From an optimization exercise on the open Yosys and OpenROAD flow, aimed at small area and a short achievable clock period; shortcuts taken in it are not production practice.
Where RTL was checked, it was by simulation tests only, not by an equivalence proof against the original.
The series may have gaps, and a smaller design here may also do less where the tests do not look.
No functional check of the RTL was part of runs 6 to 8 and 10.

**flow/design.v**
```verilog
module lrn_fa (input logic a, input logic b, input logic c, output logic s, output logic co);
    assign s  = a ^ b ^ c;
    assign co = (a & b) | (a & c) | (b & c);
endmodule
module lrn_ha (input logic a, input logic b, output logic s, output logic co);
    assign s  = a ^ b;
    assign co = a & b;
endmodule
module lrn_inc #(parameter W = 4) (input logic [W-1:0] a, output logic [W:0] y);
    logic [W:0] c;
    assign c[0] = 1'b1;
    for (genvar i = 0; i < W; i++) begin : g_bit
        lrn_ha u_ha (.a(a[i]), .b(c[i]), .s(y[i]), .co(c[i+1]));
    end
    assign y[W] = c[W];
endmodule
module lrn_step #(parameter W = 4) (
    input  logic [W-1:0] a_r,
    input  logic [W-1:0] a_w,
    input  logic         sel_w,
    input  logic [W-1:0] dim,
    output logic [W-1:0] nx,
    output logic         wrap
);
    logic [W-1:0] a;
    logic [W:0]   inc;
    assign a = sel_w ? a_w : a_r;
    lrn_inc #(.W(W)) u_inc (.a(a), .y(inc));
    assign wrap = (inc == {1'b0, dim});
    assign nx = wrap ? '0 : inc[W-1:0];
endmodule
module mapper_lrn #(
    parameter N_WIDTH = 2,     
    parameter M_WIDTH = 10,     
    parameter E_WIDTH = 6,     
    parameter F_WIDTH = 6,     
    parameter V_WIDTH = 2,     
    parameter ADDR_BUS_WIDTH = 20,     
    parameter DATA_WIDTH     = 16,     
    parameter ROW_MAJOR      = 1      
)(
    input  logic                             core_clk,                
    input  logic                             reset,                   
    input  logic                             start_normalization,     
    input  logic [N_WIDTH- 1 : 0]            dim4,                    
    input  logic [M_WIDTH- 1 : 0]            dim3,                    
    input  logic [E_WIDTH- 1 : 0]            dim2,                    
    input  logic [F_WIDTH- 1 : 0]            dim1,                    
    input  logic [V_WIDTH- 1 : 0]            padding_num,             
    input  logic                             normalized_window,    
    input  logic                             full_flag,               
    input  logic                             div_out_valid,           
    output logic [ADDR_BUS_WIDTH - 1 : 0]    r_addr,                  
    output logic                             r_enable,                
    output logic [ADDR_BUS_WIDTH - 1 : 0]    w_addr,                  
    output logic                             w_enable,                
    output logic                             normalized_layer         
);  
    logic [(F_WIDTH + E_WIDTH + M_WIDTH) - 1 : 0]  normalized_pixels_count;
    logic [N_WIDTH- 1 : 0]  idx4_w;
    logic [M_WIDTH- 1 : 0]  idx3_w;
    logic [E_WIDTH- 1 : 0]  idx2_w;
    logic [F_WIDTH- 1 : 0]  idx1_w;
    logic [N_WIDTH- 1 : 0]  idx4_r;
    logic [M_WIDTH- 1 : 0]  idx3_r;
    logic [E_WIDTH- 1 : 0]  idx2_r;
    logic [F_WIDTH- 1 : 0]  idx1_r;
    logic layer_done;
    wire n1, n2, n3, n4, n5, n6, n7, n8, n9, n10, n11, n12, n13, n14, n15, n16, n17, n18, n19, n20, n21, n22, n23, n24, n25, n26, n27, n28, n29, n30, n31, n32, n33, n34, n35, n36, s37, c37, s38, c38, s39, c39, s40, c40, s41, c41, s42, c42, s43, c43, s44, c44, s45, c45, s46, c46, s47, c47, s48, c48, s49, c49, s50, c50, s51, c51, s52, c52, s53, c53, s54, c54, s55, c55, s56, c56, n57, n58, n59, n60, n61, n62, n63, n64, n65, n66, n67, n68, n69, n70, n71, n72, n73, n74, n75, n76, n77, n78, n79, n80, n81, n82, n83, n84, n85, n86, n87, n88, n89, n90, n91, n92, n93, n94, n95, n96, n97, n98, n99, n100, n101, n102, n103, n104, n105, n106, n107, n108, n109, n110, n111, n112, n113, n114, n115, n116, n117, n118, n119, n120, n121, n122, n123, n124, n125, n126, n127, n128, n129, s130, c130, s131, c131, s132, c132, s133, c133, s134, c134, s135, c135, s136, c136, s137, c137, s138, c138, n139, n140, n141, n142, n143, n144, n145, n146, n147, n148, n149, n150, n151, n152, n153, n154, n155, n156, n157, n158, n159, n160, n161, n162, n163, n164, n165, n166, n167, n168, n169, n170, n171, n172, n173, n174, n175, n176, n177, n178, n179, n180, n181, n182, n183, n184, n185, n186, n187, n188, n189, n190, n191, n192, n193, n194, n195, n196, n197, n198, n199, n200, n201, n202, n203, n204, n205, n206, n207, n208, n209, n210, n211, n212, n213, n214, n215, n216, n217, n218, n219, n220, n221, n222, n223, n224, n225, n226, n227, n228, n229, n230, n231, n232, n233, n234, n235, n236, n237, n238, n239, n240, n241, n242, n243, n244, n245, n246, n247, n248, n249, n250, n251, n252, n253, n254, n255, n256, n257, n258, n259, n260, n261, n262, n263, n264, n265, n266, n267, n268, n269, n270, n271, n272, n273, n274, n275, n276, n277, n278, n279, n280, n281, n282, n283, n284, n285, n286, n287, n288, n289, n290, n291, n292, n293, n294, n295, n296, n297, n298, n299, n300, n301, n302, n303, n304, n305, n306, n307, n308, n309, n310, n311, n312, n313, n314, n315, n316, n317, n318, n319, n320, n321, n322, n323, n324, n325, n326, n327, n328, n329, n330, n331, n332, n333, n334, n335, n336, n337, n338, n339, n340, n341, n342, n343, n344, n345, n346, n347, n348, n349, n350, n351, n352, n353, n354, n355, n356, n357, n358, n359, n360, n361, n362, n363, n364, n365, n366, n367, n368, n369, n370, n371, n372, n373, n374, n375, n376, n377, n378, n379, n380, n381, n382, n383, n384, n385, n386, n387, n388, n389, n390, n391, n392, s393, c393, s394, c394, s395, c395, s396, c396, s397, c397, s398, c398, s399, c399, s400, c400, s401, c401, s402, c402, s403, c403, s404, c404, s405, c405, s406, c406, s407, c407, s408, c408, s409, c409, s410, c410, s411, c411, s412, c412, s413, c413, s414, c414, s415, c415, s416, c416, s417, c417, s418, c418, s419, c419, s420, c420, s421, c421, s422, c422, s423, c423, s424, c424, s425, c425, s426, c426, s427, c427, s428, c428, s429, c429, s430, c430, s431, c431, s432, c432, s433, c433, s434, c434, s435, c435, s436, c436, s437, c437, s438, c438, s439, c439, s440, c440, s441, c441, s442, c442, s443, c443, s444, c444, s445, c445, s446, c446, s447, c447, s448, c448, s449, c449, s450, c450, s451, c451, s452, c452, s453, c453, s454, c454, s455, c455, s456, c456, s457, c457, s458, c458, s459, c459, s460, c460, s461, c461, s462, c462, s463, c463, s464, c464, s465, c465, s466, c466, s467, c467, s468, c468, s469, c469, s470, c470, s471, c471, s472, c472, s473, c473, s474, c474, s475, c475, s476, c476, s477, c477, s478, c478, s479, c479, s480, c480, s481, c481, s482, c482, s483, c483, s484, c484, s485, c485, s486, c486, s487, c487, s488, c488, s489, c489, s490, c490, s491, c491, s492, c492, s493, c493, s494, c494, s495, c495, s496, c496, s497, c497, s498, c498, s499, c499, s500, c500, s501, c501, s502, c502, s503, c503, s504, c504, s505, c505, s506, c506, s507, c507, s508, c508, s509, c509, s510, c510, s511, c511, s512, c512, s513, c513, s514, c514, s515, c515, s516, c516, s517, c517, s518, c518, s519, c519, s520, c520, s521, c521, s522, c522, s523, c523, s524, c524, s525, c525, s526, c526, s527, c527, s528, c528, s529, c529, s530, c530, s531, c531, s532, c532, s533, c533, s534, c534, s535, c535, n536, n537, n538, n539, n540, n541, n542, n543, n544, n545, n546, n547, n548, n549, n550, n551, n552, n553, n554, n555, n556, n557, n558, n559, n560, n561, n562, n563, n564, n565, n566, n567, n568, n569, n570, n571, n572, n573, n574, n575, n576, n577, n578, n579, n580, n581, n582, n583, n584, n585, n586, n587, n588, n589, n590, n591, n592, n593, n594, n595, n596, n597, n598, n599, n600, n601, n602, n603, n604, n605, n606, n607, n608, n609, n610, n611, n612, n613, n614, n615, n616, n617, n618, n619, n620, n621, n622, n623, n624, n625, n626, n627, n628, n629, n630, n631, n632, n633, n634, n635, n636, n637, n638, n639, n640, n641, n642, n643, n644, n645, n646, n647, n648, n649, n650, n651, n652, n653, n654, n655, n656, n657, n658, n659, n660, n661, n662, n663, n664, n665, n666, n667, n668, n669, n670, n671, n672, n673, n674, n675, n676, n677, n678, n679, n680, n681, n682, n683, n684, n685, n686, n687, n688, n689, n690, n691, n692, n693, n694, n695, n696, n697, n698, n699, n700, n701, n702, n703, n704, n705, n706, n707, n708, n709, n710, n711, n712, n713, n714, n715, n716, n717, n718, n719, n720, n721, n722, n723, n724, n725, n726, n727, n728, n729, n730, n731, n732, n733, n734, n735, n736, n737, n738, n739, n740, n741, n742, n743, n744, n745, n746, n747, n748, s749, c749, s750, c750, s751, c751, s752, c752, s753, c753, s754, c754, s755, c755, s756, c756, s757, c757, n758, n759, n760, n761, n762, n763, n764, n765, n766, n767, n768, n769, n770, n771, n772, n773, n774, n775, n776, n777, n778, n779, n780, n781, n782, n783, n784, n785, n786, n787, n788, n789, n790, n791, n792, n793, n794, n795, n796, n797, n798, n799, n800, n801, n802, n803, n804, n805, n806, n807, n808, n809, n810, n811, n812, n813, n814, n815, n816, n817, n818, n819, n820, n821, n822, n823, n824, n825, n826, n827, n828, n829, n830, n831, n832, n833, n834, n835, n836, n837, n838, n839, n840, n841, n842, n843, n844, n845, n846, n847, n848, n849, n850, n851, n852, n853, n854, n855, n856, n857, n858, n859, n860, n861, n862, n863, n864, n865, n866, n867, n868, n869, n870, n871, n872, n873, s874, c874, s875, c875, s876, c876, s877, c877, s878, c878, s879, c879, s880, c880, s881, c881, s882, c882, s883, c883, s884, c884, s885, c885, s886, c886, s887, c887, s888, c888, s889, c889, s890, c890, s891, c891, s892, c892, s893, c893, n894, n895, n896, n897, n898, n899, n900, n901, n902, n903, n904, n905, n906, n907, n908, n909, n910, n911, n912, n913, n914, n915, n916, n917, n918, n919, n920, n921, n922, n923, n924, n925, n926, n927, n928, n929, n930, n931, n932, n933, n934, n935, n936, n937, n938, n939, n940, n941, n942, n943, n944, n945, n946, n947, n948, n949, n950, n951, n952, n953, n954, n955, n956, n957, n958, n959, n960, n961, n962, n963, n964, n965, n966, n967, n968, n969, n970, n971, n972, n973, n974, n975, n976, n977, n978, n979, n980, n981, n982, n983, n984, n985, n986, n987, n988, n989, n990, n991, n992, n993, n994, n995, n996, n997, n998, n999, n1000, n1001, n1002, n1003, n1004, n1005, n1006, n1007, n1008, n1009, n1010, n1011, n1012, n1013, n1014, n1015, n1016, n1017, n1018, n1019, n1020, n1021, n1022, n1023, n1024, n1025, n1026, n1027, n1028, n1029, n1030, n1031, n1032, n1033, n1034, n1035, n1036, n1037, n1038, n1039, n1040, n1041, n1042, n1043, n1044, n1045, n1046, n1047, n1048, n1049, n1050, n1051, n1052, n1053, n1054, n1055, n1056, n1057, n1058, n1059, n1060, n1061, n1062, n1063, n1064, n1065, n1066, n1067, n1068, n1069, n1070, n1071, n1072, n1073, n1074, n1075, n1076, n1077, n1078, n1079, n1080, n1081, n1082, n1083, n1084, n1085, n1086, n1087, n1088, n1089, n1090, n1091, n1092, n1093, n1094, n1095, n1096, n1097, n1098, n1099, n1100, n1101, n1102, n1103, n1104, n1105, n1106, n1107, n1108, n1109, n1110, n1111, n1112, n1113, n1114, n1115, n1116, n1117, n1118, n1119, n1120, n1121, n1122, n1123, n1124, n1125, n1126, n1127, n1128, n1129, n1130, n1131, n1132, s1133, c1133, s1134, c1134, s1135, c1135, s1136, c1136, s1137, c1137, s1138, c1138, s1139, c1139, s1140, c1140, s1141, c1141, s1142, c1142, s1143, c1143, s1144, c1144, s1145, c1145, s1146, c1146, s1147, c1147, s1148, c1148, s1149, c1149, s1150, c1150, s1151, c1151, s1152, c1152, s1153, c1153, s1154, c1154, s1155, c1155, s1156, c1156, s1157, c1157, s1158, c1158, s1159, c1159, s1160, c1160, s1161, c1161, s1162, c1162, s1163, c1163, s1164, c1164, s1165, c1165, s1166, c1166, s1167, c1167, s1168, c1168, s1169, c1169, s1170, c1170, s1171, c1171, s1172, c1172, s1173, c1173, s1174, c1174, s1175, c1175, s1176, c1176, s1177, c1177, s1178, c1178, s1179, c1179, s1180, c1180, s1181, c1181, s1182, c1182, s1183, c1183, s1184, c1184, s1185, c1185, s1186, c1186, s1187, c1187, s1188, c1188, s1189, c1189, s1190, c1190, s1191, c1191, s1192, c1192, s1193, c1193, s1194, c1194, s1195, c1195, s1196, c1196, s1197, c1197, s1198, c1198, s1199, c1199, s1200, c1200, s1201, c1201, s1202, c1202, s1203, c1203, s1204, c1204, s1205, c1205, s1206, c1206, s1207, c1207, s1208, c1208, s1209, c1209, s1210, c1210, s1211, c1211, s1212, c1212, s1213, c1213, s1214, c1214, s1215, c1215, s1216, c1216, s1217, c1217, s1218, c1218, s1219, c1219, s1220, c1220, s1221, c1221, s1222, c1222, s1223, c1223, s1224, c1224, s1225, c1225, s1226, c1226, s1227, c1227, s1228, c1228, s1229, c1229, s1230, c1230, s1231, c1231, s1232, c1232, s1233, c1233, s1234, c1234, s1235, c1235, s1236, c1236, s1237, c1237, s1238, c1238, s1239, c1239, s1240, c1240, s1241, c1241, s1242, c1242, s1243, c1243, s1244, c1244, s1245, c1245, s1246, c1246, s1247, c1247, s1248, c1248, s1249, c1249, s1250, c1250, s1251, c1251, s1252, c1252, s1253, c1253, s1254, c1254, s1255, c1255, s1256, c1256, s1257, c1257, s1258, c1258, s1259, c1259, s1260, c1260, s1261, c1261, s1262, c1262, s1263, c1263, s1264, c1264, s1265, c1265, s1266, c1266, s1267, c1267, s1268, c1268, s1269, c1269, s1270, c1270, s1271, c1271, s1272, c1272, s1273, c1273, s1274, c1274, s1275, c1275, s1276, c1276, s1277, c1277, s1278, c1278, s1279, c1279, s1280, c1280, s1281, c1281, s1282, c1282, s1283, c1283, s1284, c1284, s1285, c1285, s1286, c1286, s1287, c1287, s1288, c1288, s1289, c1289, s1290, c1290, s1291, c1291, s1292, c1292, s1293, c1293, n1294, n1295, n1296, n1297, n1298, n1299, n1300, n1301, n1302, n1303, n1304, n1305, n1306, n1307, n1308, n1309, n1310, n1311, n1312, n1313, n1314, n1315, n1316, n1317, n1318, n1319, n1320, n1321, n1322, n1323, n1324, n1325, n1326, n1327, n1328, n1329, n1330, n1331, n1332, n1333, n1334, n1335, n1336, n1337, n1338, n1339, n1340, n1341, n1342, n1343, n1344, n1345, n1346, n1347, n1348, n1349, n1350, n1351, n1352, n1353, n1354, n1355, n1356, n1357, n1358, n1359, n1360, n1361, n1362, n1363, n1364, n1365, n1366, n1367, n1368, n1369, n1370, n1371, n1372, n1373, n1374, n1375, n1376, n1377, n1378, n1379, n1380, n1381, n1382, n1383, n1384, n1385, n1386, n1387, n1388, n1389, n1390, n1391, n1392, n1393, n1394, n1395, n1396, n1397, n1398, n1399, n1400, n1401, n1402, n1403, n1404, n1405, n1406, n1407, n1408, n1409, n1410, n1411, n1412, n1413, n1414, n1415, n1416, n1417, n1418, n1419, n1420, n1421, n1422, n1423, n1424, n1425, n1426, n1427, n1428, n1429, n1430, n1431, n1432, n1433, n1434, n1435, n1436, n1437, n1438, n1439, n1440, n1441, n1442, n1443, n1444, n1445, n1446, n1447, n1448, n1449, n1450, n1451, n1452, n1453, n1454, n1455, n1456, n1457, n1458, n1459, n1460, n1461, n1462, n1463, n1464, n1465, n1466, n1467, n1468, n1469, n1470, n1471, n1472, n1473, n1474, n1475, n1476, n1477, n1478, n1479, n1480, n1481, n1482, n1483, n1484, n1485, n1486, n1487, n1488, n1489, n1490, n1491, n1492, n1493, n1494, n1495, n1496, n1497, n1498, n1499, n1500, n1501, n1502, n1503, n1504, n1505, n1506, n1507, n1508, n1509, n1510, n1511, n1512, n1513, n1514, n1515, n1516, n1517, n1518, n1519, n1520, n1521, n1522, n1523, n1524, n1525, n1526, n1527, n1528, n1529, n1530, n1531, n1532, n1533, n1534, n1535, n1536, n1537, n1538, n1539, n1540, n1541, n1542, n1543, n1544, n1545, n1546, n1547, n1548, n1549, n1550, n1551, n1552, n1553, n1554, n1555, n1556, n1557, n1558, n1559, n1560, n1561, n1562, n1563, n1564, n1565, n1566, n1567, n1568, n1569, n1570, n1571, n1572, n1573, n1574, n1575, n1576, n1577, n1578, n1579, n1580, n1581, n1582, n1583, n1584, n1585, n1586, n1587, n1588, n1589, n1590, n1591, n1592, n1593, n1594, n1595, n1596, n1597, n1598, n1599, n1600, n1601, n1602, n1603, n1604, n1605, n1606, n1607, n1608, n1609, n1610, n1611, n1612, n1613, n1614, n1615, n1616, n1617, n1618, n1619, n1620, n1621, n1622, n1623, n1624, n1625, n1626, n1627, n1628, n1629, n1630, n1631, n1632, n1633, n1634, n1635, n1636, n1637, n1638, n1639, n1640, n1641, n1642, n1643, n1644, n1645, n1646, n1647, n1648, n1649, n1650, n1651, n1652, n1653, n1654, n1655, n1656, n1657, n1658, n1659, n1660, n1661, n1662, n1663, n1664, n1665, n1666, n1667, n1668, n1669, n1670, n1671, n1672, n1673, n1674, s1675, c1675, s1676, c1676, s1677, c1677, s1678, c1678, s1679, c1679, s1680, c1680, s1681, c1681, s1682, c1682, s1683, c1683, s1684, c1684, s1685, c1685, s1686, c1686, s1687, c1687, s1688, c1688, s1689, c1689, s1690, c1690, s1691, c1691, s1692, c1692, s1693, c1693, s1694, c1694, s1695, c1695, s1696, c1696, s1697, c1697, s1698, c1698, s1699, c1699, s1700, c1700, s1701, c1701, s1702, c1702, s1703, c1703, s1704, c1704, s1705, c1705, s1706, c1706, s1707, c1707, s1708, c1708, s1709, c1709, s1710, c1710, s1711, c1711, s1712, c1712, s1713, c1713, s1714, c1714, s1715, c1715, s1716, c1716, s1717, c1717, s1718, c1718, s1719, c1719, s1720, c1720, s1721, c1721, s1722, c1722, s1723, c1723, s1724, c1724, s1725, c1725, s1726, c1726, s1727, c1727, s1728, c1728, s1729, c1729, s1730, c1730, s1731, c1731, s1732, c1732, s1733, c1733, s1734, c1734, s1735, c1735, s1736, c1736, s1737, c1737, s1738, c1738, s1739, c1739, s1740, c1740, s1741, c1741, s1742, c1742, s1743, c1743, s1744, c1744, s1745, c1745, s1746, c1746, s1747, c1747, s1748, c1748, s1749, c1749, s1750, c1750, s1751, c1751, s1752, c1752, s1753, c1753, s1754, c1754, s1755, c1755, s1756, c1756, s1757, c1757, s1758, c1758, s1759, c1759, s1760, c1760, s1761, c1761, s1762, c1762, s1763, c1763, s1764, c1764, s1765, c1765, s1766, c1766, s1767, c1767, s1768, c1768, s1769, c1769, s1770, c1770, s1771, c1771, s1772, c1772, s1773, c1773, s1774, c1774, s1775, c1775, s1776, c1776, s1777, c1777, s1778, c1778, s1779, c1779, s1780, c1780, s1781, c1781, s1782, c1782, s1783, c1783, s1784, c1784, s1785, c1785, s1786, c1786, s1787, c1787, s1788, c1788, s1789, c1789, s1790, c1790, s1791, c1791, s1792, c1792, s1793, c1793, s1794, c1794, s1795, c1795, s1796, c1796, s1797, c1797, s1798, c1798, s1799, c1799, s1800, c1800, s1801, c1801, s1802, c1802, s1803, c1803, s1804, c1804, s1805, c1805, n1806, n1807, n1808, n1809, n1810, n1811, n1812, n1813, n1814, n1815;
    assign n1 = dim1[0] & dim2[0];
    assign n2 = dim1[0] & dim2[1];
    assign n3 = dim1[0] & dim2[2];
    assign n4 = dim1[0] & dim2[3];
    assign n5 = dim1[0] & dim2[4];
    assign n6 = dim1[0] & dim2[5];
    assign n7 = dim1[1] & dim2[0];
    assign n8 = dim1[1] & dim2[1];
    assign n9 = dim1[1] & dim2[2];
    assign n10 = dim1[1] & dim2[3];
    assign n11 = dim1[1] & dim2[4];
    assign n12 = dim1[1] & dim2[5];
    assign n13 = dim1[2] & dim2[0];
    assign n14 = dim1[2] & dim2[1];
    assign n15 = dim1[2] & dim2[2];
    assign n16 = dim1[2] & dim2[3];
    assign n17 = dim1[2] & dim2[4];
    assign n18 = dim1[2] & dim2[5];
    assign n19 = dim1[3] & dim2[0];
    assign n20 = dim1[3] & dim2[1];
    assign n21 = dim1[3] & dim2[2];
    assign n22 = dim1[3] & dim2[3];
    assign n23 = dim1[3] & dim2[4];
    assign n24 = dim1[3] & dim2[5];
    assign n25 = dim1[4] & dim2[0];
    assign n26 = dim1[4] & dim2[1];
    assign n27 = dim1[4] & dim2[2];
    assign n28 = dim1[4] & dim2[3];
    assign n29 = dim1[4] & dim2[4];
    assign n30 = dim1[4] & dim2[5];
    assign n31 = dim1[5] & dim2[0];
    assign n32 = dim1[5] & dim2[1];
    assign n33 = dim1[5] & dim2[2];
    assign n34 = dim1[5] & dim2[3];
    assign n35 = dim1[5] & dim2[4];
    assign n36 = dim1[5] & dim2[5];
    lrn_fa u37 (.a(n3), .b(n8), .c(n13), .s(s37), .co(c37));
    lrn_fa u38 (.a(n4), .b(n9), .c(n14), .s(s38), .co(c38));
    lrn_fa u39 (.a(n19), .b(c37), .c(s38), .s(s39), .co(c39));
    lrn_fa u40 (.a(n5), .b(n10), .c(n15), .s(s40), .co(c40));
    lrn_fa u41 (.a(n20), .b(n25), .c(c38), .s(s41), .co(c41));
    lrn_fa u42 (.a(s40), .b(c39), .c(s41), .s(s42), .co(c42));
    lrn_fa u43 (.a(n6), .b(n11), .c(n16), .s(s43), .co(c43));
    lrn_fa u44 (.a(n21), .b(n26), .c(n31), .s(s44), .co(c44));
    lrn_fa u45 (.a(c40), .b(s43), .c(s44), .s(s45), .co(c45));
    lrn_fa u46 (.a(c41), .b(s45), .c(c42), .s(s46), .co(c46));
    lrn_fa u47 (.a(n12), .b(n17), .c(n22), .s(s47), .co(c47));
    lrn_fa u48 (.a(n27), .b(n32), .c(c43), .s(s48), .co(c48));
    lrn_fa u49 (.a(c44), .b(s47), .c(c45), .s(s49), .co(c49));
    lrn_fa u50 (.a(s48), .b(s49), .c(c46), .s(s50), .co(c50));
    lrn_fa u51 (.a(n18), .b(n23), .c(n28), .s(s51), .co(c51));
    lrn_fa u52 (.a(n33), .b(c47), .c(s51), .s(s52), .co(c52));
    lrn_fa u53 (.a(c48), .b(s52), .c(c49), .s(s53), .co(c53));
    lrn_fa u54 (.a(n24), .b(n29), .c(n34), .s(s54), .co(c54));
    lrn_fa u55 (.a(c51), .b(s54), .c(c52), .s(s55), .co(c55));
    lrn_fa u56 (.a(n30), .b(n35), .c(c54), .s(s56), .co(c56));
    assign n57 = n2 ^ n7;
    assign n58 = c50 ^ s53;
    assign n59 = c53 ^ s55;
    assign n60 = c55 ^ s56;
    assign n61 = n36 ^ c56;
    assign n62 = n2 & n7;
    assign n63 = c50 & s53;
    assign n64 = c53 & s55;
    assign n65 = c55 & s56;
    assign n66 = n36 & c56;
    assign n67 = n57 & n1;
    assign n68 = s39 & s37;
    assign n69 = s46 & s42;
    assign n70 = n58 & s50;
    assign n71 = n60 & n64;
    assign n72 = n65 | n71;
    assign n73 = n60 & n59;
    assign n74 = s37 & n62;
    assign n75 = s37 & n67;
    assign n76 = n68 & n62;
    assign n77 = n68 & n67;
    assign n78 = s50 & n69;
    assign n79 = n70 & n69;
    assign n80 = n61 & n72;
    assign n81 = n66 | n80;
    assign n82 = n61 & n73;
    assign n83 = s42 & n76;
    assign n84 = s42 & n77;
    assign n85 = n69 & n76;
    assign n86 = n69 & n77;
    assign n87 = n78 & n76;
    assign n88 = n78 & n77;
    assign n89 = n79 & n76;
    assign n90 = n63 | n89;
    assign n91 = n79 & n77;
    assign n92 = n59 & n90;
    assign n93 = n64 | n92;
    assign n94 = n59 & n91;
    assign n95 = n73 & n90;
    assign n96 = n72 | n95;
    assign n97 = n73 & n91;
    assign n98 = n82 & n90;
    assign n99 = n81 | n98;
    assign n100 = n82 & n91;
    assign n101 = s37 ^ n62;
    assign n102 = s39 ^ n74;
    assign n103 = s42 ^ n76;
    assign n104 = s46 ^ n83;
    assign n105 = s50 ^ n85;
    assign n106 = n58 ^ n87;
    assign n107 = n59 ^ n90;
    assign n108 = n60 ^ n93;
    assign n109 = n61 ^ n96;
    assign n110 = idx4_r[0] & dim3[0];
    assign n111 = idx4_r[0] & dim3[1];
    assign n112 = idx4_r[0] & dim3[2];
    assign n113 = idx4_r[0] & dim3[3];
    assign n114 = idx4_r[0] & dim3[4];
    assign n115 = idx4_r[0] & dim3[5];
    assign n116 = idx4_r[0] & dim3[6];
    assign n117 = idx4_r[0] & dim3[7];
    assign n118 = idx4_r[0] & dim3[8];
    assign n119 = idx4_r[0] & dim3[9];
    assign n120 = idx4_r[1] & dim3[0];
    assign n121 = idx4_r[1] & dim3[1];
    assign n122 = idx4_r[1] & dim3[2];
    assign n123 = idx4_r[1] & dim3[3];
    assign n124 = idx4_r[1] & dim3[4];
    assign n125 = idx4_r[1] & dim3[5];
    assign n126 = idx4_r[1] & dim3[6];
    assign n127 = idx4_r[1] & dim3[7];
    assign n128 = idx4_r[1] & dim3[8];
    assign n129 = idx4_r[1] & dim3[9];
    lrn_fa u130 (.a(idx3_r[1]), .b(n111), .c(n120), .s(s130), .co(c130));
    lrn_fa u131 (.a(idx3_r[2]), .b(n112), .c(n121), .s(s131), .co(c131));
    lrn_fa u132 (.a(idx3_r[3]), .b(n113), .c(n122), .s(s132), .co(c132));
    lrn_fa u133 (.a(idx3_r[4]), .b(n114), .c(n123), .s(s133), .co(c133));
    lrn_fa u134 (.a(idx3_r[5]), .b(n115), .c(n124), .s(s134), .co(c134));
    lrn_fa u135 (.a(idx3_r[6]), .b(n116), .c(n125), .s(s135), .co(c135));
    lrn_fa u136 (.a(idx3_r[7]), .b(n117), .c(n126), .s(s136), .co(c136));
    lrn_fa u137 (.a(idx3_r[8]), .b(n118), .c(n127), .s(s137), .co(c137));
    lrn_fa u138 (.a(idx3_r[9]), .b(n119), .c(n128), .s(s138), .co(c138));
    assign n139 = n110 ^ idx3_r[0];
    assign n140 = c130 ^ s131;
    assign n141 = c131 ^ s132;
    assign n142 = c132 ^ s133;
    assign n143 = c133 ^ s134;
    assign n144 = c134 ^ s135;
    assign n145 = c135 ^ s136;
    assign n146 = c136 ^ s137;
    assign n147 = c137 ^ s138;
    assign n148 = n129 ^ c138;
    assign n149 = n110 & idx3_r[0];
    assign n150 = c130 & s131;
    assign n151 = c131 & s132;
    assign n152 = c132 & s133;
    assign n153 = c133 & s134;
    assign n154 = c134 & s135;
    assign n155 = c135 & s136;
    assign n156 = c136 & s137;
    assign n157 = c137 & s138;
    assign n158 = n129 & c138;
    assign n159 = s130 & n149;
    assign n160 = s130 & n139;
    assign n161 = n141 & n150;
    assign n162 = n151 | n161;
    assign n163 = n141 & n140;
    assign n164 = n143 & n152;
    assign n165 = n153 | n164;
    assign n166 = n143 & n142;
    assign n167 = n145 & n154;
    assign n168 = n155 | n167;
    assign n169 = n145 & n144;
    assign n170 = n147 & n156;
    assign n171 = n157 | n170;
    assign n172 = n147 & n146;
    assign n173 = n140 & n159;
    assign n174 = n150 | n173;
    assign n175 = n140 & n160;
    assign n176 = n163 & n159;
    assign n177 = n162 | n176;
    assign n178 = n163 & n160;
    assign n179 = n144 & n165;
    assign n180 = n154 | n179;
    assign n181 = n144 & n166;
    assign n182 = n169 & n165;
    assign n183 = n168 | n182;
    assign n184 = n169 & n166;
    assign n185 = n148 & n171;
    assign n186 = n158 | n185;
    assign n187 = n148 & n172;
    assign n188 = n142 & n177;
    assign n189 = n152 | n188;
    assign n190 = n142 & n178;
    assign n191 = n166 & n177;
    assign n192 = n165 | n191;
    assign n193 = n166 & n178;
    assign n194 = n181 & n177;
    assign n195 = n180 | n194;
    assign n196 = n181 & n178;
    assign n197 = n184 & n177;
    assign n198 = n183 | n197;
    assign n199 = n184 & n178;
    assign n200 = n146 & n198;
    assign n201 = n156 | n200;
    assign n202 = n146 & n199;
    assign n203 = n172 & n198;
    assign n204 = n171 | n203;
    assign n205 = n172 & n199;
    assign n206 = n187 & n198;
    assign n207 = n186 | n206;
    assign n208 = n187 & n199;
    assign n209 = s130 ^ n149;
    assign n210 = n140 ^ n159;
    assign n211 = n141 ^ n174;
    assign n212 = n142 ^ n177;
    assign n213 = n143 ^ n189;
    assign n214 = n144 ^ n192;
    assign n215 = n145 ^ n195;
    assign n216 = n146 ^ n198;
    assign n217 = n147 ^ n201;
    assign n218 = n148 ^ n204;
    assign n219 = n1 & n139;
    assign n220 = n1 & n209;
    assign n221 = n1 & n210;
    assign n222 = n1 & n211;
    assign n223 = n1 & n212;
    assign n224 = n1 & n213;
    assign n225 = n1 & n214;
    assign n226 = n1 & n215;
    assign n227 = n1 & n216;
    assign n228 = n1 & n217;
    assign n229 = n1 & n218;
    assign n230 = n1 & n207;
    assign n231 = n57 & n139;
    assign n232 = n57 & n209;
    assign n233 = n57 & n210;
    assign n234 = n57 & n211;
    assign n235 = n57 & n212;
    assign n236 = n57 & n213;
    assign n237 = n57 & n214;
    assign n238 = n57 & n215;
    assign n239 = n57 & n216;
    assign n240 = n57 & n217;
    assign n241 = n57 & n218;
    assign n242 = n57 & n207;
    assign n243 = n101 & n139;
    assign n244 = n101 & n209;
    assign n245 = n101 & n210;
    assign n246 = n101 & n211;
    assign n247 = n101 & n212;
    assign n248 = n101 & n213;
    assign n249 = n101 & n214;
    assign n250 = n101 & n215;
    assign n251 = n101 & n216;
    assign n252 = n101 & n217;
    assign n253 = n101 & n218;
    assign n254 = n101 & n207;
    assign n255 = n102 & n139;
    assign n256 = n102 & n209;
    assign n257 = n102 & n210;
    assign n258 = n102 & n211;
    assign n259 = n102 & n212;
    assign n260 = n102 & n213;
    assign n261 = n102 & n214;
    assign n262 = n102 & n215;
    assign n263 = n102 & n216;
    assign n264 = n102 & n217;
    assign n265 = n102 & n218;
    assign n266 = n102 & n207;
    assign n267 = n103 & n139;
    assign n268 = n103 & n209;
    assign n269 = n103 & n210;
    assign n270 = n103 & n211;
    assign n271 = n103 & n212;
    assign n272 = n103 & n213;
    assign n273 = n103 & n214;
    assign n274 = n103 & n215;
    assign n275 = n103 & n216;
    assign n276 = n103 & n217;
    assign n277 = n103 & n218;
    assign n278 = n103 & n207;
    assign n279 = n104 & n139;
    assign n280 = n104 & n209;
    assign n281 = n104 & n210;
    assign n282 = n104 & n211;
    assign n283 = n104 & n212;
    assign n284 = n104 & n213;
    assign n285 = n104 & n214;
    assign n286 = n104 & n215;
    assign n287 = n104 & n216;
    assign n288 = n104 & n217;
    assign n289 = n104 & n218;
    assign n290 = n104 & n207;
    assign n291 = n105 & n139;
    assign n292 = n105 & n209;
    assign n293 = n105 & n210;
    assign n294 = n105 & n211;
    assign n295 = n105 & n212;
    assign n296 = n105 & n213;
    assign n297 = n105 & n214;
    assign n298 = n105 & n215;
    assign n299 = n105 & n216;
    assign n300 = n105 & n217;
    assign n301 = n105 & n218;
    assign n302 = n105 & n207;
    assign n303 = n106 & n139;
    assign n304 = n106 & n209;
    assign n305 = n106 & n210;
    assign n306 = n106 & n211;
    assign n307 = n106 & n212;
    assign n308 = n106 & n213;
    assign n309 = n106 & n214;
    assign n310 = n106 & n215;
    assign n311 = n106 & n216;
    assign n312 = n106 & n217;
    assign n313 = n106 & n218;
    assign n314 = n106 & n207;
    assign n315 = n107 & n139;
    assign n316 = n107 & n209;
    assign n317 = n107 & n210;
    assign n318 = n107 & n211;
    assign n319 = n107 & n212;
    assign n320 = n107 & n213;
    assign n321 = n107 & n214;
    assign n322 = n107 & n215;
    assign n323 = n107 & n216;
    assign n324 = n107 & n217;
    assign n325 = n107 & n218;
    assign n326 = n107 & n207;
    assign n327 = n108 & n139;
    assign n328 = n108 & n209;
    assign n329 = n108 & n210;
    assign n330 = n108 & n211;
    assign n331 = n108 & n212;
    assign n332 = n108 & n213;
    assign n333 = n108 & n214;
    assign n334 = n108 & n215;
    assign n335 = n108 & n216;
    assign n336 = n108 & n217;
    assign n337 = n108 & n218;
    assign n338 = n109 & n139;
    assign n339 = n109 & n209;
    assign n340 = n109 & n210;
    assign n341 = n109 & n211;
    assign n342 = n109 & n212;
    assign n343 = n109 & n213;
    assign n344 = n109 & n214;
    assign n345 = n109 & n215;
    assign n346 = n109 & n216;
    assign n347 = n109 & n217;
    assign n348 = n99 & n139;
    assign n349 = n99 & n209;
    assign n350 = n99 & n210;
    assign n351 = n99 & n211;
    assign n352 = n99 & n212;
    assign n353 = n99 & n213;
    assign n354 = n99 & n214;
    assign n355 = n99 & n215;
    assign n356 = n99 & n216;
    assign n357 = idx1_r[0] & dim2[0];
    assign n358 = idx1_r[0] & dim2[1];
    assign n359 = idx1_r[0] & dim2[2];
    assign n360 = idx1_r[0] & dim2[3];
    assign n361 = idx1_r[0] & dim2[4];
    assign n362 = idx1_r[0] & dim2[5];
    assign n363 = idx1_r[1] & dim2[0];
    assign n364 = idx1_r[1] & dim2[1];
    assign n365 = idx1_r[1] & dim2[2];
    assign n366 = idx1_r[1] & dim2[3];
    assign n367 = idx1_r[1] & dim2[4];
    assign n368 = idx1_r[1] & dim2[5];
    assign n369 = idx1_r[2] & dim2[0];
    assign n370 = idx1_r[2] & dim2[1];
    assign n371 = idx1_r[2] & dim2[2];
    assign n372 = idx1_r[2] & dim2[3];
    assign n373 = idx1_r[2] & dim2[4];
    assign n374 = idx1_r[2] & dim2[5];
    assign n375 = idx1_r[3] & dim2[0];
    assign n376 = idx1_r[3] & dim2[1];
    assign n377 = idx1_r[3] & dim2[2];
    assign n378 = idx1_r[3] & dim2[3];
    assign n379 = idx1_r[3] & dim2[4];
    assign n380 = idx1_r[3] & dim2[5];
    assign n381 = idx1_r[4] & dim2[0];
    assign n382 = idx1_r[4] & dim2[1];
    assign n383 = idx1_r[4] & dim2[2];
    assign n384 = idx1_r[4] & dim2[3];
    assign n385 = idx1_r[4] & dim2[4];
    assign n386 = idx1_r[4] & dim2[5];
    assign n387 = idx1_r[5] & dim2[0];
    assign n388 = idx1_r[5] & dim2[1];
    assign n389 = idx1_r[5] & dim2[2];
    assign n390 = idx1_r[5] & dim2[3];
    assign n391 = idx1_r[5] & dim2[4];
    assign n392 = idx1_r[5] & dim2[5];
    lrn_fa u393 (.a(idx2_r[0]), .b(n357), .c(n219), .s(s393), .co(c393));
    lrn_fa u394 (.a(idx2_r[1]), .b(n358), .c(n363), .s(s394), .co(c394));
    lrn_fa u395 (.a(n231), .b(s394), .c(c393), .s(s395), .co(c395));
    lrn_fa u396 (.a(idx2_r[2]), .b(n359), .c(n364), .s(s396), .co(c396));
    lrn_fa u397 (.a(n369), .b(c394), .c(s396), .s(s397), .co(c397));
    lrn_fa u398 (.a(n232), .b(n243), .c(s397), .s(s398), .co(c398));
    lrn_fa u399 (.a(n221), .b(c395), .c(s398), .s(s399), .co(c399));
    lrn_fa u400 (.a(idx2_r[3]), .b(n360), .c(n365), .s(s400), .co(c400));
    lrn_fa u401 (.a(n370), .b(n375), .c(c396), .s(s401), .co(c401));
    lrn_fa u402 (.a(s400), .b(n244), .c(c397), .s(s402), .co(c402));
    lrn_fa u403 (.a(s401), .b(n233), .c(n255), .s(s403), .co(c403));
    lrn_fa u404 (.a(c398), .b(s402), .c(n222), .s(s404), .co(c404));
    lrn_fa u405 (.a(s403), .b(c399), .c(s404), .s(s405), .co(c405));
    lrn_fa u406 (.a(idx2_r[4]), .b(n361), .c(n366), .s(s406), .co(c406));
    lrn_fa u407 (.a(n371), .b(n376), .c(n381), .s(s407), .co(c407));
    lrn_fa u408 (.a(c400), .b(s406), .c(s407), .s(s408), .co(c408));
    lrn_fa u409 (.a(c401), .b(s408), .c(n245), .s(s409), .co(c409));
    lrn_fa u410 (.a(c402), .b(n256), .c(n234), .s(s410), .co(c410));
    lrn_fa u411 (.a(s409), .b(n223), .c(n267), .s(s411), .co(c411));
    lrn_fa u412 (.a(c403), .b(c404), .c(s410), .s(s412), .co(c412));
    lrn_fa u413 (.a(s411), .b(c405), .c(s412), .s(s413), .co(c413));
    lrn_fa u414 (.a(idx2_r[5]), .b(n362), .c(n367), .s(s414), .co(c414));
    lrn_fa u415 (.a(n372), .b(n377), .c(n382), .s(s415), .co(c415));
    lrn_fa u416 (.a(n387), .b(c406), .c(c407), .s(s416), .co(c416));
    lrn_fa u417 (.a(s414), .b(s415), .c(c408), .s(s417), .co(c417));
    lrn_fa u418 (.a(s416), .b(n257), .c(s417), .s(s418), .co(c418));
    lrn_fa u419 (.a(n246), .b(c409), .c(n235), .s(s419), .co(c419));
    lrn_fa u420 (.a(n268), .b(c410), .c(s418), .s(s420), .co(c420));
    lrn_fa u421 (.a(n224), .b(s419), .c(n279), .s(s421), .co(c421));
    lrn_fa u422 (.a(c411), .b(c412), .c(s420), .s(s422), .co(c422));
    lrn_fa u423 (.a(s421), .b(c413), .c(s422), .s(s423), .co(c423));
    lrn_fa u424 (.a(n368), .b(n373), .c(n378), .s(s424), .co(c424));
    lrn_fa u425 (.a(n383), .b(n388), .c(c414), .s(s425), .co(c425));
    lrn_fa u426 (.a(c415), .b(s424), .c(c416), .s(s426), .co(c426));
    lrn_fa u427 (.a(s425), .b(c417), .c(s426), .s(s427), .co(c427));
    lrn_fa u428 (.a(n258), .b(n247), .c(n269), .s(s428), .co(c428));
    lrn_fa u429 (.a(c418), .b(s427), .c(n225), .s(s429), .co(c429));
    lrn_fa u430 (.a(n236), .b(c419), .c(n280), .s(s430), .co(c430));
    lrn_fa u431 (.a(s428), .b(c420), .c(s429), .s(s431), .co(c431));
    lrn_fa u432 (.a(n291), .b(c421), .c(s430), .s(s432), .co(c432));
    lrn_fa u433 (.a(c422), .b(s431), .c(s432), .s(s433), .co(c433));
    lrn_fa u434 (.a(n374), .b(n379), .c(n384), .s(s434), .co(c434));
    lrn_fa u435 (.a(n389), .b(c424), .c(s434), .s(s435), .co(c435));
    lrn_fa u436 (.a(c425), .b(s435), .c(c426), .s(s436), .co(c436));
    lrn_fa u437 (.a(n259), .b(c427), .c(s436), .s(s437), .co(c437));
    lrn_fa u438 (.a(n270), .b(n226), .c(n237), .s(s438), .co(c438));
    lrn_fa u439 (.a(n248), .b(n281), .c(c428), .s(s439), .co(c439));
    lrn_fa u440 (.a(s437), .b(c429), .c(s438), .s(s440), .co(c440));
    lrn_fa u441 (.a(n292), .b(c430), .c(s439), .s(s441), .co(c441));
    lrn_fa u442 (.a(c431), .b(s440), .c(n303), .s(s442), .co(c442));
    lrn_fa u443 (.a(c432), .b(s441), .c(s442), .s(s443), .co(c443));
    lrn_fa u444 (.a(n380), .b(n385), .c(n390), .s(s444), .co(c444));
    lrn_fa u445 (.a(c434), .b(s444), .c(c435), .s(s445), .co(c445));
    lrn_fa u446 (.a(s445), .b(c436), .c(n271), .s(s446), .co(c446));
    lrn_fa u447 (.a(n227), .b(n238), .c(n249), .s(s447), .co(c447));
    lrn_fa u448 (.a(n260), .b(c437), .c(n282), .s(s448), .co(c448));
    lrn_fa u449 (.a(s446), .b(c438), .c(s447), .s(s449), .co(c449));
    lrn_fa u450 (.a(n293), .b(c439), .c(s448), .s(s450), .co(c450));
    lrn_fa u451 (.a(c440), .b(s449), .c(n304), .s(s451), .co(c451));
    lrn_fa u452 (.a(c441), .b(s450), .c(c442), .s(s452), .co(c452));
    lrn_fa u453 (.a(s451), .b(n315), .c(c443), .s(s453), .co(c453));
    lrn_fa u454 (.a(n386), .b(n391), .c(c444), .s(s454), .co(c454));
    lrn_fa u455 (.a(s454), .b(c445), .c(n239), .s(s455), .co(c455));
    lrn_fa u456 (.a(n250), .b(n261), .c(n272), .s(s456), .co(c456));
    lrn_fa u457 (.a(n283), .b(c446), .c(n228), .s(s457), .co(c457));
    lrn_fa u458 (.a(c447), .b(s455), .c(s456), .s(s458), .co(c458));
    lrn_fa u459 (.a(n294), .b(c448), .c(s457), .s(s459), .co(c459));
    lrn_fa u460 (.a(c449), .b(s458), .c(n305), .s(s460), .co(c460));
    lrn_fa u461 (.a(c450), .b(s459), .c(c451), .s(s461), .co(c461));
    lrn_fa u462 (.a(s460), .b(n316), .c(n327), .s(s462), .co(c462));
    lrn_fa u463 (.a(c452), .b(s461), .c(s462), .s(s463), .co(c463));
    lrn_fa u464 (.a(n392), .b(c454), .c(n251), .s(s464), .co(c464));
    lrn_fa u465 (.a(n262), .b(n273), .c(n284), .s(s465), .co(c465));
    lrn_fa u466 (.a(n229), .b(n240), .c(c455), .s(s466), .co(c466));
    lrn_fa u467 (.a(c456), .b(s464), .c(n295), .s(s467), .co(c467));
    lrn_fa u468 (.a(c457), .b(s465), .c(c458), .s(s468), .co(c468));
    lrn_fa u469 (.a(s466), .b(n306), .c(s467), .s(s469), .co(c469));
    lrn_fa u470 (.a(c459), .b(s468), .c(c460), .s(s470), .co(c470));
    lrn_fa u471 (.a(n317), .b(s469), .c(n328), .s(s471), .co(c471));
    lrn_fa u472 (.a(n338), .b(c461), .c(s470), .s(s472), .co(c472));
    lrn_fa u473 (.a(c462), .b(s471), .c(s472), .s(s473), .co(c473));
    lrn_fa u474 (.a(n263), .b(n274), .c(n230), .s(s474), .co(c474));
    lrn_fa u475 (.a(n285), .b(n241), .c(n252), .s(s475), .co(c475));
    lrn_fa u476 (.a(c464), .b(s474), .c(n296), .s(s476), .co(c476));
    lrn_fa u477 (.a(c465), .b(s475), .c(c466), .s(s477), .co(c477));
    lrn_fa u478 (.a(n307), .b(c467), .c(s476), .s(s478), .co(c478));
    lrn_fa u479 (.a(c468), .b(s477), .c(n318), .s(s479), .co(c479));
    lrn_fa u480 (.a(c469), .b(n348), .c(s478), .s(s480), .co(c480));
    lrn_fa u481 (.a(n329), .b(n339), .c(c470), .s(s481), .co(c481));
    lrn_fa u482 (.a(s479), .b(s480), .c(c471), .s(s482), .co(c482));
    lrn_fa u483 (.a(c472), .b(s481), .c(s482), .s(s483), .co(c483));
    lrn_fa u484 (.a(n275), .b(n242), .c(n286), .s(s484), .co(c484));
    lrn_fa u485 (.a(n253), .b(n264), .c(c474), .s(s485), .co(c485));
    lrn_fa u486 (.a(n297), .b(c475), .c(s484), .s(s486), .co(c486));
    lrn_fa u487 (.a(s485), .b(n308), .c(c476), .s(s487), .co(c487));
    lrn_fa u488 (.a(s486), .b(c477), .c(n319), .s(s488), .co(c488));
    lrn_fa u489 (.a(c478), .b(s487), .c(n349), .s(s489), .co(c489));
    lrn_fa u490 (.a(n330), .b(n340), .c(c479), .s(s490), .co(c490));
    lrn_fa u491 (.a(s488), .b(c480), .c(s489), .s(s491), .co(c491));
    lrn_fa u492 (.a(c481), .b(s490), .c(s491), .s(s492), .co(c492));
    lrn_fa u493 (.a(c482), .b(s492), .c(c483), .s(s493), .co(c493));
    lrn_fa u494 (.a(n254), .b(n287), .c(n265), .s(s494), .co(c494));
    lrn_fa u495 (.a(n276), .b(n298), .c(c484), .s(s495), .co(c495));
    lrn_fa u496 (.a(s494), .b(c485), .c(n309), .s(s496), .co(c496));
    lrn_fa u497 (.a(c486), .b(s495), .c(s496), .s(s497), .co(c497));
    lrn_fa u498 (.a(n320), .b(c487), .c(n350), .s(s498), .co(c498));
    lrn_fa u499 (.a(n331), .b(n341), .c(c488), .s(s499), .co(c499));
    lrn_fa u500 (.a(s497), .b(c489), .c(s498), .s(s500), .co(c500));
    lrn_fa u501 (.a(c490), .b(s499), .c(c491), .s(s501), .co(c501));
    lrn_fa u502 (.a(s500), .b(c492), .c(s501), .s(s502), .co(c502));
    lrn_fa u503 (.a(n266), .b(n277), .c(n288), .s(s503), .co(c503));
    lrn_fa u504 (.a(n299), .b(c494), .c(s503), .s(s504), .co(c504));
    lrn_fa u505 (.a(n310), .b(c495), .c(s504), .s(s505), .co(c505));
    lrn_fa u506 (.a(c496), .b(n321), .c(n351), .s(s506), .co(c506));
    lrn_fa u507 (.a(s505), .b(n332), .c(n342), .s(s507), .co(c507));
    lrn_fa u508 (.a(c497), .b(c498), .c(s506), .s(s508), .co(c508));
    lrn_fa u509 (.a(s507), .b(c499), .c(c500), .s(s509), .co(c509));
    lrn_fa u510 (.a(s508), .b(c501), .c(s509), .s(s510), .co(c510));
    lrn_fa u511 (.a(n278), .b(n289), .c(n300), .s(s511), .co(c511));
    lrn_fa u512 (.a(c503), .b(n311), .c(s511), .s(s512), .co(c512));
    lrn_fa u513 (.a(c504), .b(n322), .c(n352), .s(s513), .co(c513));
    lrn_fa u514 (.a(s512), .b(c505), .c(n333), .s(s514), .co(c514));
    lrn_fa u515 (.a(n343), .b(c506), .c(s513), .s(s515), .co(c515));
    lrn_fa u516 (.a(c507), .b(s514), .c(c508), .s(s516), .co(c516));
    lrn_fa u517 (.a(s515), .b(c509), .c(s516), .s(s517), .co(c517));
    lrn_fa u518 (.a(n290), .b(n301), .c(n312), .s(s518), .co(c518));
    lrn_fa u519 (.a(c511), .b(s518), .c(n323), .s(s519), .co(c519));
    lrn_fa u520 (.a(c512), .b(n353), .c(n334), .s(s520), .co(c520));
    lrn_fa u521 (.a(n344), .b(s519), .c(c513), .s(s521), .co(c521));
    lrn_fa u522 (.a(c514), .b(s520), .c(s521), .s(s522), .co(c522));
    lrn_fa u523 (.a(c515), .b(c516), .c(s522), .s(s523), .co(c523));
    lrn_fa u524 (.a(n302), .b(n313), .c(c518), .s(s524), .co(c524));
    lrn_fa u525 (.a(n324), .b(n354), .c(n335), .s(s525), .co(c525));
    lrn_fa u526 (.a(n345), .b(s524), .c(c519), .s(s526), .co(c526));
    lrn_fa u527 (.a(c520), .b(s525), .c(s526), .s(s527), .co(c527));
    lrn_fa u528 (.a(c521), .b(s527), .c(c522), .s(s528), .co(c528));
    lrn_fa u529 (.a(n314), .b(n325), .c(n355), .s(s529), .co(c529));
    lrn_fa u530 (.a(n336), .b(n346), .c(c524), .s(s530), .co(c530));
    lrn_fa u531 (.a(s529), .b(c525), .c(s530), .s(s531), .co(c531));
    lrn_fa u532 (.a(c526), .b(s531), .c(c527), .s(s532), .co(c532));
    lrn_fa u533 (.a(n326), .b(n356), .c(n337), .s(s533), .co(c533));
    lrn_fa u534 (.a(n347), .b(c529), .c(c530), .s(s534), .co(c534));
    lrn_fa u535 (.a(s533), .b(c531), .c(s534), .s(s535), .co(c535));
    assign n536 = n220 ^ s395;
    assign n537 = c423 ^ s433;
    assign n538 = c433 ^ s443;
    assign n539 = s452 ^ s453;
    assign n540 = c453 ^ s463;
    assign n541 = c463 ^ s473;
    assign n542 = c473 ^ s483;
    assign n543 = c493 ^ s502;
    assign n544 = c502 ^ s510;
    assign n545 = c510 ^ s517;
    assign n546 = c517 ^ s523;
    assign n547 = c523 ^ s528;
    assign n548 = c528 ^ s532;
    assign n549 = c532 ^ s535;
    assign n550 = n220 & s395;
    assign n551 = c423 & s433;
    assign n552 = c433 & s443;
    assign n553 = s452 & s453;
    assign n554 = c453 & s463;
    assign n555 = c463 & s473;
    assign n556 = c473 & s483;
    assign n557 = c493 & s502;
    assign n558 = c502 & s510;
    assign n559 = c510 & s517;
    assign n560 = c517 & s523;
    assign n561 = c523 & s528;
    assign n562 = c528 & s532;
    assign n563 = c532 & s535;
    assign n564 = n536 & s393;
    assign n565 = s405 & s399;
    assign n566 = s423 & s413;
    assign n567 = n538 & n551;
    assign n568 = n552 | n567;
    assign n569 = n538 & n537;
    assign n570 = n540 & n553;
    assign n571 = n554 | n570;
    assign n572 = n540 & n539;
    assign n573 = n542 & n555;
    assign n574 = n556 | n573;
    assign n575 = n542 & n541;
    assign n576 = n543 & s493;
    assign n577 = n545 & n558;
    assign n578 = n559 | n577;
    assign n579 = n545 & n544;
    assign n580 = n547 & n560;
    assign n581 = n561 | n580;
    assign n582 = n547 & n546;
    assign n583 = n549 & n562;
    assign n584 = n563 | n583;
    assign n585 = n549 & n548;
    assign n586 = s399 & n550;
    assign n587 = s399 & n564;
    assign n588 = n565 & n550;
    assign n589 = n565 & n564;
    assign n590 = n537 & n566;
    assign n591 = n569 & n566;
    assign n592 = n541 & n571;
    assign n593 = n555 | n592;
    assign n594 = n541 & n572;
    assign n595 = n575 & n571;
    assign n596 = n574 | n595;
    assign n597 = n575 & n572;
    assign n598 = n544 & n557;
    assign n599 = n558 | n598;
    assign n600 = n544 & n576;
    assign n601 = n579 & n557;
    assign n602 = n578 | n601;
    assign n603 = n579 & n576;
    assign n604 = n548 & n581;
    assign n605 = n562 | n604;
    assign n606 = n548 & n582;
    assign n607 = n585 & n581;
    assign n608 = n584 | n607;
    assign n609 = n585 & n582;
    assign n610 = s413 & n588;
    assign n611 = s413 & n589;
    assign n612 = n566 & n588;
    assign n613 = n566 & n589;
    assign n614 = n590 & n588;
    assign n615 = n551 | n614;
    assign n616 = n590 & n589;
    assign n617 = n591 & n588;
    assign n618 = n568 | n617;
    assign n619 = n591 & n589;
    assign n620 = s493 & n596;
    assign n621 = s493 & n597;
    assign n622 = n576 & n596;
    assign n623 = n557 | n622;
    assign n624 = n576 & n597;
    assign n625 = n600 & n596;
    assign n626 = n599 | n625;
    assign n627 = n600 & n597;
    assign n628 = n603 & n596;
    assign n629 = n602 | n628;
    assign n630 = n603 & n597;
    assign n631 = n539 & n618;
    assign n632 = n553 | n631;
    assign n633 = n539 & n619;
    assign n634 = n572 & n618;
    assign n635 = n571 | n634;
    assign n636 = n572 & n619;
    assign n637 = n594 & n618;
    assign n638 = n593 | n637;
    assign n639 = n594 & n619;
    assign n640 = n597 & n618;
    assign n641 = n596 | n640;
    assign n642 = n597 & n619;
    assign n643 = n621 & n618;
    assign n644 = n620 | n643;
    assign n645 = n621 & n619;
    assign n646 = n624 & n618;
    assign n647 = n623 | n646;
    assign n648 = n624 & n619;
    assign n649 = n627 & n618;
    assign n650 = n626 | n649;
    assign n651 = n627 & n619;
    assign n652 = n630 & n618;
    assign n653 = n629 | n652;
    assign n654 = n630 & n619;
    assign n655 = n546 & n653;
    assign n656 = n560 | n655;
    assign n657 = n546 & n654;
    assign n658 = n582 & n653;
    assign n659 = n581 | n658;
    assign n660 = n582 & n654;
    assign n661 = n606 & n653;
    assign n662 = n605 | n661;
    assign n663 = n606 & n654;
    assign n664 = n609 & n653;
    assign n665 = n608 | n664;
    assign n666 = n609 & n654;
    assign n667 = s399 ^ n550;
    assign n668 = s405 ^ n586;
    assign n669 = s413 ^ n588;
    assign n670 = s423 ^ n610;
    assign n671 = n537 ^ n612;
    assign n672 = n538 ^ n615;
    assign n673 = n539 ^ n618;
    assign n674 = n540 ^ n632;
    assign n675 = n541 ^ n635;
    assign n676 = n542 ^ n638;
    assign n677 = s493 ^ n641;
    assign n678 = n543 ^ n644;
    assign n679 = n544 ^ n647;
    assign n680 = n545 ^ n650;
    assign n681 = n546 ^ n653;
    assign n682 = n547 ^ n656;
    assign n683 = n548 ^ n659;
    assign n684 = n549 ^ n662;
    assign n685 = dim1[1] ^ padding_num[0];
    assign n686 = dim1[2] ^ padding_num[1];
    assign n687 = dim1[1] & padding_num[0];
    assign n688 = dim1[2] & padding_num[1];
    assign n689 = n685 & dim1[0];
    assign n690 = dim1[3] & n688;
    assign n691 = dim1[3] & n686;
    assign n692 = dim1[5] & dim1[4];
    assign n693 = n686 & n687;
    assign n694 = n688 | n693;
    assign n695 = n686 & n689;
    assign n696 = n691 & n687;
    assign n697 = n690 | n696;
    assign n698 = n691 & n689;
    assign n699 = dim1[4] & n697;
    assign n700 = dim1[4] & n698;
    assign n701 = n692 & n697;
    assign n702 = n692 & n698;
    assign n703 = n686 ^ n687;
    assign n704 = dim1[3] ^ n694;
    assign n705 = dim1[4] ^ n697;
    assign n706 = dim1[5] ^ n699;
    assign n707 = dim2[1] ^ padding_num[0];
    assign n708 = dim2[2] ^ padding_num[1];
    assign n709 = dim2[1] & padding_num[0];
    assign n710 = dim2[2] & padding_num[1];
    assign n711 = n707 & dim2[0];
    assign n712 = dim2[3] & n710;
    assign n713 = dim2[3] & n708;
    assign n714 = dim2[5] & dim2[4];
    assign n715 = n708 & n709;
    assign n716 = n710 | n715;
    assign n717 = n708 & n711;
    assign n718 = n713 & n709;
    assign n719 = n712 | n718;
    assign n720 = n713 & n711;
    assign n721 = dim2[4] & n719;
    assign n722 = dim2[4] & n720;
    assign n723 = n714 & n719;
    assign n724 = n714 & n720;
    assign n725 = n708 ^ n709;
    assign n726 = dim2[3] ^ n716;
    assign n727 = dim2[4] ^ n719;
    assign n728 = dim2[5] ^ n721;
    assign n729 = idx4_w[0] & dim3[0];
    assign n730 = idx4_w[0] & dim3[1];
    assign n731 = idx4_w[0] & dim3[2];
    assign n732 = idx4_w[0] & dim3[3];
    assign n733 = idx4_w[0] & dim3[4];
    assign n734 = idx4_w[0] & dim3[5];
    assign n735 = idx4_w[0] & dim3[6];
    assign n736 = idx4_w[0] & dim3[7];
    assign n737 = idx4_w[0] & dim3[8];
    assign n738 = idx4_w[0] & dim3[9];
    assign n739 = idx4_w[1] & dim3[0];
    assign n740 = idx4_w[1] & dim3[1];
    assign n741 = idx4_w[1] & dim3[2];
    assign n742 = idx4_w[1] & dim3[3];
    assign n743 = idx4_w[1] & dim3[4];
    assign n744 = idx4_w[1] & dim3[5];
    assign n745 = idx4_w[1] & dim3[6];
    assign n746 = idx4_w[1] & dim3[7];
    assign n747 = idx4_w[1] & dim3[8];
    assign n748 = idx4_w[1] & dim3[9];
    lrn_fa u749 (.a(idx3_w[1]), .b(n730), .c(n739), .s(s749), .co(c749));
    lrn_fa u750 (.a(idx3_w[2]), .b(n731), .c(n740), .s(s750), .co(c750));
    lrn_fa u751 (.a(idx3_w[3]), .b(n732), .c(n741), .s(s751), .co(c751));
    lrn_fa u752 (.a(idx3_w[4]), .b(n733), .c(n742), .s(s752), .co(c752));
    lrn_fa u753 (.a(idx3_w[5]), .b(n734), .c(n743), .s(s753), .co(c753));
    lrn_fa u754 (.a(idx3_w[6]), .b(n735), .c(n744), .s(s754), .co(c754));
    lrn_fa u755 (.a(idx3_w[7]), .b(n736), .c(n745), .s(s755), .co(c755));
    lrn_fa u756 (.a(idx3_w[8]), .b(n737), .c(n746), .s(s756), .co(c756));
    lrn_fa u757 (.a(idx3_w[9]), .b(n738), .c(n747), .s(s757), .co(c757));
    assign n758 = n729 ^ idx3_w[0];
    assign n759 = c749 ^ s750;
    assign n760 = c750 ^ s751;
    assign n761 = c751 ^ s752;
    assign n762 = c752 ^ s753;
    assign n763 = c753 ^ s754;
    assign n764 = c754 ^ s755;
    assign n765 = c755 ^ s756;
    assign n766 = c756 ^ s757;
    assign n767 = n748 ^ c757;
    assign n768 = n729 & idx3_w[0];
    assign n769 = c749 & s750;
    assign n770 = c750 & s751;
    assign n771 = c751 & s752;
    assign n772 = c752 & s753;
    assign n773 = c753 & s754;
    assign n774 = c754 & s755;
    assign n775 = c755 & s756;
    assign n776 = c756 & s757;
    assign n777 = n748 & c757;
    assign n778 = s749 & n768;
    assign n779 = s749 & n758;
    assign n780 = n760 & n769;
    assign n781 = n770 | n780;
    assign n782 = n760 & n759;
    assign n783 = n762 & n771;
    assign n784 = n772 | n783;
    assign n785 = n762 & n761;
    assign n786 = n764 & n773;
    assign n787 = n774 | n786;
    assign n788 = n764 & n763;
    assign n789 = n766 & n775;
    assign n790 = n776 | n789;
    assign n791 = n766 & n765;
    assign n792 = n759 & n778;
    assign n793 = n769 | n792;
    assign n794 = n759 & n779;
    assign n795 = n782 & n778;
    assign n796 = n781 | n795;
    assign n797 = n782 & n779;
    assign n798 = n763 & n784;
    assign n799 = n773 | n798;
    assign n800 = n763 & n785;
    assign n801 = n788 & n784;
    assign n802 = n787 | n801;
    assign n803 = n788 & n785;
    assign n804 = n767 & n790;
    assign n805 = n777 | n804;
    assign n806 = n767 & n791;
    assign n807 = n761 & n796;
    assign n808 = n771 | n807;
    assign n809 = n761 & n797;
    assign n810 = n785 & n796;
    assign n811 = n784 | n810;
    assign n812 = n785 & n797;
    assign n813 = n800 & n796;
    assign n814 = n799 | n813;
    assign n815 = n800 & n797;
    assign n816 = n803 & n796;
    assign n817 = n802 | n816;
    assign n818 = n803 & n797;
    assign n819 = n765 & n817;
    assign n820 = n775 | n819;
    assign n821 = n765 & n818;
    assign n822 = n791 & n817;
    assign n823 = n790 | n822;
    assign n824 = n791 & n818;
    assign n825 = n806 & n817;
    assign n826 = n805 | n825;
    assign n827 = n806 & n818;
    assign n828 = s749 ^ n768;
    assign n829 = n759 ^ n778;
    assign n830 = n760 ^ n793;
    assign n831 = n761 ^ n796;
    assign n832 = n762 ^ n808;
    assign n833 = n763 ^ n811;
    assign n834 = n764 ^ n814;
    assign n835 = n765 ^ n817;
    assign n836 = n766 ^ n820;
    assign n837 = n767 ^ n823;
    assign n838 = dim1[0] & dim2[0];
    assign n839 = dim1[0] & n707;
    assign n840 = dim1[0] & n725;
    assign n841 = dim1[0] & n726;
    assign n842 = dim1[0] & n727;
    assign n843 = dim1[0] & n728;
    assign n844 = n685 & dim2[0];
    assign n845 = n685 & n707;
    assign n846 = n685 & n725;
    assign n847 = n685 & n726;
    assign n848 = n685 & n727;
    assign n849 = n685 & n728;
    assign n850 = n703 & dim2[0];
    assign n851 = n703 & n707;
    assign n852 = n703 & n725;
    assign n853 = n703 & n726;
    assign n854 = n703 & n727;
    assign n855 = n703 & n728;
    assign n856 = n704 & dim2[0];
    assign n857 = n704 & n707;
    assign n858 = n704 & n725;
    assign n859 = n704 & n726;
    assign n860 = n704 & n727;
    assign n861 = n704 & n728;
    assign n862 = n705 & dim2[0];
    assign n863 = n705 & n707;
    assign n864 = n705 & n725;
    assign n865 = n705 & n726;
    assign n866 = n705 & n727;
    assign n867 = n705 & n728;
    assign n868 = n706 & dim2[0];
    assign n869 = n706 & n707;
    assign n870 = n706 & n725;
    assign n871 = n706 & n726;
    assign n872 = n706 & n727;
    assign n873 = n706 & n728;
    lrn_fa u874 (.a(n845), .b(n840), .c(n850), .s(s874), .co(c874));
    lrn_fa u875 (.a(n846), .b(n851), .c(n841), .s(s875), .co(c875));
    lrn_fa u876 (.a(n856), .b(c874), .c(s875), .s(s876), .co(c876));
    lrn_fa u877 (.a(n852), .b(n847), .c(n857), .s(s877), .co(c877));
    lrn_fa u878 (.a(n842), .b(n862), .c(c875), .s(s878), .co(c878));
    lrn_fa u879 (.a(s877), .b(c876), .c(s878), .s(s879), .co(c879));
    lrn_fa u880 (.a(n853), .b(n858), .c(n848), .s(s880), .co(c880));
    lrn_fa u881 (.a(n863), .b(n843), .c(n868), .s(s881), .co(c881));
    lrn_fa u882 (.a(c877), .b(s880), .c(s881), .s(s882), .co(c882));
    lrn_fa u883 (.a(c878), .b(s882), .c(c879), .s(s883), .co(c883));
    lrn_fa u884 (.a(n859), .b(n854), .c(n864), .s(s884), .co(c884));
    lrn_fa u885 (.a(n849), .b(n869), .c(c880), .s(s885), .co(c885));
    lrn_fa u886 (.a(s884), .b(c881), .c(s885), .s(s886), .co(c886));
    lrn_fa u887 (.a(c882), .b(s886), .c(c883), .s(s887), .co(c887));
    lrn_fa u888 (.a(n860), .b(n865), .c(n855), .s(s888), .co(c888));
    lrn_fa u889 (.a(n870), .b(c884), .c(s888), .s(s889), .co(c889));
    lrn_fa u890 (.a(c885), .b(s889), .c(c886), .s(s890), .co(c890));
    lrn_fa u891 (.a(n866), .b(n861), .c(n871), .s(s891), .co(c891));
    lrn_fa u892 (.a(c888), .b(s891), .c(c889), .s(s892), .co(c892));
    lrn_fa u893 (.a(n867), .b(n872), .c(c891), .s(s893), .co(c893));
    assign n894 = n839 ^ n844;
    assign n895 = c887 ^ s890;
    assign n896 = c890 ^ s892;
    assign n897 = c892 ^ s893;
    assign n898 = n873 ^ c893;
    assign n899 = n839 & n844;
    assign n900 = c887 & s890;
    assign n901 = c890 & s892;
    assign n902 = c892 & s893;
    assign n903 = n873 & c893;
    assign n904 = n894 & n838;
    assign n905 = s876 & s874;
    assign n906 = s883 & s879;
    assign n907 = n895 & s887;
    assign n908 = n897 & n901;
    assign n909 = n902 | n908;
    assign n910 = n897 & n896;
    assign n911 = s874 & n899;
    assign n912 = s874 & n904;
    assign n913 = n905 & n899;
    assign n914 = n905 & n904;
    assign n915 = s887 & n906;
    assign n916 = n907 & n906;
    assign n917 = n898 & n909;
    assign n918 = n903 | n917;
    assign n919 = n898 & n910;
    assign n920 = s879 & n913;
    assign n921 = s879 & n914;
    assign n922 = n906 & n913;
    assign n923 = n906 & n914;
    assign n924 = n915 & n913;
    assign n925 = n915 & n914;
    assign n926 = n916 & n913;
    assign n927 = n900 | n926;
    assign n928 = n916 & n914;
    assign n929 = n896 & n927;
    assign n930 = n901 | n929;
    assign n931 = n896 & n928;
    assign n932 = n910 & n927;
    assign n933 = n909 | n932;
    assign n934 = n910 & n928;
    assign n935 = n919 & n927;
    assign n936 = n918 | n935;
    assign n937 = n919 & n928;
    assign n938 = s874 ^ n899;
    assign n939 = s876 ^ n911;
    assign n940 = s879 ^ n913;
    assign n941 = s883 ^ n920;
    assign n942 = s887 ^ n922;
    assign n943 = n895 ^ n924;
    assign n944 = n896 ^ n927;
    assign n945 = n897 ^ n930;
    assign n946 = n898 ^ n933;
    assign n947 = n838 & n758;
    assign n948 = n838 & n828;
    assign n949 = n838 & n829;
    assign n950 = n838 & n830;
    assign n951 = n838 & n831;
    assign n952 = n838 & n832;
    assign n953 = n838 & n833;
    assign n954 = n838 & n834;
    assign n955 = n838 & n835;
    assign n956 = n838 & n836;
    assign n957 = n838 & n837;
    assign n958 = n838 & n826;
    assign n959 = n894 & n758;
    assign n960 = n894 & n828;
    assign n961 = n894 & n829;
    assign n962 = n894 & n830;
    assign n963 = n894 & n831;
    assign n964 = n894 & n832;
    assign n965 = n894 & n833;
    assign n966 = n894 & n834;
    assign n967 = n894 & n835;
    assign n968 = n894 & n836;
    assign n969 = n894 & n837;
    assign n970 = n894 & n826;
    assign n971 = n938 & n758;
    assign n972 = n938 & n828;
    assign n973 = n938 & n829;
    assign n974 = n938 & n830;
    assign n975 = n938 & n831;
    assign n976 = n938 & n832;
    assign n977 = n938 & n833;
    assign n978 = n938 & n834;
    assign n979 = n938 & n835;
    assign n980 = n938 & n836;
    assign n981 = n938 & n837;
    assign n982 = n938 & n826;
    assign n983 = n939 & n758;
    assign n984 = n939 & n828;
    assign n985 = n939 & n829;
    assign n986 = n939 & n830;
    assign n987 = n939 & n831;
    assign n988 = n939 & n832;
    assign n989 = n939 & n833;
    assign n990 = n939 & n834;
    assign n991 = n939 & n835;
    assign n992 = n939 & n836;
    assign n993 = n939 & n837;
    assign n994 = n939 & n826;
    assign n995 = n940 & n758;
    assign n996 = n940 & n828;
    assign n997 = n940 & n829;
    assign n998 = n940 & n830;
    assign n999 = n940 & n831;
    assign n1000 = n940 & n832;
    assign n1001 = n940 & n833;
    assign n1002 = n940 & n834;
    assign n1003 = n940 & n835;
    assign n1004 = n940 & n836;
    assign n1005 = n940 & n837;
    assign n1006 = n940 & n826;
    assign n1007 = n941 & n758;
    assign n1008 = n941 & n828;
    assign n1009 = n941 & n829;
    assign n1010 = n941 & n830;
    assign n1011 = n941 & n831;
    assign n1012 = n941 & n832;
    assign n1013 = n941 & n833;
    assign n1014 = n941 & n834;
    assign n1015 = n941 & n835;
    assign n1016 = n941 & n836;
    assign n1017 = n941 & n837;
    assign n1018 = n941 & n826;
    assign n1019 = n942 & n758;
    assign n1020 = n942 & n828;
    assign n1021 = n942 & n829;
    assign n1022 = n942 & n830;
    assign n1023 = n942 & n831;
    assign n1024 = n942 & n832;
    assign n1025 = n942 & n833;
    assign n1026 = n942 & n834;
    assign n1027 = n942 & n835;
    assign n1028 = n942 & n836;
    assign n1029 = n942 & n837;
    assign n1030 = n942 & n826;
    assign n1031 = n943 & n758;
    assign n1032 = n943 & n828;
    assign n1033 = n943 & n829;
    assign n1034 = n943 & n830;
    assign n1035 = n943 & n831;
    assign n1036 = n943 & n832;
    assign n1037 = n943 & n833;
    assign n1038 = n943 & n834;
    assign n1039 = n943 & n835;
    assign n1040 = n943 & n836;
    assign n1041 = n943 & n837;
    assign n1042 = n943 & n826;
    assign n1043 = n944 & n758;
    assign n1044 = n944 & n828;
    assign n1045 = n944 & n829;
    assign n1046 = n944 & n830;
    assign n1047 = n944 & n831;
    assign n1048 = n944 & n832;
    assign n1049 = n944 & n833;
    assign n1050 = n944 & n834;
    assign n1051 = n944 & n835;
    assign n1052 = n944 & n836;
    assign n1053 = n944 & n837;
    assign n1054 = n944 & n826;
    assign n1055 = n945 & n758;
    assign n1056 = n945 & n828;
    assign n1057 = n945 & n829;
    assign n1058 = n945 & n830;
    assign n1059 = n945 & n831;
    assign n1060 = n945 & n832;
    assign n1061 = n945 & n833;
    assign n1062 = n945 & n834;
    assign n1063 = n945 & n835;
    assign n1064 = n945 & n836;
    assign n1065 = n945 & n837;
    assign n1066 = n946 & n758;
    assign n1067 = n946 & n828;
    assign n1068 = n946 & n829;
    assign n1069 = n946 & n830;
    assign n1070 = n946 & n831;
    assign n1071 = n946 & n832;
    assign n1072 = n946 & n833;
    assign n1073 = n946 & n834;
    assign n1074 = n946 & n835;
    assign n1075 = n946 & n836;
    assign n1076 = n936 & n758;
    assign n1077 = n936 & n828;
    assign n1078 = n936 & n829;
    assign n1079 = n936 & n830;
    assign n1080 = n936 & n831;
    assign n1081 = n936 & n832;
    assign n1082 = n936 & n833;
    assign n1083 = n936 & n834;
    assign n1084 = n936 & n835;
    assign n1085 = idx1_w[0] & dim2[0];
    assign n1086 = idx1_w[0] & n707;
    assign n1087 = idx1_w[0] & n725;
    assign n1088 = idx1_w[0] & n726;
    assign n1089 = idx1_w[0] & n727;
    assign n1090 = idx1_w[0] & n728;
    assign n1091 = idx1_w[1] & dim2[0];
    assign n1092 = idx1_w[1] & n707;
    assign n1093 = idx1_w[1] & n725;
    assign n1094 = idx1_w[1] & n726;
    assign n1095 = idx1_w[1] & n727;
    assign n1096 = idx1_w[1] & n728;
    assign n1097 = idx1_w[2] & dim2[0];
    assign n1098 = idx1_w[2] & n707;
    assign n1099 = idx1_w[2] & n725;
    assign n1100 = idx1_w[2] & n726;
    assign n1101 = idx1_w[2] & n727;
    assign n1102 = idx1_w[2] & n728;
    assign n1103 = idx1_w[3] & dim2[0];
    assign n1104 = idx1_w[3] & n707;
    assign n1105 = idx1_w[3] & n725;
    assign n1106 = idx1_w[3] & n726;
    assign n1107 = idx1_w[3] & n727;
    assign n1108 = idx1_w[3] & n728;
    assign n1109 = idx1_w[4] & dim2[0];
    assign n1110 = idx1_w[4] & n707;
    assign n1111 = idx1_w[4] & n725;
    assign n1112 = idx1_w[4] & n726;
    assign n1113 = idx1_w[4] & n727;
    assign n1114 = idx1_w[4] & n728;
    assign n1115 = idx1_w[5] & dim2[0];
    assign n1116 = idx1_w[5] & n707;
    assign n1117 = idx1_w[5] & n725;
    assign n1118 = idx1_w[5] & n726;
    assign n1119 = idx1_w[5] & n727;
    assign n1120 = idx1_w[5] & n728;
    assign n1121 = padding_num[0] & dim2[0];
    assign n1122 = padding_num[0] & n707;
    assign n1123 = padding_num[0] & n725;
    assign n1124 = padding_num[0] & n726;
    assign n1125 = padding_num[0] & n727;
    assign n1126 = padding_num[0] & n728;
    assign n1127 = padding_num[1] & dim2[0];
    assign n1128 = padding_num[1] & n707;
    assign n1129 = padding_num[1] & n725;
    assign n1130 = padding_num[1] & n726;
    assign n1131 = padding_num[1] & n727;
    assign n1132 = padding_num[1] & n728;
    lrn_fa u1133 (.a(idx2_w[0]), .b(padding_num[0]), .c(n1085), .s(s1133), .co(c1133));
    lrn_fa u1134 (.a(n1121), .b(n947), .c(s1133), .s(s1134), .co(c1134));
    lrn_fa u1135 (.a(idx2_w[1]), .b(padding_num[1]), .c(n1091), .s(s1135), .co(c1135));
    lrn_fa u1136 (.a(n1127), .b(n1086), .c(n1122), .s(s1136), .co(c1136));
    lrn_fa u1137 (.a(c1133), .b(s1135), .c(n959), .s(s1137), .co(c1137));
    lrn_fa u1138 (.a(s1136), .b(n948), .c(c1134), .s(s1138), .co(c1138));
    lrn_fa u1139 (.a(idx2_w[2]), .b(n1097), .c(n1092), .s(s1139), .co(c1139));
    lrn_fa u1140 (.a(n1128), .b(c1135), .c(n1087), .s(s1140), .co(c1140));
    lrn_fa u1141 (.a(n1123), .b(c1136), .c(s1139), .s(s1141), .co(c1141));
    lrn_fa u1142 (.a(n960), .b(s1140), .c(c1137), .s(s1142), .co(c1142));
    lrn_fa u1143 (.a(n949), .b(s1141), .c(c1138), .s(s1143), .co(c1143));
    lrn_fa u1144 (.a(n971), .b(s1142), .c(s1143), .s(s1144), .co(c1144));
    lrn_fa u1145 (.a(idx2_w[3]), .b(n1103), .c(n1098), .s(s1145), .co(c1145));
    lrn_fa u1146 (.a(n1093), .b(n1129), .c(c1139), .s(s1146), .co(c1146));
    lrn_fa u1147 (.a(s1145), .b(n1088), .c(n1124), .s(s1147), .co(c1147));
    lrn_fa u1148 (.a(c1140), .b(n961), .c(c1141), .s(s1148), .co(c1148));
    lrn_fa u1149 (.a(s1146), .b(s1147), .c(n972), .s(s1149), .co(c1149));
    lrn_fa u1150 (.a(n950), .b(c1142), .c(s1148), .s(s1150), .co(c1150));
    lrn_fa u1151 (.a(c1143), .b(s1149), .c(s1150), .s(s1151), .co(c1151));
    lrn_fa u1152 (.a(n983), .b(c1144), .c(s1151), .s(s1152), .co(c1152));
    lrn_fa u1153 (.a(idx2_w[4]), .b(n1109), .c(n1104), .s(s1153), .co(c1153));
    lrn_fa u1154 (.a(n1099), .b(c1145), .c(s1153), .s(s1154), .co(c1154));
    lrn_fa u1155 (.a(n1094), .b(n1130), .c(n1089), .s(s1155), .co(c1155));
    lrn_fa u1156 (.a(n1125), .b(c1146), .c(s1154), .s(s1156), .co(c1156));
    lrn_fa u1157 (.a(c1147), .b(n973), .c(n962), .s(s1157), .co(c1157));
    lrn_fa u1158 (.a(s1155), .b(c1148), .c(n951), .s(s1158), .co(c1158));
    lrn_fa u1159 (.a(s1156), .b(c1149), .c(s1157), .s(s1159), .co(c1159));
    lrn_fa u1160 (.a(c1150), .b(s1158), .c(n984), .s(s1160), .co(c1160));
    lrn_fa u1161 (.a(s1159), .b(c1151), .c(n995), .s(s1161), .co(c1161));
    lrn_fa u1162 (.a(s1160), .b(c1152), .c(s1161), .s(s1162), .co(c1162));
    lrn_fa u1163 (.a(idx2_w[5]), .b(n1115), .c(n1110), .s(s1163), .co(c1163));
    lrn_fa u1164 (.a(n1105), .b(c1153), .c(s1163), .s(s1164), .co(c1164));
    lrn_fa u1165 (.a(n1100), .b(n1095), .c(n1131), .s(s1165), .co(c1165));
    lrn_fa u1166 (.a(n1090), .b(n1126), .c(c1154), .s(s1166), .co(c1166));
    lrn_fa u1167 (.a(s1164), .b(c1155), .c(n974), .s(s1167), .co(c1167));
    lrn_fa u1168 (.a(s1165), .b(n963), .c(c1156), .s(s1168), .co(c1168));
    lrn_fa u1169 (.a(s1166), .b(c1157), .c(s1167), .s(s1169), .co(c1169));
    lrn_fa u1170 (.a(n952), .b(c1158), .c(s1168), .s(s1170), .co(c1170));
    lrn_fa u1171 (.a(n985), .b(c1159), .c(s1169), .s(s1171), .co(c1171));
    lrn_fa u1172 (.a(n996), .b(c1160), .c(s1170), .s(s1172), .co(c1172));
    lrn_fa u1173 (.a(s1171), .b(n1007), .c(c1161), .s(s1173), .co(c1173));
    lrn_fa u1174 (.a(s1172), .b(c1162), .c(s1173), .s(s1174), .co(c1174));
    lrn_fa u1175 (.a(n1116), .b(n1111), .c(c1163), .s(s1175), .co(c1175));
    lrn_fa u1176 (.a(n1106), .b(n1101), .c(n1096), .s(s1176), .co(c1176));
    lrn_fa u1177 (.a(n1132), .b(c1164), .c(s1175), .s(s1177), .co(c1177));
    lrn_fa u1178 (.a(c1165), .b(c1166), .c(n975), .s(s1178), .co(c1178));
    lrn_fa u1179 (.a(s1176), .b(s1177), .c(c1167), .s(s1179), .co(c1179));
    lrn_fa u1180 (.a(n953), .b(n964), .c(c1168), .s(s1180), .co(c1180));
    lrn_fa u1181 (.a(s1178), .b(n986), .c(c1169), .s(s1181), .co(c1181));
    lrn_fa u1182 (.a(s1179), .b(c1170), .c(s1180), .s(s1182), .co(c1182));
    lrn_fa u1183 (.a(n997), .b(c1171), .c(s1181), .s(s1183), .co(c1183));
    lrn_fa u1184 (.a(n1008), .b(c1172), .c(s1182), .s(s1184), .co(c1184));
    lrn_fa u1185 (.a(s1183), .b(n1019), .c(c1173), .s(s1185), .co(c1185));
    lrn_fa u1186 (.a(s1184), .b(c1174), .c(s1185), .s(s1186), .co(c1186));
    lrn_fa u1187 (.a(n1117), .b(n1112), .c(n1107), .s(s1187), .co(c1187));
    lrn_fa u1188 (.a(c1175), .b(n1102), .c(s1187), .s(s1188), .co(c1188));
    lrn_fa u1189 (.a(c1176), .b(c1177), .c(s1188), .s(s1189), .co(c1189));
    lrn_fa u1190 (.a(n954), .b(n965), .c(n976), .s(s1190), .co(c1190));
    lrn_fa u1191 (.a(c1178), .b(n987), .c(c1179), .s(s1191), .co(c1191));
    lrn_fa u1192 (.a(s1189), .b(s1190), .c(c1180), .s(s1192), .co(c1192));
    lrn_fa u1193 (.a(n998), .b(c1181), .c(s1191), .s(s1193), .co(c1193));
    lrn_fa u1194 (.a(c1182), .b(s1192), .c(n1009), .s(s1194), .co(c1194));
    lrn_fa u1195 (.a(c1183), .b(s1193), .c(n1020), .s(s1195), .co(c1195));
    lrn_fa u1196 (.a(c1184), .b(s1194), .c(n1031), .s(s1196), .co(c1196));
    lrn_fa u1197 (.a(c1185), .b(s1195), .c(s1196), .s(s1197), .co(c1197));
    lrn_fa u1198 (.a(n1118), .b(n1113), .c(n1108), .s(s1198), .co(c1198));
    lrn_fa u1199 (.a(c1187), .b(s1198), .c(c1188), .s(s1199), .co(c1199));
    lrn_fa u1200 (.a(n955), .b(n966), .c(n977), .s(s1200), .co(c1200));
    lrn_fa u1201 (.a(n988), .b(c1189), .c(s1199), .s(s1201), .co(c1201));
    lrn_fa u1202 (.a(c1190), .b(s1200), .c(n999), .s(s1202), .co(c1202));
    lrn_fa u1203 (.a(c1191), .b(s1201), .c(c1192), .s(s1203), .co(c1203));
    lrn_fa u1204 (.a(n1010), .b(s1202), .c(c1193), .s(s1204), .co(c1204));
    lrn_fa u1205 (.a(s1203), .b(n1021), .c(c1194), .s(s1205), .co(c1205));
    lrn_fa u1206 (.a(s1204), .b(n1032), .c(c1195), .s(s1206), .co(c1206));
    lrn_fa u1207 (.a(s1205), .b(c1196), .c(n1043), .s(s1207), .co(c1207));
    lrn_fa u1208 (.a(s1206), .b(c1197), .c(s1207), .s(s1208), .co(c1208));
    lrn_fa u1209 (.a(n1119), .b(n1114), .c(c1198), .s(s1209), .co(c1209));
    lrn_fa u1210 (.a(n967), .b(n978), .c(s1209), .s(s1210), .co(c1210));
    lrn_fa u1211 (.a(n989), .b(n956), .c(c1199), .s(s1211), .co(c1211));
    lrn_fa u1212 (.a(c1200), .b(s1210), .c(n1000), .s(s1212), .co(c1212));
    lrn_fa u1213 (.a(c1201), .b(s1211), .c(n1011), .s(s1213), .co(c1213));
    lrn_fa u1214 (.a(c1202), .b(s1212), .c(c1203), .s(s1214), .co(c1214));
    lrn_fa u1215 (.a(n1022), .b(s1213), .c(c1204), .s(s1215), .co(c1215));
    lrn_fa u1216 (.a(n1033), .b(s1214), .c(c1205), .s(s1216), .co(c1216));
    lrn_fa u1217 (.a(s1215), .b(n1044), .c(c1206), .s(s1217), .co(c1217));
    lrn_fa u1218 (.a(s1216), .b(n1055), .c(c1207), .s(s1218), .co(c1218));
    lrn_fa u1219 (.a(s1217), .b(c1208), .c(s1218), .s(s1219), .co(c1219));
    lrn_fa u1220 (.a(n1120), .b(n979), .c(c1209), .s(s1220), .co(c1220));
    lrn_fa u1221 (.a(n990), .b(n957), .c(n968), .s(s1221), .co(c1221));
    lrn_fa u1222 (.a(c1210), .b(s1220), .c(n1001), .s(s1222), .co(c1222));
    lrn_fa u1223 (.a(c1211), .b(s1221), .c(n1012), .s(s1223), .co(c1223));
    lrn_fa u1224 (.a(c1212), .b(s1222), .c(n1023), .s(s1224), .co(c1224));
    lrn_fa u1225 (.a(c1213), .b(s1223), .c(n1034), .s(s1225), .co(c1225));
    lrn_fa u1226 (.a(c1214), .b(s1224), .c(c1215), .s(s1226), .co(c1226));
    lrn_fa u1227 (.a(s1225), .b(n1045), .c(c1216), .s(s1227), .co(c1227));
    lrn_fa u1228 (.a(s1226), .b(n1056), .c(n1066), .s(s1228), .co(c1228));
    lrn_fa u1229 (.a(c1217), .b(s1227), .c(s1228), .s(s1229), .co(c1229));
    lrn_fa u1230 (.a(c1218), .b(s1229), .c(c1219), .s(s1230), .co(c1230));
    lrn_fa u1231 (.a(n958), .b(n991), .c(n969), .s(s1231), .co(c1231));
    lrn_fa u1232 (.a(n980), .b(c1220), .c(n1002), .s(s1232), .co(c1232));
    lrn_fa u1233 (.a(c1221), .b(s1231), .c(n1013), .s(s1233), .co(c1233));
    lrn_fa u1234 (.a(c1222), .b(s1232), .c(n1024), .s(s1234), .co(c1234));
    lrn_fa u1235 (.a(c1223), .b(s1233), .c(n1035), .s(s1235), .co(c1235));
    lrn_fa u1236 (.a(c1224), .b(s1234), .c(c1225), .s(s1236), .co(c1236));
    lrn_fa u1237 (.a(s1235), .b(n1046), .c(n1076), .s(s1237), .co(c1237));
    lrn_fa u1238 (.a(c1226), .b(n1057), .c(n1067), .s(s1238), .co(c1238));
    lrn_fa u1239 (.a(s1236), .b(c1227), .c(s1237), .s(s1239), .co(c1239));
    lrn_fa u1240 (.a(c1228), .b(s1238), .c(s1239), .s(s1240), .co(c1240));
    lrn_fa u1241 (.a(c1229), .b(s1240), .c(c1230), .s(s1241), .co(c1241));
    lrn_fa u1242 (.a(n970), .b(n981), .c(n992), .s(s1242), .co(c1242));
    lrn_fa u1243 (.a(n1003), .b(c1231), .c(s1242), .s(s1243), .co(c1243));
    lrn_fa u1244 (.a(n1014), .b(c1232), .c(s1243), .s(s1244), .co(c1244));
    lrn_fa u1245 (.a(n1025), .b(c1233), .c(s1244), .s(s1245), .co(c1245));
    lrn_fa u1246 (.a(n1036), .b(c1234), .c(s1245), .s(s1246), .co(c1246));
    lrn_fa u1247 (.a(c1235), .b(n1047), .c(n1077), .s(s1247), .co(c1247));
    lrn_fa u1248 (.a(n1058), .b(n1068), .c(c1236), .s(s1248), .co(c1248));
    lrn_fa u1249 (.a(s1246), .b(c1237), .c(s1247), .s(s1249), .co(c1249));
    lrn_fa u1250 (.a(c1238), .b(s1248), .c(c1239), .s(s1250), .co(c1250));
    lrn_fa u1251 (.a(s1249), .b(c1240), .c(s1250), .s(s1251), .co(c1251));
    lrn_fa u1252 (.a(n982), .b(n993), .c(n1004), .s(s1252), .co(c1252));
    lrn_fa u1253 (.a(c1242), .b(n1015), .c(s1252), .s(s1253), .co(c1253));
    lrn_fa u1254 (.a(c1243), .b(n1026), .c(s1253), .s(s1254), .co(c1254));
    lrn_fa u1255 (.a(c1244), .b(n1037), .c(s1254), .s(s1255), .co(c1255));
    lrn_fa u1256 (.a(c1245), .b(n1048), .c(n1078), .s(s1256), .co(c1256));
    lrn_fa u1257 (.a(s1255), .b(n1059), .c(n1069), .s(s1257), .co(c1257));
    lrn_fa u1258 (.a(c1246), .b(c1247), .c(s1256), .s(s1258), .co(c1258));
    lrn_fa u1259 (.a(c1248), .b(s1257), .c(c1249), .s(s1259), .co(c1259));
    lrn_fa u1260 (.a(s1258), .b(c1250), .c(s1259), .s(s1260), .co(c1260));
    lrn_fa u1261 (.a(n994), .b(n1005), .c(n1016), .s(s1261), .co(c1261));
    lrn_fa u1262 (.a(c1252), .b(n1027), .c(c1253), .s(s1262), .co(c1262));
    lrn_fa u1263 (.a(s1261), .b(n1038), .c(c1254), .s(s1263), .co(c1263));
    lrn_fa u1264 (.a(s1262), .b(n1049), .c(n1079), .s(s1264), .co(c1264));
    lrn_fa u1265 (.a(c1255), .b(s1263), .c(n1060), .s(s1265), .co(c1265));
    lrn_fa u1266 (.a(n1070), .b(c1256), .c(s1264), .s(s1266), .co(c1266));
    lrn_fa u1267 (.a(c1257), .b(s1265), .c(c1258), .s(s1267), .co(c1267));
    lrn_fa u1268 (.a(s1266), .b(c1259), .c(s1267), .s(s1268), .co(c1268));
    lrn_fa u1269 (.a(n1006), .b(n1017), .c(n1028), .s(s1269), .co(c1269));
    lrn_fa u1270 (.a(c1261), .b(n1039), .c(c1262), .s(s1270), .co(c1270));
    lrn_fa u1271 (.a(s1269), .b(n1050), .c(n1080), .s(s1271), .co(c1271));
    lrn_fa u1272 (.a(s1270), .b(c1263), .c(n1061), .s(s1272), .co(c1272));
    lrn_fa u1273 (.a(n1071), .b(c1264), .c(s1271), .s(s1273), .co(c1273));
    lrn_fa u1274 (.a(c1265), .b(s1272), .c(c1266), .s(s1274), .co(c1274));
    lrn_fa u1275 (.a(s1273), .b(c1267), .c(s1274), .s(s1275), .co(c1275));
    lrn_fa u1276 (.a(n1018), .b(n1029), .c(n1040), .s(s1276), .co(c1276));
    lrn_fa u1277 (.a(c1269), .b(s1276), .c(n1051), .s(s1277), .co(c1277));
    lrn_fa u1278 (.a(c1270), .b(n1081), .c(n1062), .s(s1278), .co(c1278));
    lrn_fa u1279 (.a(n1072), .b(s1277), .c(c1271), .s(s1279), .co(c1279));
    lrn_fa u1280 (.a(c1272), .b(s1278), .c(c1273), .s(s1280), .co(c1280));
    lrn_fa u1281 (.a(s1279), .b(c1274), .c(s1280), .s(s1281), .co(c1281));
    lrn_fa u1282 (.a(n1030), .b(n1041), .c(c1276), .s(s1282), .co(c1282));
    lrn_fa u1283 (.a(n1052), .b(n1082), .c(n1063), .s(s1283), .co(c1283));
    lrn_fa u1284 (.a(n1073), .b(s1282), .c(c1277), .s(s1284), .co(c1284));
    lrn_fa u1285 (.a(c1278), .b(s1283), .c(s1284), .s(s1285), .co(c1285));
    lrn_fa u1286 (.a(c1279), .b(s1285), .c(c1280), .s(s1286), .co(c1286));
    lrn_fa u1287 (.a(n1042), .b(n1053), .c(n1083), .s(s1287), .co(c1287));
    lrn_fa u1288 (.a(n1064), .b(n1074), .c(c1282), .s(s1288), .co(c1288));
    lrn_fa u1289 (.a(s1287), .b(c1283), .c(s1288), .s(s1289), .co(c1289));
    lrn_fa u1290 (.a(c1284), .b(s1289), .c(c1285), .s(s1290), .co(c1290));
    lrn_fa u1291 (.a(n1054), .b(n1084), .c(n1065), .s(s1291), .co(c1291));
    lrn_fa u1292 (.a(n1075), .b(c1287), .c(c1288), .s(s1292), .co(c1292));
    lrn_fa u1293 (.a(s1291), .b(c1289), .c(s1292), .s(s1293), .co(c1293));
    assign n1294 = s1137 ^ s1138;
    assign n1295 = c1186 ^ s1197;
    assign n1296 = c1241 ^ s1251;
    assign n1297 = c1251 ^ s1260;
    assign n1298 = c1260 ^ s1268;
    assign n1299 = c1268 ^ s1275;
    assign n1300 = c1275 ^ s1281;
    assign n1301 = c1281 ^ s1286;
    assign n1302 = c1286 ^ s1290;
    assign n1303 = c1290 ^ s1293;
    assign n1304 = s1137 & s1138;
    assign n1305 = c1186 & s1197;
    assign n1306 = c1241 & s1251;
    assign n1307 = c1251 & s1260;
    assign n1308 = c1260 & s1268;
    assign n1309 = c1268 & s1275;
    assign n1310 = c1275 & s1281;
    assign n1311 = c1281 & s1286;
    assign n1312 = c1286 & s1290;
    assign n1313 = c1290 & s1293;
    assign n1314 = n1294 & s1134;
    assign n1315 = s1152 & s1144;
    assign n1316 = s1174 & s1162;
    assign n1317 = n1295 & s1186;
    assign n1318 = s1219 & s1208;
    assign n1319 = s1241 & s1230;
    assign n1320 = n1297 & n1306;
    assign n1321 = n1307 | n1320;
    assign n1322 = n1297 & n1296;
    assign n1323 = n1299 & n1308;
    assign n1324 = n1309 | n1323;
    assign n1325 = n1299 & n1298;
    assign n1326 = n1301 & n1310;
    assign n1327 = n1311 | n1326;
    assign n1328 = n1301 & n1300;
    assign n1329 = n1303 & n1312;
    assign n1330 = n1313 | n1329;
    assign n1331 = n1303 & n1302;
    assign n1332 = s1144 & n1304;
    assign n1333 = s1144 & n1314;
    assign n1334 = n1315 & n1304;
    assign n1335 = n1315 & n1314;
    assign n1336 = s1186 & n1316;
    assign n1337 = n1317 & n1316;
    assign n1338 = s1230 & n1318;
    assign n1339 = n1319 & n1318;
    assign n1340 = n1298 & n1321;
    assign n1341 = n1308 | n1340;
    assign n1342 = n1298 & n1322;
    assign n1343 = n1325 & n1321;
    assign n1344 = n1324 | n1343;
    assign n1345 = n1325 & n1322;
    assign n1346 = n1302 & n1327;
    assign n1347 = n1312 | n1346;
    assign n1348 = n1302 & n1328;
    assign n1349 = n1331 & n1327;
    assign n1350 = n1330 | n1349;
    assign n1351 = n1331 & n1328;
    assign n1352 = s1162 & n1334;
    assign n1353 = s1162 & n1335;
    assign n1354 = n1316 & n1334;
    assign n1355 = n1316 & n1335;
    assign n1356 = n1336 & n1334;
    assign n1357 = n1336 & n1335;
    assign n1358 = n1337 & n1334;
    assign n1359 = n1305 | n1358;
    assign n1360 = n1337 & n1335;
    assign n1361 = n1296 & n1339;
    assign n1362 = n1322 & n1339;
    assign n1363 = n1342 & n1339;
    assign n1364 = n1345 & n1339;
    assign n1365 = s1208 & n1359;
    assign n1366 = s1208 & n1360;
    assign n1367 = n1318 & n1359;
    assign n1368 = n1318 & n1360;
    assign n1369 = n1338 & n1359;
    assign n1370 = n1338 & n1360;
    assign n1371 = n1339 & n1359;
    assign n1372 = n1339 & n1360;
    assign n1373 = n1361 & n1359;
    assign n1374 = n1306 | n1373;
    assign n1375 = n1361 & n1360;
    assign n1376 = n1362 & n1359;
    assign n1377 = n1321 | n1376;
    assign n1378 = n1362 & n1360;
    assign n1379 = n1363 & n1359;
    assign n1380 = n1341 | n1379;
    assign n1381 = n1363 & n1360;
    assign n1382 = n1364 & n1359;
    assign n1383 = n1344 | n1382;
    assign n1384 = n1364 & n1360;
    assign n1385 = n1300 & n1383;
    assign n1386 = n1310 | n1385;
    assign n1387 = n1300 & n1384;
    assign n1388 = n1328 & n1383;
    assign n1389 = n1327 | n1388;
    assign n1390 = n1328 & n1384;
    assign n1391 = n1348 & n1383;
    assign n1392 = n1347 | n1391;
    assign n1393 = n1348 & n1384;
    assign n1394 = n1351 & n1383;
    assign n1395 = n1350 | n1394;
    assign n1396 = n1351 & n1384;
    assign n1397 = s1144 ^ n1304;
    assign n1398 = s1152 ^ n1332;
    assign n1399 = s1162 ^ n1334;
    assign n1400 = s1174 ^ n1352;
    assign n1401 = s1186 ^ n1354;
    assign n1402 = n1295 ^ n1356;
    assign n1403 = s1208 ^ n1359;
    assign n1404 = s1219 ^ n1365;
    assign n1405 = s1230 ^ n1367;
    assign n1406 = s1241 ^ n1369;
    assign n1407 = n1296 ^ n1371;
    assign n1408 = n1297 ^ n1374;
    assign n1409 = n1298 ^ n1377;
    assign n1410 = n1299 ^ n1380;
    assign n1411 = n1300 ^ n1383;
    assign n1412 = n1301 ^ n1386;
    assign n1413 = n1302 ^ n1389;
    assign n1414 = n1303 ^ n1392;
    assign n1415 = dim4[0] & dim3[0];
    assign n1416 = dim4[0] & dim3[1];
    assign n1417 = dim4[0] & dim3[2];
    assign n1418 = dim4[0] & dim3[3];
    assign n1419 = dim4[0] & dim3[4];
    assign n1420 = dim4[0] & dim3[5];
    assign n1421 = dim4[0] & dim3[6];
    assign n1422 = dim4[0] & dim3[7];
    assign n1423 = dim4[0] & dim3[8];
    assign n1424 = dim4[0] & dim3[9];
    assign n1425 = dim4[1] & dim3[0];
    assign n1426 = dim4[1] & dim3[1];
    assign n1427 = dim4[1] & dim3[2];
    assign n1428 = dim4[1] & dim3[3];
    assign n1429 = dim4[1] & dim3[4];
    assign n1430 = dim4[1] & dim3[5];
    assign n1431 = dim4[1] & dim3[6];
    assign n1432 = dim4[1] & dim3[7];
    assign n1433 = dim4[1] & dim3[8];
    assign n1434 = dim4[1] & dim3[9];
    assign n1435 = n1416 ^ n1425;
    assign n1436 = n1417 ^ n1426;
    assign n1437 = n1418 ^ n1427;
    assign n1438 = n1419 ^ n1428;
    assign n1439 = n1420 ^ n1429;
    assign n1440 = n1421 ^ n1430;
    assign n1441 = n1422 ^ n1431;
    assign n1442 = n1423 ^ n1432;
    assign n1443 = n1424 ^ n1433;
    assign n1444 = n1416 & n1425;
    assign n1445 = n1417 & n1426;
    assign n1446 = n1418 & n1427;
    assign n1447 = n1419 & n1428;
    assign n1448 = n1420 & n1429;
    assign n1449 = n1421 & n1430;
    assign n1450 = n1422 & n1431;
    assign n1451 = n1423 & n1432;
    assign n1452 = n1424 & n1433;
    assign n1453 = n1435 & n1415;
    assign n1454 = n1437 & n1445;
    assign n1455 = n1446 | n1454;
    assign n1456 = n1437 & n1436;
    assign n1457 = n1439 & n1447;
    assign n1458 = n1448 | n1457;
    assign n1459 = n1439 & n1438;
    assign n1460 = n1441 & n1449;
    assign n1461 = n1450 | n1460;
    assign n1462 = n1441 & n1440;
    assign n1463 = n1443 & n1451;
    assign n1464 = n1452 | n1463;
    assign n1465 = n1443 & n1442;
    assign n1466 = n1436 & n1444;
    assign n1467 = n1445 | n1466;
    assign n1468 = n1436 & n1453;
    assign n1469 = n1456 & n1444;
    assign n1470 = n1455 | n1469;
    assign n1471 = n1456 & n1453;
    assign n1472 = n1440 & n1458;
    assign n1473 = n1449 | n1472;
    assign n1474 = n1440 & n1459;
    assign n1475 = n1462 & n1458;
    assign n1476 = n1461 | n1475;
    assign n1477 = n1462 & n1459;
    assign n1478 = n1434 & n1464;
    assign n1479 = n1434 & n1465;
    assign n1480 = n1438 & n1470;
    assign n1481 = n1447 | n1480;
    assign n1482 = n1438 & n1471;
    assign n1483 = n1459 & n1470;
    assign n1484 = n1458 | n1483;
    assign n1485 = n1459 & n1471;
    assign n1486 = n1474 & n1470;
    assign n1487 = n1473 | n1486;
    assign n1488 = n1474 & n1471;
    assign n1489 = n1477 & n1470;
    assign n1490 = n1476 | n1489;
    assign n1491 = n1477 & n1471;
    assign n1492 = n1442 & n1490;
    assign n1493 = n1451 | n1492;
    assign n1494 = n1442 & n1491;
    assign n1495 = n1465 & n1490;
    assign n1496 = n1464 | n1495;
    assign n1497 = n1465 & n1491;
    assign n1498 = n1479 & n1490;
    assign n1499 = n1478 | n1498;
    assign n1500 = n1479 & n1491;
    assign n1501 = n1436 ^ n1444;
    assign n1502 = n1437 ^ n1467;
    assign n1503 = n1438 ^ n1470;
    assign n1504 = n1439 ^ n1481;
    assign n1505 = n1440 ^ n1484;
    assign n1506 = n1441 ^ n1487;
    assign n1507 = n1442 ^ n1490;
    assign n1508 = n1443 ^ n1493;
    assign n1509 = n1434 ^ n1496;
    assign n1510 = n1 & n1415;
    assign n1511 = n1 & n1435;
    assign n1512 = n1 & n1501;
    assign n1513 = n1 & n1502;
    assign n1514 = n1 & n1503;
    assign n1515 = n1 & n1504;
    assign n1516 = n1 & n1505;
    assign n1517 = n1 & n1506;
    assign n1518 = n1 & n1507;
    assign n1519 = n1 & n1508;
    assign n1520 = n1 & n1509;
    assign n1521 = n1 & n1499;
    assign n1522 = n57 & n1415;
    assign n1523 = n57 & n1435;
    assign n1524 = n57 & n1501;
    assign n1525 = n57 & n1502;
    assign n1526 = n57 & n1503;
    assign n1527 = n57 & n1504;
    assign n1528 = n57 & n1505;
    assign n1529 = n57 & n1506;
    assign n1530 = n57 & n1507;
    assign n1531 = n57 & n1508;
    assign n1532 = n57 & n1509;
    assign n1533 = n57 & n1499;
    assign n1534 = n101 & n1415;
    assign n1535 = n101 & n1435;
    assign n1536 = n101 & n1501;
    assign n1537 = n101 & n1502;
    assign n1538 = n101 & n1503;
    assign n1539 = n101 & n1504;
    assign n1540 = n101 & n1505;
    assign n1541 = n101 & n1506;
    assign n1542 = n101 & n1507;
    assign n1543 = n101 & n1508;
    assign n1544 = n101 & n1509;
    assign n1545 = n101 & n1499;
    assign n1546 = n102 & n1415;
    assign n1547 = n102 & n1435;
    assign n1548 = n102 & n1501;
    assign n1549 = n102 & n1502;
    assign n1550 = n102 & n1503;
    assign n1551 = n102 & n1504;
    assign n1552 = n102 & n1505;
    assign n1553 = n102 & n1506;
    assign n1554 = n102 & n1507;
    assign n1555 = n102 & n1508;
    assign n1556 = n102 & n1509;
    assign n1557 = n102 & n1499;
    assign n1558 = n103 & n1415;
    assign n1559 = n103 & n1435;
    assign n1560 = n103 & n1501;
    assign n1561 = n103 & n1502;
    assign n1562 = n103 & n1503;
    assign n1563 = n103 & n1504;
    assign n1564 = n103 & n1505;
    assign n1565 = n103 & n1506;
    assign n1566 = n103 & n1507;
    assign n1567 = n103 & n1508;
    assign n1568 = n103 & n1509;
    assign n1569 = n103 & n1499;
    assign n1570 = n104 & n1415;
    assign n1571 = n104 & n1435;
    assign n1572 = n104 & n1501;
    assign n1573 = n104 & n1502;
    assign n1574 = n104 & n1503;
    assign n1575 = n104 & n1504;
    assign n1576 = n104 & n1505;
    assign n1577 = n104 & n1506;
    assign n1578 = n104 & n1507;
    assign n1579 = n104 & n1508;
    assign n1580 = n104 & n1509;
    assign n1581 = n104 & n1499;
    assign n1582 = n105 & n1415;
    assign n1583 = n105 & n1435;
    assign n1584 = n105 & n1501;
    assign n1585 = n105 & n1502;
    assign n1586 = n105 & n1503;
    assign n1587 = n105 & n1504;
    assign n1588 = n105 & n1505;
    assign n1589 = n105 & n1506;
    assign n1590 = n105 & n1507;
    assign n1591 = n105 & n1508;
    assign n1592 = n105 & n1509;
    assign n1593 = n105 & n1499;
    assign n1594 = n106 & n1415;
    assign n1595 = n106 & n1435;
    assign n1596 = n106 & n1501;
    assign n1597 = n106 & n1502;
    assign n1598 = n106 & n1503;
    assign n1599 = n106 & n1504;
    assign n1600 = n106 & n1505;
    assign n1601 = n106 & n1506;
    assign n1602 = n106 & n1507;
    assign n1603 = n106 & n1508;
    assign n1604 = n106 & n1509;
    assign n1605 = n106 & n1499;
    assign n1606 = n107 & n1415;
    assign n1607 = n107 & n1435;
    assign n1608 = n107 & n1501;
    assign n1609 = n107 & n1502;
    assign n1610 = n107 & n1503;
    assign n1611 = n107 & n1504;
    assign n1612 = n107 & n1505;
    assign n1613 = n107 & n1506;
    assign n1614 = n107 & n1507;
    assign n1615 = n107 & n1508;
    assign n1616 = n107 & n1509;
    assign n1617 = n107 & n1499;
    assign n1618 = n108 & n1415;
    assign n1619 = n108 & n1435;
    assign n1620 = n108 & n1501;
    assign n1621 = n108 & n1502;
    assign n1622 = n108 & n1503;
    assign n1623 = n108 & n1504;
    assign n1624 = n108 & n1505;
    assign n1625 = n108 & n1506;
    assign n1626 = n108 & n1507;
    assign n1627 = n108 & n1508;
    assign n1628 = n108 & n1509;
    assign n1629 = n108 & n1499;
    assign n1630 = n109 & n1415;
    assign n1631 = n109 & n1435;
    assign n1632 = n109 & n1501;
    assign n1633 = n109 & n1502;
    assign n1634 = n109 & n1503;
    assign n1635 = n109 & n1504;
    assign n1636 = n109 & n1505;
    assign n1637 = n109 & n1506;
    assign n1638 = n109 & n1507;
    assign n1639 = n109 & n1508;
    assign n1640 = n109 & n1509;
    assign n1641 = n109 & n1499;
    assign n1642 = n99 & n1415;
    assign n1643 = n99 & n1435;
    assign n1644 = n99 & n1501;
    assign n1645 = n99 & n1502;
    assign n1646 = n99 & n1503;
    assign n1647 = n99 & n1504;
    assign n1648 = n99 & n1505;
    assign n1649 = n99 & n1506;
    assign n1650 = n99 & n1507;
    assign n1651 = n99 & n1508;
    assign n1652 = n99 & n1509;
    assign n1653 = ~normalized_pixels_count[0];
    assign n1654 = ~normalized_pixels_count[1];
    assign n1655 = ~normalized_pixels_count[2];
    assign n1656 = ~normalized_pixels_count[3];
    assign n1657 = ~normalized_pixels_count[4];
    assign n1658 = ~normalized_pixels_count[5];
    assign n1659 = ~normalized_pixels_count[6];
    assign n1660 = ~normalized_pixels_count[7];
    assign n1661 = ~normalized_pixels_count[8];
    assign n1662 = ~normalized_pixels_count[9];
    assign n1663 = ~normalized_pixels_count[10];
    assign n1664 = ~normalized_pixels_count[11];
    assign n1665 = ~normalized_pixels_count[12];
    assign n1666 = ~normalized_pixels_count[13];
    assign n1667 = ~normalized_pixels_count[14];
    assign n1668 = ~normalized_pixels_count[15];
    assign n1669 = ~normalized_pixels_count[16];
    assign n1670 = ~normalized_pixels_count[17];
    assign n1671 = ~normalized_pixels_count[18];
    assign n1672 = ~normalized_pixels_count[19];
    assign n1673 = ~normalized_pixels_count[20];
    assign n1674 = ~normalized_pixels_count[21];
    lrn_fa u1675 (.a(n1654), .b(n1511), .c(n1522), .s(s1675), .co(c1675));
    lrn_fa u1676 (.a(n1655), .b(n1523), .c(n1512), .s(s1676), .co(c1676));
    lrn_fa u1677 (.a(c1675), .b(n1534), .c(s1676), .s(s1677), .co(c1677));
    lrn_fa u1678 (.a(n1656), .b(n1524), .c(n1535), .s(s1678), .co(c1678));
    lrn_fa u1679 (.a(n1513), .b(c1676), .c(n1546), .s(s1679), .co(c1679));
    lrn_fa u1680 (.a(s1678), .b(c1677), .c(s1679), .s(s1680), .co(c1680));
    lrn_fa u1681 (.a(n1657), .b(n1536), .c(n1525), .s(s1681), .co(c1681));
    lrn_fa u1682 (.a(n1514), .b(c1678), .c(n1547), .s(s1682), .co(c1682));
    lrn_fa u1683 (.a(s1681), .b(n1558), .c(c1679), .s(s1683), .co(c1683));
    lrn_fa u1684 (.a(s1682), .b(c1680), .c(s1683), .s(s1684), .co(c1684));
    lrn_fa u1685 (.a(n1658), .b(n1537), .c(n1526), .s(s1685), .co(c1685));
    lrn_fa u1686 (.a(n1548), .b(c1681), .c(n1515), .s(s1686), .co(c1686));
    lrn_fa u1687 (.a(s1685), .b(n1559), .c(c1682), .s(s1687), .co(c1687));
    lrn_fa u1688 (.a(s1686), .b(n1570), .c(c1683), .s(s1688), .co(c1688));
    lrn_fa u1689 (.a(s1687), .b(c1684), .c(s1688), .s(s1689), .co(c1689));
    lrn_fa u1690 (.a(n1659), .b(n1538), .c(n1549), .s(s1690), .co(c1690));
    lrn_fa u1691 (.a(n1516), .b(n1527), .c(c1685), .s(s1691), .co(c1691));
    lrn_fa u1692 (.a(n1560), .b(s1690), .c(c1686), .s(s1692), .co(c1692));
    lrn_fa u1693 (.a(s1691), .b(n1571), .c(c1687), .s(s1693), .co(c1693));
    lrn_fa u1694 (.a(s1692), .b(n1582), .c(c1688), .s(s1694), .co(c1694));
    lrn_fa u1695 (.a(s1693), .b(c1689), .c(s1694), .s(s1695), .co(c1695));
    lrn_fa u1696 (.a(n1660), .b(n1550), .c(n1517), .s(s1696), .co(c1696));
    lrn_fa u1697 (.a(n1528), .b(n1539), .c(n1561), .s(s1697), .co(c1697));
    lrn_fa u1698 (.a(c1690), .b(s1696), .c(c1691), .s(s1698), .co(c1698));
    lrn_fa u1699 (.a(n1572), .b(s1697), .c(c1692), .s(s1699), .co(c1699));
    lrn_fa u1700 (.a(s1698), .b(n1583), .c(c1693), .s(s1700), .co(c1700));
    lrn_fa u1701 (.a(s1699), .b(n1594), .c(c1694), .s(s1701), .co(c1701));
    lrn_fa u1702 (.a(s1700), .b(c1695), .c(s1701), .s(s1702), .co(c1702));
    lrn_fa u1703 (.a(n1661), .b(n1518), .c(n1529), .s(s1703), .co(c1703));
    lrn_fa u1704 (.a(n1540), .b(n1551), .c(n1562), .s(s1704), .co(c1704));
    lrn_fa u1705 (.a(c1696), .b(s1703), .c(n1573), .s(s1705), .co(c1705));
    lrn_fa u1706 (.a(c1697), .b(s1704), .c(c1698), .s(s1706), .co(c1706));
    lrn_fa u1707 (.a(n1584), .b(s1705), .c(c1699), .s(s1707), .co(c1707));
    lrn_fa u1708 (.a(s1706), .b(n1595), .c(c1700), .s(s1708), .co(c1708));
    lrn_fa u1709 (.a(s1707), .b(n1606), .c(c1701), .s(s1709), .co(c1709));
    lrn_fa u1710 (.a(s1708), .b(c1702), .c(s1709), .s(s1710), .co(c1710));
    lrn_fa u1711 (.a(n1662), .b(n1530), .c(n1541), .s(s1711), .co(c1711));
    lrn_fa u1712 (.a(n1552), .b(n1519), .c(n1563), .s(s1712), .co(c1712));
    lrn_fa u1713 (.a(c1703), .b(s1711), .c(n1574), .s(s1713), .co(c1713));
    lrn_fa u1714 (.a(c1704), .b(s1712), .c(n1585), .s(s1714), .co(c1714));
    lrn_fa u1715 (.a(c1705), .b(s1713), .c(c1706), .s(s1715), .co(c1715));
    lrn_fa u1716 (.a(n1596), .b(s1714), .c(c1707), .s(s1716), .co(c1716));
    lrn_fa u1717 (.a(s1715), .b(n1607), .c(c1708), .s(s1717), .co(c1717));
    lrn_fa u1718 (.a(s1716), .b(n1618), .c(c1709), .s(s1718), .co(c1718));
    lrn_fa u1719 (.a(s1717), .b(c1710), .c(s1718), .s(s1719), .co(c1719));
    lrn_fa u1720 (.a(n1663), .b(n1542), .c(n1553), .s(s1720), .co(c1720));
    lrn_fa u1721 (.a(n1520), .b(n1531), .c(n1564), .s(s1721), .co(c1721));
    lrn_fa u1722 (.a(c1711), .b(s1720), .c(n1575), .s(s1722), .co(c1722));
    lrn_fa u1723 (.a(c1712), .b(s1721), .c(n1586), .s(s1723), .co(c1723));
    lrn_fa u1724 (.a(c1713), .b(s1722), .c(n1597), .s(s1724), .co(c1724));
    lrn_fa u1725 (.a(c1714), .b(s1723), .c(c1715), .s(s1725), .co(c1725));
    lrn_fa u1726 (.a(s1724), .b(n1608), .c(c1716), .s(s1726), .co(c1726));
    lrn_fa u1727 (.a(s1725), .b(n1619), .c(n1630), .s(s1727), .co(c1727));
    lrn_fa u1728 (.a(c1717), .b(s1726), .c(s1727), .s(s1728), .co(c1728));
    lrn_fa u1729 (.a(c1718), .b(s1728), .c(c1719), .s(s1729), .co(c1729));
    lrn_fa u1730 (.a(n1664), .b(n1554), .c(n1521), .s(s1730), .co(c1730));
    lrn_fa u1731 (.a(n1532), .b(n1543), .c(n1565), .s(s1731), .co(c1731));
    lrn_fa u1732 (.a(c1720), .b(s1730), .c(n1576), .s(s1732), .co(c1732));
    lrn_fa u1733 (.a(c1721), .b(s1731), .c(n1587), .s(s1733), .co(c1733));
    lrn_fa u1734 (.a(c1722), .b(s1732), .c(n1598), .s(s1734), .co(c1734));
    lrn_fa u1735 (.a(c1723), .b(s1733), .c(c1724), .s(s1735), .co(c1735));
    lrn_fa u1736 (.a(s1734), .b(n1609), .c(n1642), .s(s1736), .co(c1736));
    lrn_fa u1737 (.a(c1725), .b(n1620), .c(n1631), .s(s1737), .co(c1737));
    lrn_fa u1738 (.a(s1735), .b(c1726), .c(s1736), .s(s1738), .co(c1738));
    lrn_fa u1739 (.a(c1727), .b(s1737), .c(s1738), .s(s1739), .co(c1739));
    lrn_fa u1740 (.a(c1728), .b(s1739), .c(c1729), .s(s1740), .co(c1740));
    lrn_fa u1741 (.a(n1665), .b(n1533), .c(n1544), .s(s1741), .co(c1741));
    lrn_fa u1742 (.a(n1555), .b(n1566), .c(c1730), .s(s1742), .co(c1742));
    lrn_fa u1743 (.a(n1577), .b(c1731), .c(s1741), .s(s1743), .co(c1743));
    lrn_fa u1744 (.a(s1742), .b(n1588), .c(c1732), .s(s1744), .co(c1744));
    lrn_fa u1745 (.a(s1743), .b(n1599), .c(c1733), .s(s1745), .co(c1745));
    lrn_fa u1746 (.a(s1744), .b(c1734), .c(n1610), .s(s1746), .co(c1746));
    lrn_fa u1747 (.a(s1745), .b(n1643), .c(n1621), .s(s1747), .co(c1747));
    lrn_fa u1748 (.a(n1632), .b(c1735), .c(s1746), .s(s1748), .co(c1748));
    lrn_fa u1749 (.a(c1736), .b(c1737), .c(s1747), .s(s1749), .co(c1749));
    lrn_fa u1750 (.a(s1748), .b(c1738), .c(s1749), .s(s1750), .co(c1750));
    lrn_fa u1751 (.a(c1739), .b(s1750), .c(c1740), .s(s1751), .co(c1751));
    lrn_fa u1752 (.a(n1666), .b(n1545), .c(n1556), .s(s1752), .co(c1752));
    lrn_fa u1753 (.a(n1567), .b(c1741), .c(n1578), .s(s1753), .co(c1753));
    lrn_fa u1754 (.a(s1752), .b(c1742), .c(n1589), .s(s1754), .co(c1754));
    lrn_fa u1755 (.a(c1743), .b(s1753), .c(n1600), .s(s1755), .co(c1755));
    lrn_fa u1756 (.a(c1744), .b(s1754), .c(s1755), .s(s1756), .co(c1756));
    lrn_fa u1757 (.a(n1611), .b(c1745), .c(n1644), .s(s1757), .co(c1757));
    lrn_fa u1758 (.a(n1622), .b(n1633), .c(c1746), .s(s1758), .co(c1758));
    lrn_fa u1759 (.a(s1756), .b(s1757), .c(c1747), .s(s1759), .co(c1759));
    lrn_fa u1760 (.a(c1748), .b(s1758), .c(c1749), .s(s1760), .co(c1760));
    lrn_fa u1761 (.a(s1759), .b(c1750), .c(s1760), .s(s1761), .co(c1761));
    lrn_fa u1762 (.a(n1667), .b(n1557), .c(n1568), .s(s1762), .co(c1762));
    lrn_fa u1763 (.a(c1752), .b(n1579), .c(s1762), .s(s1763), .co(c1763));
    lrn_fa u1764 (.a(n1590), .b(c1753), .c(s1763), .s(s1764), .co(c1764));
    lrn_fa u1765 (.a(n1601), .b(c1754), .c(s1764), .s(s1765), .co(c1765));
    lrn_fa u1766 (.a(c1755), .b(n1612), .c(n1645), .s(s1766), .co(c1766));
    lrn_fa u1767 (.a(s1765), .b(n1623), .c(n1634), .s(s1767), .co(c1767));
    lrn_fa u1768 (.a(c1756), .b(c1757), .c(s1766), .s(s1768), .co(c1768));
    lrn_fa u1769 (.a(s1767), .b(c1758), .c(s1768), .s(s1769), .co(c1769));
    lrn_fa u1770 (.a(c1759), .b(s1769), .c(c1760), .s(s1770), .co(c1770));
    lrn_fa u1771 (.a(n1668), .b(n1569), .c(n1580), .s(s1771), .co(c1771));
    lrn_fa u1772 (.a(c1762), .b(n1591), .c(c1763), .s(s1772), .co(c1772));
    lrn_fa u1773 (.a(s1771), .b(n1602), .c(c1764), .s(s1773), .co(c1773));
    lrn_fa u1774 (.a(s1772), .b(n1613), .c(n1646), .s(s1774), .co(c1774));
    lrn_fa u1775 (.a(c1765), .b(s1773), .c(n1624), .s(s1775), .co(c1775));
    lrn_fa u1776 (.a(n1635), .b(c1766), .c(s1774), .s(s1776), .co(c1776));
    lrn_fa u1777 (.a(c1767), .b(s1775), .c(c1768), .s(s1777), .co(c1777));
    lrn_fa u1778 (.a(s1776), .b(c1769), .c(s1777), .s(s1778), .co(c1778));
    lrn_fa u1779 (.a(n1669), .b(n1581), .c(n1592), .s(s1779), .co(c1779));
    lrn_fa u1780 (.a(c1771), .b(n1603), .c(c1772), .s(s1780), .co(c1780));
    lrn_fa u1781 (.a(s1779), .b(n1614), .c(n1647), .s(s1781), .co(c1781));
    lrn_fa u1782 (.a(c1773), .b(s1780), .c(n1625), .s(s1782), .co(c1782));
    lrn_fa u1783 (.a(n1636), .b(c1774), .c(s1781), .s(s1783), .co(c1783));
    lrn_fa u1784 (.a(c1775), .b(s1782), .c(c1776), .s(s1784), .co(c1784));
    lrn_fa u1785 (.a(s1783), .b(c1777), .c(s1784), .s(s1785), .co(c1785));
    lrn_fa u1786 (.a(n1670), .b(n1593), .c(n1604), .s(s1786), .co(c1786));
    lrn_fa u1787 (.a(c1779), .b(s1786), .c(n1615), .s(s1787), .co(c1787));
    lrn_fa u1788 (.a(c1780), .b(n1648), .c(n1626), .s(s1788), .co(c1788));
    lrn_fa u1789 (.a(n1637), .b(s1787), .c(c1781), .s(s1789), .co(c1789));
    lrn_fa u1790 (.a(c1782), .b(s1788), .c(s1789), .s(s1790), .co(c1790));
    lrn_fa u1791 (.a(c1783), .b(c1784), .c(s1790), .s(s1791), .co(c1791));
    lrn_fa u1792 (.a(n1671), .b(n1605), .c(c1786), .s(s1792), .co(c1792));
    lrn_fa u1793 (.a(n1616), .b(n1649), .c(n1627), .s(s1793), .co(c1793));
    lrn_fa u1794 (.a(n1638), .b(s1792), .c(c1787), .s(s1794), .co(c1794));
    lrn_fa u1795 (.a(c1788), .b(s1793), .c(s1794), .s(s1795), .co(c1795));
    lrn_fa u1796 (.a(c1789), .b(s1795), .c(c1790), .s(s1796), .co(c1796));
    lrn_fa u1797 (.a(n1672), .b(n1617), .c(n1650), .s(s1797), .co(c1797));
    lrn_fa u1798 (.a(n1628), .b(n1639), .c(c1792), .s(s1798), .co(c1798));
    lrn_fa u1799 (.a(s1797), .b(c1793), .c(s1798), .s(s1799), .co(c1799));
    lrn_fa u1800 (.a(c1794), .b(s1799), .c(c1795), .s(s1800), .co(c1800));
    lrn_fa u1801 (.a(n1673), .b(n1651), .c(n1629), .s(s1801), .co(c1801));
    lrn_fa u1802 (.a(n1640), .b(c1797), .c(c1798), .s(s1802), .co(c1802));
    lrn_fa u1803 (.a(s1801), .b(c1799), .c(s1802), .s(s1803), .co(c1803));
    lrn_fa u1804 (.a(n1674), .b(n1652), .c(n1641), .s(s1804), .co(c1804));
    lrn_fa u1805 (.a(c1801), .b(s1804), .c(c1802), .s(s1805), .co(c1805));
    assign n1806 = n1510 ^ n1653;
    assign n1807 = c1751 ^ s1761;
    assign n1808 = c1761 ^ s1770;
    assign n1809 = c1770 ^ s1778;
    assign n1810 = c1778 ^ s1785;
    assign n1811 = c1785 ^ s1791;
    assign n1812 = c1791 ^ s1796;
    assign n1813 = c1796 ^ s1800;
    assign n1814 = c1800 ^ s1803;
    assign n1815 = c1803 ^ s1805;
    assign r_addr = {n684, n683, n682, n681, n680, n679, n678, n677, n676, n675, n674, n673, n672, n671, n670, n669, n668, n667, n536, s393};
    assign w_addr = {n1414, n1413, n1412, n1411, n1410, n1409, n1408, n1407, n1406, n1405, n1404, n1403, n1402, n1401, n1400, n1399, n1398, n1397, n1294, s1134};
    assign layer_done = &{n1815, n1814, n1813, n1812, n1811, n1810, n1809, n1808, n1807, s1751, s1740, s1729, s1719, s1710, s1702, s1695, s1689, s1684, s1680, s1677, s1675, n1806};
    localparam logic [2:0] S_IDLE = 3'd0, S_WAIT = 3'd1, S_READ = 3'd2, S_PROCESS = 3'd3, S_WRITE = 3'd4;
    logic [2:0] current_state, next_state;
    logic st_idle, st_wait, st_read, st_process, st_write;
    assign st_idle    = (current_state == S_IDLE);
    assign st_wait    = (current_state == S_WAIT);
    assign st_read    = (current_state == S_READ);
    assign st_process = (current_state == S_PROCESS);
    assign st_write   = (current_state == S_WRITE);
    always_comb begin
        next_state = S_IDLE;
        if (st_idle)         next_state = start_normalization ? S_READ : S_IDLE;
        else if (st_read)    next_state = full_flag ? S_PROCESS : S_READ;
        else if (st_process) next_state = normalized_layer ? S_IDLE :
                                          div_out_valid ? S_WRITE :
                                          normalized_window ? S_WAIT : S_PROCESS;
        else if (st_write)   next_state = normalized_window ? S_WRITE : S_PROCESS;
        else if (st_wait)    next_state = S_READ;
    end
    logic [N_WIDTH - 1 : 0] s4;
    logic [M_WIDTH - 1 : 0] s3;
    logic [E_WIDTH - 1 : 0] s2;
    logic [F_WIDTH - 1 : 0] s1;
    logic [N_WIDTH : 0] s4_inc;
    logic [M_WIDTH : 0] s3_inc;
    logic [E_WIDTH : 0] s2_inc;
    logic [F_WIDTH : 0] s1_inc;
    logic s4_wrap, s3_wrap, s2_wrap, s1_wrap;
    assign s4 = st_write ? idx4_w : idx4_r;
    assign s3 = st_write ? idx3_w : idx3_r;
    assign s2 = st_write ? idx2_w : idx2_r;
    assign s1 = st_write ? idx1_w : idx1_r;
    lrn_inc #(.W(N_WIDTH)) u_inc4 (.a(s4), .y(s4_inc));
    lrn_inc #(.W(M_WIDTH)) u_inc3 (.a(s3), .y(s3_inc));
    lrn_inc #(.W(E_WIDTH)) u_inc2 (.a(s2), .y(s2_inc));
    lrn_inc #(.W(F_WIDTH)) u_inc1 (.a(s1), .y(s1_inc));
    assign s4_wrap = (s4_inc == {1'b0, dim4});
    assign s3_wrap = (s3_inc == {1'b0, dim3});
    assign s2_wrap = (s2_inc == {1'b0, dim2});
    assign s1_wrap = (s1_inc == {1'b0, dim1});
    logic [N_WIDTH - 1 : 0] nx4;
    logic [M_WIDTH - 1 : 0] nx3;
    logic [E_WIDTH - 1 : 0] nx2;
    logic [F_WIDTH - 1 : 0] nx1;
    assign nx4 = s4_wrap ? '0 : s4_inc[N_WIDTH-1:0];
    assign nx3 = s3_wrap ? '0 : s3_inc[M_WIDTH-1:0];
    assign nx2 = s2_wrap ? '0 : s2_inc[E_WIDTH-1:0];
    assign nx1 = s1_wrap ? '0 : s1_inc[F_WIDTH-1:0];
    logic r_step, w_step;
    assign r_step = st_read & r_enable;
    assign w_step = st_write & w_enable;
    logic [(F_WIDTH + E_WIDTH + M_WIDTH) - 1 : 0] count_inc;
    assign count_inc = normalized_pixels_count + 1'b1;
    always_ff @ (posedge core_clk or posedge reset) begin
        if (reset) begin
            current_state <= S_IDLE;
            idx4_r <= '0;
            idx3_r <= '0;
            idx2_r <= '0;
            idx1_r <= '0;
            idx4_w <= '0;
            idx3_w <= '0;
            idx2_w <= '0;
            idx1_w <= '0;
            w_enable <= 1'b0;
            r_enable <= 1'b0;
            normalized_pixels_count <= '0;
            normalized_layer <= 1'b0;
        end
        else begin
            current_state <= next_state;
            if (st_idle) begin
                idx4_r <= '0; idx3_r <= '0; idx2_r <= '0; idx1_r <= '0;
            end
            else if (r_step) begin
                idx4_r <= nx4;
                if (s4_wrap) begin
                    idx3_r <= nx3;
                    if (s3_wrap) begin
                        idx2_r <= nx2;
                        if (s2_wrap) idx1_r <= nx1;
                    end
                end
            end
            if (st_idle) begin
                idx4_w <= '0; idx3_w <= '0; idx2_w <= '0; idx1_w <= '0;
            end
            else if (w_step) begin
                idx4_w <= nx4;
                if (s4_wrap) begin
                    idx3_w <= nx3;
                    if (s3_wrap) begin
                        idx2_w <= nx2;
                        if (s2_wrap) idx1_w <= nx1;
                    end
                end
            end
            if (st_idle)                   r_enable <= start_normalization;
            else if (st_read)              begin if (s3_wrap) r_enable <= 1'b0; end
            else if (st_process | st_write) r_enable <= 1'b0;
            else if (st_wait)              r_enable <= 1'b1;
            if (st_idle | st_read | st_write) w_enable <= 1'b0;
            else if (st_process & div_out_valid) w_enable <= 1'b1;
            if (st_idle | (st_write & layer_done)) normalized_pixels_count <= '0;
            else if (st_process & div_out_valid)   normalized_pixels_count <= count_inc;
            if (st_idle | st_process | st_wait) normalized_layer <= 1'b0;
            else if (st_write & layer_done)     normalized_layer <= 1'b1;
        end
    end
endmodule
```
**flow/flow/run.sh**
```bash
#!/bin/bash
set -euo pipefail
bash standard.sh BUFFER_PORTS_ARGS="-buffer_cell sky130_fd_sc_hd__buf_2" finish > standard.log 2>&1
```
**flow/standard.sh**
```bash
#!/bin/bash
# synth_recipe.tcl (not shown) runs the flow's synth.tcl, then flattens the netlist and writes it again
# the make line also repeats each setting of config.mk as NAME=value (left out here)
make -C /OpenROAD-flow-scripts/flow DESIGN_CONFIG=/design/flow/config.mk WORK_HOME=/design/flow/orfs CLKGATE_MAP_FILE= SYNTH_SCRIPT=/design/flow/synth_recipe.tcl "${@:-finish}"
```
**flow/config.mk**
```make
export PLATFORM = sky130hd
export DESIGN_NAME = mapper_lrn
export DESIGN_NICKNAME = mapper_lrn
export VERILOG_FILES = /design/flow/design.v
export SDC_FILE = /design/flow/constraint.sdc
export NUM_CORES = 4
export LEC_CHECK = 0
export CAP_MARGIN = 20
export CORE_MARGIN = 2
export CORE_UTILIZATION = 40
export SETUP_SLACK_MARGIN = 3
export SLEW_MARGIN = 20
export SYNTH_HIERARCHICAL = 1
export SYNTH_MINIMUM_KEEP_SIZE = 0
```
**flow/constraint.sdc**
```tcl
create_clock -name core_clock -period 20.0 [get_ports {core_clk}]
set_input_delay 4.0000 -clock core_clock [delete_from_list [all_inputs] [get_ports {core_clk}]]
set_output_delay 4.0000 -clock core_clock [all_outputs]
set_load 0.01 [all_outputs]
```
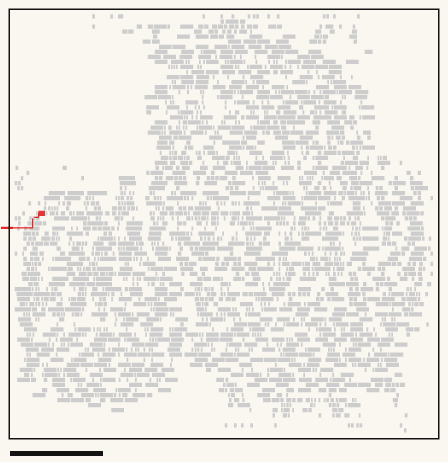
**Above:** run 1 (port wiring).
Scale bar: 50 µm.
[red] `full_flag` | bits: 1 | direction: input | edge: left | end cells: 1 | wire: 21.3 µm

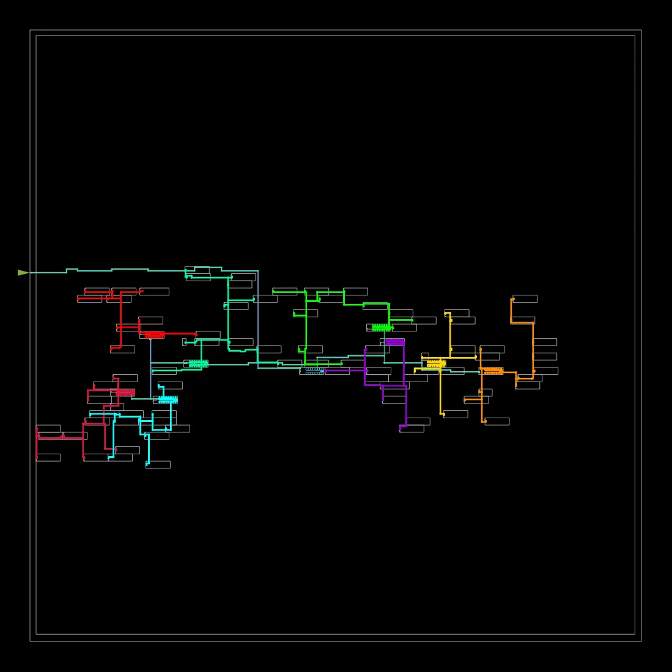
**Above:** run 1 (the clock tree on the layout).
number of sequential cells: 76
number of clock buffers inserted by TritonCTS: 9
Root Buffer Master: sky130_fd_sc_hd__clkbuf_16

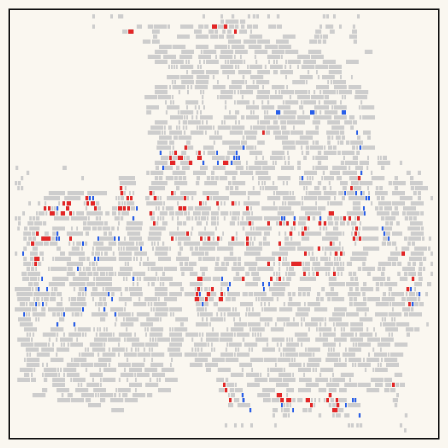
**Above:** run 1 (gate-type map).
[red] inverting AOI/OAI gates | cells: 123
[blue] inverters | cells: 85

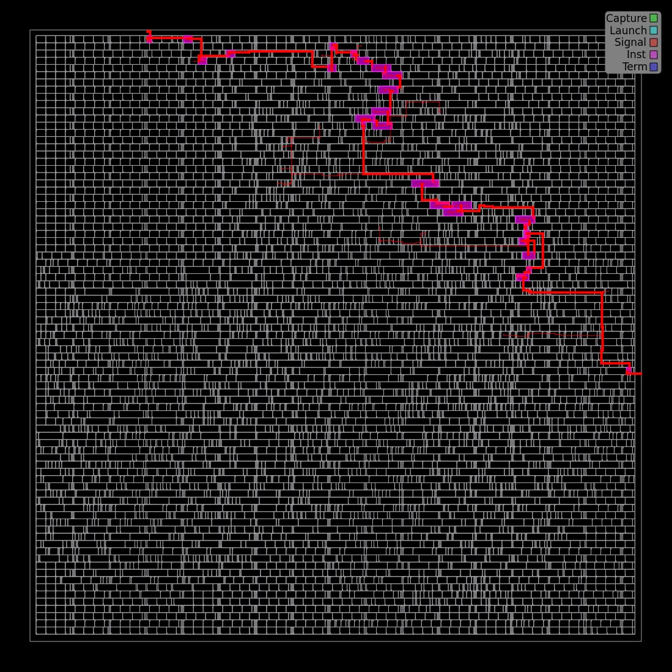
**Above:** run 1 (path with the least slack).
post-route setup slack: 3.38 ns
Sum Neg Setup Slack: 0 ns
number of standard cells in the layout, taps in and fillers out: 2,774
utilization after layout: 42.9%
shortest clock period the worst path allows after layout: 16.62 ns

==> run summary, run 1 <==
minimum setup slack after placement 2.72 ns; capture point of the worst reg-to-reg path normalized_pixels_count[9]$_DFFE_PP0P_; most area-hungry cell class in the final design multi-input gates; number of failing setup endpoints in the final timing report 0; H-Tree Depth 3; layout clock buffer count 13; All-Layer GR Usage 19.1%; Bufs and invs on worst path 2; master of the slowest instance on the critical path sky130_fd_sc_hd__fa_1; data-path buffer share of cell area in the final layout about 3.1%; number of library cell types mapped by synthesis 66; area share of the largest cell type after synthesis 49.6%; vertical die dimension ~230 µm; maximum count of clock buffers along a single path 2; GRT met1 Usage 25.7%; post-synthesis share of cell area spent on and, or, nand and nor gates 19.9%; end of the critical path w_addr[19]; global routing met3 resource utilization 2.22%; Detailed Route WL between 40,000 and 50,000 µm; launch point of the worst reg-to-reg path normalized_pixels_count[1]$_DFFE_PP0P_; hold buffer count at CTS 0; clk sinks 76; layout overhead on the synthesized area 6.42%; Post-Place Cell Area 21,300 µm²; Max-Slew Margin vs Limit between 30% and 40%; fmax 60.2 MHz; postcts setup bufs 2; CTS tree yes; count of cells along the worst register-to-register path 18; number of well taps just under 700; ratio of final minimum period to clock period 83.1%; endpoints failing hold 0; final-layout worst hold slack 0.530 ns; first-pass GRT wire length 81,800 µm; number of maximum-capacitance constraint violations 0; via density per instance 5.24; EDFF count, synth 0; global routing's busiest layer met2; cell class contributing the biggest share of worst-path delay adder cells; proportion of cell area occupied by multi-input gates between 80% and 90%; multi-input combinational cell count 1,804; Inverters 85; M1 wire length 20,800 µm; die extent in x ~230 µm; startpoint of the worst setup timing path dim1[2]; class of the worst hold path flip-flop to flip-flop; asr flop ratio synth 100%; Worst setup EP type primary output; share of the synthesized area in compound gates (AO/OA/AOI/OAI) under 10%; final max-slew violation count 0; length of the first detailed-routing pass in iterations 6; required time reported for the critical path endpoint 16.00 ns; library cell occupying the most area in the post-synthesis netlist sky130_fd_sc_hd__fa_1; final-layout clock-cell area share 1.55%; flip-flop and latch share of the layout cell area 8.70%; mean routed wirelength per cell 17.3 µm; number of global-route vias before repair about 16,000; net count after synthesis 2,763; number of remaining DRC errors 0; XOR/XNOR share of the synthesized area 4.99%; total area of multi-input combinational cells roughly 18,000 µm²; setup slack of the most critical reg-to-reg path 12.49 ns; number of instances in the placed design 2,748; share of post-route cells with drive strength above 1 8.84%; sequential cell area in the final layout between 1500 and 2000 µm²; total number of placement rows 83; GRT overflow 0; clock slew at the register clock pins of the worst setup and hold paths 0.05 ns; I/O pin count 75; sequential cell area fraction in the yosys report about 9%; Primary FF master, synth sky130_fd_sc_hd__dfrtp_1; wire length on met2 24,600 µm; top post-synthesis cells by area sky130_fd_sc_hd__fa_1 (50%), sky130_fd_sc_hd__nor2_1 (9.7%), sky130_fd_sc_hd__dfrtp_1 (9.3%), sky130_fd_sc_hd__ha_1 (6.3%), sky130_fd_sc_hd__and2_1 (4.4%); setup repair after global routing missed its margin false; Synth Register Bits 76; flip-flop count of the largest register after layout 22; min-delay src idx3_r[0]$_DFFE_PP0P_; number of logic stages on the critical path including buffering 27; biggest regs normalized_pixels_count x22, idx3_r x10, idx3_w x10; largest net degree at the start of global routing between 70 and 80; filler cell count 4,989; Worst Hold End idx3_r[0]$_DFFE_PP0P_; clk latency of the worst-skew pair 0.34 ns; top fanout value on the critical path 12; ANT nets after route 0; Final Skew between 0.008 and 0.009 ns; final cell area excluding filler cells ~22,000 µm²; total via count after detailed routing between 10,000 and 15,000; post_cts resized 6; DPL Wire Length slightly below 40,000 µm; number of nets in the final layout roughly 2,700; core box area 51,000 µm²; largest stage delay on the critical path 0.57 ns; Critical Path Most Common Cell sky130_fd_sc_hd__fa_1; initial antenna violation count 0; global routing usage on met2 around a third; run status finished clean; worst-margin pin slew 0.992 ns; initial standard-cell utilization of the core 40.3%; arrival time of the worst setup path roughly 13 ns; number of port buffers 74; adder and majority gate portion of the synthesized area a little under three fifths; gate count after technology mapping between 2,000 and 2,500; placer congestion estimate 0.859; yosys warns 7; antenna diode count 1; met3 wirelength from detailed routing 1670 µm; commonest non-fill, non-tap cell in the layout sky130_fd_sc_hd__nor2_1; drt first-iter violations 639; cell types with the highest counts after synthesis sky130_fd_sc_hd__nor2_1 (533), sky130_fd_sc_hd__fa_1 (509), sky130_fd_sc_hd__nand2_1 (152); commonest non-fill, non-tap cells in the layout sky130_fd_sc_hd__nor2_1 (531), sky130_fd_sc_hd__fa_1 (505), sky130_fd_sc_hd__nand2_1 (152); post-synthesis instance area 20,500 µm²; main combinational cell family by area after synthesis adder cells; count of non-CTS buffers in the layout 112; Largest Register normalized_pixels_count; average footprint of a synthesized cell roughly 9.7 µm²; multiplexer share of the synthesized area 0.0487%; critical setup path kind primary input to primary output; Worst Hold Path Cells 2; CP startpoint kind primary input; count leader, synth sky130_fd_sc_hd__nor2_1; Die Area 53,200 µm²; top routing layer in use met4
**Run 1: layout detail**

Scale bar: 10 µm. Window x 103 to 128, y 57 to 82 µm. Cells in gray, sequential cells in the stronger gray; small squares are vias.
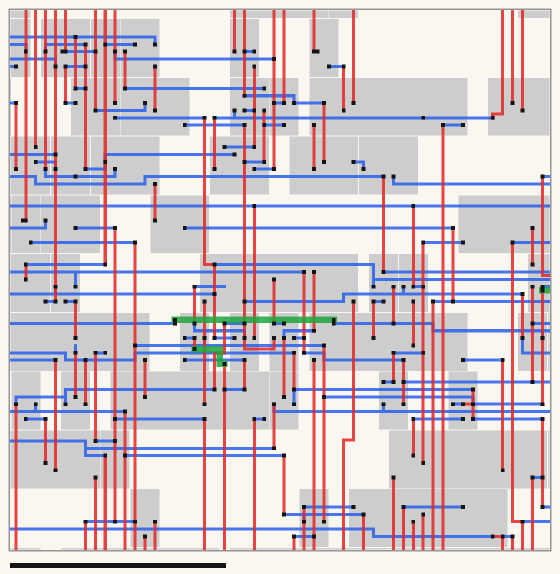

## Run 2: what changed since run 1
--- a/flow/config.mk
+++ b/flow/config.mk
@@ -8,7 +8,7 @@
 export CAP_MARGIN = 20
 export CORE_MARGIN = 2
 export CORE_UTILIZATION = 40
-export SETUP_SLACK_MARGIN = 3
+export SETUP_SLACK_MARGIN = 5
 export SLEW_MARGIN = 20
 export SYNTH_HIERARCHICAL = 1
 export SYNTH_MINIMUM_KEEP_SIZE = 0
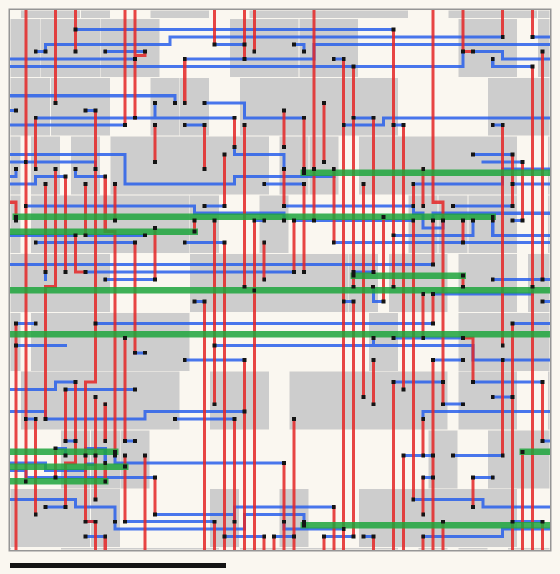
**Above:** run 2 (layout detail).
Scale bar: 10 µm. Window x 103 to 128, y 57 to 82 µm. Cells in gray, sequential cells in the stronger gray; small squares are vias.
[blue] met1
[red] met2
[green] met3
cells with their middle in the window: 45
most frequent: nor2_1 (20), fa_1 (12), buf_4 (10)
sequential cells in the window: 0

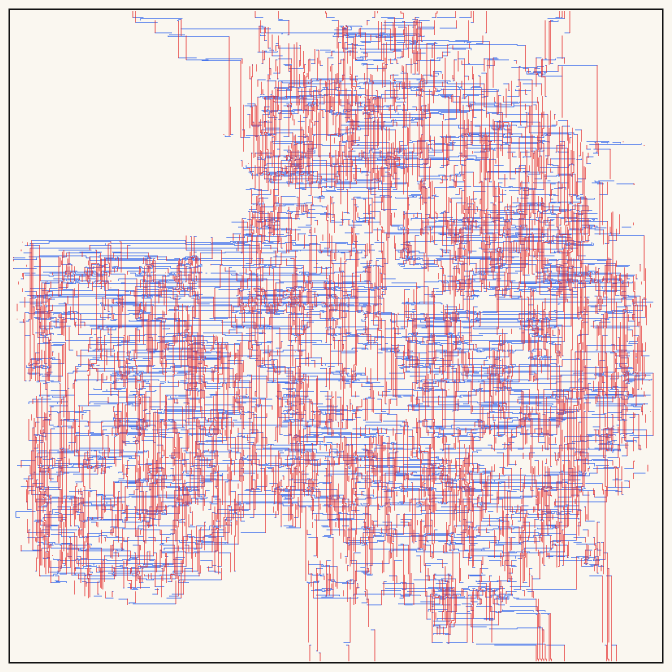
**Above:** run 2 (metal layers overlaid).
Only two layers are drawn.
[blue] met1 | wire length: 21.6 mm
[red] met2 | wire length: 25.8 mm

==> run summary, run 2 <==
Post-Place Cell Area 21,500 µm² (+1.1%); flip-flop count of the largest register after layout 22 (unchanged); Root Buffer Master sky130_fd_sc_hd__clkbuf_16; placer congestion estimate 0.848 (-1.3%); clock slew at the register clock pins of the worst setup and hold paths 0.06 ns (about the same); Worst Hold Path Cells 2 (unchanged); min-delay src idx3_w[0]$_DFFE_PP0P_; run status finished clean; met3 wirelength from detailed routing 2180 µm (+30%); critical setup path kind primary input to primary output; multi-input combinational cell count 1,805 (+0.055%); layout overhead on the synthesized area 13.0%; commonest non-fill, non-tap cell in the layout sky130_fd_sc_hd__nor2_1; first-pass GRT wire length 84,900 µm (+3.7%); proportion of cell area occupied by multi-input gates 79.2% (-2.1 points); layout clock buffer count 11 (-2); cell class contributing the biggest share of worst-path delay adder cells; share of post-route cells with drive strength above 1 17.3% (+8.5 points); wire length on met2 25,800 µm (+4.9%); number of library cell types mapped by synthesis 66 (unchanged); final max-slew violation count 0 (unchanged); final-layout clock-cell area share 1.35% (-0.20 points); number of instances in the placed design 2,750 (+0.073%); count of cells along the worst register-to-register path 18 (unchanged); total number of placement rows 83 (unchanged); average footprint of a synthesized cell 9.70 µm² (unchanged); total area of multi-input combinational cells 18,400 µm² (+3.5%); Critical Path Most Common Cell sky130_fd_sc_hd__fa_1; ANT nets after route 0 (unchanged); post-route setup slack 4.10 ns (+0.721 ns); via density per instance 5.24 (about the same); EDFF count, synth 0 (unchanged); All-Layer GR Usage 19.8% (+0.76 points); most area-hungry cell class in the final design multi-input gates; antenna diode count 2 (+1); multiplexer share of the synthesized area 0.0487% (unchanged); share of the synthesized area in compound gates (AO/OA/AOI/OAI) 4.54% (unchanged); postcts setup bufs 65 (+63); biggest regs normalized_pixels_count x22, idx3_r x10, idx3_w x10; clk sinks 76 (unchanged); number of port buffers 74 (unchanged); gate count after technology mapping 2,118 (unchanged); count of non-CTS buffers in the layout 184 (+64%); startpoint of the worst setup timing path dim3[2]; global routing usage on met2 35.0% (+1.6 points); ratio of final minimum period to clock period 79.5% (-3.6 points); Primary FF master, synth sky130_fd_sc_hd__dfrtp_1; arrival time of the worst setup path 11.90 ns (-0.72 ns); GRT overflow 0 (unchanged); top fanout value on the critical path 3 (-9); master of the slowest instance on the critical path sky130_fd_sc_hd__fa_1; number of standard cells in the layout, taps in and fillers out 2,848 (+2.7%); class of the worst hold path flip-flop to flip-flop; commonest non-fill, non-tap cells in the layout sky130_fd_sc_hd__nor2_1 (520), sky130_fd_sc_hd__fa_1 (450), sky130_fd_sc_hd__nand2_1 (152); Synth Register Bits 76 (unchanged); number of clock buffers inserted by TritonCTS 9 (unchanged); die extent in x 231 µm (unchanged); DPL Wire Length 39,100 µm (+0.35%); XOR/XNOR share of the synthesized area 4.99% (unchanged); fmax 62.9 MHz (+4.5%); top routing layer in use met4; global routing met3 resource utilization 2.27% (+0.049 points); post-synthesis share of cell area spent on and, or, nand and nor gates 19.9% (unchanged); mean routed wirelength per cell 17.6 µm (+1.9%); number of well taps 680 (unchanged); number of maximum-capacitance constraint violations 0 (unchanged); minimum setup slack after placement 3.17 ns (+0.449 ns); length of the first detailed-routing pass in iterations 4 (-2); post-synthesis instance area 20,500 µm² (unchanged); final cell area excluding filler cells 23,200 µm² (+6.2%); clk latency of the worst-skew pair 0.35 ns (about the same); launch point of the worst reg-to-reg path normalized_pixels_count[2]$_DFFE_PP0P_; Final Skew 0.00999 ns (+0.00167 ns); sequential cell area fraction in the yosys report 9.26% (unchanged); end of the critical path w_addr[19]; I/O pin count 75 (unchanged); Detailed Route WL 50,200 µm (+4.6%); library cell occupying the most area in the post-synthesis netlist sky130_fd_sc_hd__fa_1; shortest clock period the worst path allows after layout 15.90 ns (-0.721 ns); CTS tree yes; area share of the largest cell type after synthesis 49.6% (unchanged); number of nets in the final layout 2,806 (+2.7%); capture point of the worst reg-to-reg path normalized_pixels_count[12]$_DFFE_PP0P_; cell types with the highest counts after synthesis sky130_fd_sc_hd__nor2_1 (533), sky130_fd_sc_hd__fa_1 (509), sky130_fd_sc_hd__nand2_1 (152); required time reported for the critical path endpoint 16.00 ns (about the same); initial standard-cell utilization of the core 40.3% (unchanged); largest stage delay on the critical path 0.52 ns (-0.05 ns); data-path buffer share of cell area in the final layout 6.09% (+3.0 points); Worst setup EP type primary output; Bufs and invs on worst path 2 (unchanged); core box area 51,000 µm² (unchanged); number of global-route vias before repair 16,674 (+4.2%); yosys warns 7 (unchanged); GRT met1 Usage 26.9% (+1.2 points); vertical die dimension 231 µm (unchanged); largest net degree at the start of global routing 77 (unchanged); setup repair after global routing missed its margin true; number of sequential cells 76 (unchanged); Largest Register normalized_pixels_count; asr flop ratio synth 100% (unchanged); flip-flop and latch share of the layout cell area 8.19% (-0.51 points); final-layout worst hold slack 0.529 ns (-0.00145 ns); net count after synthesis 2,763 (unchanged); number of remaining DRC errors 0 (unchanged); endpoints failing hold 0 (unchanged); setup slack of the most critical reg-to-reg path 12.37 ns (-0.12 ns); number of logic stages on the critical path including buffering 29 (+7.4%); utilization after layout 45.5% (+2.7 points); main combinational cell family by area after synthesis adder cells; sequential cell area in the final layout 1900 µm² (unchanged); total via count after detailed routing 14,918 (+2.6%); count leader, synth sky130_fd_sc_hd__nor2_1; CP startpoint kind primary input; drt first-iter violations 656 (+2.7%); Worst Hold End idx3_w[0]$_DFFE_PP0P_; Max-Slew Margin vs Limit 31.7% (-1.3 points); M1 wire length 21,600 µm (+3.9%); global routing's busiest layer met2; maximum count of clock buffers along a single path 2 (unchanged); adder and majority gate portion of the synthesized area 55.9% (unchanged); worst-margin pin slew 1.01 ns (+0.0191 ns); number of failing setup endpoints in the final timing report 0 (unchanged); top post-synthesis cells by area sky130_fd_sc_hd__fa_1 (50%), sky130_fd_sc_hd__nor2_1 (9.7%), sky130_fd_sc_hd__dfrtp_1 (9.3%), sky130_fd_sc_hd__ha_1 (6.3%), sky130_fd_sc_hd__and2_1 (4.4%); hold buffer count at CTS 0 (unchanged); filler cell count 4,844 (-2.9%); Die Area 53,200 µm² (unchanged); initial antenna violation count 2 (+2); H-Tree Depth 3 (unchanged); Sum Neg Setup Slack 0 ns (unchanged); post_cts resized 131 (+125); Inverters 85 (unchanged)
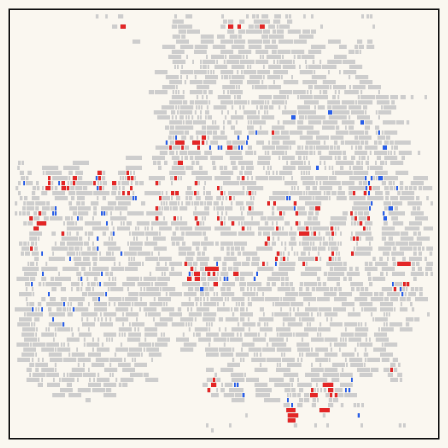
**Above:** run 2 (gate-type map).
[red] inverting AOI/OAI gates | cells: 123
[blue] inverters | cells: 85

**Run 2: path with the least slack**

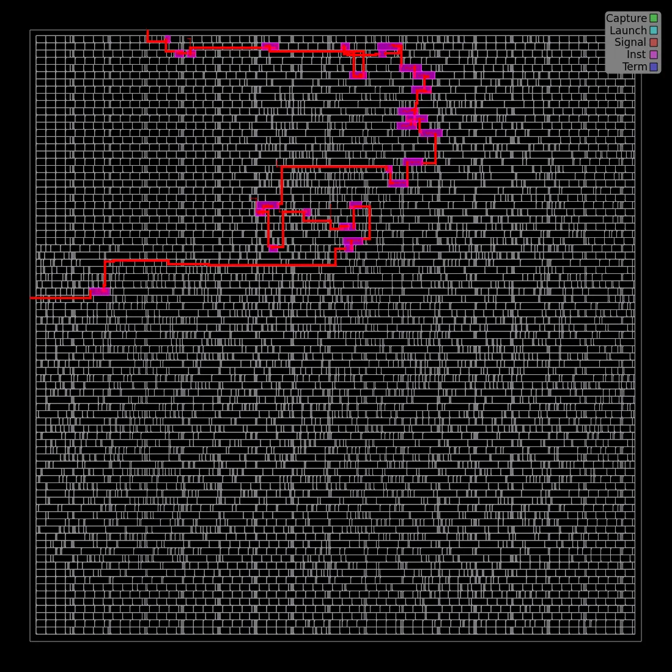

## Run 3: what changed since run 2
--- a/flow/config.mk
+++ b/flow/config.mk
@@ -7,8 +7,9 @@
 export LEC_CHECK = 0
 export CAP_MARGIN = 20
 export CORE_MARGIN = 2
-export CORE_UTILIZATION = 40
-export SETUP_SLACK_MARGIN = 5
+export CORE_UTILIZATION = 55
+export PLACE_DENSITY = 0.8
+export SETUP_SLACK_MARGIN = 4
 export SLEW_MARGIN = 20
 export SYNTH_HIERARCHICAL = 1
 export SYNTH_MINIMUM_KEEP_SIZE = 0
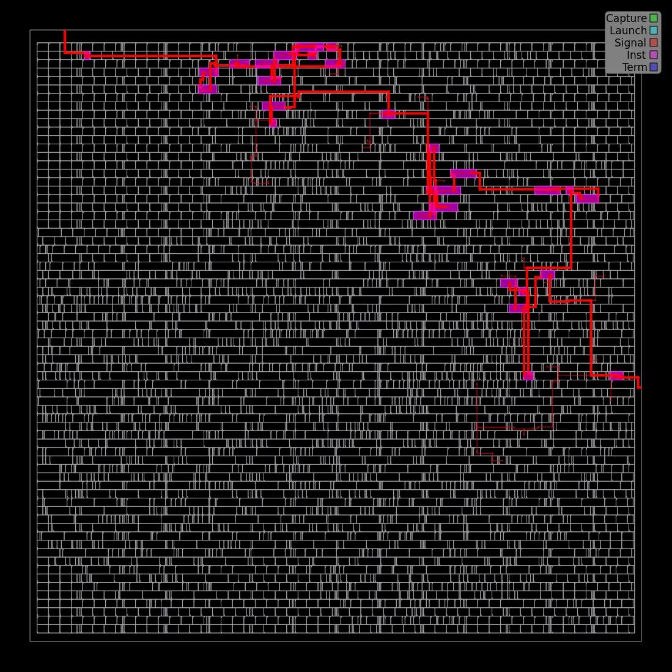
**Above:** run 3 (path with the least slack).
number of standard cells in the layout, taps in and fillers out: 2,605
shortest clock period the worst path allows after layout: 16.01 ns
post-route setup slack: 3.99 ns
utilization after layout: 61.6%

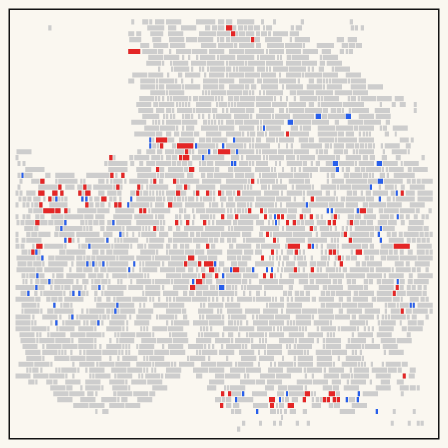
**Above:** run 3 (gate-type map).
[blue] inverters | cells: 85
[red] inverting AOI/OAI gates | cells: 123

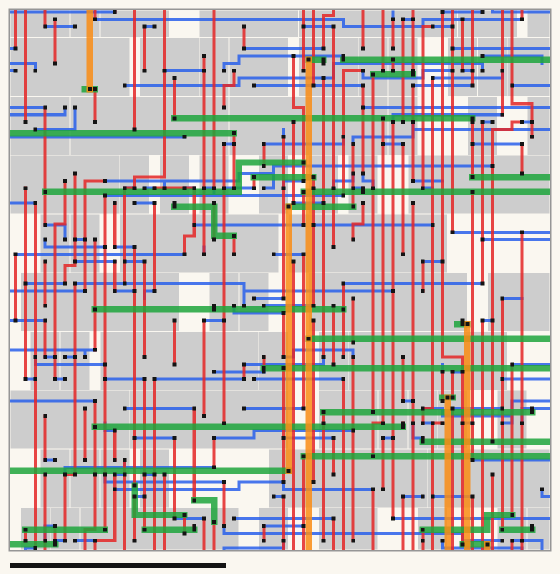
**Above:** run 3 (layout detail).
Scale bar: 10 µm. Window x 86 to 111, y 47 to 72 µm. Cells in gray, sequential cells in the stronger gray; small squares are vias.
[green] met3
[blue] met1
[orange] met4
[red] met2
cells with their middle in the window: 57
most frequent: nor2_1 (35), fa_1 (15), buf_4 (4)
sequential cells in the window: 0

==> run summary, run 3 <==
required time reported for the critical path endpoint 16.00 ns (about the same); clk latency of the worst-skew pair 0.34 ns (about the same); ratio of final minimum period to clock period 80.1% (+0.56 points); Critical Path Most Common Cell sky130_fd_sc_hd__fa_1; All-Layer GR Usage 26.9% (+7.1 points); length of the first detailed-routing pass in iterations 5 (+1); multiplexer share of the synthesized area 0.0487% (unchanged); M1 wire length 19,500 µm (-9.6%); master of the slowest instance on the critical path sky130_fd_sc_hd__fa_1; ANT nets after route 0 (unchanged); number of instances in the placed design 2,530 (-8.0%); die extent in x 197 µm (-14%); number of well taps 468 (-31%); data-path buffer share of cell area in the final layout 5.04% (-1.0 points); core box area 36,700 µm² (-28%); minimum setup slack after placement 2.54 ns (-0.624 ns); CTS tree yes; setup repair after global routing missed its margin true; count leader, synth sky130_fd_sc_hd__nor2_1; final-layout clock-cell area share 1.62% (+0.27 points); filler cell count 2,827 (-42%); net count after synthesis 2,763 (unchanged); adder and majority gate portion of the synthesized area 55.9% (unchanged); wire length on met2 25,200 µm (-2.7%); Worst Hold Path Cells 2 (unchanged); first-pass GRT wire length 84,000 µm (-1.1%); launch point of the worst reg-to-reg path normalized_pixels_count[1]$_DFFE_PP0P_; Bufs and invs on worst path 4 (+2); mean routed wirelength per cell 18.9 µm (+7.3%); top fanout value on the critical path 14 (+11); asr flop ratio synth 100% (unchanged); number of remaining DRC errors 0 (unchanged); number of logic stages on the critical path including buffering 29 (unchanged); H-Tree Depth 3 (unchanged); clk sinks 76 (unchanged); Worst setup EP type primary output; post-synthesis instance area 20,500 µm² (unchanged); number of failing setup endpoints in the final timing report 0 (unchanged); Die Area 38,900 µm² (-27%); sequential cell area fraction in the yosys report 9.26% (unchanged); clock slew at the register clock pins of the worst setup and hold paths 0.06 ns (about the same); number of sequential cells 76 (unchanged); postcts setup bufs 50 (-23%); gate count after technology mapping 2,118 (unchanged); maximum count of clock buffers along a single path 2 (unchanged); CP startpoint kind primary input; number of nets in the final layout 2,777 (-1.0%); number of clock buffers inserted by TritonCTS 9 (unchanged); Worst Hold End idx3_w[0]$_DFFE_PP0P_; number of library cell types mapped by synthesis 66 (unchanged); global routing met3 resource utilization 4.32% (+2.0 points); startpoint of the worst setup timing path dim2[2]; commonest non-fill, non-tap cell in the layout sky130_fd_sc_hd__nor2_1; capture point of the worst reg-to-reg path normalized_pixels_count[2]$_DFFE_PP0P_; average footprint of a synthesized cell 9.70 µm² (unchanged); layout overhead on the synthesized area 10.1%; GRT met1 Usage 34.8% (+7.9 points); I/O pin count 75 (unchanged); area share of the largest cell type after synthesis 49.6% (unchanged); EDFF count, synth 0 (unchanged); Post-Place Cell Area 21,000 µm² (-2.6%); fmax 62.5 MHz (-0.71%); global routing usage on met2 46.9% (+12 points); most area-hungry cell class in the final design multi-input gates; run status finished clean; largest net degree at the start of global routing 77 (unchanged); Synth Register Bits 76 (unchanged); multi-input combinational cell count 1,804 (-0.055%); setup slack of the most critical reg-to-reg path 12.46 ns (+0.09 ns); final max-slew violation count 0 (unchanged); cell types with the highest counts after synthesis sky130_fd_sc_hd__nor2_1 (533), sky130_fd_sc_hd__fa_1 (509), sky130_fd_sc_hd__nand2_1 (152); cell class contributing the biggest share of worst-path delay adder cells; total number of placement rows 70 (-16%); via density per instance 5.86 (+12%); largest stage delay on the critical path 0.55 ns (+0.03 ns); biggest regs normalized_pixels_count x22, idx3_r x10, idx3_w x10; endpoints failing hold 0 (unchanged); number of port buffers 74 (unchanged); antenna diode count 0 (-2); class of the worst hold path flip-flop to flip-flop; yosys warns 7 (unchanged); Sum Neg Setup Slack 0 ns (unchanged); vertical die dimension 197 µm (-14%); Largest Register normalized_pixels_count; met3 wirelength from detailed routing 3010 µm (+38%); count of cells along the worst register-to-register path 18 (unchanged); share of post-route cells with drive strength above 1 14.9% (-2.4 points); GRT overflow 0 (unchanged); flip-flop count of the largest register after layout 22 (unchanged); total via count after detailed routing 15,256 (+2.3%); main combinational cell family by area after synthesis adder cells; arrival time of the worst setup path 12.01 ns (+0.11 ns); DPL Wire Length 37,500 µm (-4.0%); count of non-CTS buffers in the layout 156 (-15%); min-delay src idx3_w[0]$_DFFE_PP0P_; Root Buffer Master sky130_fd_sc_hd__clkbuf_16; initial standard-cell utilization of the core 56.0% (+16 points); final cell area excluding filler cells 22,600 µm² (-2.6%); Max-Slew Margin vs Limit 28.1% (-3.6 points); placer congestion estimate 0.902 (+6.3%); initial antenna violation count 0 (-2); total area of multi-input combinational cells 18,300 µm² (-0.64%); flip-flop and latch share of the layout cell area 8.41% (+0.22 points); share of the synthesized area in compound gates (AO/OA/AOI/OAI) 4.54% (unchanged); commonest non-fill, non-tap cells in the layout sky130_fd_sc_hd__nor2_1 (519), sky130_fd_sc_hd__fa_1 (467), sky130_fd_sc_hd__nand2_1 (152); final-layout worst hold slack 0.542 ns (+0.0135 ns); global routing's busiest layer met2; post_cts resized 119 (-9.2%); hold buffer count at CTS 0 (unchanged); top routing layer in use met4; sequential cell area in the final layout 1900 µm² (unchanged); proportion of cell area occupied by multi-input gates 80.8% (+1.6 points); number of global-route vias before repair 17,384 (+4.3%); drt first-iter violations 1,090 (+66%); critical setup path kind primary input to primary output; top post-synthesis cells by area sky130_fd_sc_hd__fa_1 (50%), sky130_fd_sc_hd__nor2_1 (9.7%), sky130_fd_sc_hd__dfrtp_1 (9.3%), sky130_fd_sc_hd__ha_1 (6.3%), sky130_fd_sc_hd__and2_1 (4.4%); post-synthesis share of cell area spent on and, or, nand and nor gates 19.9% (unchanged); worst-margin pin slew 1.08 ns (+0.0679 ns); number of maximum-capacitance constraint violations 0 (unchanged); Final Skew 0.0118 ns (+0.00183 ns); layout clock buffer count 10 (-1); XOR/XNOR share of the synthesized area 4.99% (unchanged); end of the critical path w_addr[19]; Primary FF master, synth sky130_fd_sc_hd__dfrtp_1; library cell occupying the most area in the post-synthesis netlist sky130_fd_sc_hd__fa_1; Inverters 85 (unchanged); Detailed Route WL 49,200 µm (-1.9%)
**Run 3: metal layers overlaid**

Only two layers are drawn.
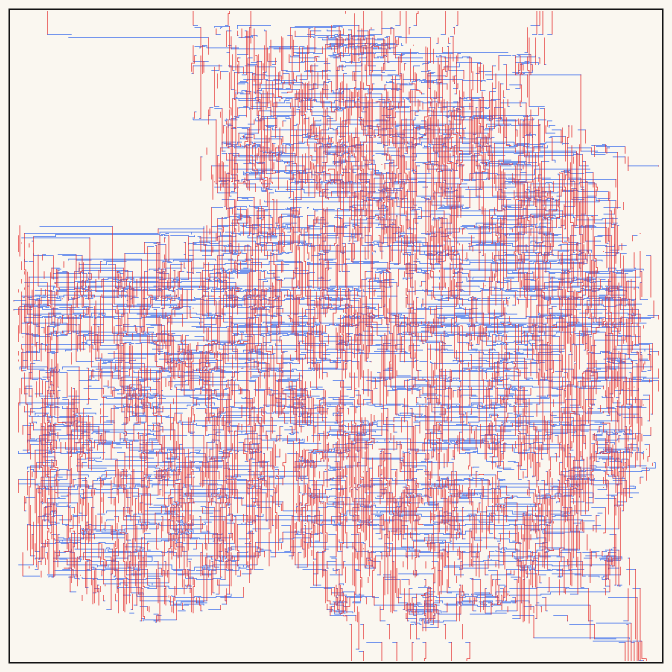

## Run 4: what changed since run 3
==> flow/flow/run.sh (replaced) <==
#!/bin/bash
set -euo pipefail
bash standard.sh BUFFER_PORTS_ARGS="-buffer_cell sky130_fd_sc_hd__buf_2" RECOVER_POWER=100 finish > standard.log 2>&1
--- a/flow/config.mk
+++ b/flow/config.mk
@@ -7,8 +7,7 @@
 export LEC_CHECK = 0
 export CAP_MARGIN = 20
 export CORE_MARGIN = 2
-export CORE_UTILIZATION = 55
-export PLACE_DENSITY = 0.8
+export CORE_UTILIZATION = 40
 export SETUP_SLACK_MARGIN = 4
 export SLEW_MARGIN = 20
 export SYNTH_HIERARCHICAL = 1
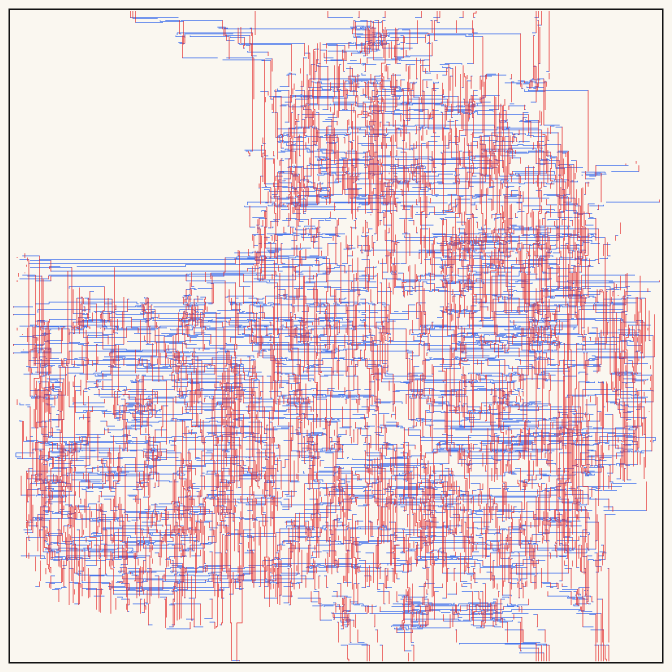
**Above:** run 4 (metal layers overlaid).
Only two layers are drawn.
[red] met2 | wire length: 25.3 mm
[blue] met1 | wire length: 21.2 mm

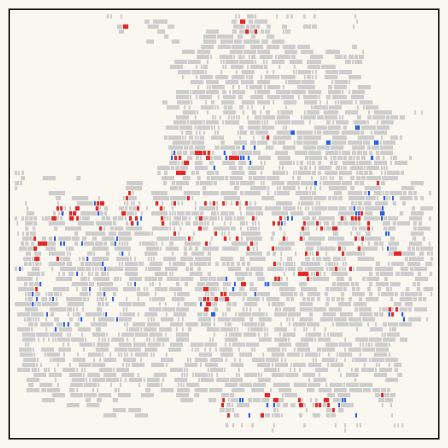
**Above:** run 4 (gate-type map).
[blue] inverters | cells: 85
[red] inverting AOI/OAI gates | cells: 123

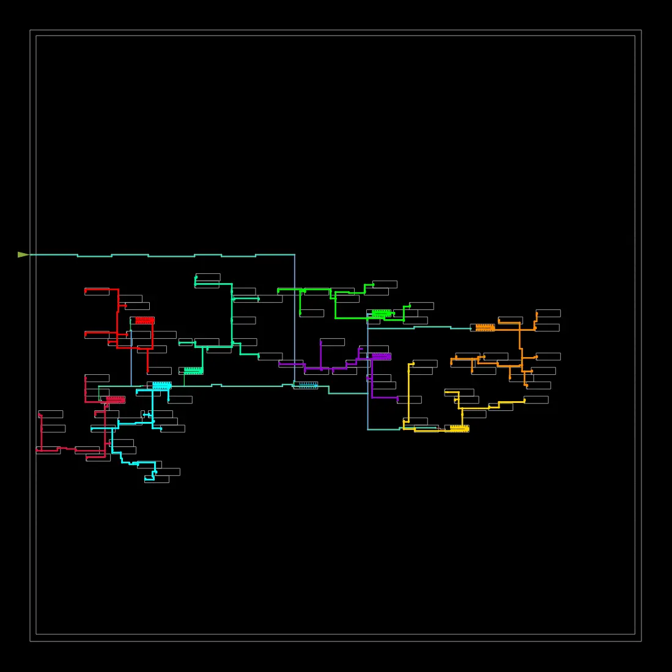
**Above:** run 4 (the clock tree on the layout).
H-Tree Depth: 3
clk sinks: 76

==> run summary, run 4 <==
global routing's busiest layer met2; top post-synthesis cells by area sky130_fd_sc_hd__fa_1 (50%), sky130_fd_sc_hd__nor2_1 (9.7%), sky130_fd_sc_hd__dfrtp_1 (9.3%), sky130_fd_sc_hd__ha_1 (6.3%), sky130_fd_sc_hd__and2_1 (4.4%); library cell occupying the most area in the post-synthesis netlist sky130_fd_sc_hd__fa_1; number of global-route vias before repair 16,536 (-4.9%); number of remaining DRC errors 0 (unchanged); share of the synthesized area in compound gates (AO/OA/AOI/OAI) 4.54% (unchanged); average footprint of a synthesized cell 9.70 µm² (unchanged); die extent in x 231 µm (+17%); ratio of final minimum period to clock period 85.3% (+5.3 points); flip-flop and latch share of the layout cell area 8.37% (-0.041 points); final cell area excluding filler cells 22,700 µm² (+0.49%); flip-flop count of the largest register after layout 22 (unchanged); DPL Wire Length 39,000 µm (+3.9%); Detailed Route WL 49,300 µm (+0.11%); filler cell count 4,840 (+71%); adder and majority gate portion of the synthesized area 55.9% (unchanged); number of sequential cells 76 (unchanged); layout overhead on the synthesized area 10.6%; drt first-iter violations 756 (-31%); master of the slowest instance on the critical path sky130_fd_sc_hd__clkbuf_1; number of maximum-capacitance constraint violations 1 (+1); maximum count of clock buffers along a single path 2 (unchanged); proportion of cell area occupied by multi-input gates 79.8% (-0.99 points); arrival time of the worst setup path 13.06 ns (+1.05 ns); Worst setup EP type primary output; largest net degree at the start of global routing 77 (unchanged); cell types with the highest counts after synthesis sky130_fd_sc_hd__nor2_1 (533), sky130_fd_sc_hd__fa_1 (509), sky130_fd_sc_hd__nand2_1 (152); Max-Slew Margin vs Limit -176% (-200 points); top routing layer in use met4; largest stage delay on the critical path 1.06 ns (+0.51 ns); XOR/XNOR share of the synthesized area 4.99% (unchanged); wire length on met2 25,300 µm (+0.69%); Sum Neg Setup Slack 0 ns (unchanged); Layout Check Failures capacitance limit, slew limit; postcts setup bufs 51 (+2.0%); number of logic stages on the critical path including buffering 24 (-17%); Final Skew 0.00510 ns (-0.00671 ns); placer congestion estimate 0.850 (-5.7%); final-layout clock-cell area share 1.55% (-0.068 points); total number of placement rows 83 (+19%); Inverters 85 (unchanged); Primary FF master, synth sky130_fd_sc_hd__dfrtp_1; area share of the largest cell type after synthesis 49.6% (unchanged); net count after synthesis 2,763 (unchanged); clk latency of the worst-skew pair 0.35 ns (about the same); post-synthesis share of cell area spent on and, or, nand and nor gates 19.9% (unchanged); number of instances in the placed design 2,746 (+8.5%); initial antenna violation count 1 (+1); I/O pin count 75 (unchanged); number of well taps 680 (+45%); post-route setup slack 2.94 ns (-1.05 ns); count of cells along the worst register-to-register path 18 (unchanged); most area-hungry cell class in the final design multi-input gates; min-delay src idx3_r[0]$_DFFE_PP0P_; final max-slew violation count 77 (+77); sequential cell area in the final layout 1900 µm² (unchanged); commonest non-fill, non-tap cells in the layout sky130_fd_sc_hd__nor2_1 (520), sky130_fd_sc_hd__fa_1 (483), sky130_fd_sc_hd__nand2_1 (151); biggest regs normalized_pixels_count x22, idx3_r x10, idx3_w x10; number of library cell types mapped by synthesis 66 (unchanged); hold buffer count at CTS 0 (unchanged); Worst Hold End idx3_r[0]$_DFFE_PP0P_; Root Buffer Master sky130_fd_sc_hd__clkbuf_16; share of post-route cells with drive strength above 1 12.0% (-3.0 points); Synth Register Bits 76 (unchanged); multi-input combinational cell count 1,805 (+0.055%); number of failing setup endpoints in the final timing report 0 (unchanged); launch point of the worst reg-to-reg path normalized_pixels_count[2]$_DFFE_PP0P_; vertical die dimension 231 µm (+17%); setup slack of the most critical reg-to-reg path 11.94 ns (-0.52 ns); commonest non-fill, non-tap cell in the layout sky130_fd_sc_hd__nor2_1; core box area 51,000 µm² (+39%); setup repair after global routing missed its margin true; GRT met1 Usage 26.7% (-8.1 points); yosys warns 7 (unchanged); post-synthesis instance area 20,500 µm² (unchanged); minimum setup slack after placement 2.75 ns (+0.210 ns); startpoint of the worst setup timing path dim2[0]; clock slew at the register clock pins of the worst setup and hold paths 0.06 ns (about the same); worst-margin pin slew 4.14 ns (+3.06 ns); mean routed wirelength per cell 17.4 µm (-7.7%); antenna diode count 0 (unchanged); end of the critical path r_addr[16]; first-pass GRT wire length 84,300 µm (+0.39%); run status failed layout checks; final-layout worst hold slack 0.534 ns (-0.00854 ns); global routing met3 resource utilization 2.24% (-2.1 points); Post-Place Cell Area 21,300 µm² (+1.7%); count leader, synth sky130_fd_sc_hd__nor2_1; All-Layer GR Usage 19.7% (-7.2 points); gate count after technology mapping 2,118 (unchanged); via density per instance 5.21 (-11%); main combinational cell family by area after synthesis adder cells; EDFF count, synth 0 (unchanged); sequential cell area fraction in the yosys report 9.26% (unchanged); post_cts resized 109 (-8.4%); cell class contributing the biggest share of worst-path delay adder cells; initial standard-cell utilization of the core 40.3% (-16 points); layout clock buffer count 12 (+2); met3 wirelength from detailed routing 2190 µm (-27%); critical setup path kind primary input to primary output; required time reported for the critical path endpoint 16.00 ns (about the same); Critical Path Most Common Cell sky130_fd_sc_hd__fa_1; shortest clock period the worst path allows after layout 17.06 ns (+1.05 ns); GRT overflow 0 (unchanged); utilization after layout 44.6% (-17 points); data-path buffer share of cell area in the final layout 5.00% (-0.041 points); Largest Register normalized_pixels_count; total area of multi-input combinational cells 18,100 µm² (-0.74%); endpoints failing hold 0 (unchanged); number of nets in the final layout 2,787 (+0.36%); number of port buffers 74 (unchanged); asr flop ratio synth 100% (unchanged); top fanout value on the critical path 24 (+10); M1 wire length 21,200 µm (+8.3%); ANT nets after route 0 (unchanged); CTS tree yes; Die Area 53,200 µm² (+37%); length of the first detailed-routing pass in iterations 5 (unchanged); capture point of the worst reg-to-reg path normalized_pixels_count[17]$_DFFE_PP0P_; CP startpoint kind primary input; count of non-CTS buffers in the layout 165 (+5.8%); fmax 58.6 MHz (-6.2%); number of standard cells in the layout, taps in and fillers out 2,827 (+8.5%); multiplexer share of the synthesized area 0.0487% (unchanged)
**Run 4: path with the least slack**

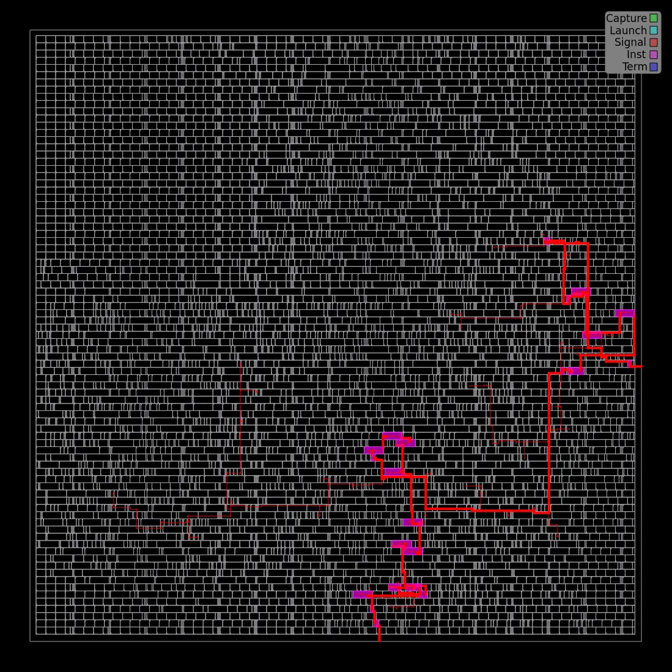

## Run 5: what changed since run 4
==> flow/flow/run.sh (replaced) <==
#!/bin/bash
set -euo pipefail
bash standard.sh BUFFER_PORTS_ARGS="-buffer_cell sky130_fd_sc_hd__buf_1" finish > standard.log 2>&1
--- a/flow/config.mk
+++ b/flow/config.mk
@@ -8,6 +8,7 @@
 export CAP_MARGIN = 20
 export CORE_MARGIN = 2
 export CORE_UTILIZATION = 40
+export CTS_BUF_LIST = sky130_fd_sc_hd__clkbuf_8
 export SETUP_SLACK_MARGIN = 4
 export SLEW_MARGIN = 20
 export SYNTH_HIERARCHICAL = 1
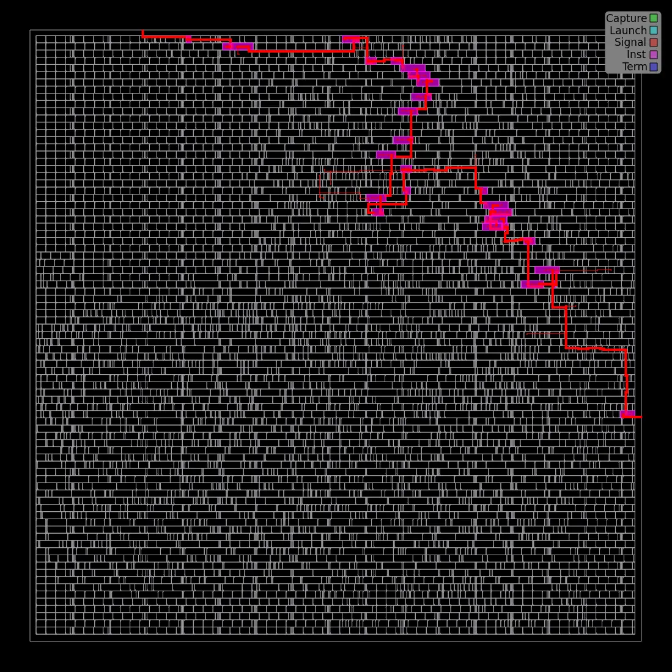
**Above:** run 5 (path with the least slack).
utilization after layout: 44.7%
shortest clock period the worst path allows after layout: 15.99 ns
number of standard cells in the layout, taps in and fillers out: 2,831
post-route setup slack: 4.01 ns

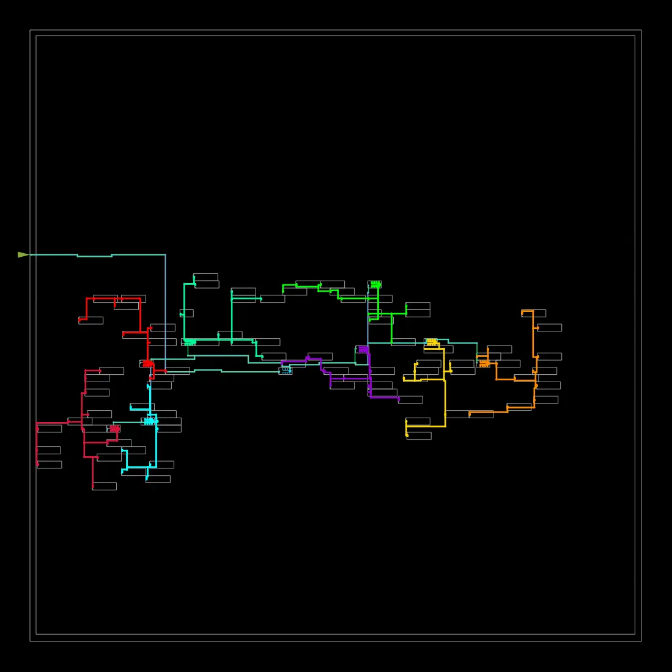
**Above:** run 5 (the clock tree on the layout).
Root Buffer Master: sky130_fd_sc_hd__clkbuf_8

==> run summary, run 5 <==
maximum count of clock buffers along a single path 2 (unchanged); post-synthesis share of cell area spent on and, or, nand and nor gates 19.9% (unchanged); asr flop ratio synth 100% (unchanged); Worst setup EP type primary output; All-Layer GR Usage 19.2% (-0.49 points); final cell area excluding filler cells 22,800 µm² (+0.32%); worst-margin pin slew 1.07 ns (-3.07 ns); yosys warns 7 (unchanged); number of port buffers 74 (unchanged); count of cells along the worst register-to-register path 18 (unchanged); flip-flop and latch share of the layout cell area 8.34% (-0.027 points); initial standard-cell utilization of the core 40.3% (unchanged); net count after synthesis 2,763 (unchanged); number of library cell types mapped by synthesis 66 (unchanged); layout clock buffer count 11 (-1); M1 wire length 21,200 µm (about the same); number of logic stages on the critical path including buffering 28 (+17%); via density per instance 5.18 (-0.56%); commonest non-fill, non-tap cell in the layout sky130_fd_sc_hd__nor2_1; count of non-CTS buffers in the layout 170 (+3.0%); area share of the largest cell type after synthesis 49.6% (unchanged); startpoint of the worst setup timing path dim1[1]; Post-Place Cell Area 21,200 µm² (-0.36%); flip-flop count of the largest register after layout 22 (unchanged); first-pass GRT wire length 82,300 µm (-2.4%); commonest non-fill, non-tap cells in the layout sky130_fd_sc_hd__nor2_1 (511), sky130_fd_sc_hd__fa_1 (477), sky130_fd_sc_hd__nand2_1 (152); library cell occupying the most area in the post-synthesis netlist sky130_fd_sc_hd__fa_1; GRT met1 Usage 26.4% (-0.31 points); largest net degree at the start of global routing 77 (unchanged); post_cts resized 136 (+25%); length of the first detailed-routing pass in iterations 5 (unchanged); main combinational cell family by area after synthesis adder cells; share of post-route cells with drive strength above 1 12.9% (+0.91 points); placer congestion estimate 0.843 (-0.88%); sequential cell area fraction in the yosys report 9.26% (unchanged); multi-input combinational cell count 1,805 (unchanged); master of the slowest instance on the critical path sky130_fd_sc_hd__fa_1; global routing met3 resource utilization 2.16% (-0.074 points); Inverters 85 (unchanged); ANT nets after route 0 (unchanged); Worst Hold End idx3_r[0]$_DFFE_PP0P_; initial antenna violation count 1 (unchanged); minimum setup slack after placement 2.38 ns (-0.370 ns); Detailed Route WL 48,600 µm (-1.4%); number of remaining DRC errors 0 (unchanged); Max-Slew Margin vs Limit 28.6% (+200 points); die extent in x 231 µm (unchanged); XOR/XNOR share of the synthesized area 4.99% (unchanged); Final Skew 0.00735 ns (+0.00225 ns); multiplexer share of the synthesized area 0.0487% (unchanged); number of failing setup endpoints in the final timing report 0 (unchanged); number of instances in the placed design 2,749 (+0.11%); cell types with the highest counts after synthesis sky130_fd_sc_hd__nor2_1 (533), sky130_fd_sc_hd__fa_1 (509), sky130_fd_sc_hd__nand2_1 (152); capture point of the worst reg-to-reg path normalized_pixels_count[11]$_DFFE_PP0P_; Synth Register Bits 76 (unchanged); I/O pin count 75 (unchanged); gate count after technology mapping 2,118 (unchanged); hold buffer count at CTS 0 (unchanged); wire length on met2 24,600 µm (-2.8%); count leader, synth sky130_fd_sc_hd__nor2_1; post-synthesis instance area 20,500 µm² (unchanged); setup slack of the most critical reg-to-reg path 12.50 ns (+0.56 ns); adder and majority gate portion of the synthesized area 55.9% (unchanged); average footprint of a synthesized cell 9.70 µm² (unchanged); CTS tree yes; filler cell count 4,825 (-0.31%); end of the critical path w_addr[17]; number of well taps 680 (unchanged); clk sinks 76 (unchanged); H-Tree Depth 3 (unchanged); data-path buffer share of cell area in the final layout 5.14% (+0.14 points); GRT overflow 0 (unchanged); postcts setup bufs 48 (-5.9%); run status finished clean; layout overhead on the synthesized area 11.0%; Largest Register normalized_pixels_count; ratio of final minimum period to clock period 80.0% (-5.3 points); number of global-route vias before repair 16,268 (-1.6%); min-delay src idx3_r[0]$_DFFE_PP0P_; met3 wirelength from detailed routing 1890 µm (-14%); antenna diode count 0 (unchanged); final-layout clock-cell area share 1.19% (-0.36 points); proportion of cell area occupied by multi-input gates 80.1% (+0.26 points); Primary FF master, synth sky130_fd_sc_hd__dfrtp_1; top fanout value on the critical path 8 (-67%); setup repair after global routing missed its margin true; cell class contributing the biggest share of worst-path delay adder cells; number of sequential cells 76 (unchanged); launch point of the worst reg-to-reg path normalized_pixels_count[1]$_DFFE_PP0P_; number of maximum-capacitance constraint violations 0 (-1); clock slew at the register clock pins of the worst setup and hold paths 0.07 ns (about the same); DPL Wire Length 38,700 µm (-0.80%); vertical die dimension 231 µm (unchanged); top post-synthesis cells by area sky130_fd_sc_hd__fa_1 (50%), sky130_fd_sc_hd__nor2_1 (9.7%), sky130_fd_sc_hd__dfrtp_1 (9.3%), sky130_fd_sc_hd__ha_1 (6.3%), sky130_fd_sc_hd__and2_1 (4.4%); endpoints failing hold 0 (unchanged); total number of placement rows 83 (unchanged); total area of multi-input combinational cells 18,300 µm² (+0.65%); most area-hungry cell class in the final design multi-input gates; drt first-iter violations 730 (-3.4%); EDFF count, synth 0 (unchanged); sequential cell area in the final layout 1900 µm² (unchanged); number of nets in the final layout 2,792 (+0.18%); core box area 51,000 µm² (unchanged); final-layout worst hold slack 0.529 ns (-0.00482 ns); mean routed wirelength per cell 17.2 µm (-1.6%)
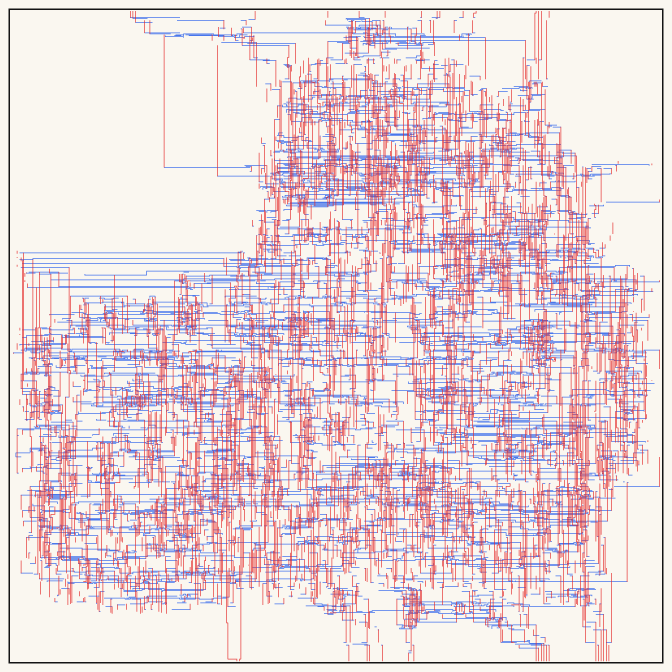
**Above:** run 5 (metal layers overlaid).
Only two layers are drawn.
[red] met2 | wire length: 24.6 mm
[blue] met1 | wire length: 21.2 mm

**Run 5: port wiring**

Scale bar: 50 µm.
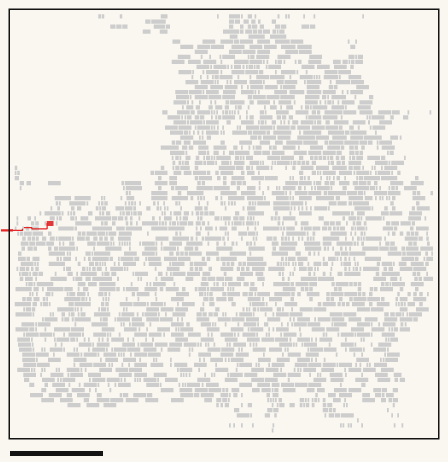

==> run 6: too many edits to list; what changed since run 5 <==
flow/design.v: 1996 -> 1999 lines; modules unchanged: 4
  lrn_bsel: new, 3 lines
  mapper_lrn: edited, 1965 -> 1965 lines
==> module lrn_bsel as of run 6 <==
module lrn_bsel (input logic one, input logic two, input logic a, input logic b, input logic neg, output logic y);
    assign y = ((one & a) | (two & b)) ^ neg;
endmodule
==> flow/flow/run.sh (replaced) <==
#!/bin/bash
set -euo pipefail
bash standard.sh BUFFER_PORTS_ARGS="-buffer_cell sky130_fd_sc_hd__buf_2" finish > standard.log 2>&1
--- a/flow/config.mk
+++ b/flow/config.mk
@@ -9,5 +9,4 @@
 export CORE_MARGIN = 2
 export CORE_UTILIZATION = 40
-export CTS_BUF_LIST = sky130_fd_sc_hd__clkbuf_8
 export SETUP_SLACK_MARGIN = 4
 export SLEW_MARGIN = 20
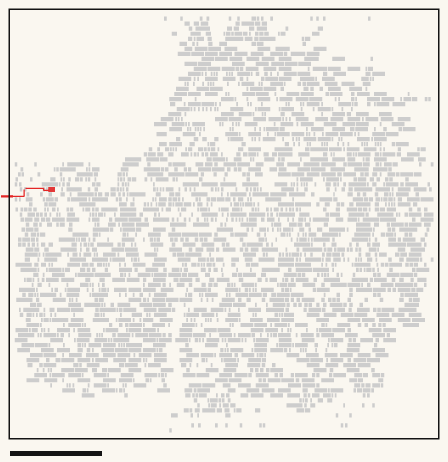
**Above:** run 6 (port wiring).
Scale bar: 50 µm.
[red] `full_flag` | bits: 1 | direction: input | edge: left | end cells: 1 | wire: 24.5 µm

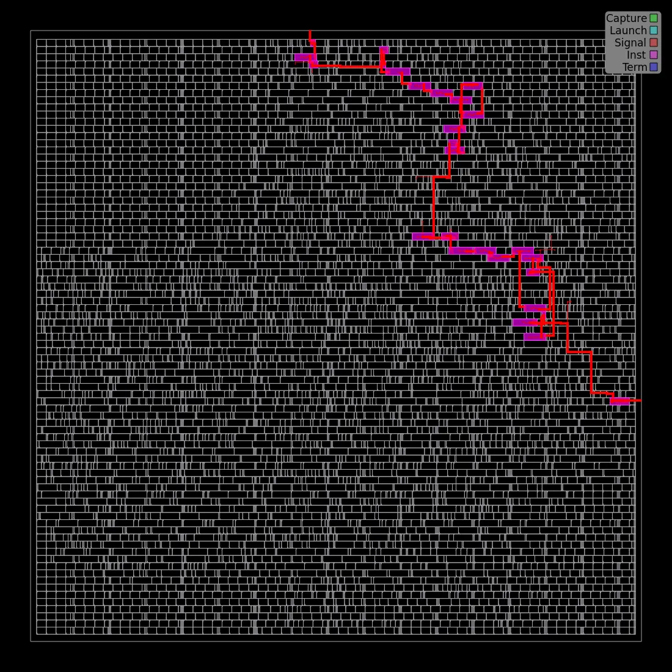
**Above:** run 6 (path with the least slack).
shortest clock period the worst path allows after layout: 16.32 ns
number of standard cells in the layout, taps in and fillers out: 2,810
utilization after layout: 44.6%
post-route setup slack: 3.68 ns

==> run summary, run 6 <==
Detailed Route WL 52,500 µm (+8.1%); number of clock buffers inserted by TritonCTS 9; H-Tree Depth 3 (unchanged); yosys warns 7 (unchanged); multiplexer share of the synthesized area 0.0482% (-0.00052 points); total area of multi-input combinational cells 18,400 µm² (+0.56%); final max-slew violation count 0; hold buffer count at CTS 0 (unchanged); Post-Place Cell Area 21,700 µm² (+2.1%); Final Skew 0.0102 ns (+0.00286 ns); count of cells along the worst register-to-register path 18 (unchanged); Worst Hold End idx3_w[0]$_DFFE_PP0P_; final-layout worst hold slack 0.520 ns (-0.00839 ns); GRT overflow 0 (unchanged); die extent in x 232 µm (+0.52%); commonest non-fill, non-tap cell in the layout sky130_fd_sc_hd__fa_1; I/O pin count 75 (unchanged); top routing layer in use met5; flip-flop count of the largest register after layout 22 (unchanged); met3 wirelength from detailed routing 2610 µm (+38%); number of logic stages on the critical path including buffering 27 (-3.6%); cell class contributing the biggest share of worst-path delay adder cells; All-Layer GR Usage 20.3% (+1.1 points); Sum Neg Setup Slack 0 ns; multi-input combinational cell count 1,797 (-0.44%); post-synthesis share of cell area spent on and, or, nand and nor gates 20.8% (+0.90 points); initial standard-cell utilization of the core 40.5% (+0.18 points); minimum setup slack after placement 2.67 ns (+0.285 ns); via density per instance 5.28 (+1.9%); top fanout value on the critical path 5 (-3); main combinational cell family by area after synthesis adder cells; length of the first detailed-routing pass in iterations 7 (+2); vertical die dimension 232 µm (+0.52%); clk sinks 76 (unchanged); M1 wire length 22,700 µm (+7.2%); maximum count of clock buffers along a single path 2 (unchanged); cell types with the highest counts after synthesis sky130_fd_sc_hd__fa_1 (509), sky130_fd_sc_hd__nor2_1 (414), sky130_fd_sc_hd__and2_1 (185); XOR/XNOR share of the synthesized area 5.26% (+0.27 points); launch point of the worst reg-to-reg path normalized_pixels_count[3]$_DFFE_PP0P_; commonest non-fill, non-tap cells in the layout sky130_fd_sc_hd__fa_1 (488), sky130_fd_sc_hd__nor2_1 (411), sky130_fd_sc_hd__and2_1 (180); required time reported for the critical path endpoint 16.00 ns; number of failing setup endpoints in the final timing report 0 (unchanged); mean routed wirelength per cell 18.7 µm (+9.0%); number of maximum-capacitance constraint violations 0 (unchanged); count of non-CTS buffers in the layout 157 (-7.6%); end of the critical path w_addr[16]; first-pass GRT wire length 86,300 µm (+4.9%); clock slew at the register clock pins of the worst setup and hold paths 0.06 ns (about the same); most area-hungry cell class in the final design multi-input gates; CTS tree yes; Synth Register Bits 76 (unchanged); capture point of the worst reg-to-reg path normalized_pixels_count[8]$_DFFE_PP0P_; setup slack of the most critical reg-to-reg path 12.48 ns (-0.02 ns); number of global-route vias before repair 16,460 (+1.2%); Root Buffer Master sky130_fd_sc_hd__clkbuf_16; layout overhead on the synthesized area 10.2%; core box area 51,300 µm² (+0.61%); DPL Wire Length 40,600 µm (+5.0%); antenna diode count 2 (+2); filler cell count 4,981 (+3.2%); number of well taps 680 (unchanged); data-path buffer share of cell area in the final layout 5.03% (-0.11 points); drt first-iter violations 787 (+7.8%); area share of the largest cell type after synthesis 49.1% (-0.53 points); Primary FF master, synth sky130_fd_sc_hd__dfrtp_1; layout clock buffer count 11 (unchanged); Worst Hold Path Cells 2; largest net degree at the start of global routing 77 (unchanged); master of the slowest instance on the critical path sky130_fd_sc_hd__fa_2; startpoint of the worst setup timing path dim2[1]; run status finished clean; number of library cell types mapped by synthesis 61 (-7.6%); Inverters 83 (-2.4%); min-delay src idx3_w[0]$_DFFE_PP0P_; global routing met3 resource utilization 2.41% (+0.25 points); number of nets in the final layout 2,769 (-0.82%); share of post-route cells with drive strength above 1 13.0% (+0.14 points); final cell area excluding filler cells 22,900 µm² (+0.37%); post_cts resized 74 (-46%); postcts setup bufs 29 (-40%); proportion of cell area occupied by multi-input gates 80.2% (+0.15 points); ratio of final minimum period to clock period 81.6% (+1.7 points); total number of placement rows 83 (unchanged); asr flop ratio synth 100% (unchanged); initial antenna violation count 4 (+3); post-synthesis instance area 20,800 µm² (+1.1%); wire length on met2 26,500 µm (+7.7%); final-layout clock-cell area share 1.24% (+0.050 points); setup repair after global routing missed its margin true; library cell occupying the most area in the post-synthesis netlist sky130_fd_sc_hd__fa_1; placer congestion estimate 0.863 (+2.4%); number of instances in the placed design 2,742 (-0.25%); Max-Slew Margin vs Limit 34.0% (+5.4 points); adder and majority gate portion of the synthesized area 55.3% (-0.59 points); sequential cell area in the final layout 1900 µm² (unchanged); number of remaining DRC errors 0 (unchanged); number of port buffers 74 (unchanged); GRT met1 Usage 27.5% (+1.1 points); Worst setup EP type primary output; gate count after technology mapping 2,098 (-0.94%); endpoints failing hold 0 (unchanged); flip-flop and latch share of the layout cell area 8.31% (-0.031 points); net count after synthesis 2,743 (-0.72%); ANT nets after route 0 (unchanged); Largest Register normalized_pixels_count; count leader, synth sky130_fd_sc_hd__fa_1; top post-synthesis cells by area sky130_fd_sc_hd__fa_1 (49%), sky130_fd_sc_hd__dfrtp_1 (9.2%), sky130_fd_sc_hd__nor2_1 (7.5%), sky130_fd_sc_hd__ha_1 (6.3%), sky130_fd_sc_hd__and2_1 (5.6%); worst-margin pin slew 0.989 ns (-0.0800 ns); average footprint of a synthesized cell 9.90 µm² (+2.0%); number of sequential cells 76 (unchanged); EDFF count, synth 0 (unchanged)
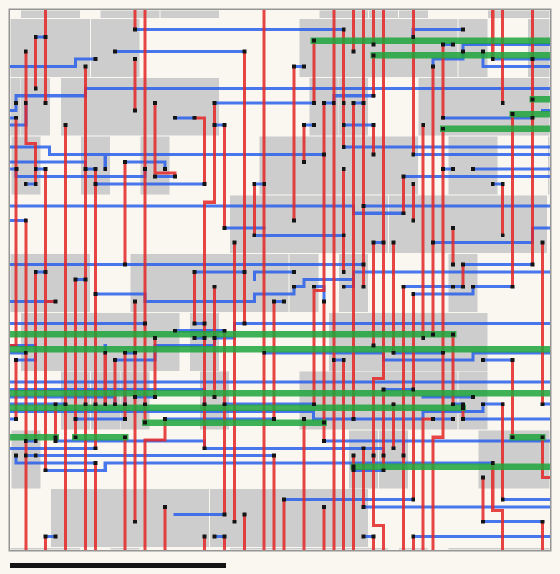
**Above:** run 6 (layout detail).
Scale bar: 10 µm. Window x 103 to 128, y 57 to 82 µm. Cells in gray, sequential cells in the stronger gray; small squares are vias.
[red] met2
[green] met3
[blue] met1
sequential cells in the window: 0
most frequent: nor2_1 (19), fa_1 (14)
cells with their middle in the window: 35

**Run 6: the clock tree on the layout**

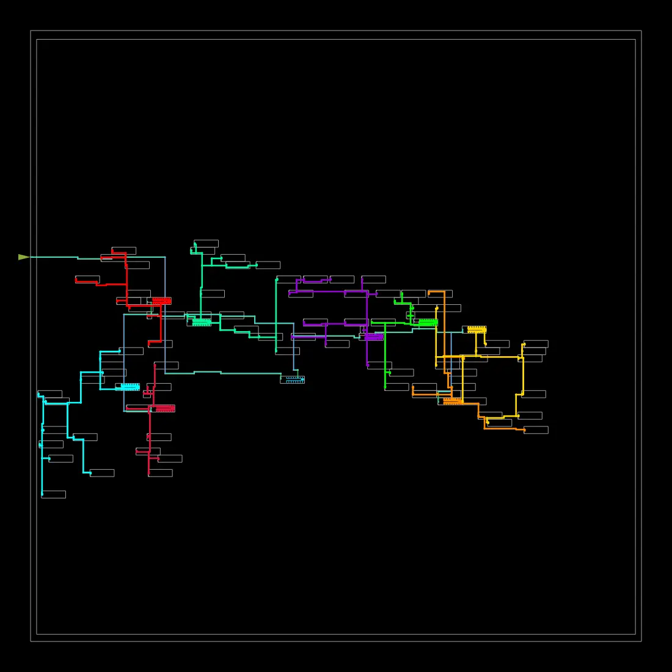

## Run 7: large edit since run 6, in outline
flow/design.v: 1999 -> 2036 lines; modules unchanged: 4
  mapper_lrn: edited, 1965 -> 2005 lines
  removed: lrn_bsel
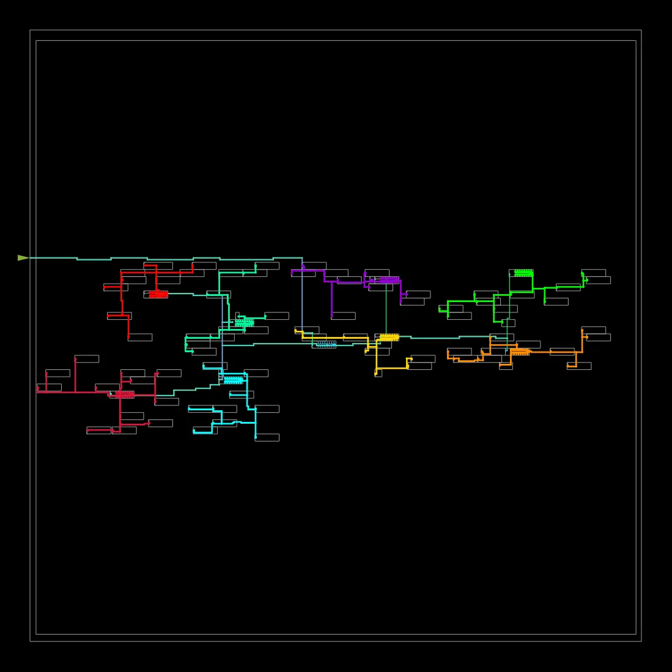
**Above:** run 7 (the clock tree on the layout).
Root Buffer Master: sky130_fd_sc_hd__clkbuf_16

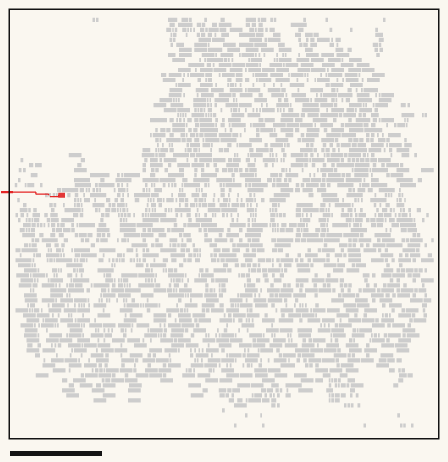
**Above:** run 7 (port wiring).
Scale bar: 50 µm.
[red] `full_flag` | bits: 1 | direction: input | edge: left | end cells: 1 | wire: 27.6 µm

==> run summary, run 7 <==
cell types with the highest counts after synthesis sky130_fd_sc_hd__fa_1 (501), sky130_fd_sc_hd__nor2_1 (384), sky130_fd_sc_hd__and2_1 (216); Worst Hold Path Cells 2 (unchanged); XOR/XNOR share of the synthesized area 5.28% (+0.022 points); startpoint of the worst setup timing path dim3[1]; final max-slew violation count 0 (unchanged); master of the slowest instance on the critical path sky130_fd_sc_hd__or4_4; via density per instance 5.25 (-0.64%); setup repair after global routing missed its margin true; hold buffer count at CTS 0 (unchanged); most area-hungry cell class in the final design multi-input gates; count of non-CTS buffers in the layout 153 (-2.5%); post-synthesis instance area 20,900 µm² (+0.61%); number of failing setup endpoints in the final timing report 0 (unchanged); capture point of the worst reg-to-reg path normalized_pixels_count[3]$_DFFE_PP0P_; layout overhead on the synthesized area 10.6%; main combinational cell family by area after synthesis adder cells; setup slack of the most critical reg-to-reg path 12.53 ns (+0.05 ns); die extent in x 233 µm (+0.30%); Largest Register normalized_pixels_count; number of port buffers 74 (unchanged); postcts setup bufs 19 (-34%); antenna diode count 1 (-1); share of post-route cells with drive strength above 1 14.0% (+0.97 points); Post-Place Cell Area 21,600 µm² (-0.33%); final cell area excluding filler cells 23,100 µm² (+0.92%); number of remaining DRC errors 0 (unchanged); multi-input combinational cell count 1,799 (+0.11%); Worst setup EP type primary output; post-synthesis share of cell area spent on and, or, nand and nor gates 20.7% (-0.024 points); Inverters 79 (-4.8%); end of the critical path w_addr[16]; clock slew at the register clock pins of the worst setup and hold paths 0.06 ns (about the same); CTS tree yes; multiplexer share of the synthesized area 0.335% (+0.29 points); net count after synthesis 2,744 (+0.036%); core box area 51,500 µm² (+0.40%); number of logic stages on the critical path including buffering 26 (-3.7%); EDFF count, synth 0 (unchanged); min-delay src idx3_r[0]$_DFFE_PP0P_; ANT nets after route 0 (unchanged); Sum Neg Setup Slack 0 ns (unchanged); top routing layer in use met4; Final Skew 0.00663 ns (-0.00358 ns); number of sequential cells 76 (unchanged); run status finished clean; post-route setup slack 4.11 ns (+0.430 ns); top fanout value on the critical path 6 (+1); number of library cell types mapped by synthesis 62 (+1.6%); asr flop ratio synth 100% (unchanged); number of instances in the placed design 2,738 (-0.15%); commonest non-fill, non-tap cells in the layout sky130_fd_sc_hd__fa_1 (466), sky130_fd_sc_hd__nor2_1 (372), sky130_fd_sc_hd__and2_1 (211); proportion of cell area occupied by multi-input gates 80.6% (+0.40 points); largest net degree at the start of global routing 77 (unchanged); initial antenna violation count 1 (-3); filler cell count 4,927 (-1.1%); post_cts resized 53 (-28%); I/O pin count 75 (unchanged); utilization after layout 44.8% (+0.23 points); vertical die dimension 233 µm (+0.30%); ratio of final minimum period to clock period 79.5% (-2.1 points); number of well taps 680 (unchanged); final-layout clock-cell area share 1.32% (+0.075 points); sequential cell area fraction in the yosys report 9.11%; initial standard-cell utilization of the core 40.6% (+0.082 points); launch point of the worst reg-to-reg path normalized_pixels_count[1]$_DFFE_PP0P_; number of clock buffers inserted by TritonCTS 9 (unchanged); library cell occupying the most area in the post-synthesis netlist sky130_fd_sc_hd__fa_1; M1 wire length 21,600 µm (-4.7%); minimum setup slack after placement 2.94 ns (+0.275 ns); Primary FF master, synth sky130_fd_sc_hd__dfrtp_1; number of standard cells in the layout, taps in and fillers out 2,804 (-0.21%); All-Layer GR Usage 19.4% (-0.94 points); yosys warns 7 (unchanged); gate count after technology mapping 2,101 (+0.14%); area share of the largest cell type after synthesis 48.0% (-1.1 points); maximum count of clock buffers along a single path 2 (unchanged); endpoints failing hold 0 (unchanged); data-path buffer share of cell area in the final layout 4.78% (-0.25 points); total area of multi-input combinational cells 18,600 µm² (+1.4%); clk sinks 76 (unchanged); met3 wirelength from detailed routing 2220 µm (-15%); length of the first detailed-routing pass in iterations 5 (-2); number of nets in the final layout 2,761 (-0.29%); commonest non-fill, non-tap cell in the layout sky130_fd_sc_hd__fa_1; DPL Wire Length 40,000 µm (-1.5%); drt first-iter violations 693 (-12%); top post-synthesis cells by area sky130_fd_sc_hd__fa_1 (48%), sky130_fd_sc_hd__dfrtp_1 (9.1%), sky130_fd_sc_hd__nor2_1 (6.9%), sky130_fd_sc_hd__ha_1 (6.6%), sky130_fd_sc_hd__and2_1 (6.5%); flip-flop and latch share of the layout cell area 8.24% (-0.076 points); flip-flop count of the largest register after layout 22 (unchanged); required time reported for the critical path endpoint 16.00 ns (about the same); Max-Slew Margin vs Limit 33.1% (-0.96 points); count leader, synth sky130_fd_sc_hd__fa_1; total number of placement rows 83 (unchanged); shortest clock period the worst path allows after layout 15.89 ns (-0.430 ns); Synth Register Bits 76 (unchanged); Worst Hold End idx3_r[0]$_DFFE_PP0P_; GRT met1 Usage 26.5% (-1.0 points); mean routed wirelength per cell 17.7 µm (-5.1%); wire length on met2 25,500 µm (-3.8%); GRT overflow 0 (unchanged); placer congestion estimate 0.840 (-2.7%); average footprint of a synthesized cell 9.94 µm² (+0.47%); first-pass GRT wire length 83,700 µm (-3.1%); global routing met3 resource utilization 2.61% (+0.20 points)
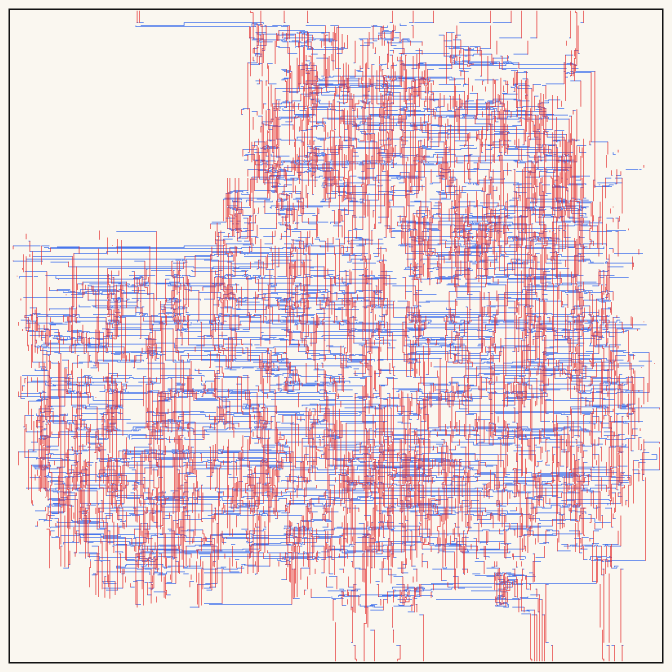
**Above:** run 7 (metal layers overlaid).
Only two layers are drawn.
[red] met2 | wire length: 25.5 mm
[blue] met1 | wire length: 21.6 mm

**Run 7: layout detail**

Scale bar: 10 µm. Window x 104 to 129, y 57 to 82 µm. Cells in gray, sequential cells in the stronger gray; small squares are vias.
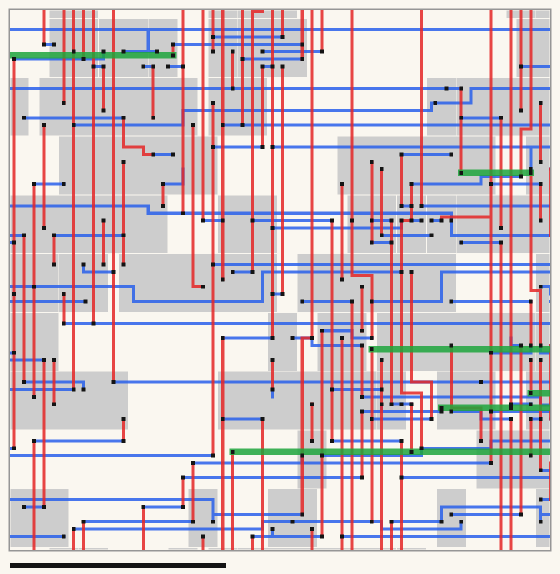

## Run 8: what changed since run 7
--- a/flow/config.mk
+++ b/flow/config.mk
@@ -8,7 +8,7 @@
 export CAP_MARGIN = 20
 export CORE_MARGIN = 2
 export CORE_UTILIZATION = 40
-export SETUP_SLACK_MARGIN = 4
+export SETUP_SLACK_MARGIN = 3
 export SLEW_MARGIN = 20
 export SYNTH_HIERARCHICAL = 1
 export SYNTH_MINIMUM_KEEP_SIZE = 0
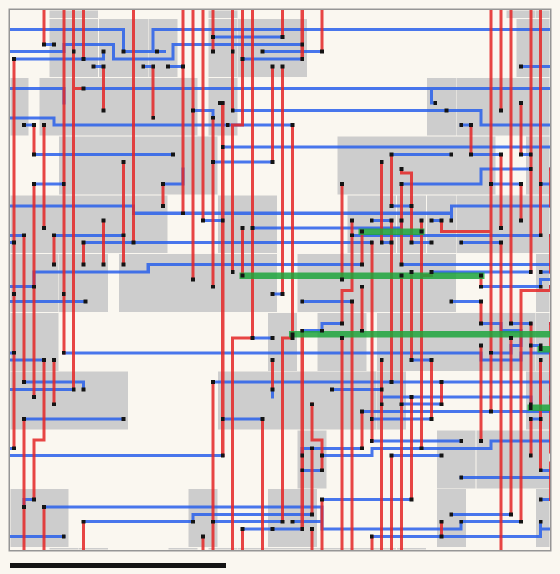
**Above:** run 8 (layout detail).
Scale bar: 10 µm. Window x 104 to 129, y 57 to 82 µm. Cells in gray, sequential cells in the stronger gray; small squares are vias.
[blue] met1
[red] met2
[green] met3
sequential cells in the window: 0
most frequent: fa_1 (11), nor2_1 (10), nor2b_1 (4)
cells with their middle in the window: 34

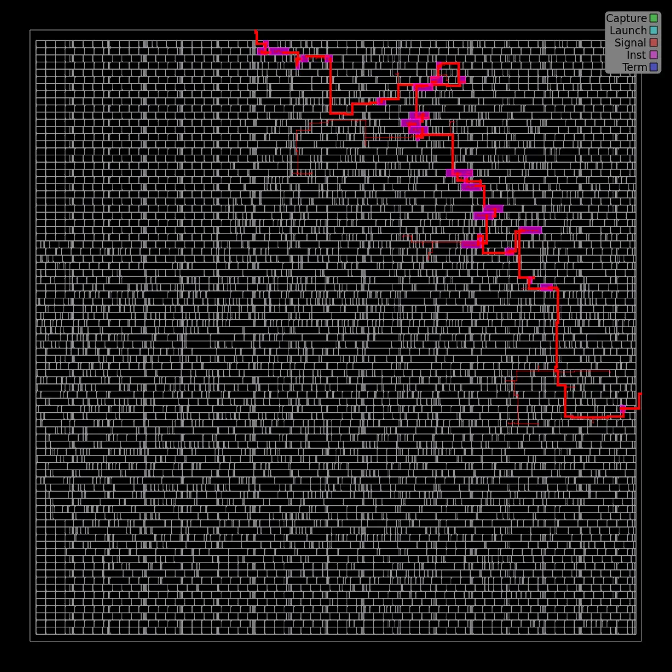
**Above:** run 8 (path with the least slack).
post-route setup slack: 3.38 ns
shortest clock period the worst path allows after layout: 16.62 ns
number of standard cells in the layout, taps in and fillers out: 2,760
utilization after layout: 42.8%

==> run summary, run 8 <==
library cell occupying the most area in the post-synthesis netlist sky130_fd_sc_hd__fa_1; number of library cell types mapped by synthesis 62 (unchanged); number of sequential cells 76 (unchanged); top post-synthesis cells by area sky130_fd_sc_hd__fa_1 (48%), sky130_fd_sc_hd__dfrtp_1 (9.1%), sky130_fd_sc_hd__nor2_1 (6.9%), sky130_fd_sc_hd__ha_1 (6.6%), sky130_fd_sc_hd__and2_1 (6.5%); number of well taps 680 (unchanged); Largest Register normalized_pixels_count; post-synthesis share of cell area spent on and, or, nand and nor gates 20.7% (unchanged); setup slack of the most critical reg-to-reg path 12.54 ns (about the same); XOR/XNOR share of the synthesized area 5.28% (unchanged); Root Buffer Master sky130_fd_sc_hd__clkbuf_16; Primary FF master, synth sky130_fd_sc_hd__dfrtp_1; multiplexer share of the synthesized area 0.335% (unchanged); number of port buffers 74 (unchanged); postcts setup bufs 0 (-19); clock slew at the register clock pins of the worst setup and hold paths 0.06 ns (about the same); Sum Neg Setup Slack 0 ns (unchanged); number of logic stages on the critical path including buffering 27 (+3.8%); initial standard-cell utilization of the core 40.6% (unchanged); number of nets in the final layout 2,717 (-1.6%); yosys warns 7 (unchanged); vertical die dimension 233 µm (unchanged); launch point of the worst reg-to-reg path normalized_pixels_count[1]$_DFFE_PP0P_; drt first-iter violations 694 (+0.14%); length of the first detailed-routing pass in iterations 5 (unchanged); layout overhead on the synthesized area 5.66%; cell types with the highest counts after synthesis sky130_fd_sc_hd__fa_1 (501), sky130_fd_sc_hd__nor2_1 (384), sky130_fd_sc_hd__and2_1 (216); net count after synthesis 2,744 (unchanged); Max-Slew Margin vs Limit 27.5% (-5.6 points); placer congestion estimate 0.840 (unchanged); total number of placement rows 83 (unchanged); total area of multi-input combinational cells 18,100 µm² (-2.9%); I/O pin count 75 (unchanged); GRT overflow 0 (unchanged); top routing layer in use met5; number of clock buffers inserted by TritonCTS 9 (unchanged); final cell area excluding filler cells 22,100 µm² (-4.4%); asr flop ratio synth 100% (unchanged); multi-input combinational cell count 1,799 (unchanged); Final Skew 0.00744 ns (+0.000809 ns); antenna diode count 1 (unchanged); min-delay src idx3_r[0]$_DFFE_PP0P_; M1 wire length 21,700 µm (+0.42%); commonest non-fill, non-tap cells in the layout sky130_fd_sc_hd__fa_1 (500), sky130_fd_sc_hd__nor2_1 (384), sky130_fd_sc_hd__and2_1 (216); final max-slew violation count 0 (unchanged); Worst Hold End idx3_r[0]$_DFFE_PP0P_; proportion of cell area occupied by multi-input gates 81.9% (+1.3 points); final-layout clock-cell area share 1.38% (+0.061 points); post-synthesis instance area 20,900 µm² (unchanged); number of failing setup endpoints in the final timing report 0 (unchanged); number of instances in the placed design 2,738 (unchanged); Synth Register Bits 76 (unchanged); run status finished clean; CTS tree yes; first-pass GRT wire length 82,700 µm (-1.1%); startpoint of the worst setup timing path dim2[1]
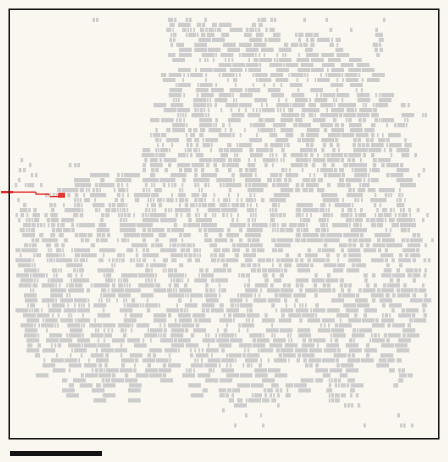
**Above:** run 8 (port wiring).
Scale bar: 50 µm.
[red] `full_flag` | bits: 1 | direction: input | edge: left | end cells: 1 | wire: 27.6 µm

**Run 8: metal layers overlaid**

Only two layers are drawn.
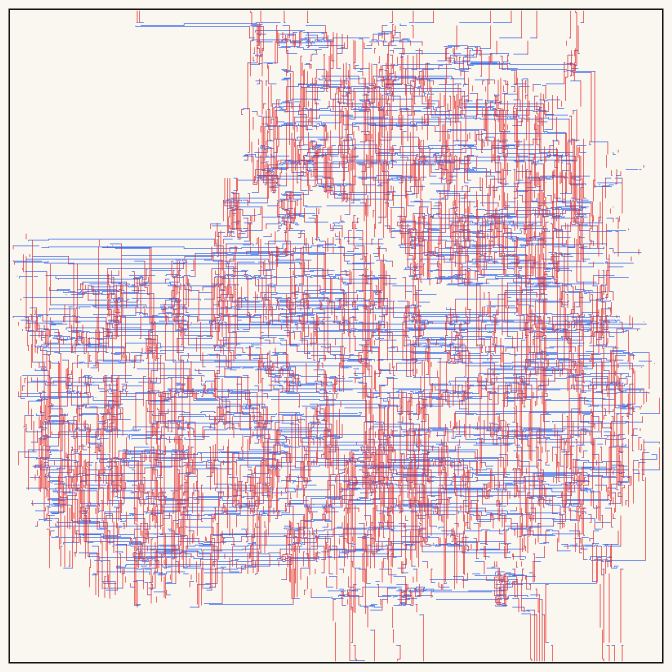

## Run 9: large edit since run 8, in outline
flow/design.v: 2036 -> 2016 lines; modules unchanged: 4
  lrn_pgi: new, 4 lines
  lrn_bsel: new, 3 lines
  mapper_lrn: edited, 2005 -> 1978 lines
==> module lrn_bsel as of run 9 <==
module lrn_bsel (input logic one, input logic two, input logic a, input logic b, input logic neg, output logic y);
    assign y = ((one & a) | (two & b)) ^ neg;
endmodule
==> module lrn_pgi as of run 9 <==
module lrn_pgi (input logic a, input logic b, output logic p, output logic g);
    assign p = a ^ b;
    assign g = ~(a | b);
endmodule
--- a/flow/config.mk
+++ b/flow/config.mk
@@ -9,5 +9,5 @@
 export CORE_MARGIN = 2
 export CORE_UTILIZATION = 40
-export SETUP_SLACK_MARGIN = 3
+export SETUP_SLACK_MARGIN = 4
 export SLEW_MARGIN = 20
 export SYNTH_HIERARCHICAL = 1
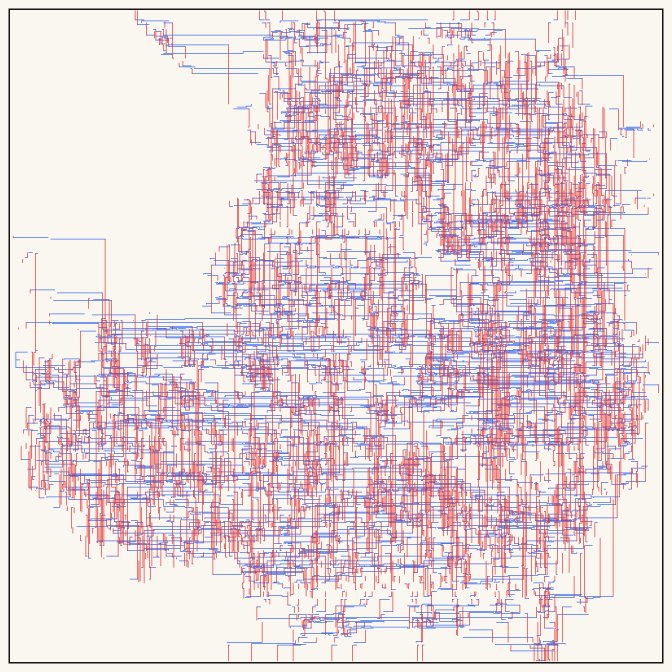
**Above:** run 9 (metal layers overlaid).
Only two layers are drawn.
[blue] met1 | wire length: 21.7 mm
[red] met2 | wire length: 24.9 mm

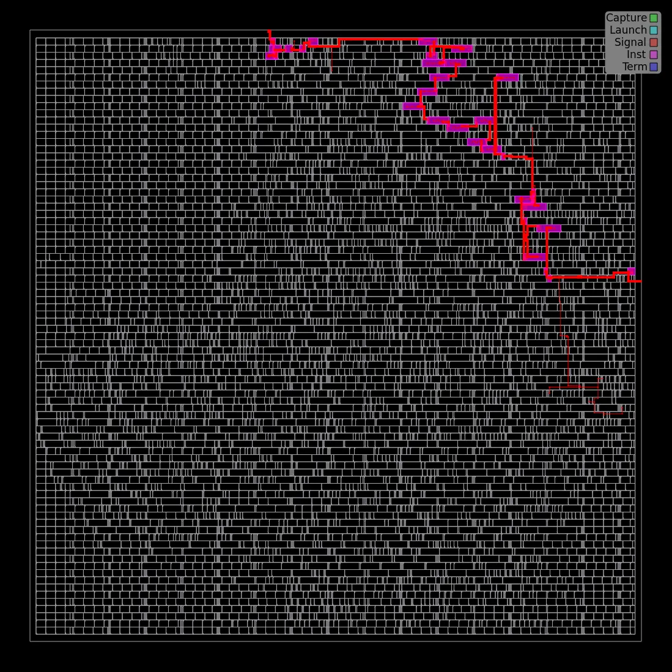
**Above:** run 9 (path with the least slack).
utilization after layout: 44.5%
number of standard cells in the layout, taps in and fillers out: 2,935

==> run summary, run 9 <==
commonest non-fill, non-tap cells in the layout sky130_fd_sc_hd__nand2_1 (736), sky130_fd_sc_hd__fa_1 (469), sky130_fd_sc_hd__inv_1 (188); sequential cell area in the final layout 1900 µm²; number of remaining DRC errors 0; number of maximum-capacitance constraint violations 0; GRT met1 Usage 26.8%; die extent in x 231 µm; required time reported for the critical path endpoint approximately 16 ns; final cell area excluding filler cells 22,800 µm² (+3.1%); min-delay src idx3_r[7]$_DFFE_PP0P_; share of the synthesized area in compound gates (AO/OA/AOI/OAI) 4.53%; startpoint of the worst setup timing path dim1[2]; most area-hungry cell class in the final design multi-input gates; post-route setup slack 4.17 ns (+0.791 ns); count of non-CTS buffers in the layout about 170; length of the first detailed-routing pass in iterations 5 (unchanged); CP startpoint kind primary input; initial antenna violation count 0; fmax 63.2 MHz; maximum count of clock buffers along a single path 2; minimum setup slack after placement 2.90 ns; Post-Place Cell Area 21,300 µm²; final-layout clock-cell area share 1.21% (-0.17 points); library cell occupying the most area in the post-synthesis netlist sky130_fd_sc_hd__fa_1; top post-synthesis cells by area sky130_fd_sc_hd__fa_1 (48%), sky130_fd_sc_hd__nand2_1 (13%), sky130_fd_sc_hd__dfrtp_1 (9.2%), sky130_fd_sc_hd__ha_1 (7.3%), sky130_fd_sc_hd__inv_1 (3.6%); DPL Wire Length around 39,000 µm; share of post-route cells with drive strength above 1 13.6%; number of failing setup endpoints in the final timing report 0 (unchanged); Worst setup EP type primary output; layout clock buffer count 10; Primary FF master, synth sky130_fd_sc_hd__dfrtp_1; mean routed wirelength per cell roughly 17 µm; cell types with the highest counts after synthesis sky130_fd_sc_hd__nand2_1 (741), sky130_fd_sc_hd__fa_1 (493), sky130_fd_sc_hd__inv_1 (199); adder and majority gate portion of the synthesized area 55.0%; count leader, synth sky130_fd_sc_hd__nand2_1; Largest Register normalized_pixels_count; setup repair after global routing missed its margin true; top routing layer in use met4; final-layout worst hold slack 0.482 ns; Worst Hold Path Cells 2; layout overhead on the synthesized area 9.97%; Die Area 53,600 µm²; commonest non-fill, non-tap cell in the layout sky130_fd_sc_hd__nand2_1; first-pass GRT wire length 83,700 µm (+1.2%); endpoints failing hold 0; total number of placement rows 83 (unchanged); Final Skew 0.0144 ns (+0.00697 ns); Detailed Route WL 49,600 µm; global routing's busiest layer met2; number of library cell types mapped by synthesis 64 (+3.2%); via density per instance 5.18; Worst Hold End idx3_r[7]$_DFFE_PP0P_; global routing usage on met2 33.2%; setup slack of the most critical reg-to-reg path 12.44 ns (-0.10 ns); drt first-iter violations 973 (+40%); hold buffer count at CTS 0; biggest regs normalized_pixels_count x22, idx3_r x10, idx3_w x10; number of logic stages on the critical path including buffering 31 (+15%); Max-Slew Margin vs Limit 29.5% (+2.1 points); proportion of cell area occupied by multi-input gates 77.8% (-4.1 points); net count after synthesis 2,897 (+5.6%); ratio of final minimum period to clock period 79.1%; top fanout value on the critical path 8; core box area 51,200 µm²; vertical die dimension 231 µm (-0.44%); wire length on met2 24,900 µm; flip-flop count of the largest register after layout 22; met3 wirelength from detailed routing 2380 µm; placer congestion estimate 0.854 (+1.6%); sequential cell area fraction in the yosys report 9.19%; data-path buffer share of cell area in the final layout 5.51%; M1 wire length 21,700 µm (about the same); multi-input combinational cell count 1,793 (-0.33%); class of the worst hold path flip-flop to flip-flop; total area of multi-input combinational cells 17,700 µm² (-2.0%); I/O pin count 75 (unchanged); Bufs and invs on worst path 5; clk sinks 76; shortest clock period the worst path allows after layout 15.83 ns (-0.791 ns); final max-slew violation count 0 (unchanged); XOR/XNOR share of the synthesized area 4.65% (-0.62 points); All-Layer GR Usage 19.5%; H-Tree Depth 3; worst-margin pin slew 1.05 ns; post-synthesis share of cell area spent on and, or, nand and nor gates 17.7% (-3.1 points); run status finished clean; arrival time of the worst setup path roughly 12 ns; main combinational cell family by area after synthesis adder cells; number of global-route vias before repair 16,383; clk latency of the worst-skew pair 0.36 ns; average footprint of a synthesized cell 9.20 µm²; number of nets in the final layout 2,897 (+6.6%); area share of the largest cell type after synthesis 47.7%; number of clock buffers inserted by TritonCTS 9 (unchanged); clock slew at the register clock pins of the worst setup and hold paths 0.06 ns (about the same); global routing met3 resource utilization 2.90%; multiplexer share of the synthesized area 0.967% (+0.63 points); post_cts resized 54; end of the critical path w_addr[17]; postcts setup bufs 24 (+24); number of port buffers 74 (unchanged); number of instances in the placed design 2,847 (+4.0%); critical setup path kind primary input to primary output; antenna diode count 0 (-1); asr flop ratio synth 100% (unchanged); ANT nets after route 0; total via count after detailed routing 15,208; number of well taps 680 (unchanged); largest stage delay on the critical path 0.58 ns; Inverters 199; post-synthesis instance area 20,700 µm² (-0.90%); flip-flop and latch share of the layout cell area 8.35%; Root Buffer Master sky130_fd_sc_hd__clkbuf_16; EDFF count, synth 0; master of the slowest instance on the critical path sky130_fd_sc_hd__fa_1; cell class contributing the biggest share of worst-path delay adder cells; count of cells along the worst register-to-register path 18; gate count after technology mapping 2,251; Synth Register Bits 76 (unchanged); yosys warns 7 (unchanged); CTS tree yes; Sum Neg Setup Slack 0 ns (unchanged); capture point of the worst reg-to-reg path normalized_pixels_count[13]$_DFFE_PP0P_; initial standard-cell utilization of the core 40.4% (-0.12 points); largest net degree at the start of global routing 77; number of sequential cells 76 (unchanged); launch point of the worst reg-to-reg path normalized_pixels_count[1]$_DFFE_PP0P_; filler cell count just under 5,000; GRT overflow 0 (unchanged)
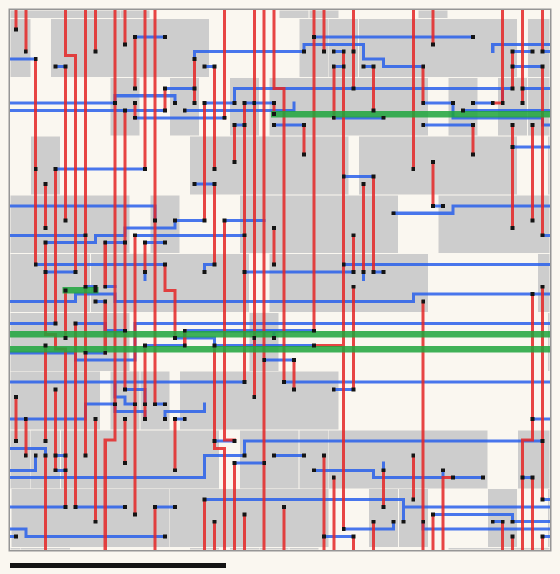
**Above:** run 9 (layout detail).
Scale bar: 10 µm. Window x 103 to 128, y 57 to 82 µm. Cells in gray, sequential cells in the stronger gray; small squares are vias.
[red] met2
[blue] met1
[green] met3
cells with their middle in the window: 39
sequential cells in the window: 0
most frequent: nand2_1 (20), fa_1 (18), buf_4 (1)

**Run 9: gate-type map**

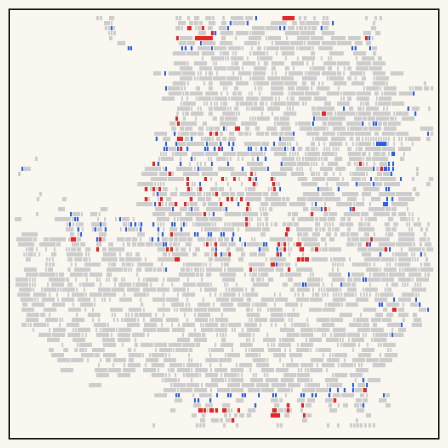

==> run 10: too many edits to list; what changed since run 9 <==
flow/design.v: 2016 -> 2016 lines; modules unchanged: 6
  mapper_lrn: edited, 1978 -> 1978 lines
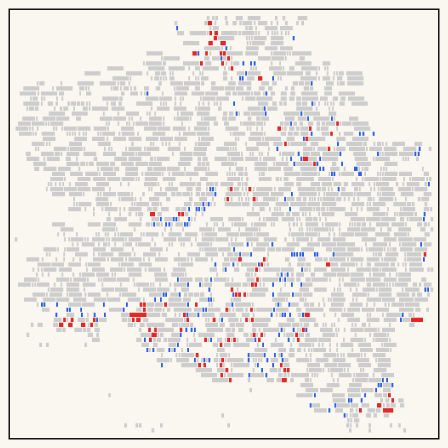
**Above:** run 10 (gate-type map).
[blue] inverters | cells: 199
[red] inverting AOI/OAI gates | cells: 100

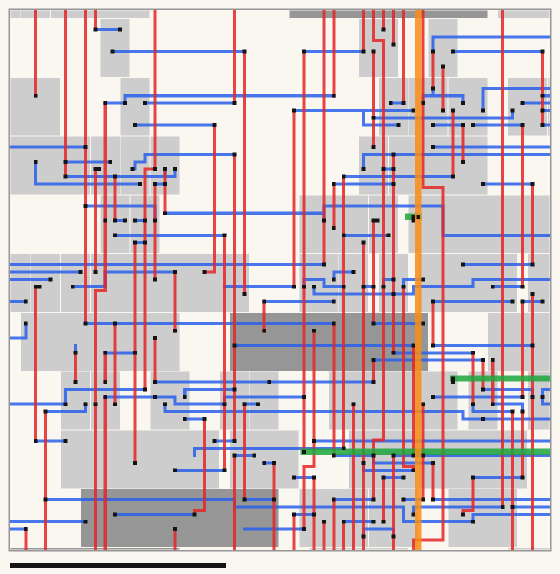
**Above:** run 10 (layout detail).
Scale bar: 10 µm. Window x 103 to 128, y 57 to 82 µm. Cells in gray, sequential cells in the stronger gray; small squares are vias.
[blue] met1
[red] met2
[orange] met4
[green] met3
most frequent: nand2_1 (12), inv_1 (8), o21ai_0 (7)
sequential cells in the window: 2
cells with their middle in the window: 47
netlist names of flops here include: `idx3_r` (2)

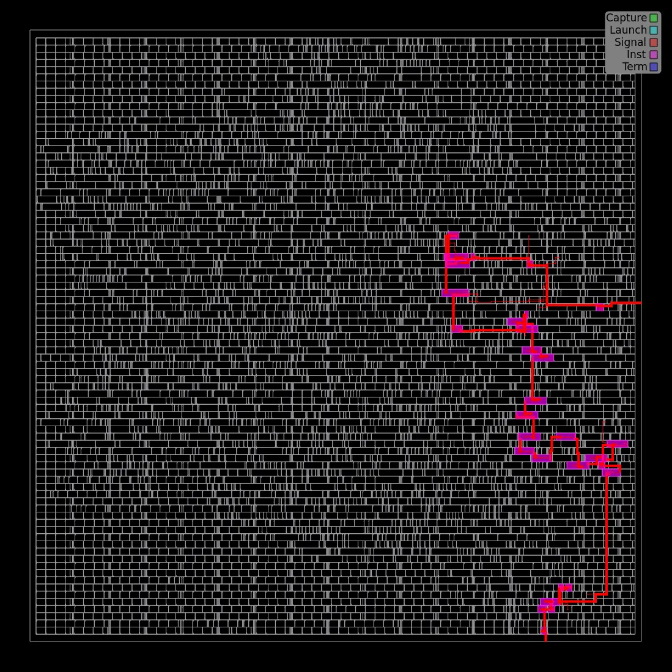
**Above:** run 10 (path with the least slack).
shortest clock period the worst path allows after layout: 15.84 ns
number of standard cells in the layout, taps in and fillers out: 2,897

==> run summary, run 10 <==
run status finished clean; sequential cell area fraction in the yosys report 9.19% (unchanged); post-route setup slack 4.16 ns (-0.0108 ns); top fanout value on the critical path 7 (-1); number of port buffers 74 (unchanged); placer congestion estimate 0.848 (-0.67%); global routing usage on met2 35.1% (+1.9 points); most area-hungry cell class in the final design multi-input gates; Largest Register normalized_pixels_count; All-Layer GR Usage 20.1% (+0.61 points); Bufs and invs on worst path 5 (unchanged); cell types with the highest counts after synthesis sky130_fd_sc_hd__nand2_1 (741), sky130_fd_sc_hd__fa_1 (493), sky130_fd_sc_hd__inv_1 (199); Worst setup EP type primary output; minimum setup slack after placement 2.61 ns (-0.290 ns); fmax 63.1 MHz (about the same); library cell occupying the most area in the post-synthesis netlist sky130_fd_sc_hd__fa_1; maximum count of clock buffers along a single path 2 (unchanged); asr flop ratio synth 100% (unchanged); length of the first detailed-routing pass in iterations 5 (unchanged); class of the worst hold path flip-flop to flip-flop; XOR/XNOR share of the synthesized area 4.65% (unchanged); top routing layer in use met5; number of well taps 680 (unchanged); critical setup path kind primary input to primary output; filler cell count 4,906 (+1.4%); commonest non-fill, non-tap cells in the layout sky130_fd_sc_hd__nand2_1 (739), sky130_fd_sc_hd__fa_1 (453), sky130_fd_sc_hd__inv_1 (196); number of nets in the final layout 2,858 (-1.3%); first-pass GRT wire length 85,300 µm (+1.8%); largest net degree at the start of global routing 77 (unchanged); total area of multi-input combinational cells 17,800 µm² (+0.49%); main combinational cell family by area after synthesis adder cells; number of logic stages on the critical path including buffering 31 (unchanged); Max-Slew Margin vs Limit 25.3% (-4.3 points); Synth Register Bits 76 (unchanged); GRT overflow 0 (unchanged); number of failing setup endpoints in the final timing report 0 (unchanged); clk latency of the worst-skew pair 0.37 ns (about the same); launch point of the worst reg-to-reg path normalized_pixels_count[2]$_DFFE_PP0P_; ANT nets after route 0 (unchanged); final cell area excluding filler cells 22,600 µm² (-0.86%); sequential cell area in the final layout 1900 µm² (unchanged); number of maximum-capacitance constraint violations 0 (unchanged); die extent in x 231 µm (unchanged); gate count after technology mapping 2,251 (unchanged); EDFF count, synth 0 (unchanged); Root Buffer Master sky130_fd_sc_hd__clkbuf_16; number of instances in the placed design 2,849 (+0.070%); net count after synthesis 2,897 (unchanged); hold buffer count at CTS 0 (unchanged); share of post-route cells with drive strength above 1 12.4% (-1.1 points); final max-slew violation count 0 (unchanged); number of clock buffers inserted by TritonCTS 9 (unchanged); setup slack of the most critical reg-to-reg path 12.59 ns (+0.15 ns); number of sequential cells 76 (unchanged); Worst Hold Path Cells 2 (unchanged); count of non-CTS buffers in the layout 133 (-23%); CP startpoint kind primary input; master of the slowest instance on the critical path sky130_fd_sc_hd__fa_1; setup repair after global routing missed its margin true; area share of the largest cell type after synthesis 47.7% (unchanged); multi-input combinational cell count 1,793 (unchanged); I/O pin count 75 (unchanged); count leader, synth sky130_fd_sc_hd__nand2_1; mean routed wirelength per cell 17.8 µm (+5.2%); drt first-iter violations 852 (-12%); required time reported for the critical path endpoint 16.00 ns (about the same); Primary FF master, synth sky130_fd_sc_hd__dfrtp_1; CTS tree yes; vertical die dimension 231 µm (unchanged); H-Tree Depth 3 (unchanged); post-synthesis instance area 20,700 µm² (unchanged); Sum Neg Setup Slack 0 ns (unchanged); final-layout clock-cell area share 1.38% (+0.17 points); initial antenna violation count 5 (+5); number of library cell types mapped by synthesis 64 (unchanged); layout clock buffer count 12 (+2); number of global-route vias before repair 16,436 (+0.32%); proportion of cell area occupied by multi-input gates 78.9% (+1.1 points); cell class contributing the biggest share of worst-path delay adder cells; Final Skew 0.00881 ns (-0.00560 ns); wire length on met2 26,300 µm (+5.7%); Detailed Route WL 51,500 µm (+3.8%); yosys warns 7 (unchanged); M1 wire length 21,300 µm (-1.9%); Inverters 199 (unchanged); flip-flop count of the largest register after layout 22 (unchanged); ratio of final minimum period to clock period 79.2% (about the same); initial standard-cell utilization of the core 40.4% (unchanged); count of cells along the worst register-to-register path 18 (unchanged); flip-flop and latch share of the layout cell area 8.43% (+0.072 points); Die Area 53,600 µm² (unchanged); core box area 51,200 µm² (unchanged); postcts setup bufs 17 (-29%); clock slew at the register clock pins of the worst setup and hold paths 0.06 ns (about the same); post-synthesis share of cell area spent on and, or, nand and nor gates 17.7% (unchanged); Post-Place Cell Area 21,300 µm² (about the same); largest stage delay on the critical path 0.55 ns (-0.03 ns); post_cts resized 80 (+48%); end of the critical path w_addr[17]; adder and majority gate portion of the synthesized area 55.0% (unchanged); number of remaining DRC errors 0 (unchanged); min-delay src idx3_r[6]$_DFFE_PP0P_; layout overhead on the synthesized area 9.03%; GRT met1 Usage 25.7% (-1.1 points); met3 wirelength from detailed routing 2510 µm (+5.5%); total number of placement rows 83 (unchanged); average footprint of a synthesized cell 9.20 µm² (unchanged); commonest non-fill, non-tap cell in the layout sky130_fd_sc_hd__nand2_1; startpoint of the worst setup timing path padding_num[1]; final-layout worst hold slack 0.479 ns (-0.00309 ns); clk sinks 76 (unchanged); capture point of the worst reg-to-reg path normalized_pixels_count[17]$_DFFE_PP0P_; biggest regs normalized_pixels_count x22, idx3_r x10, idx3_w x10; arrival time of the worst setup path 11.84 ns (about the same); via density per instance 5.21 (+0.64%); global routing met3 resource utilization 3.09% (+0.18 points); data-path buffer share of cell area in the final layout 4.22% (-1.3 points); global routing's busiest layer met2; DPL Wire Length 41,200 µm (+4.7%); worst-margin pin slew 1.12 ns (+0.0637 ns); endpoints failing hold 0 (unchanged); Worst Hold End idx3_r[6]$_DFFE_PP0P_; top post-synthesis cells by area sky130_fd_sc_hd__fa_1 (48%), sky130_fd_sc_hd__nand2_1 (13%), sky130_fd_sc_hd__dfrtp_1 (9.2%), sky130_fd_sc_hd__ha_1 (7.3%), sky130_fd_sc_hd__inv_1 (3.6%)

## separate check: timing with driven ports
No port has a modelled driver above. Below, the same layouts with a new extraction and two added sets of constraints.
Step 1 sets driving cells, clkbuf_16 on the clock port and buf_2 on the other inputs (assumed; they add their load-dependent delay and slew).
Step 2 also shifts input and output timing later by t, the mid clock arrival at the registers, as if the neighbouring blocks saw the same clock.
a / b / c = no drivers / after step 1 / after step 2; a / b = the first two.
| run | t (ns) | setup slack, ns | latest minus earliest clock arrival (ns) |
|---|---|---|---|
| run 1 | 0.382 | 3.381 / 3.350 / 3.350 | 0.008 / 0.008 |
| run 2 | 0.393 | 4.102 / 4.044 / 4.044 | 0.010 / 0.010 |
| run 3 | 0.374 | 3.989 / 3.944 / 3.944 | 0.016 / 0.016 |
| run 4 | 0.392 | 2.938 / 2.911 / 2.911 | 0.005 / 0.005 |
| run 5 | 0.404 | 4.007 / 3.944 / 3.944 | 0.008 / 0.009 |
| run 6 | 0.393 | 3.676 / 3.610 / 3.610 | 0.010 / 0.010 |
| run 7 | 0.397 | 4.106 / 4.041 / 4.041 | 0.007 / 0.007 |
| run 8 | 0.396 | 3.380 / 3.341 / 3.341 | 0.009 / 0.009 |
| run 9 | 0.397 | 4.171 / 4.141 / 4.141 | 0.015 / 0.014 |
| run 10 | 0.415 | 4.160 / 4.092 / 4.092 | 0.010 / 0.009 |
The setup slack of run 10, which loses most, moves by -0.068 ns with the drivers and by -0.068 ns with both steps.
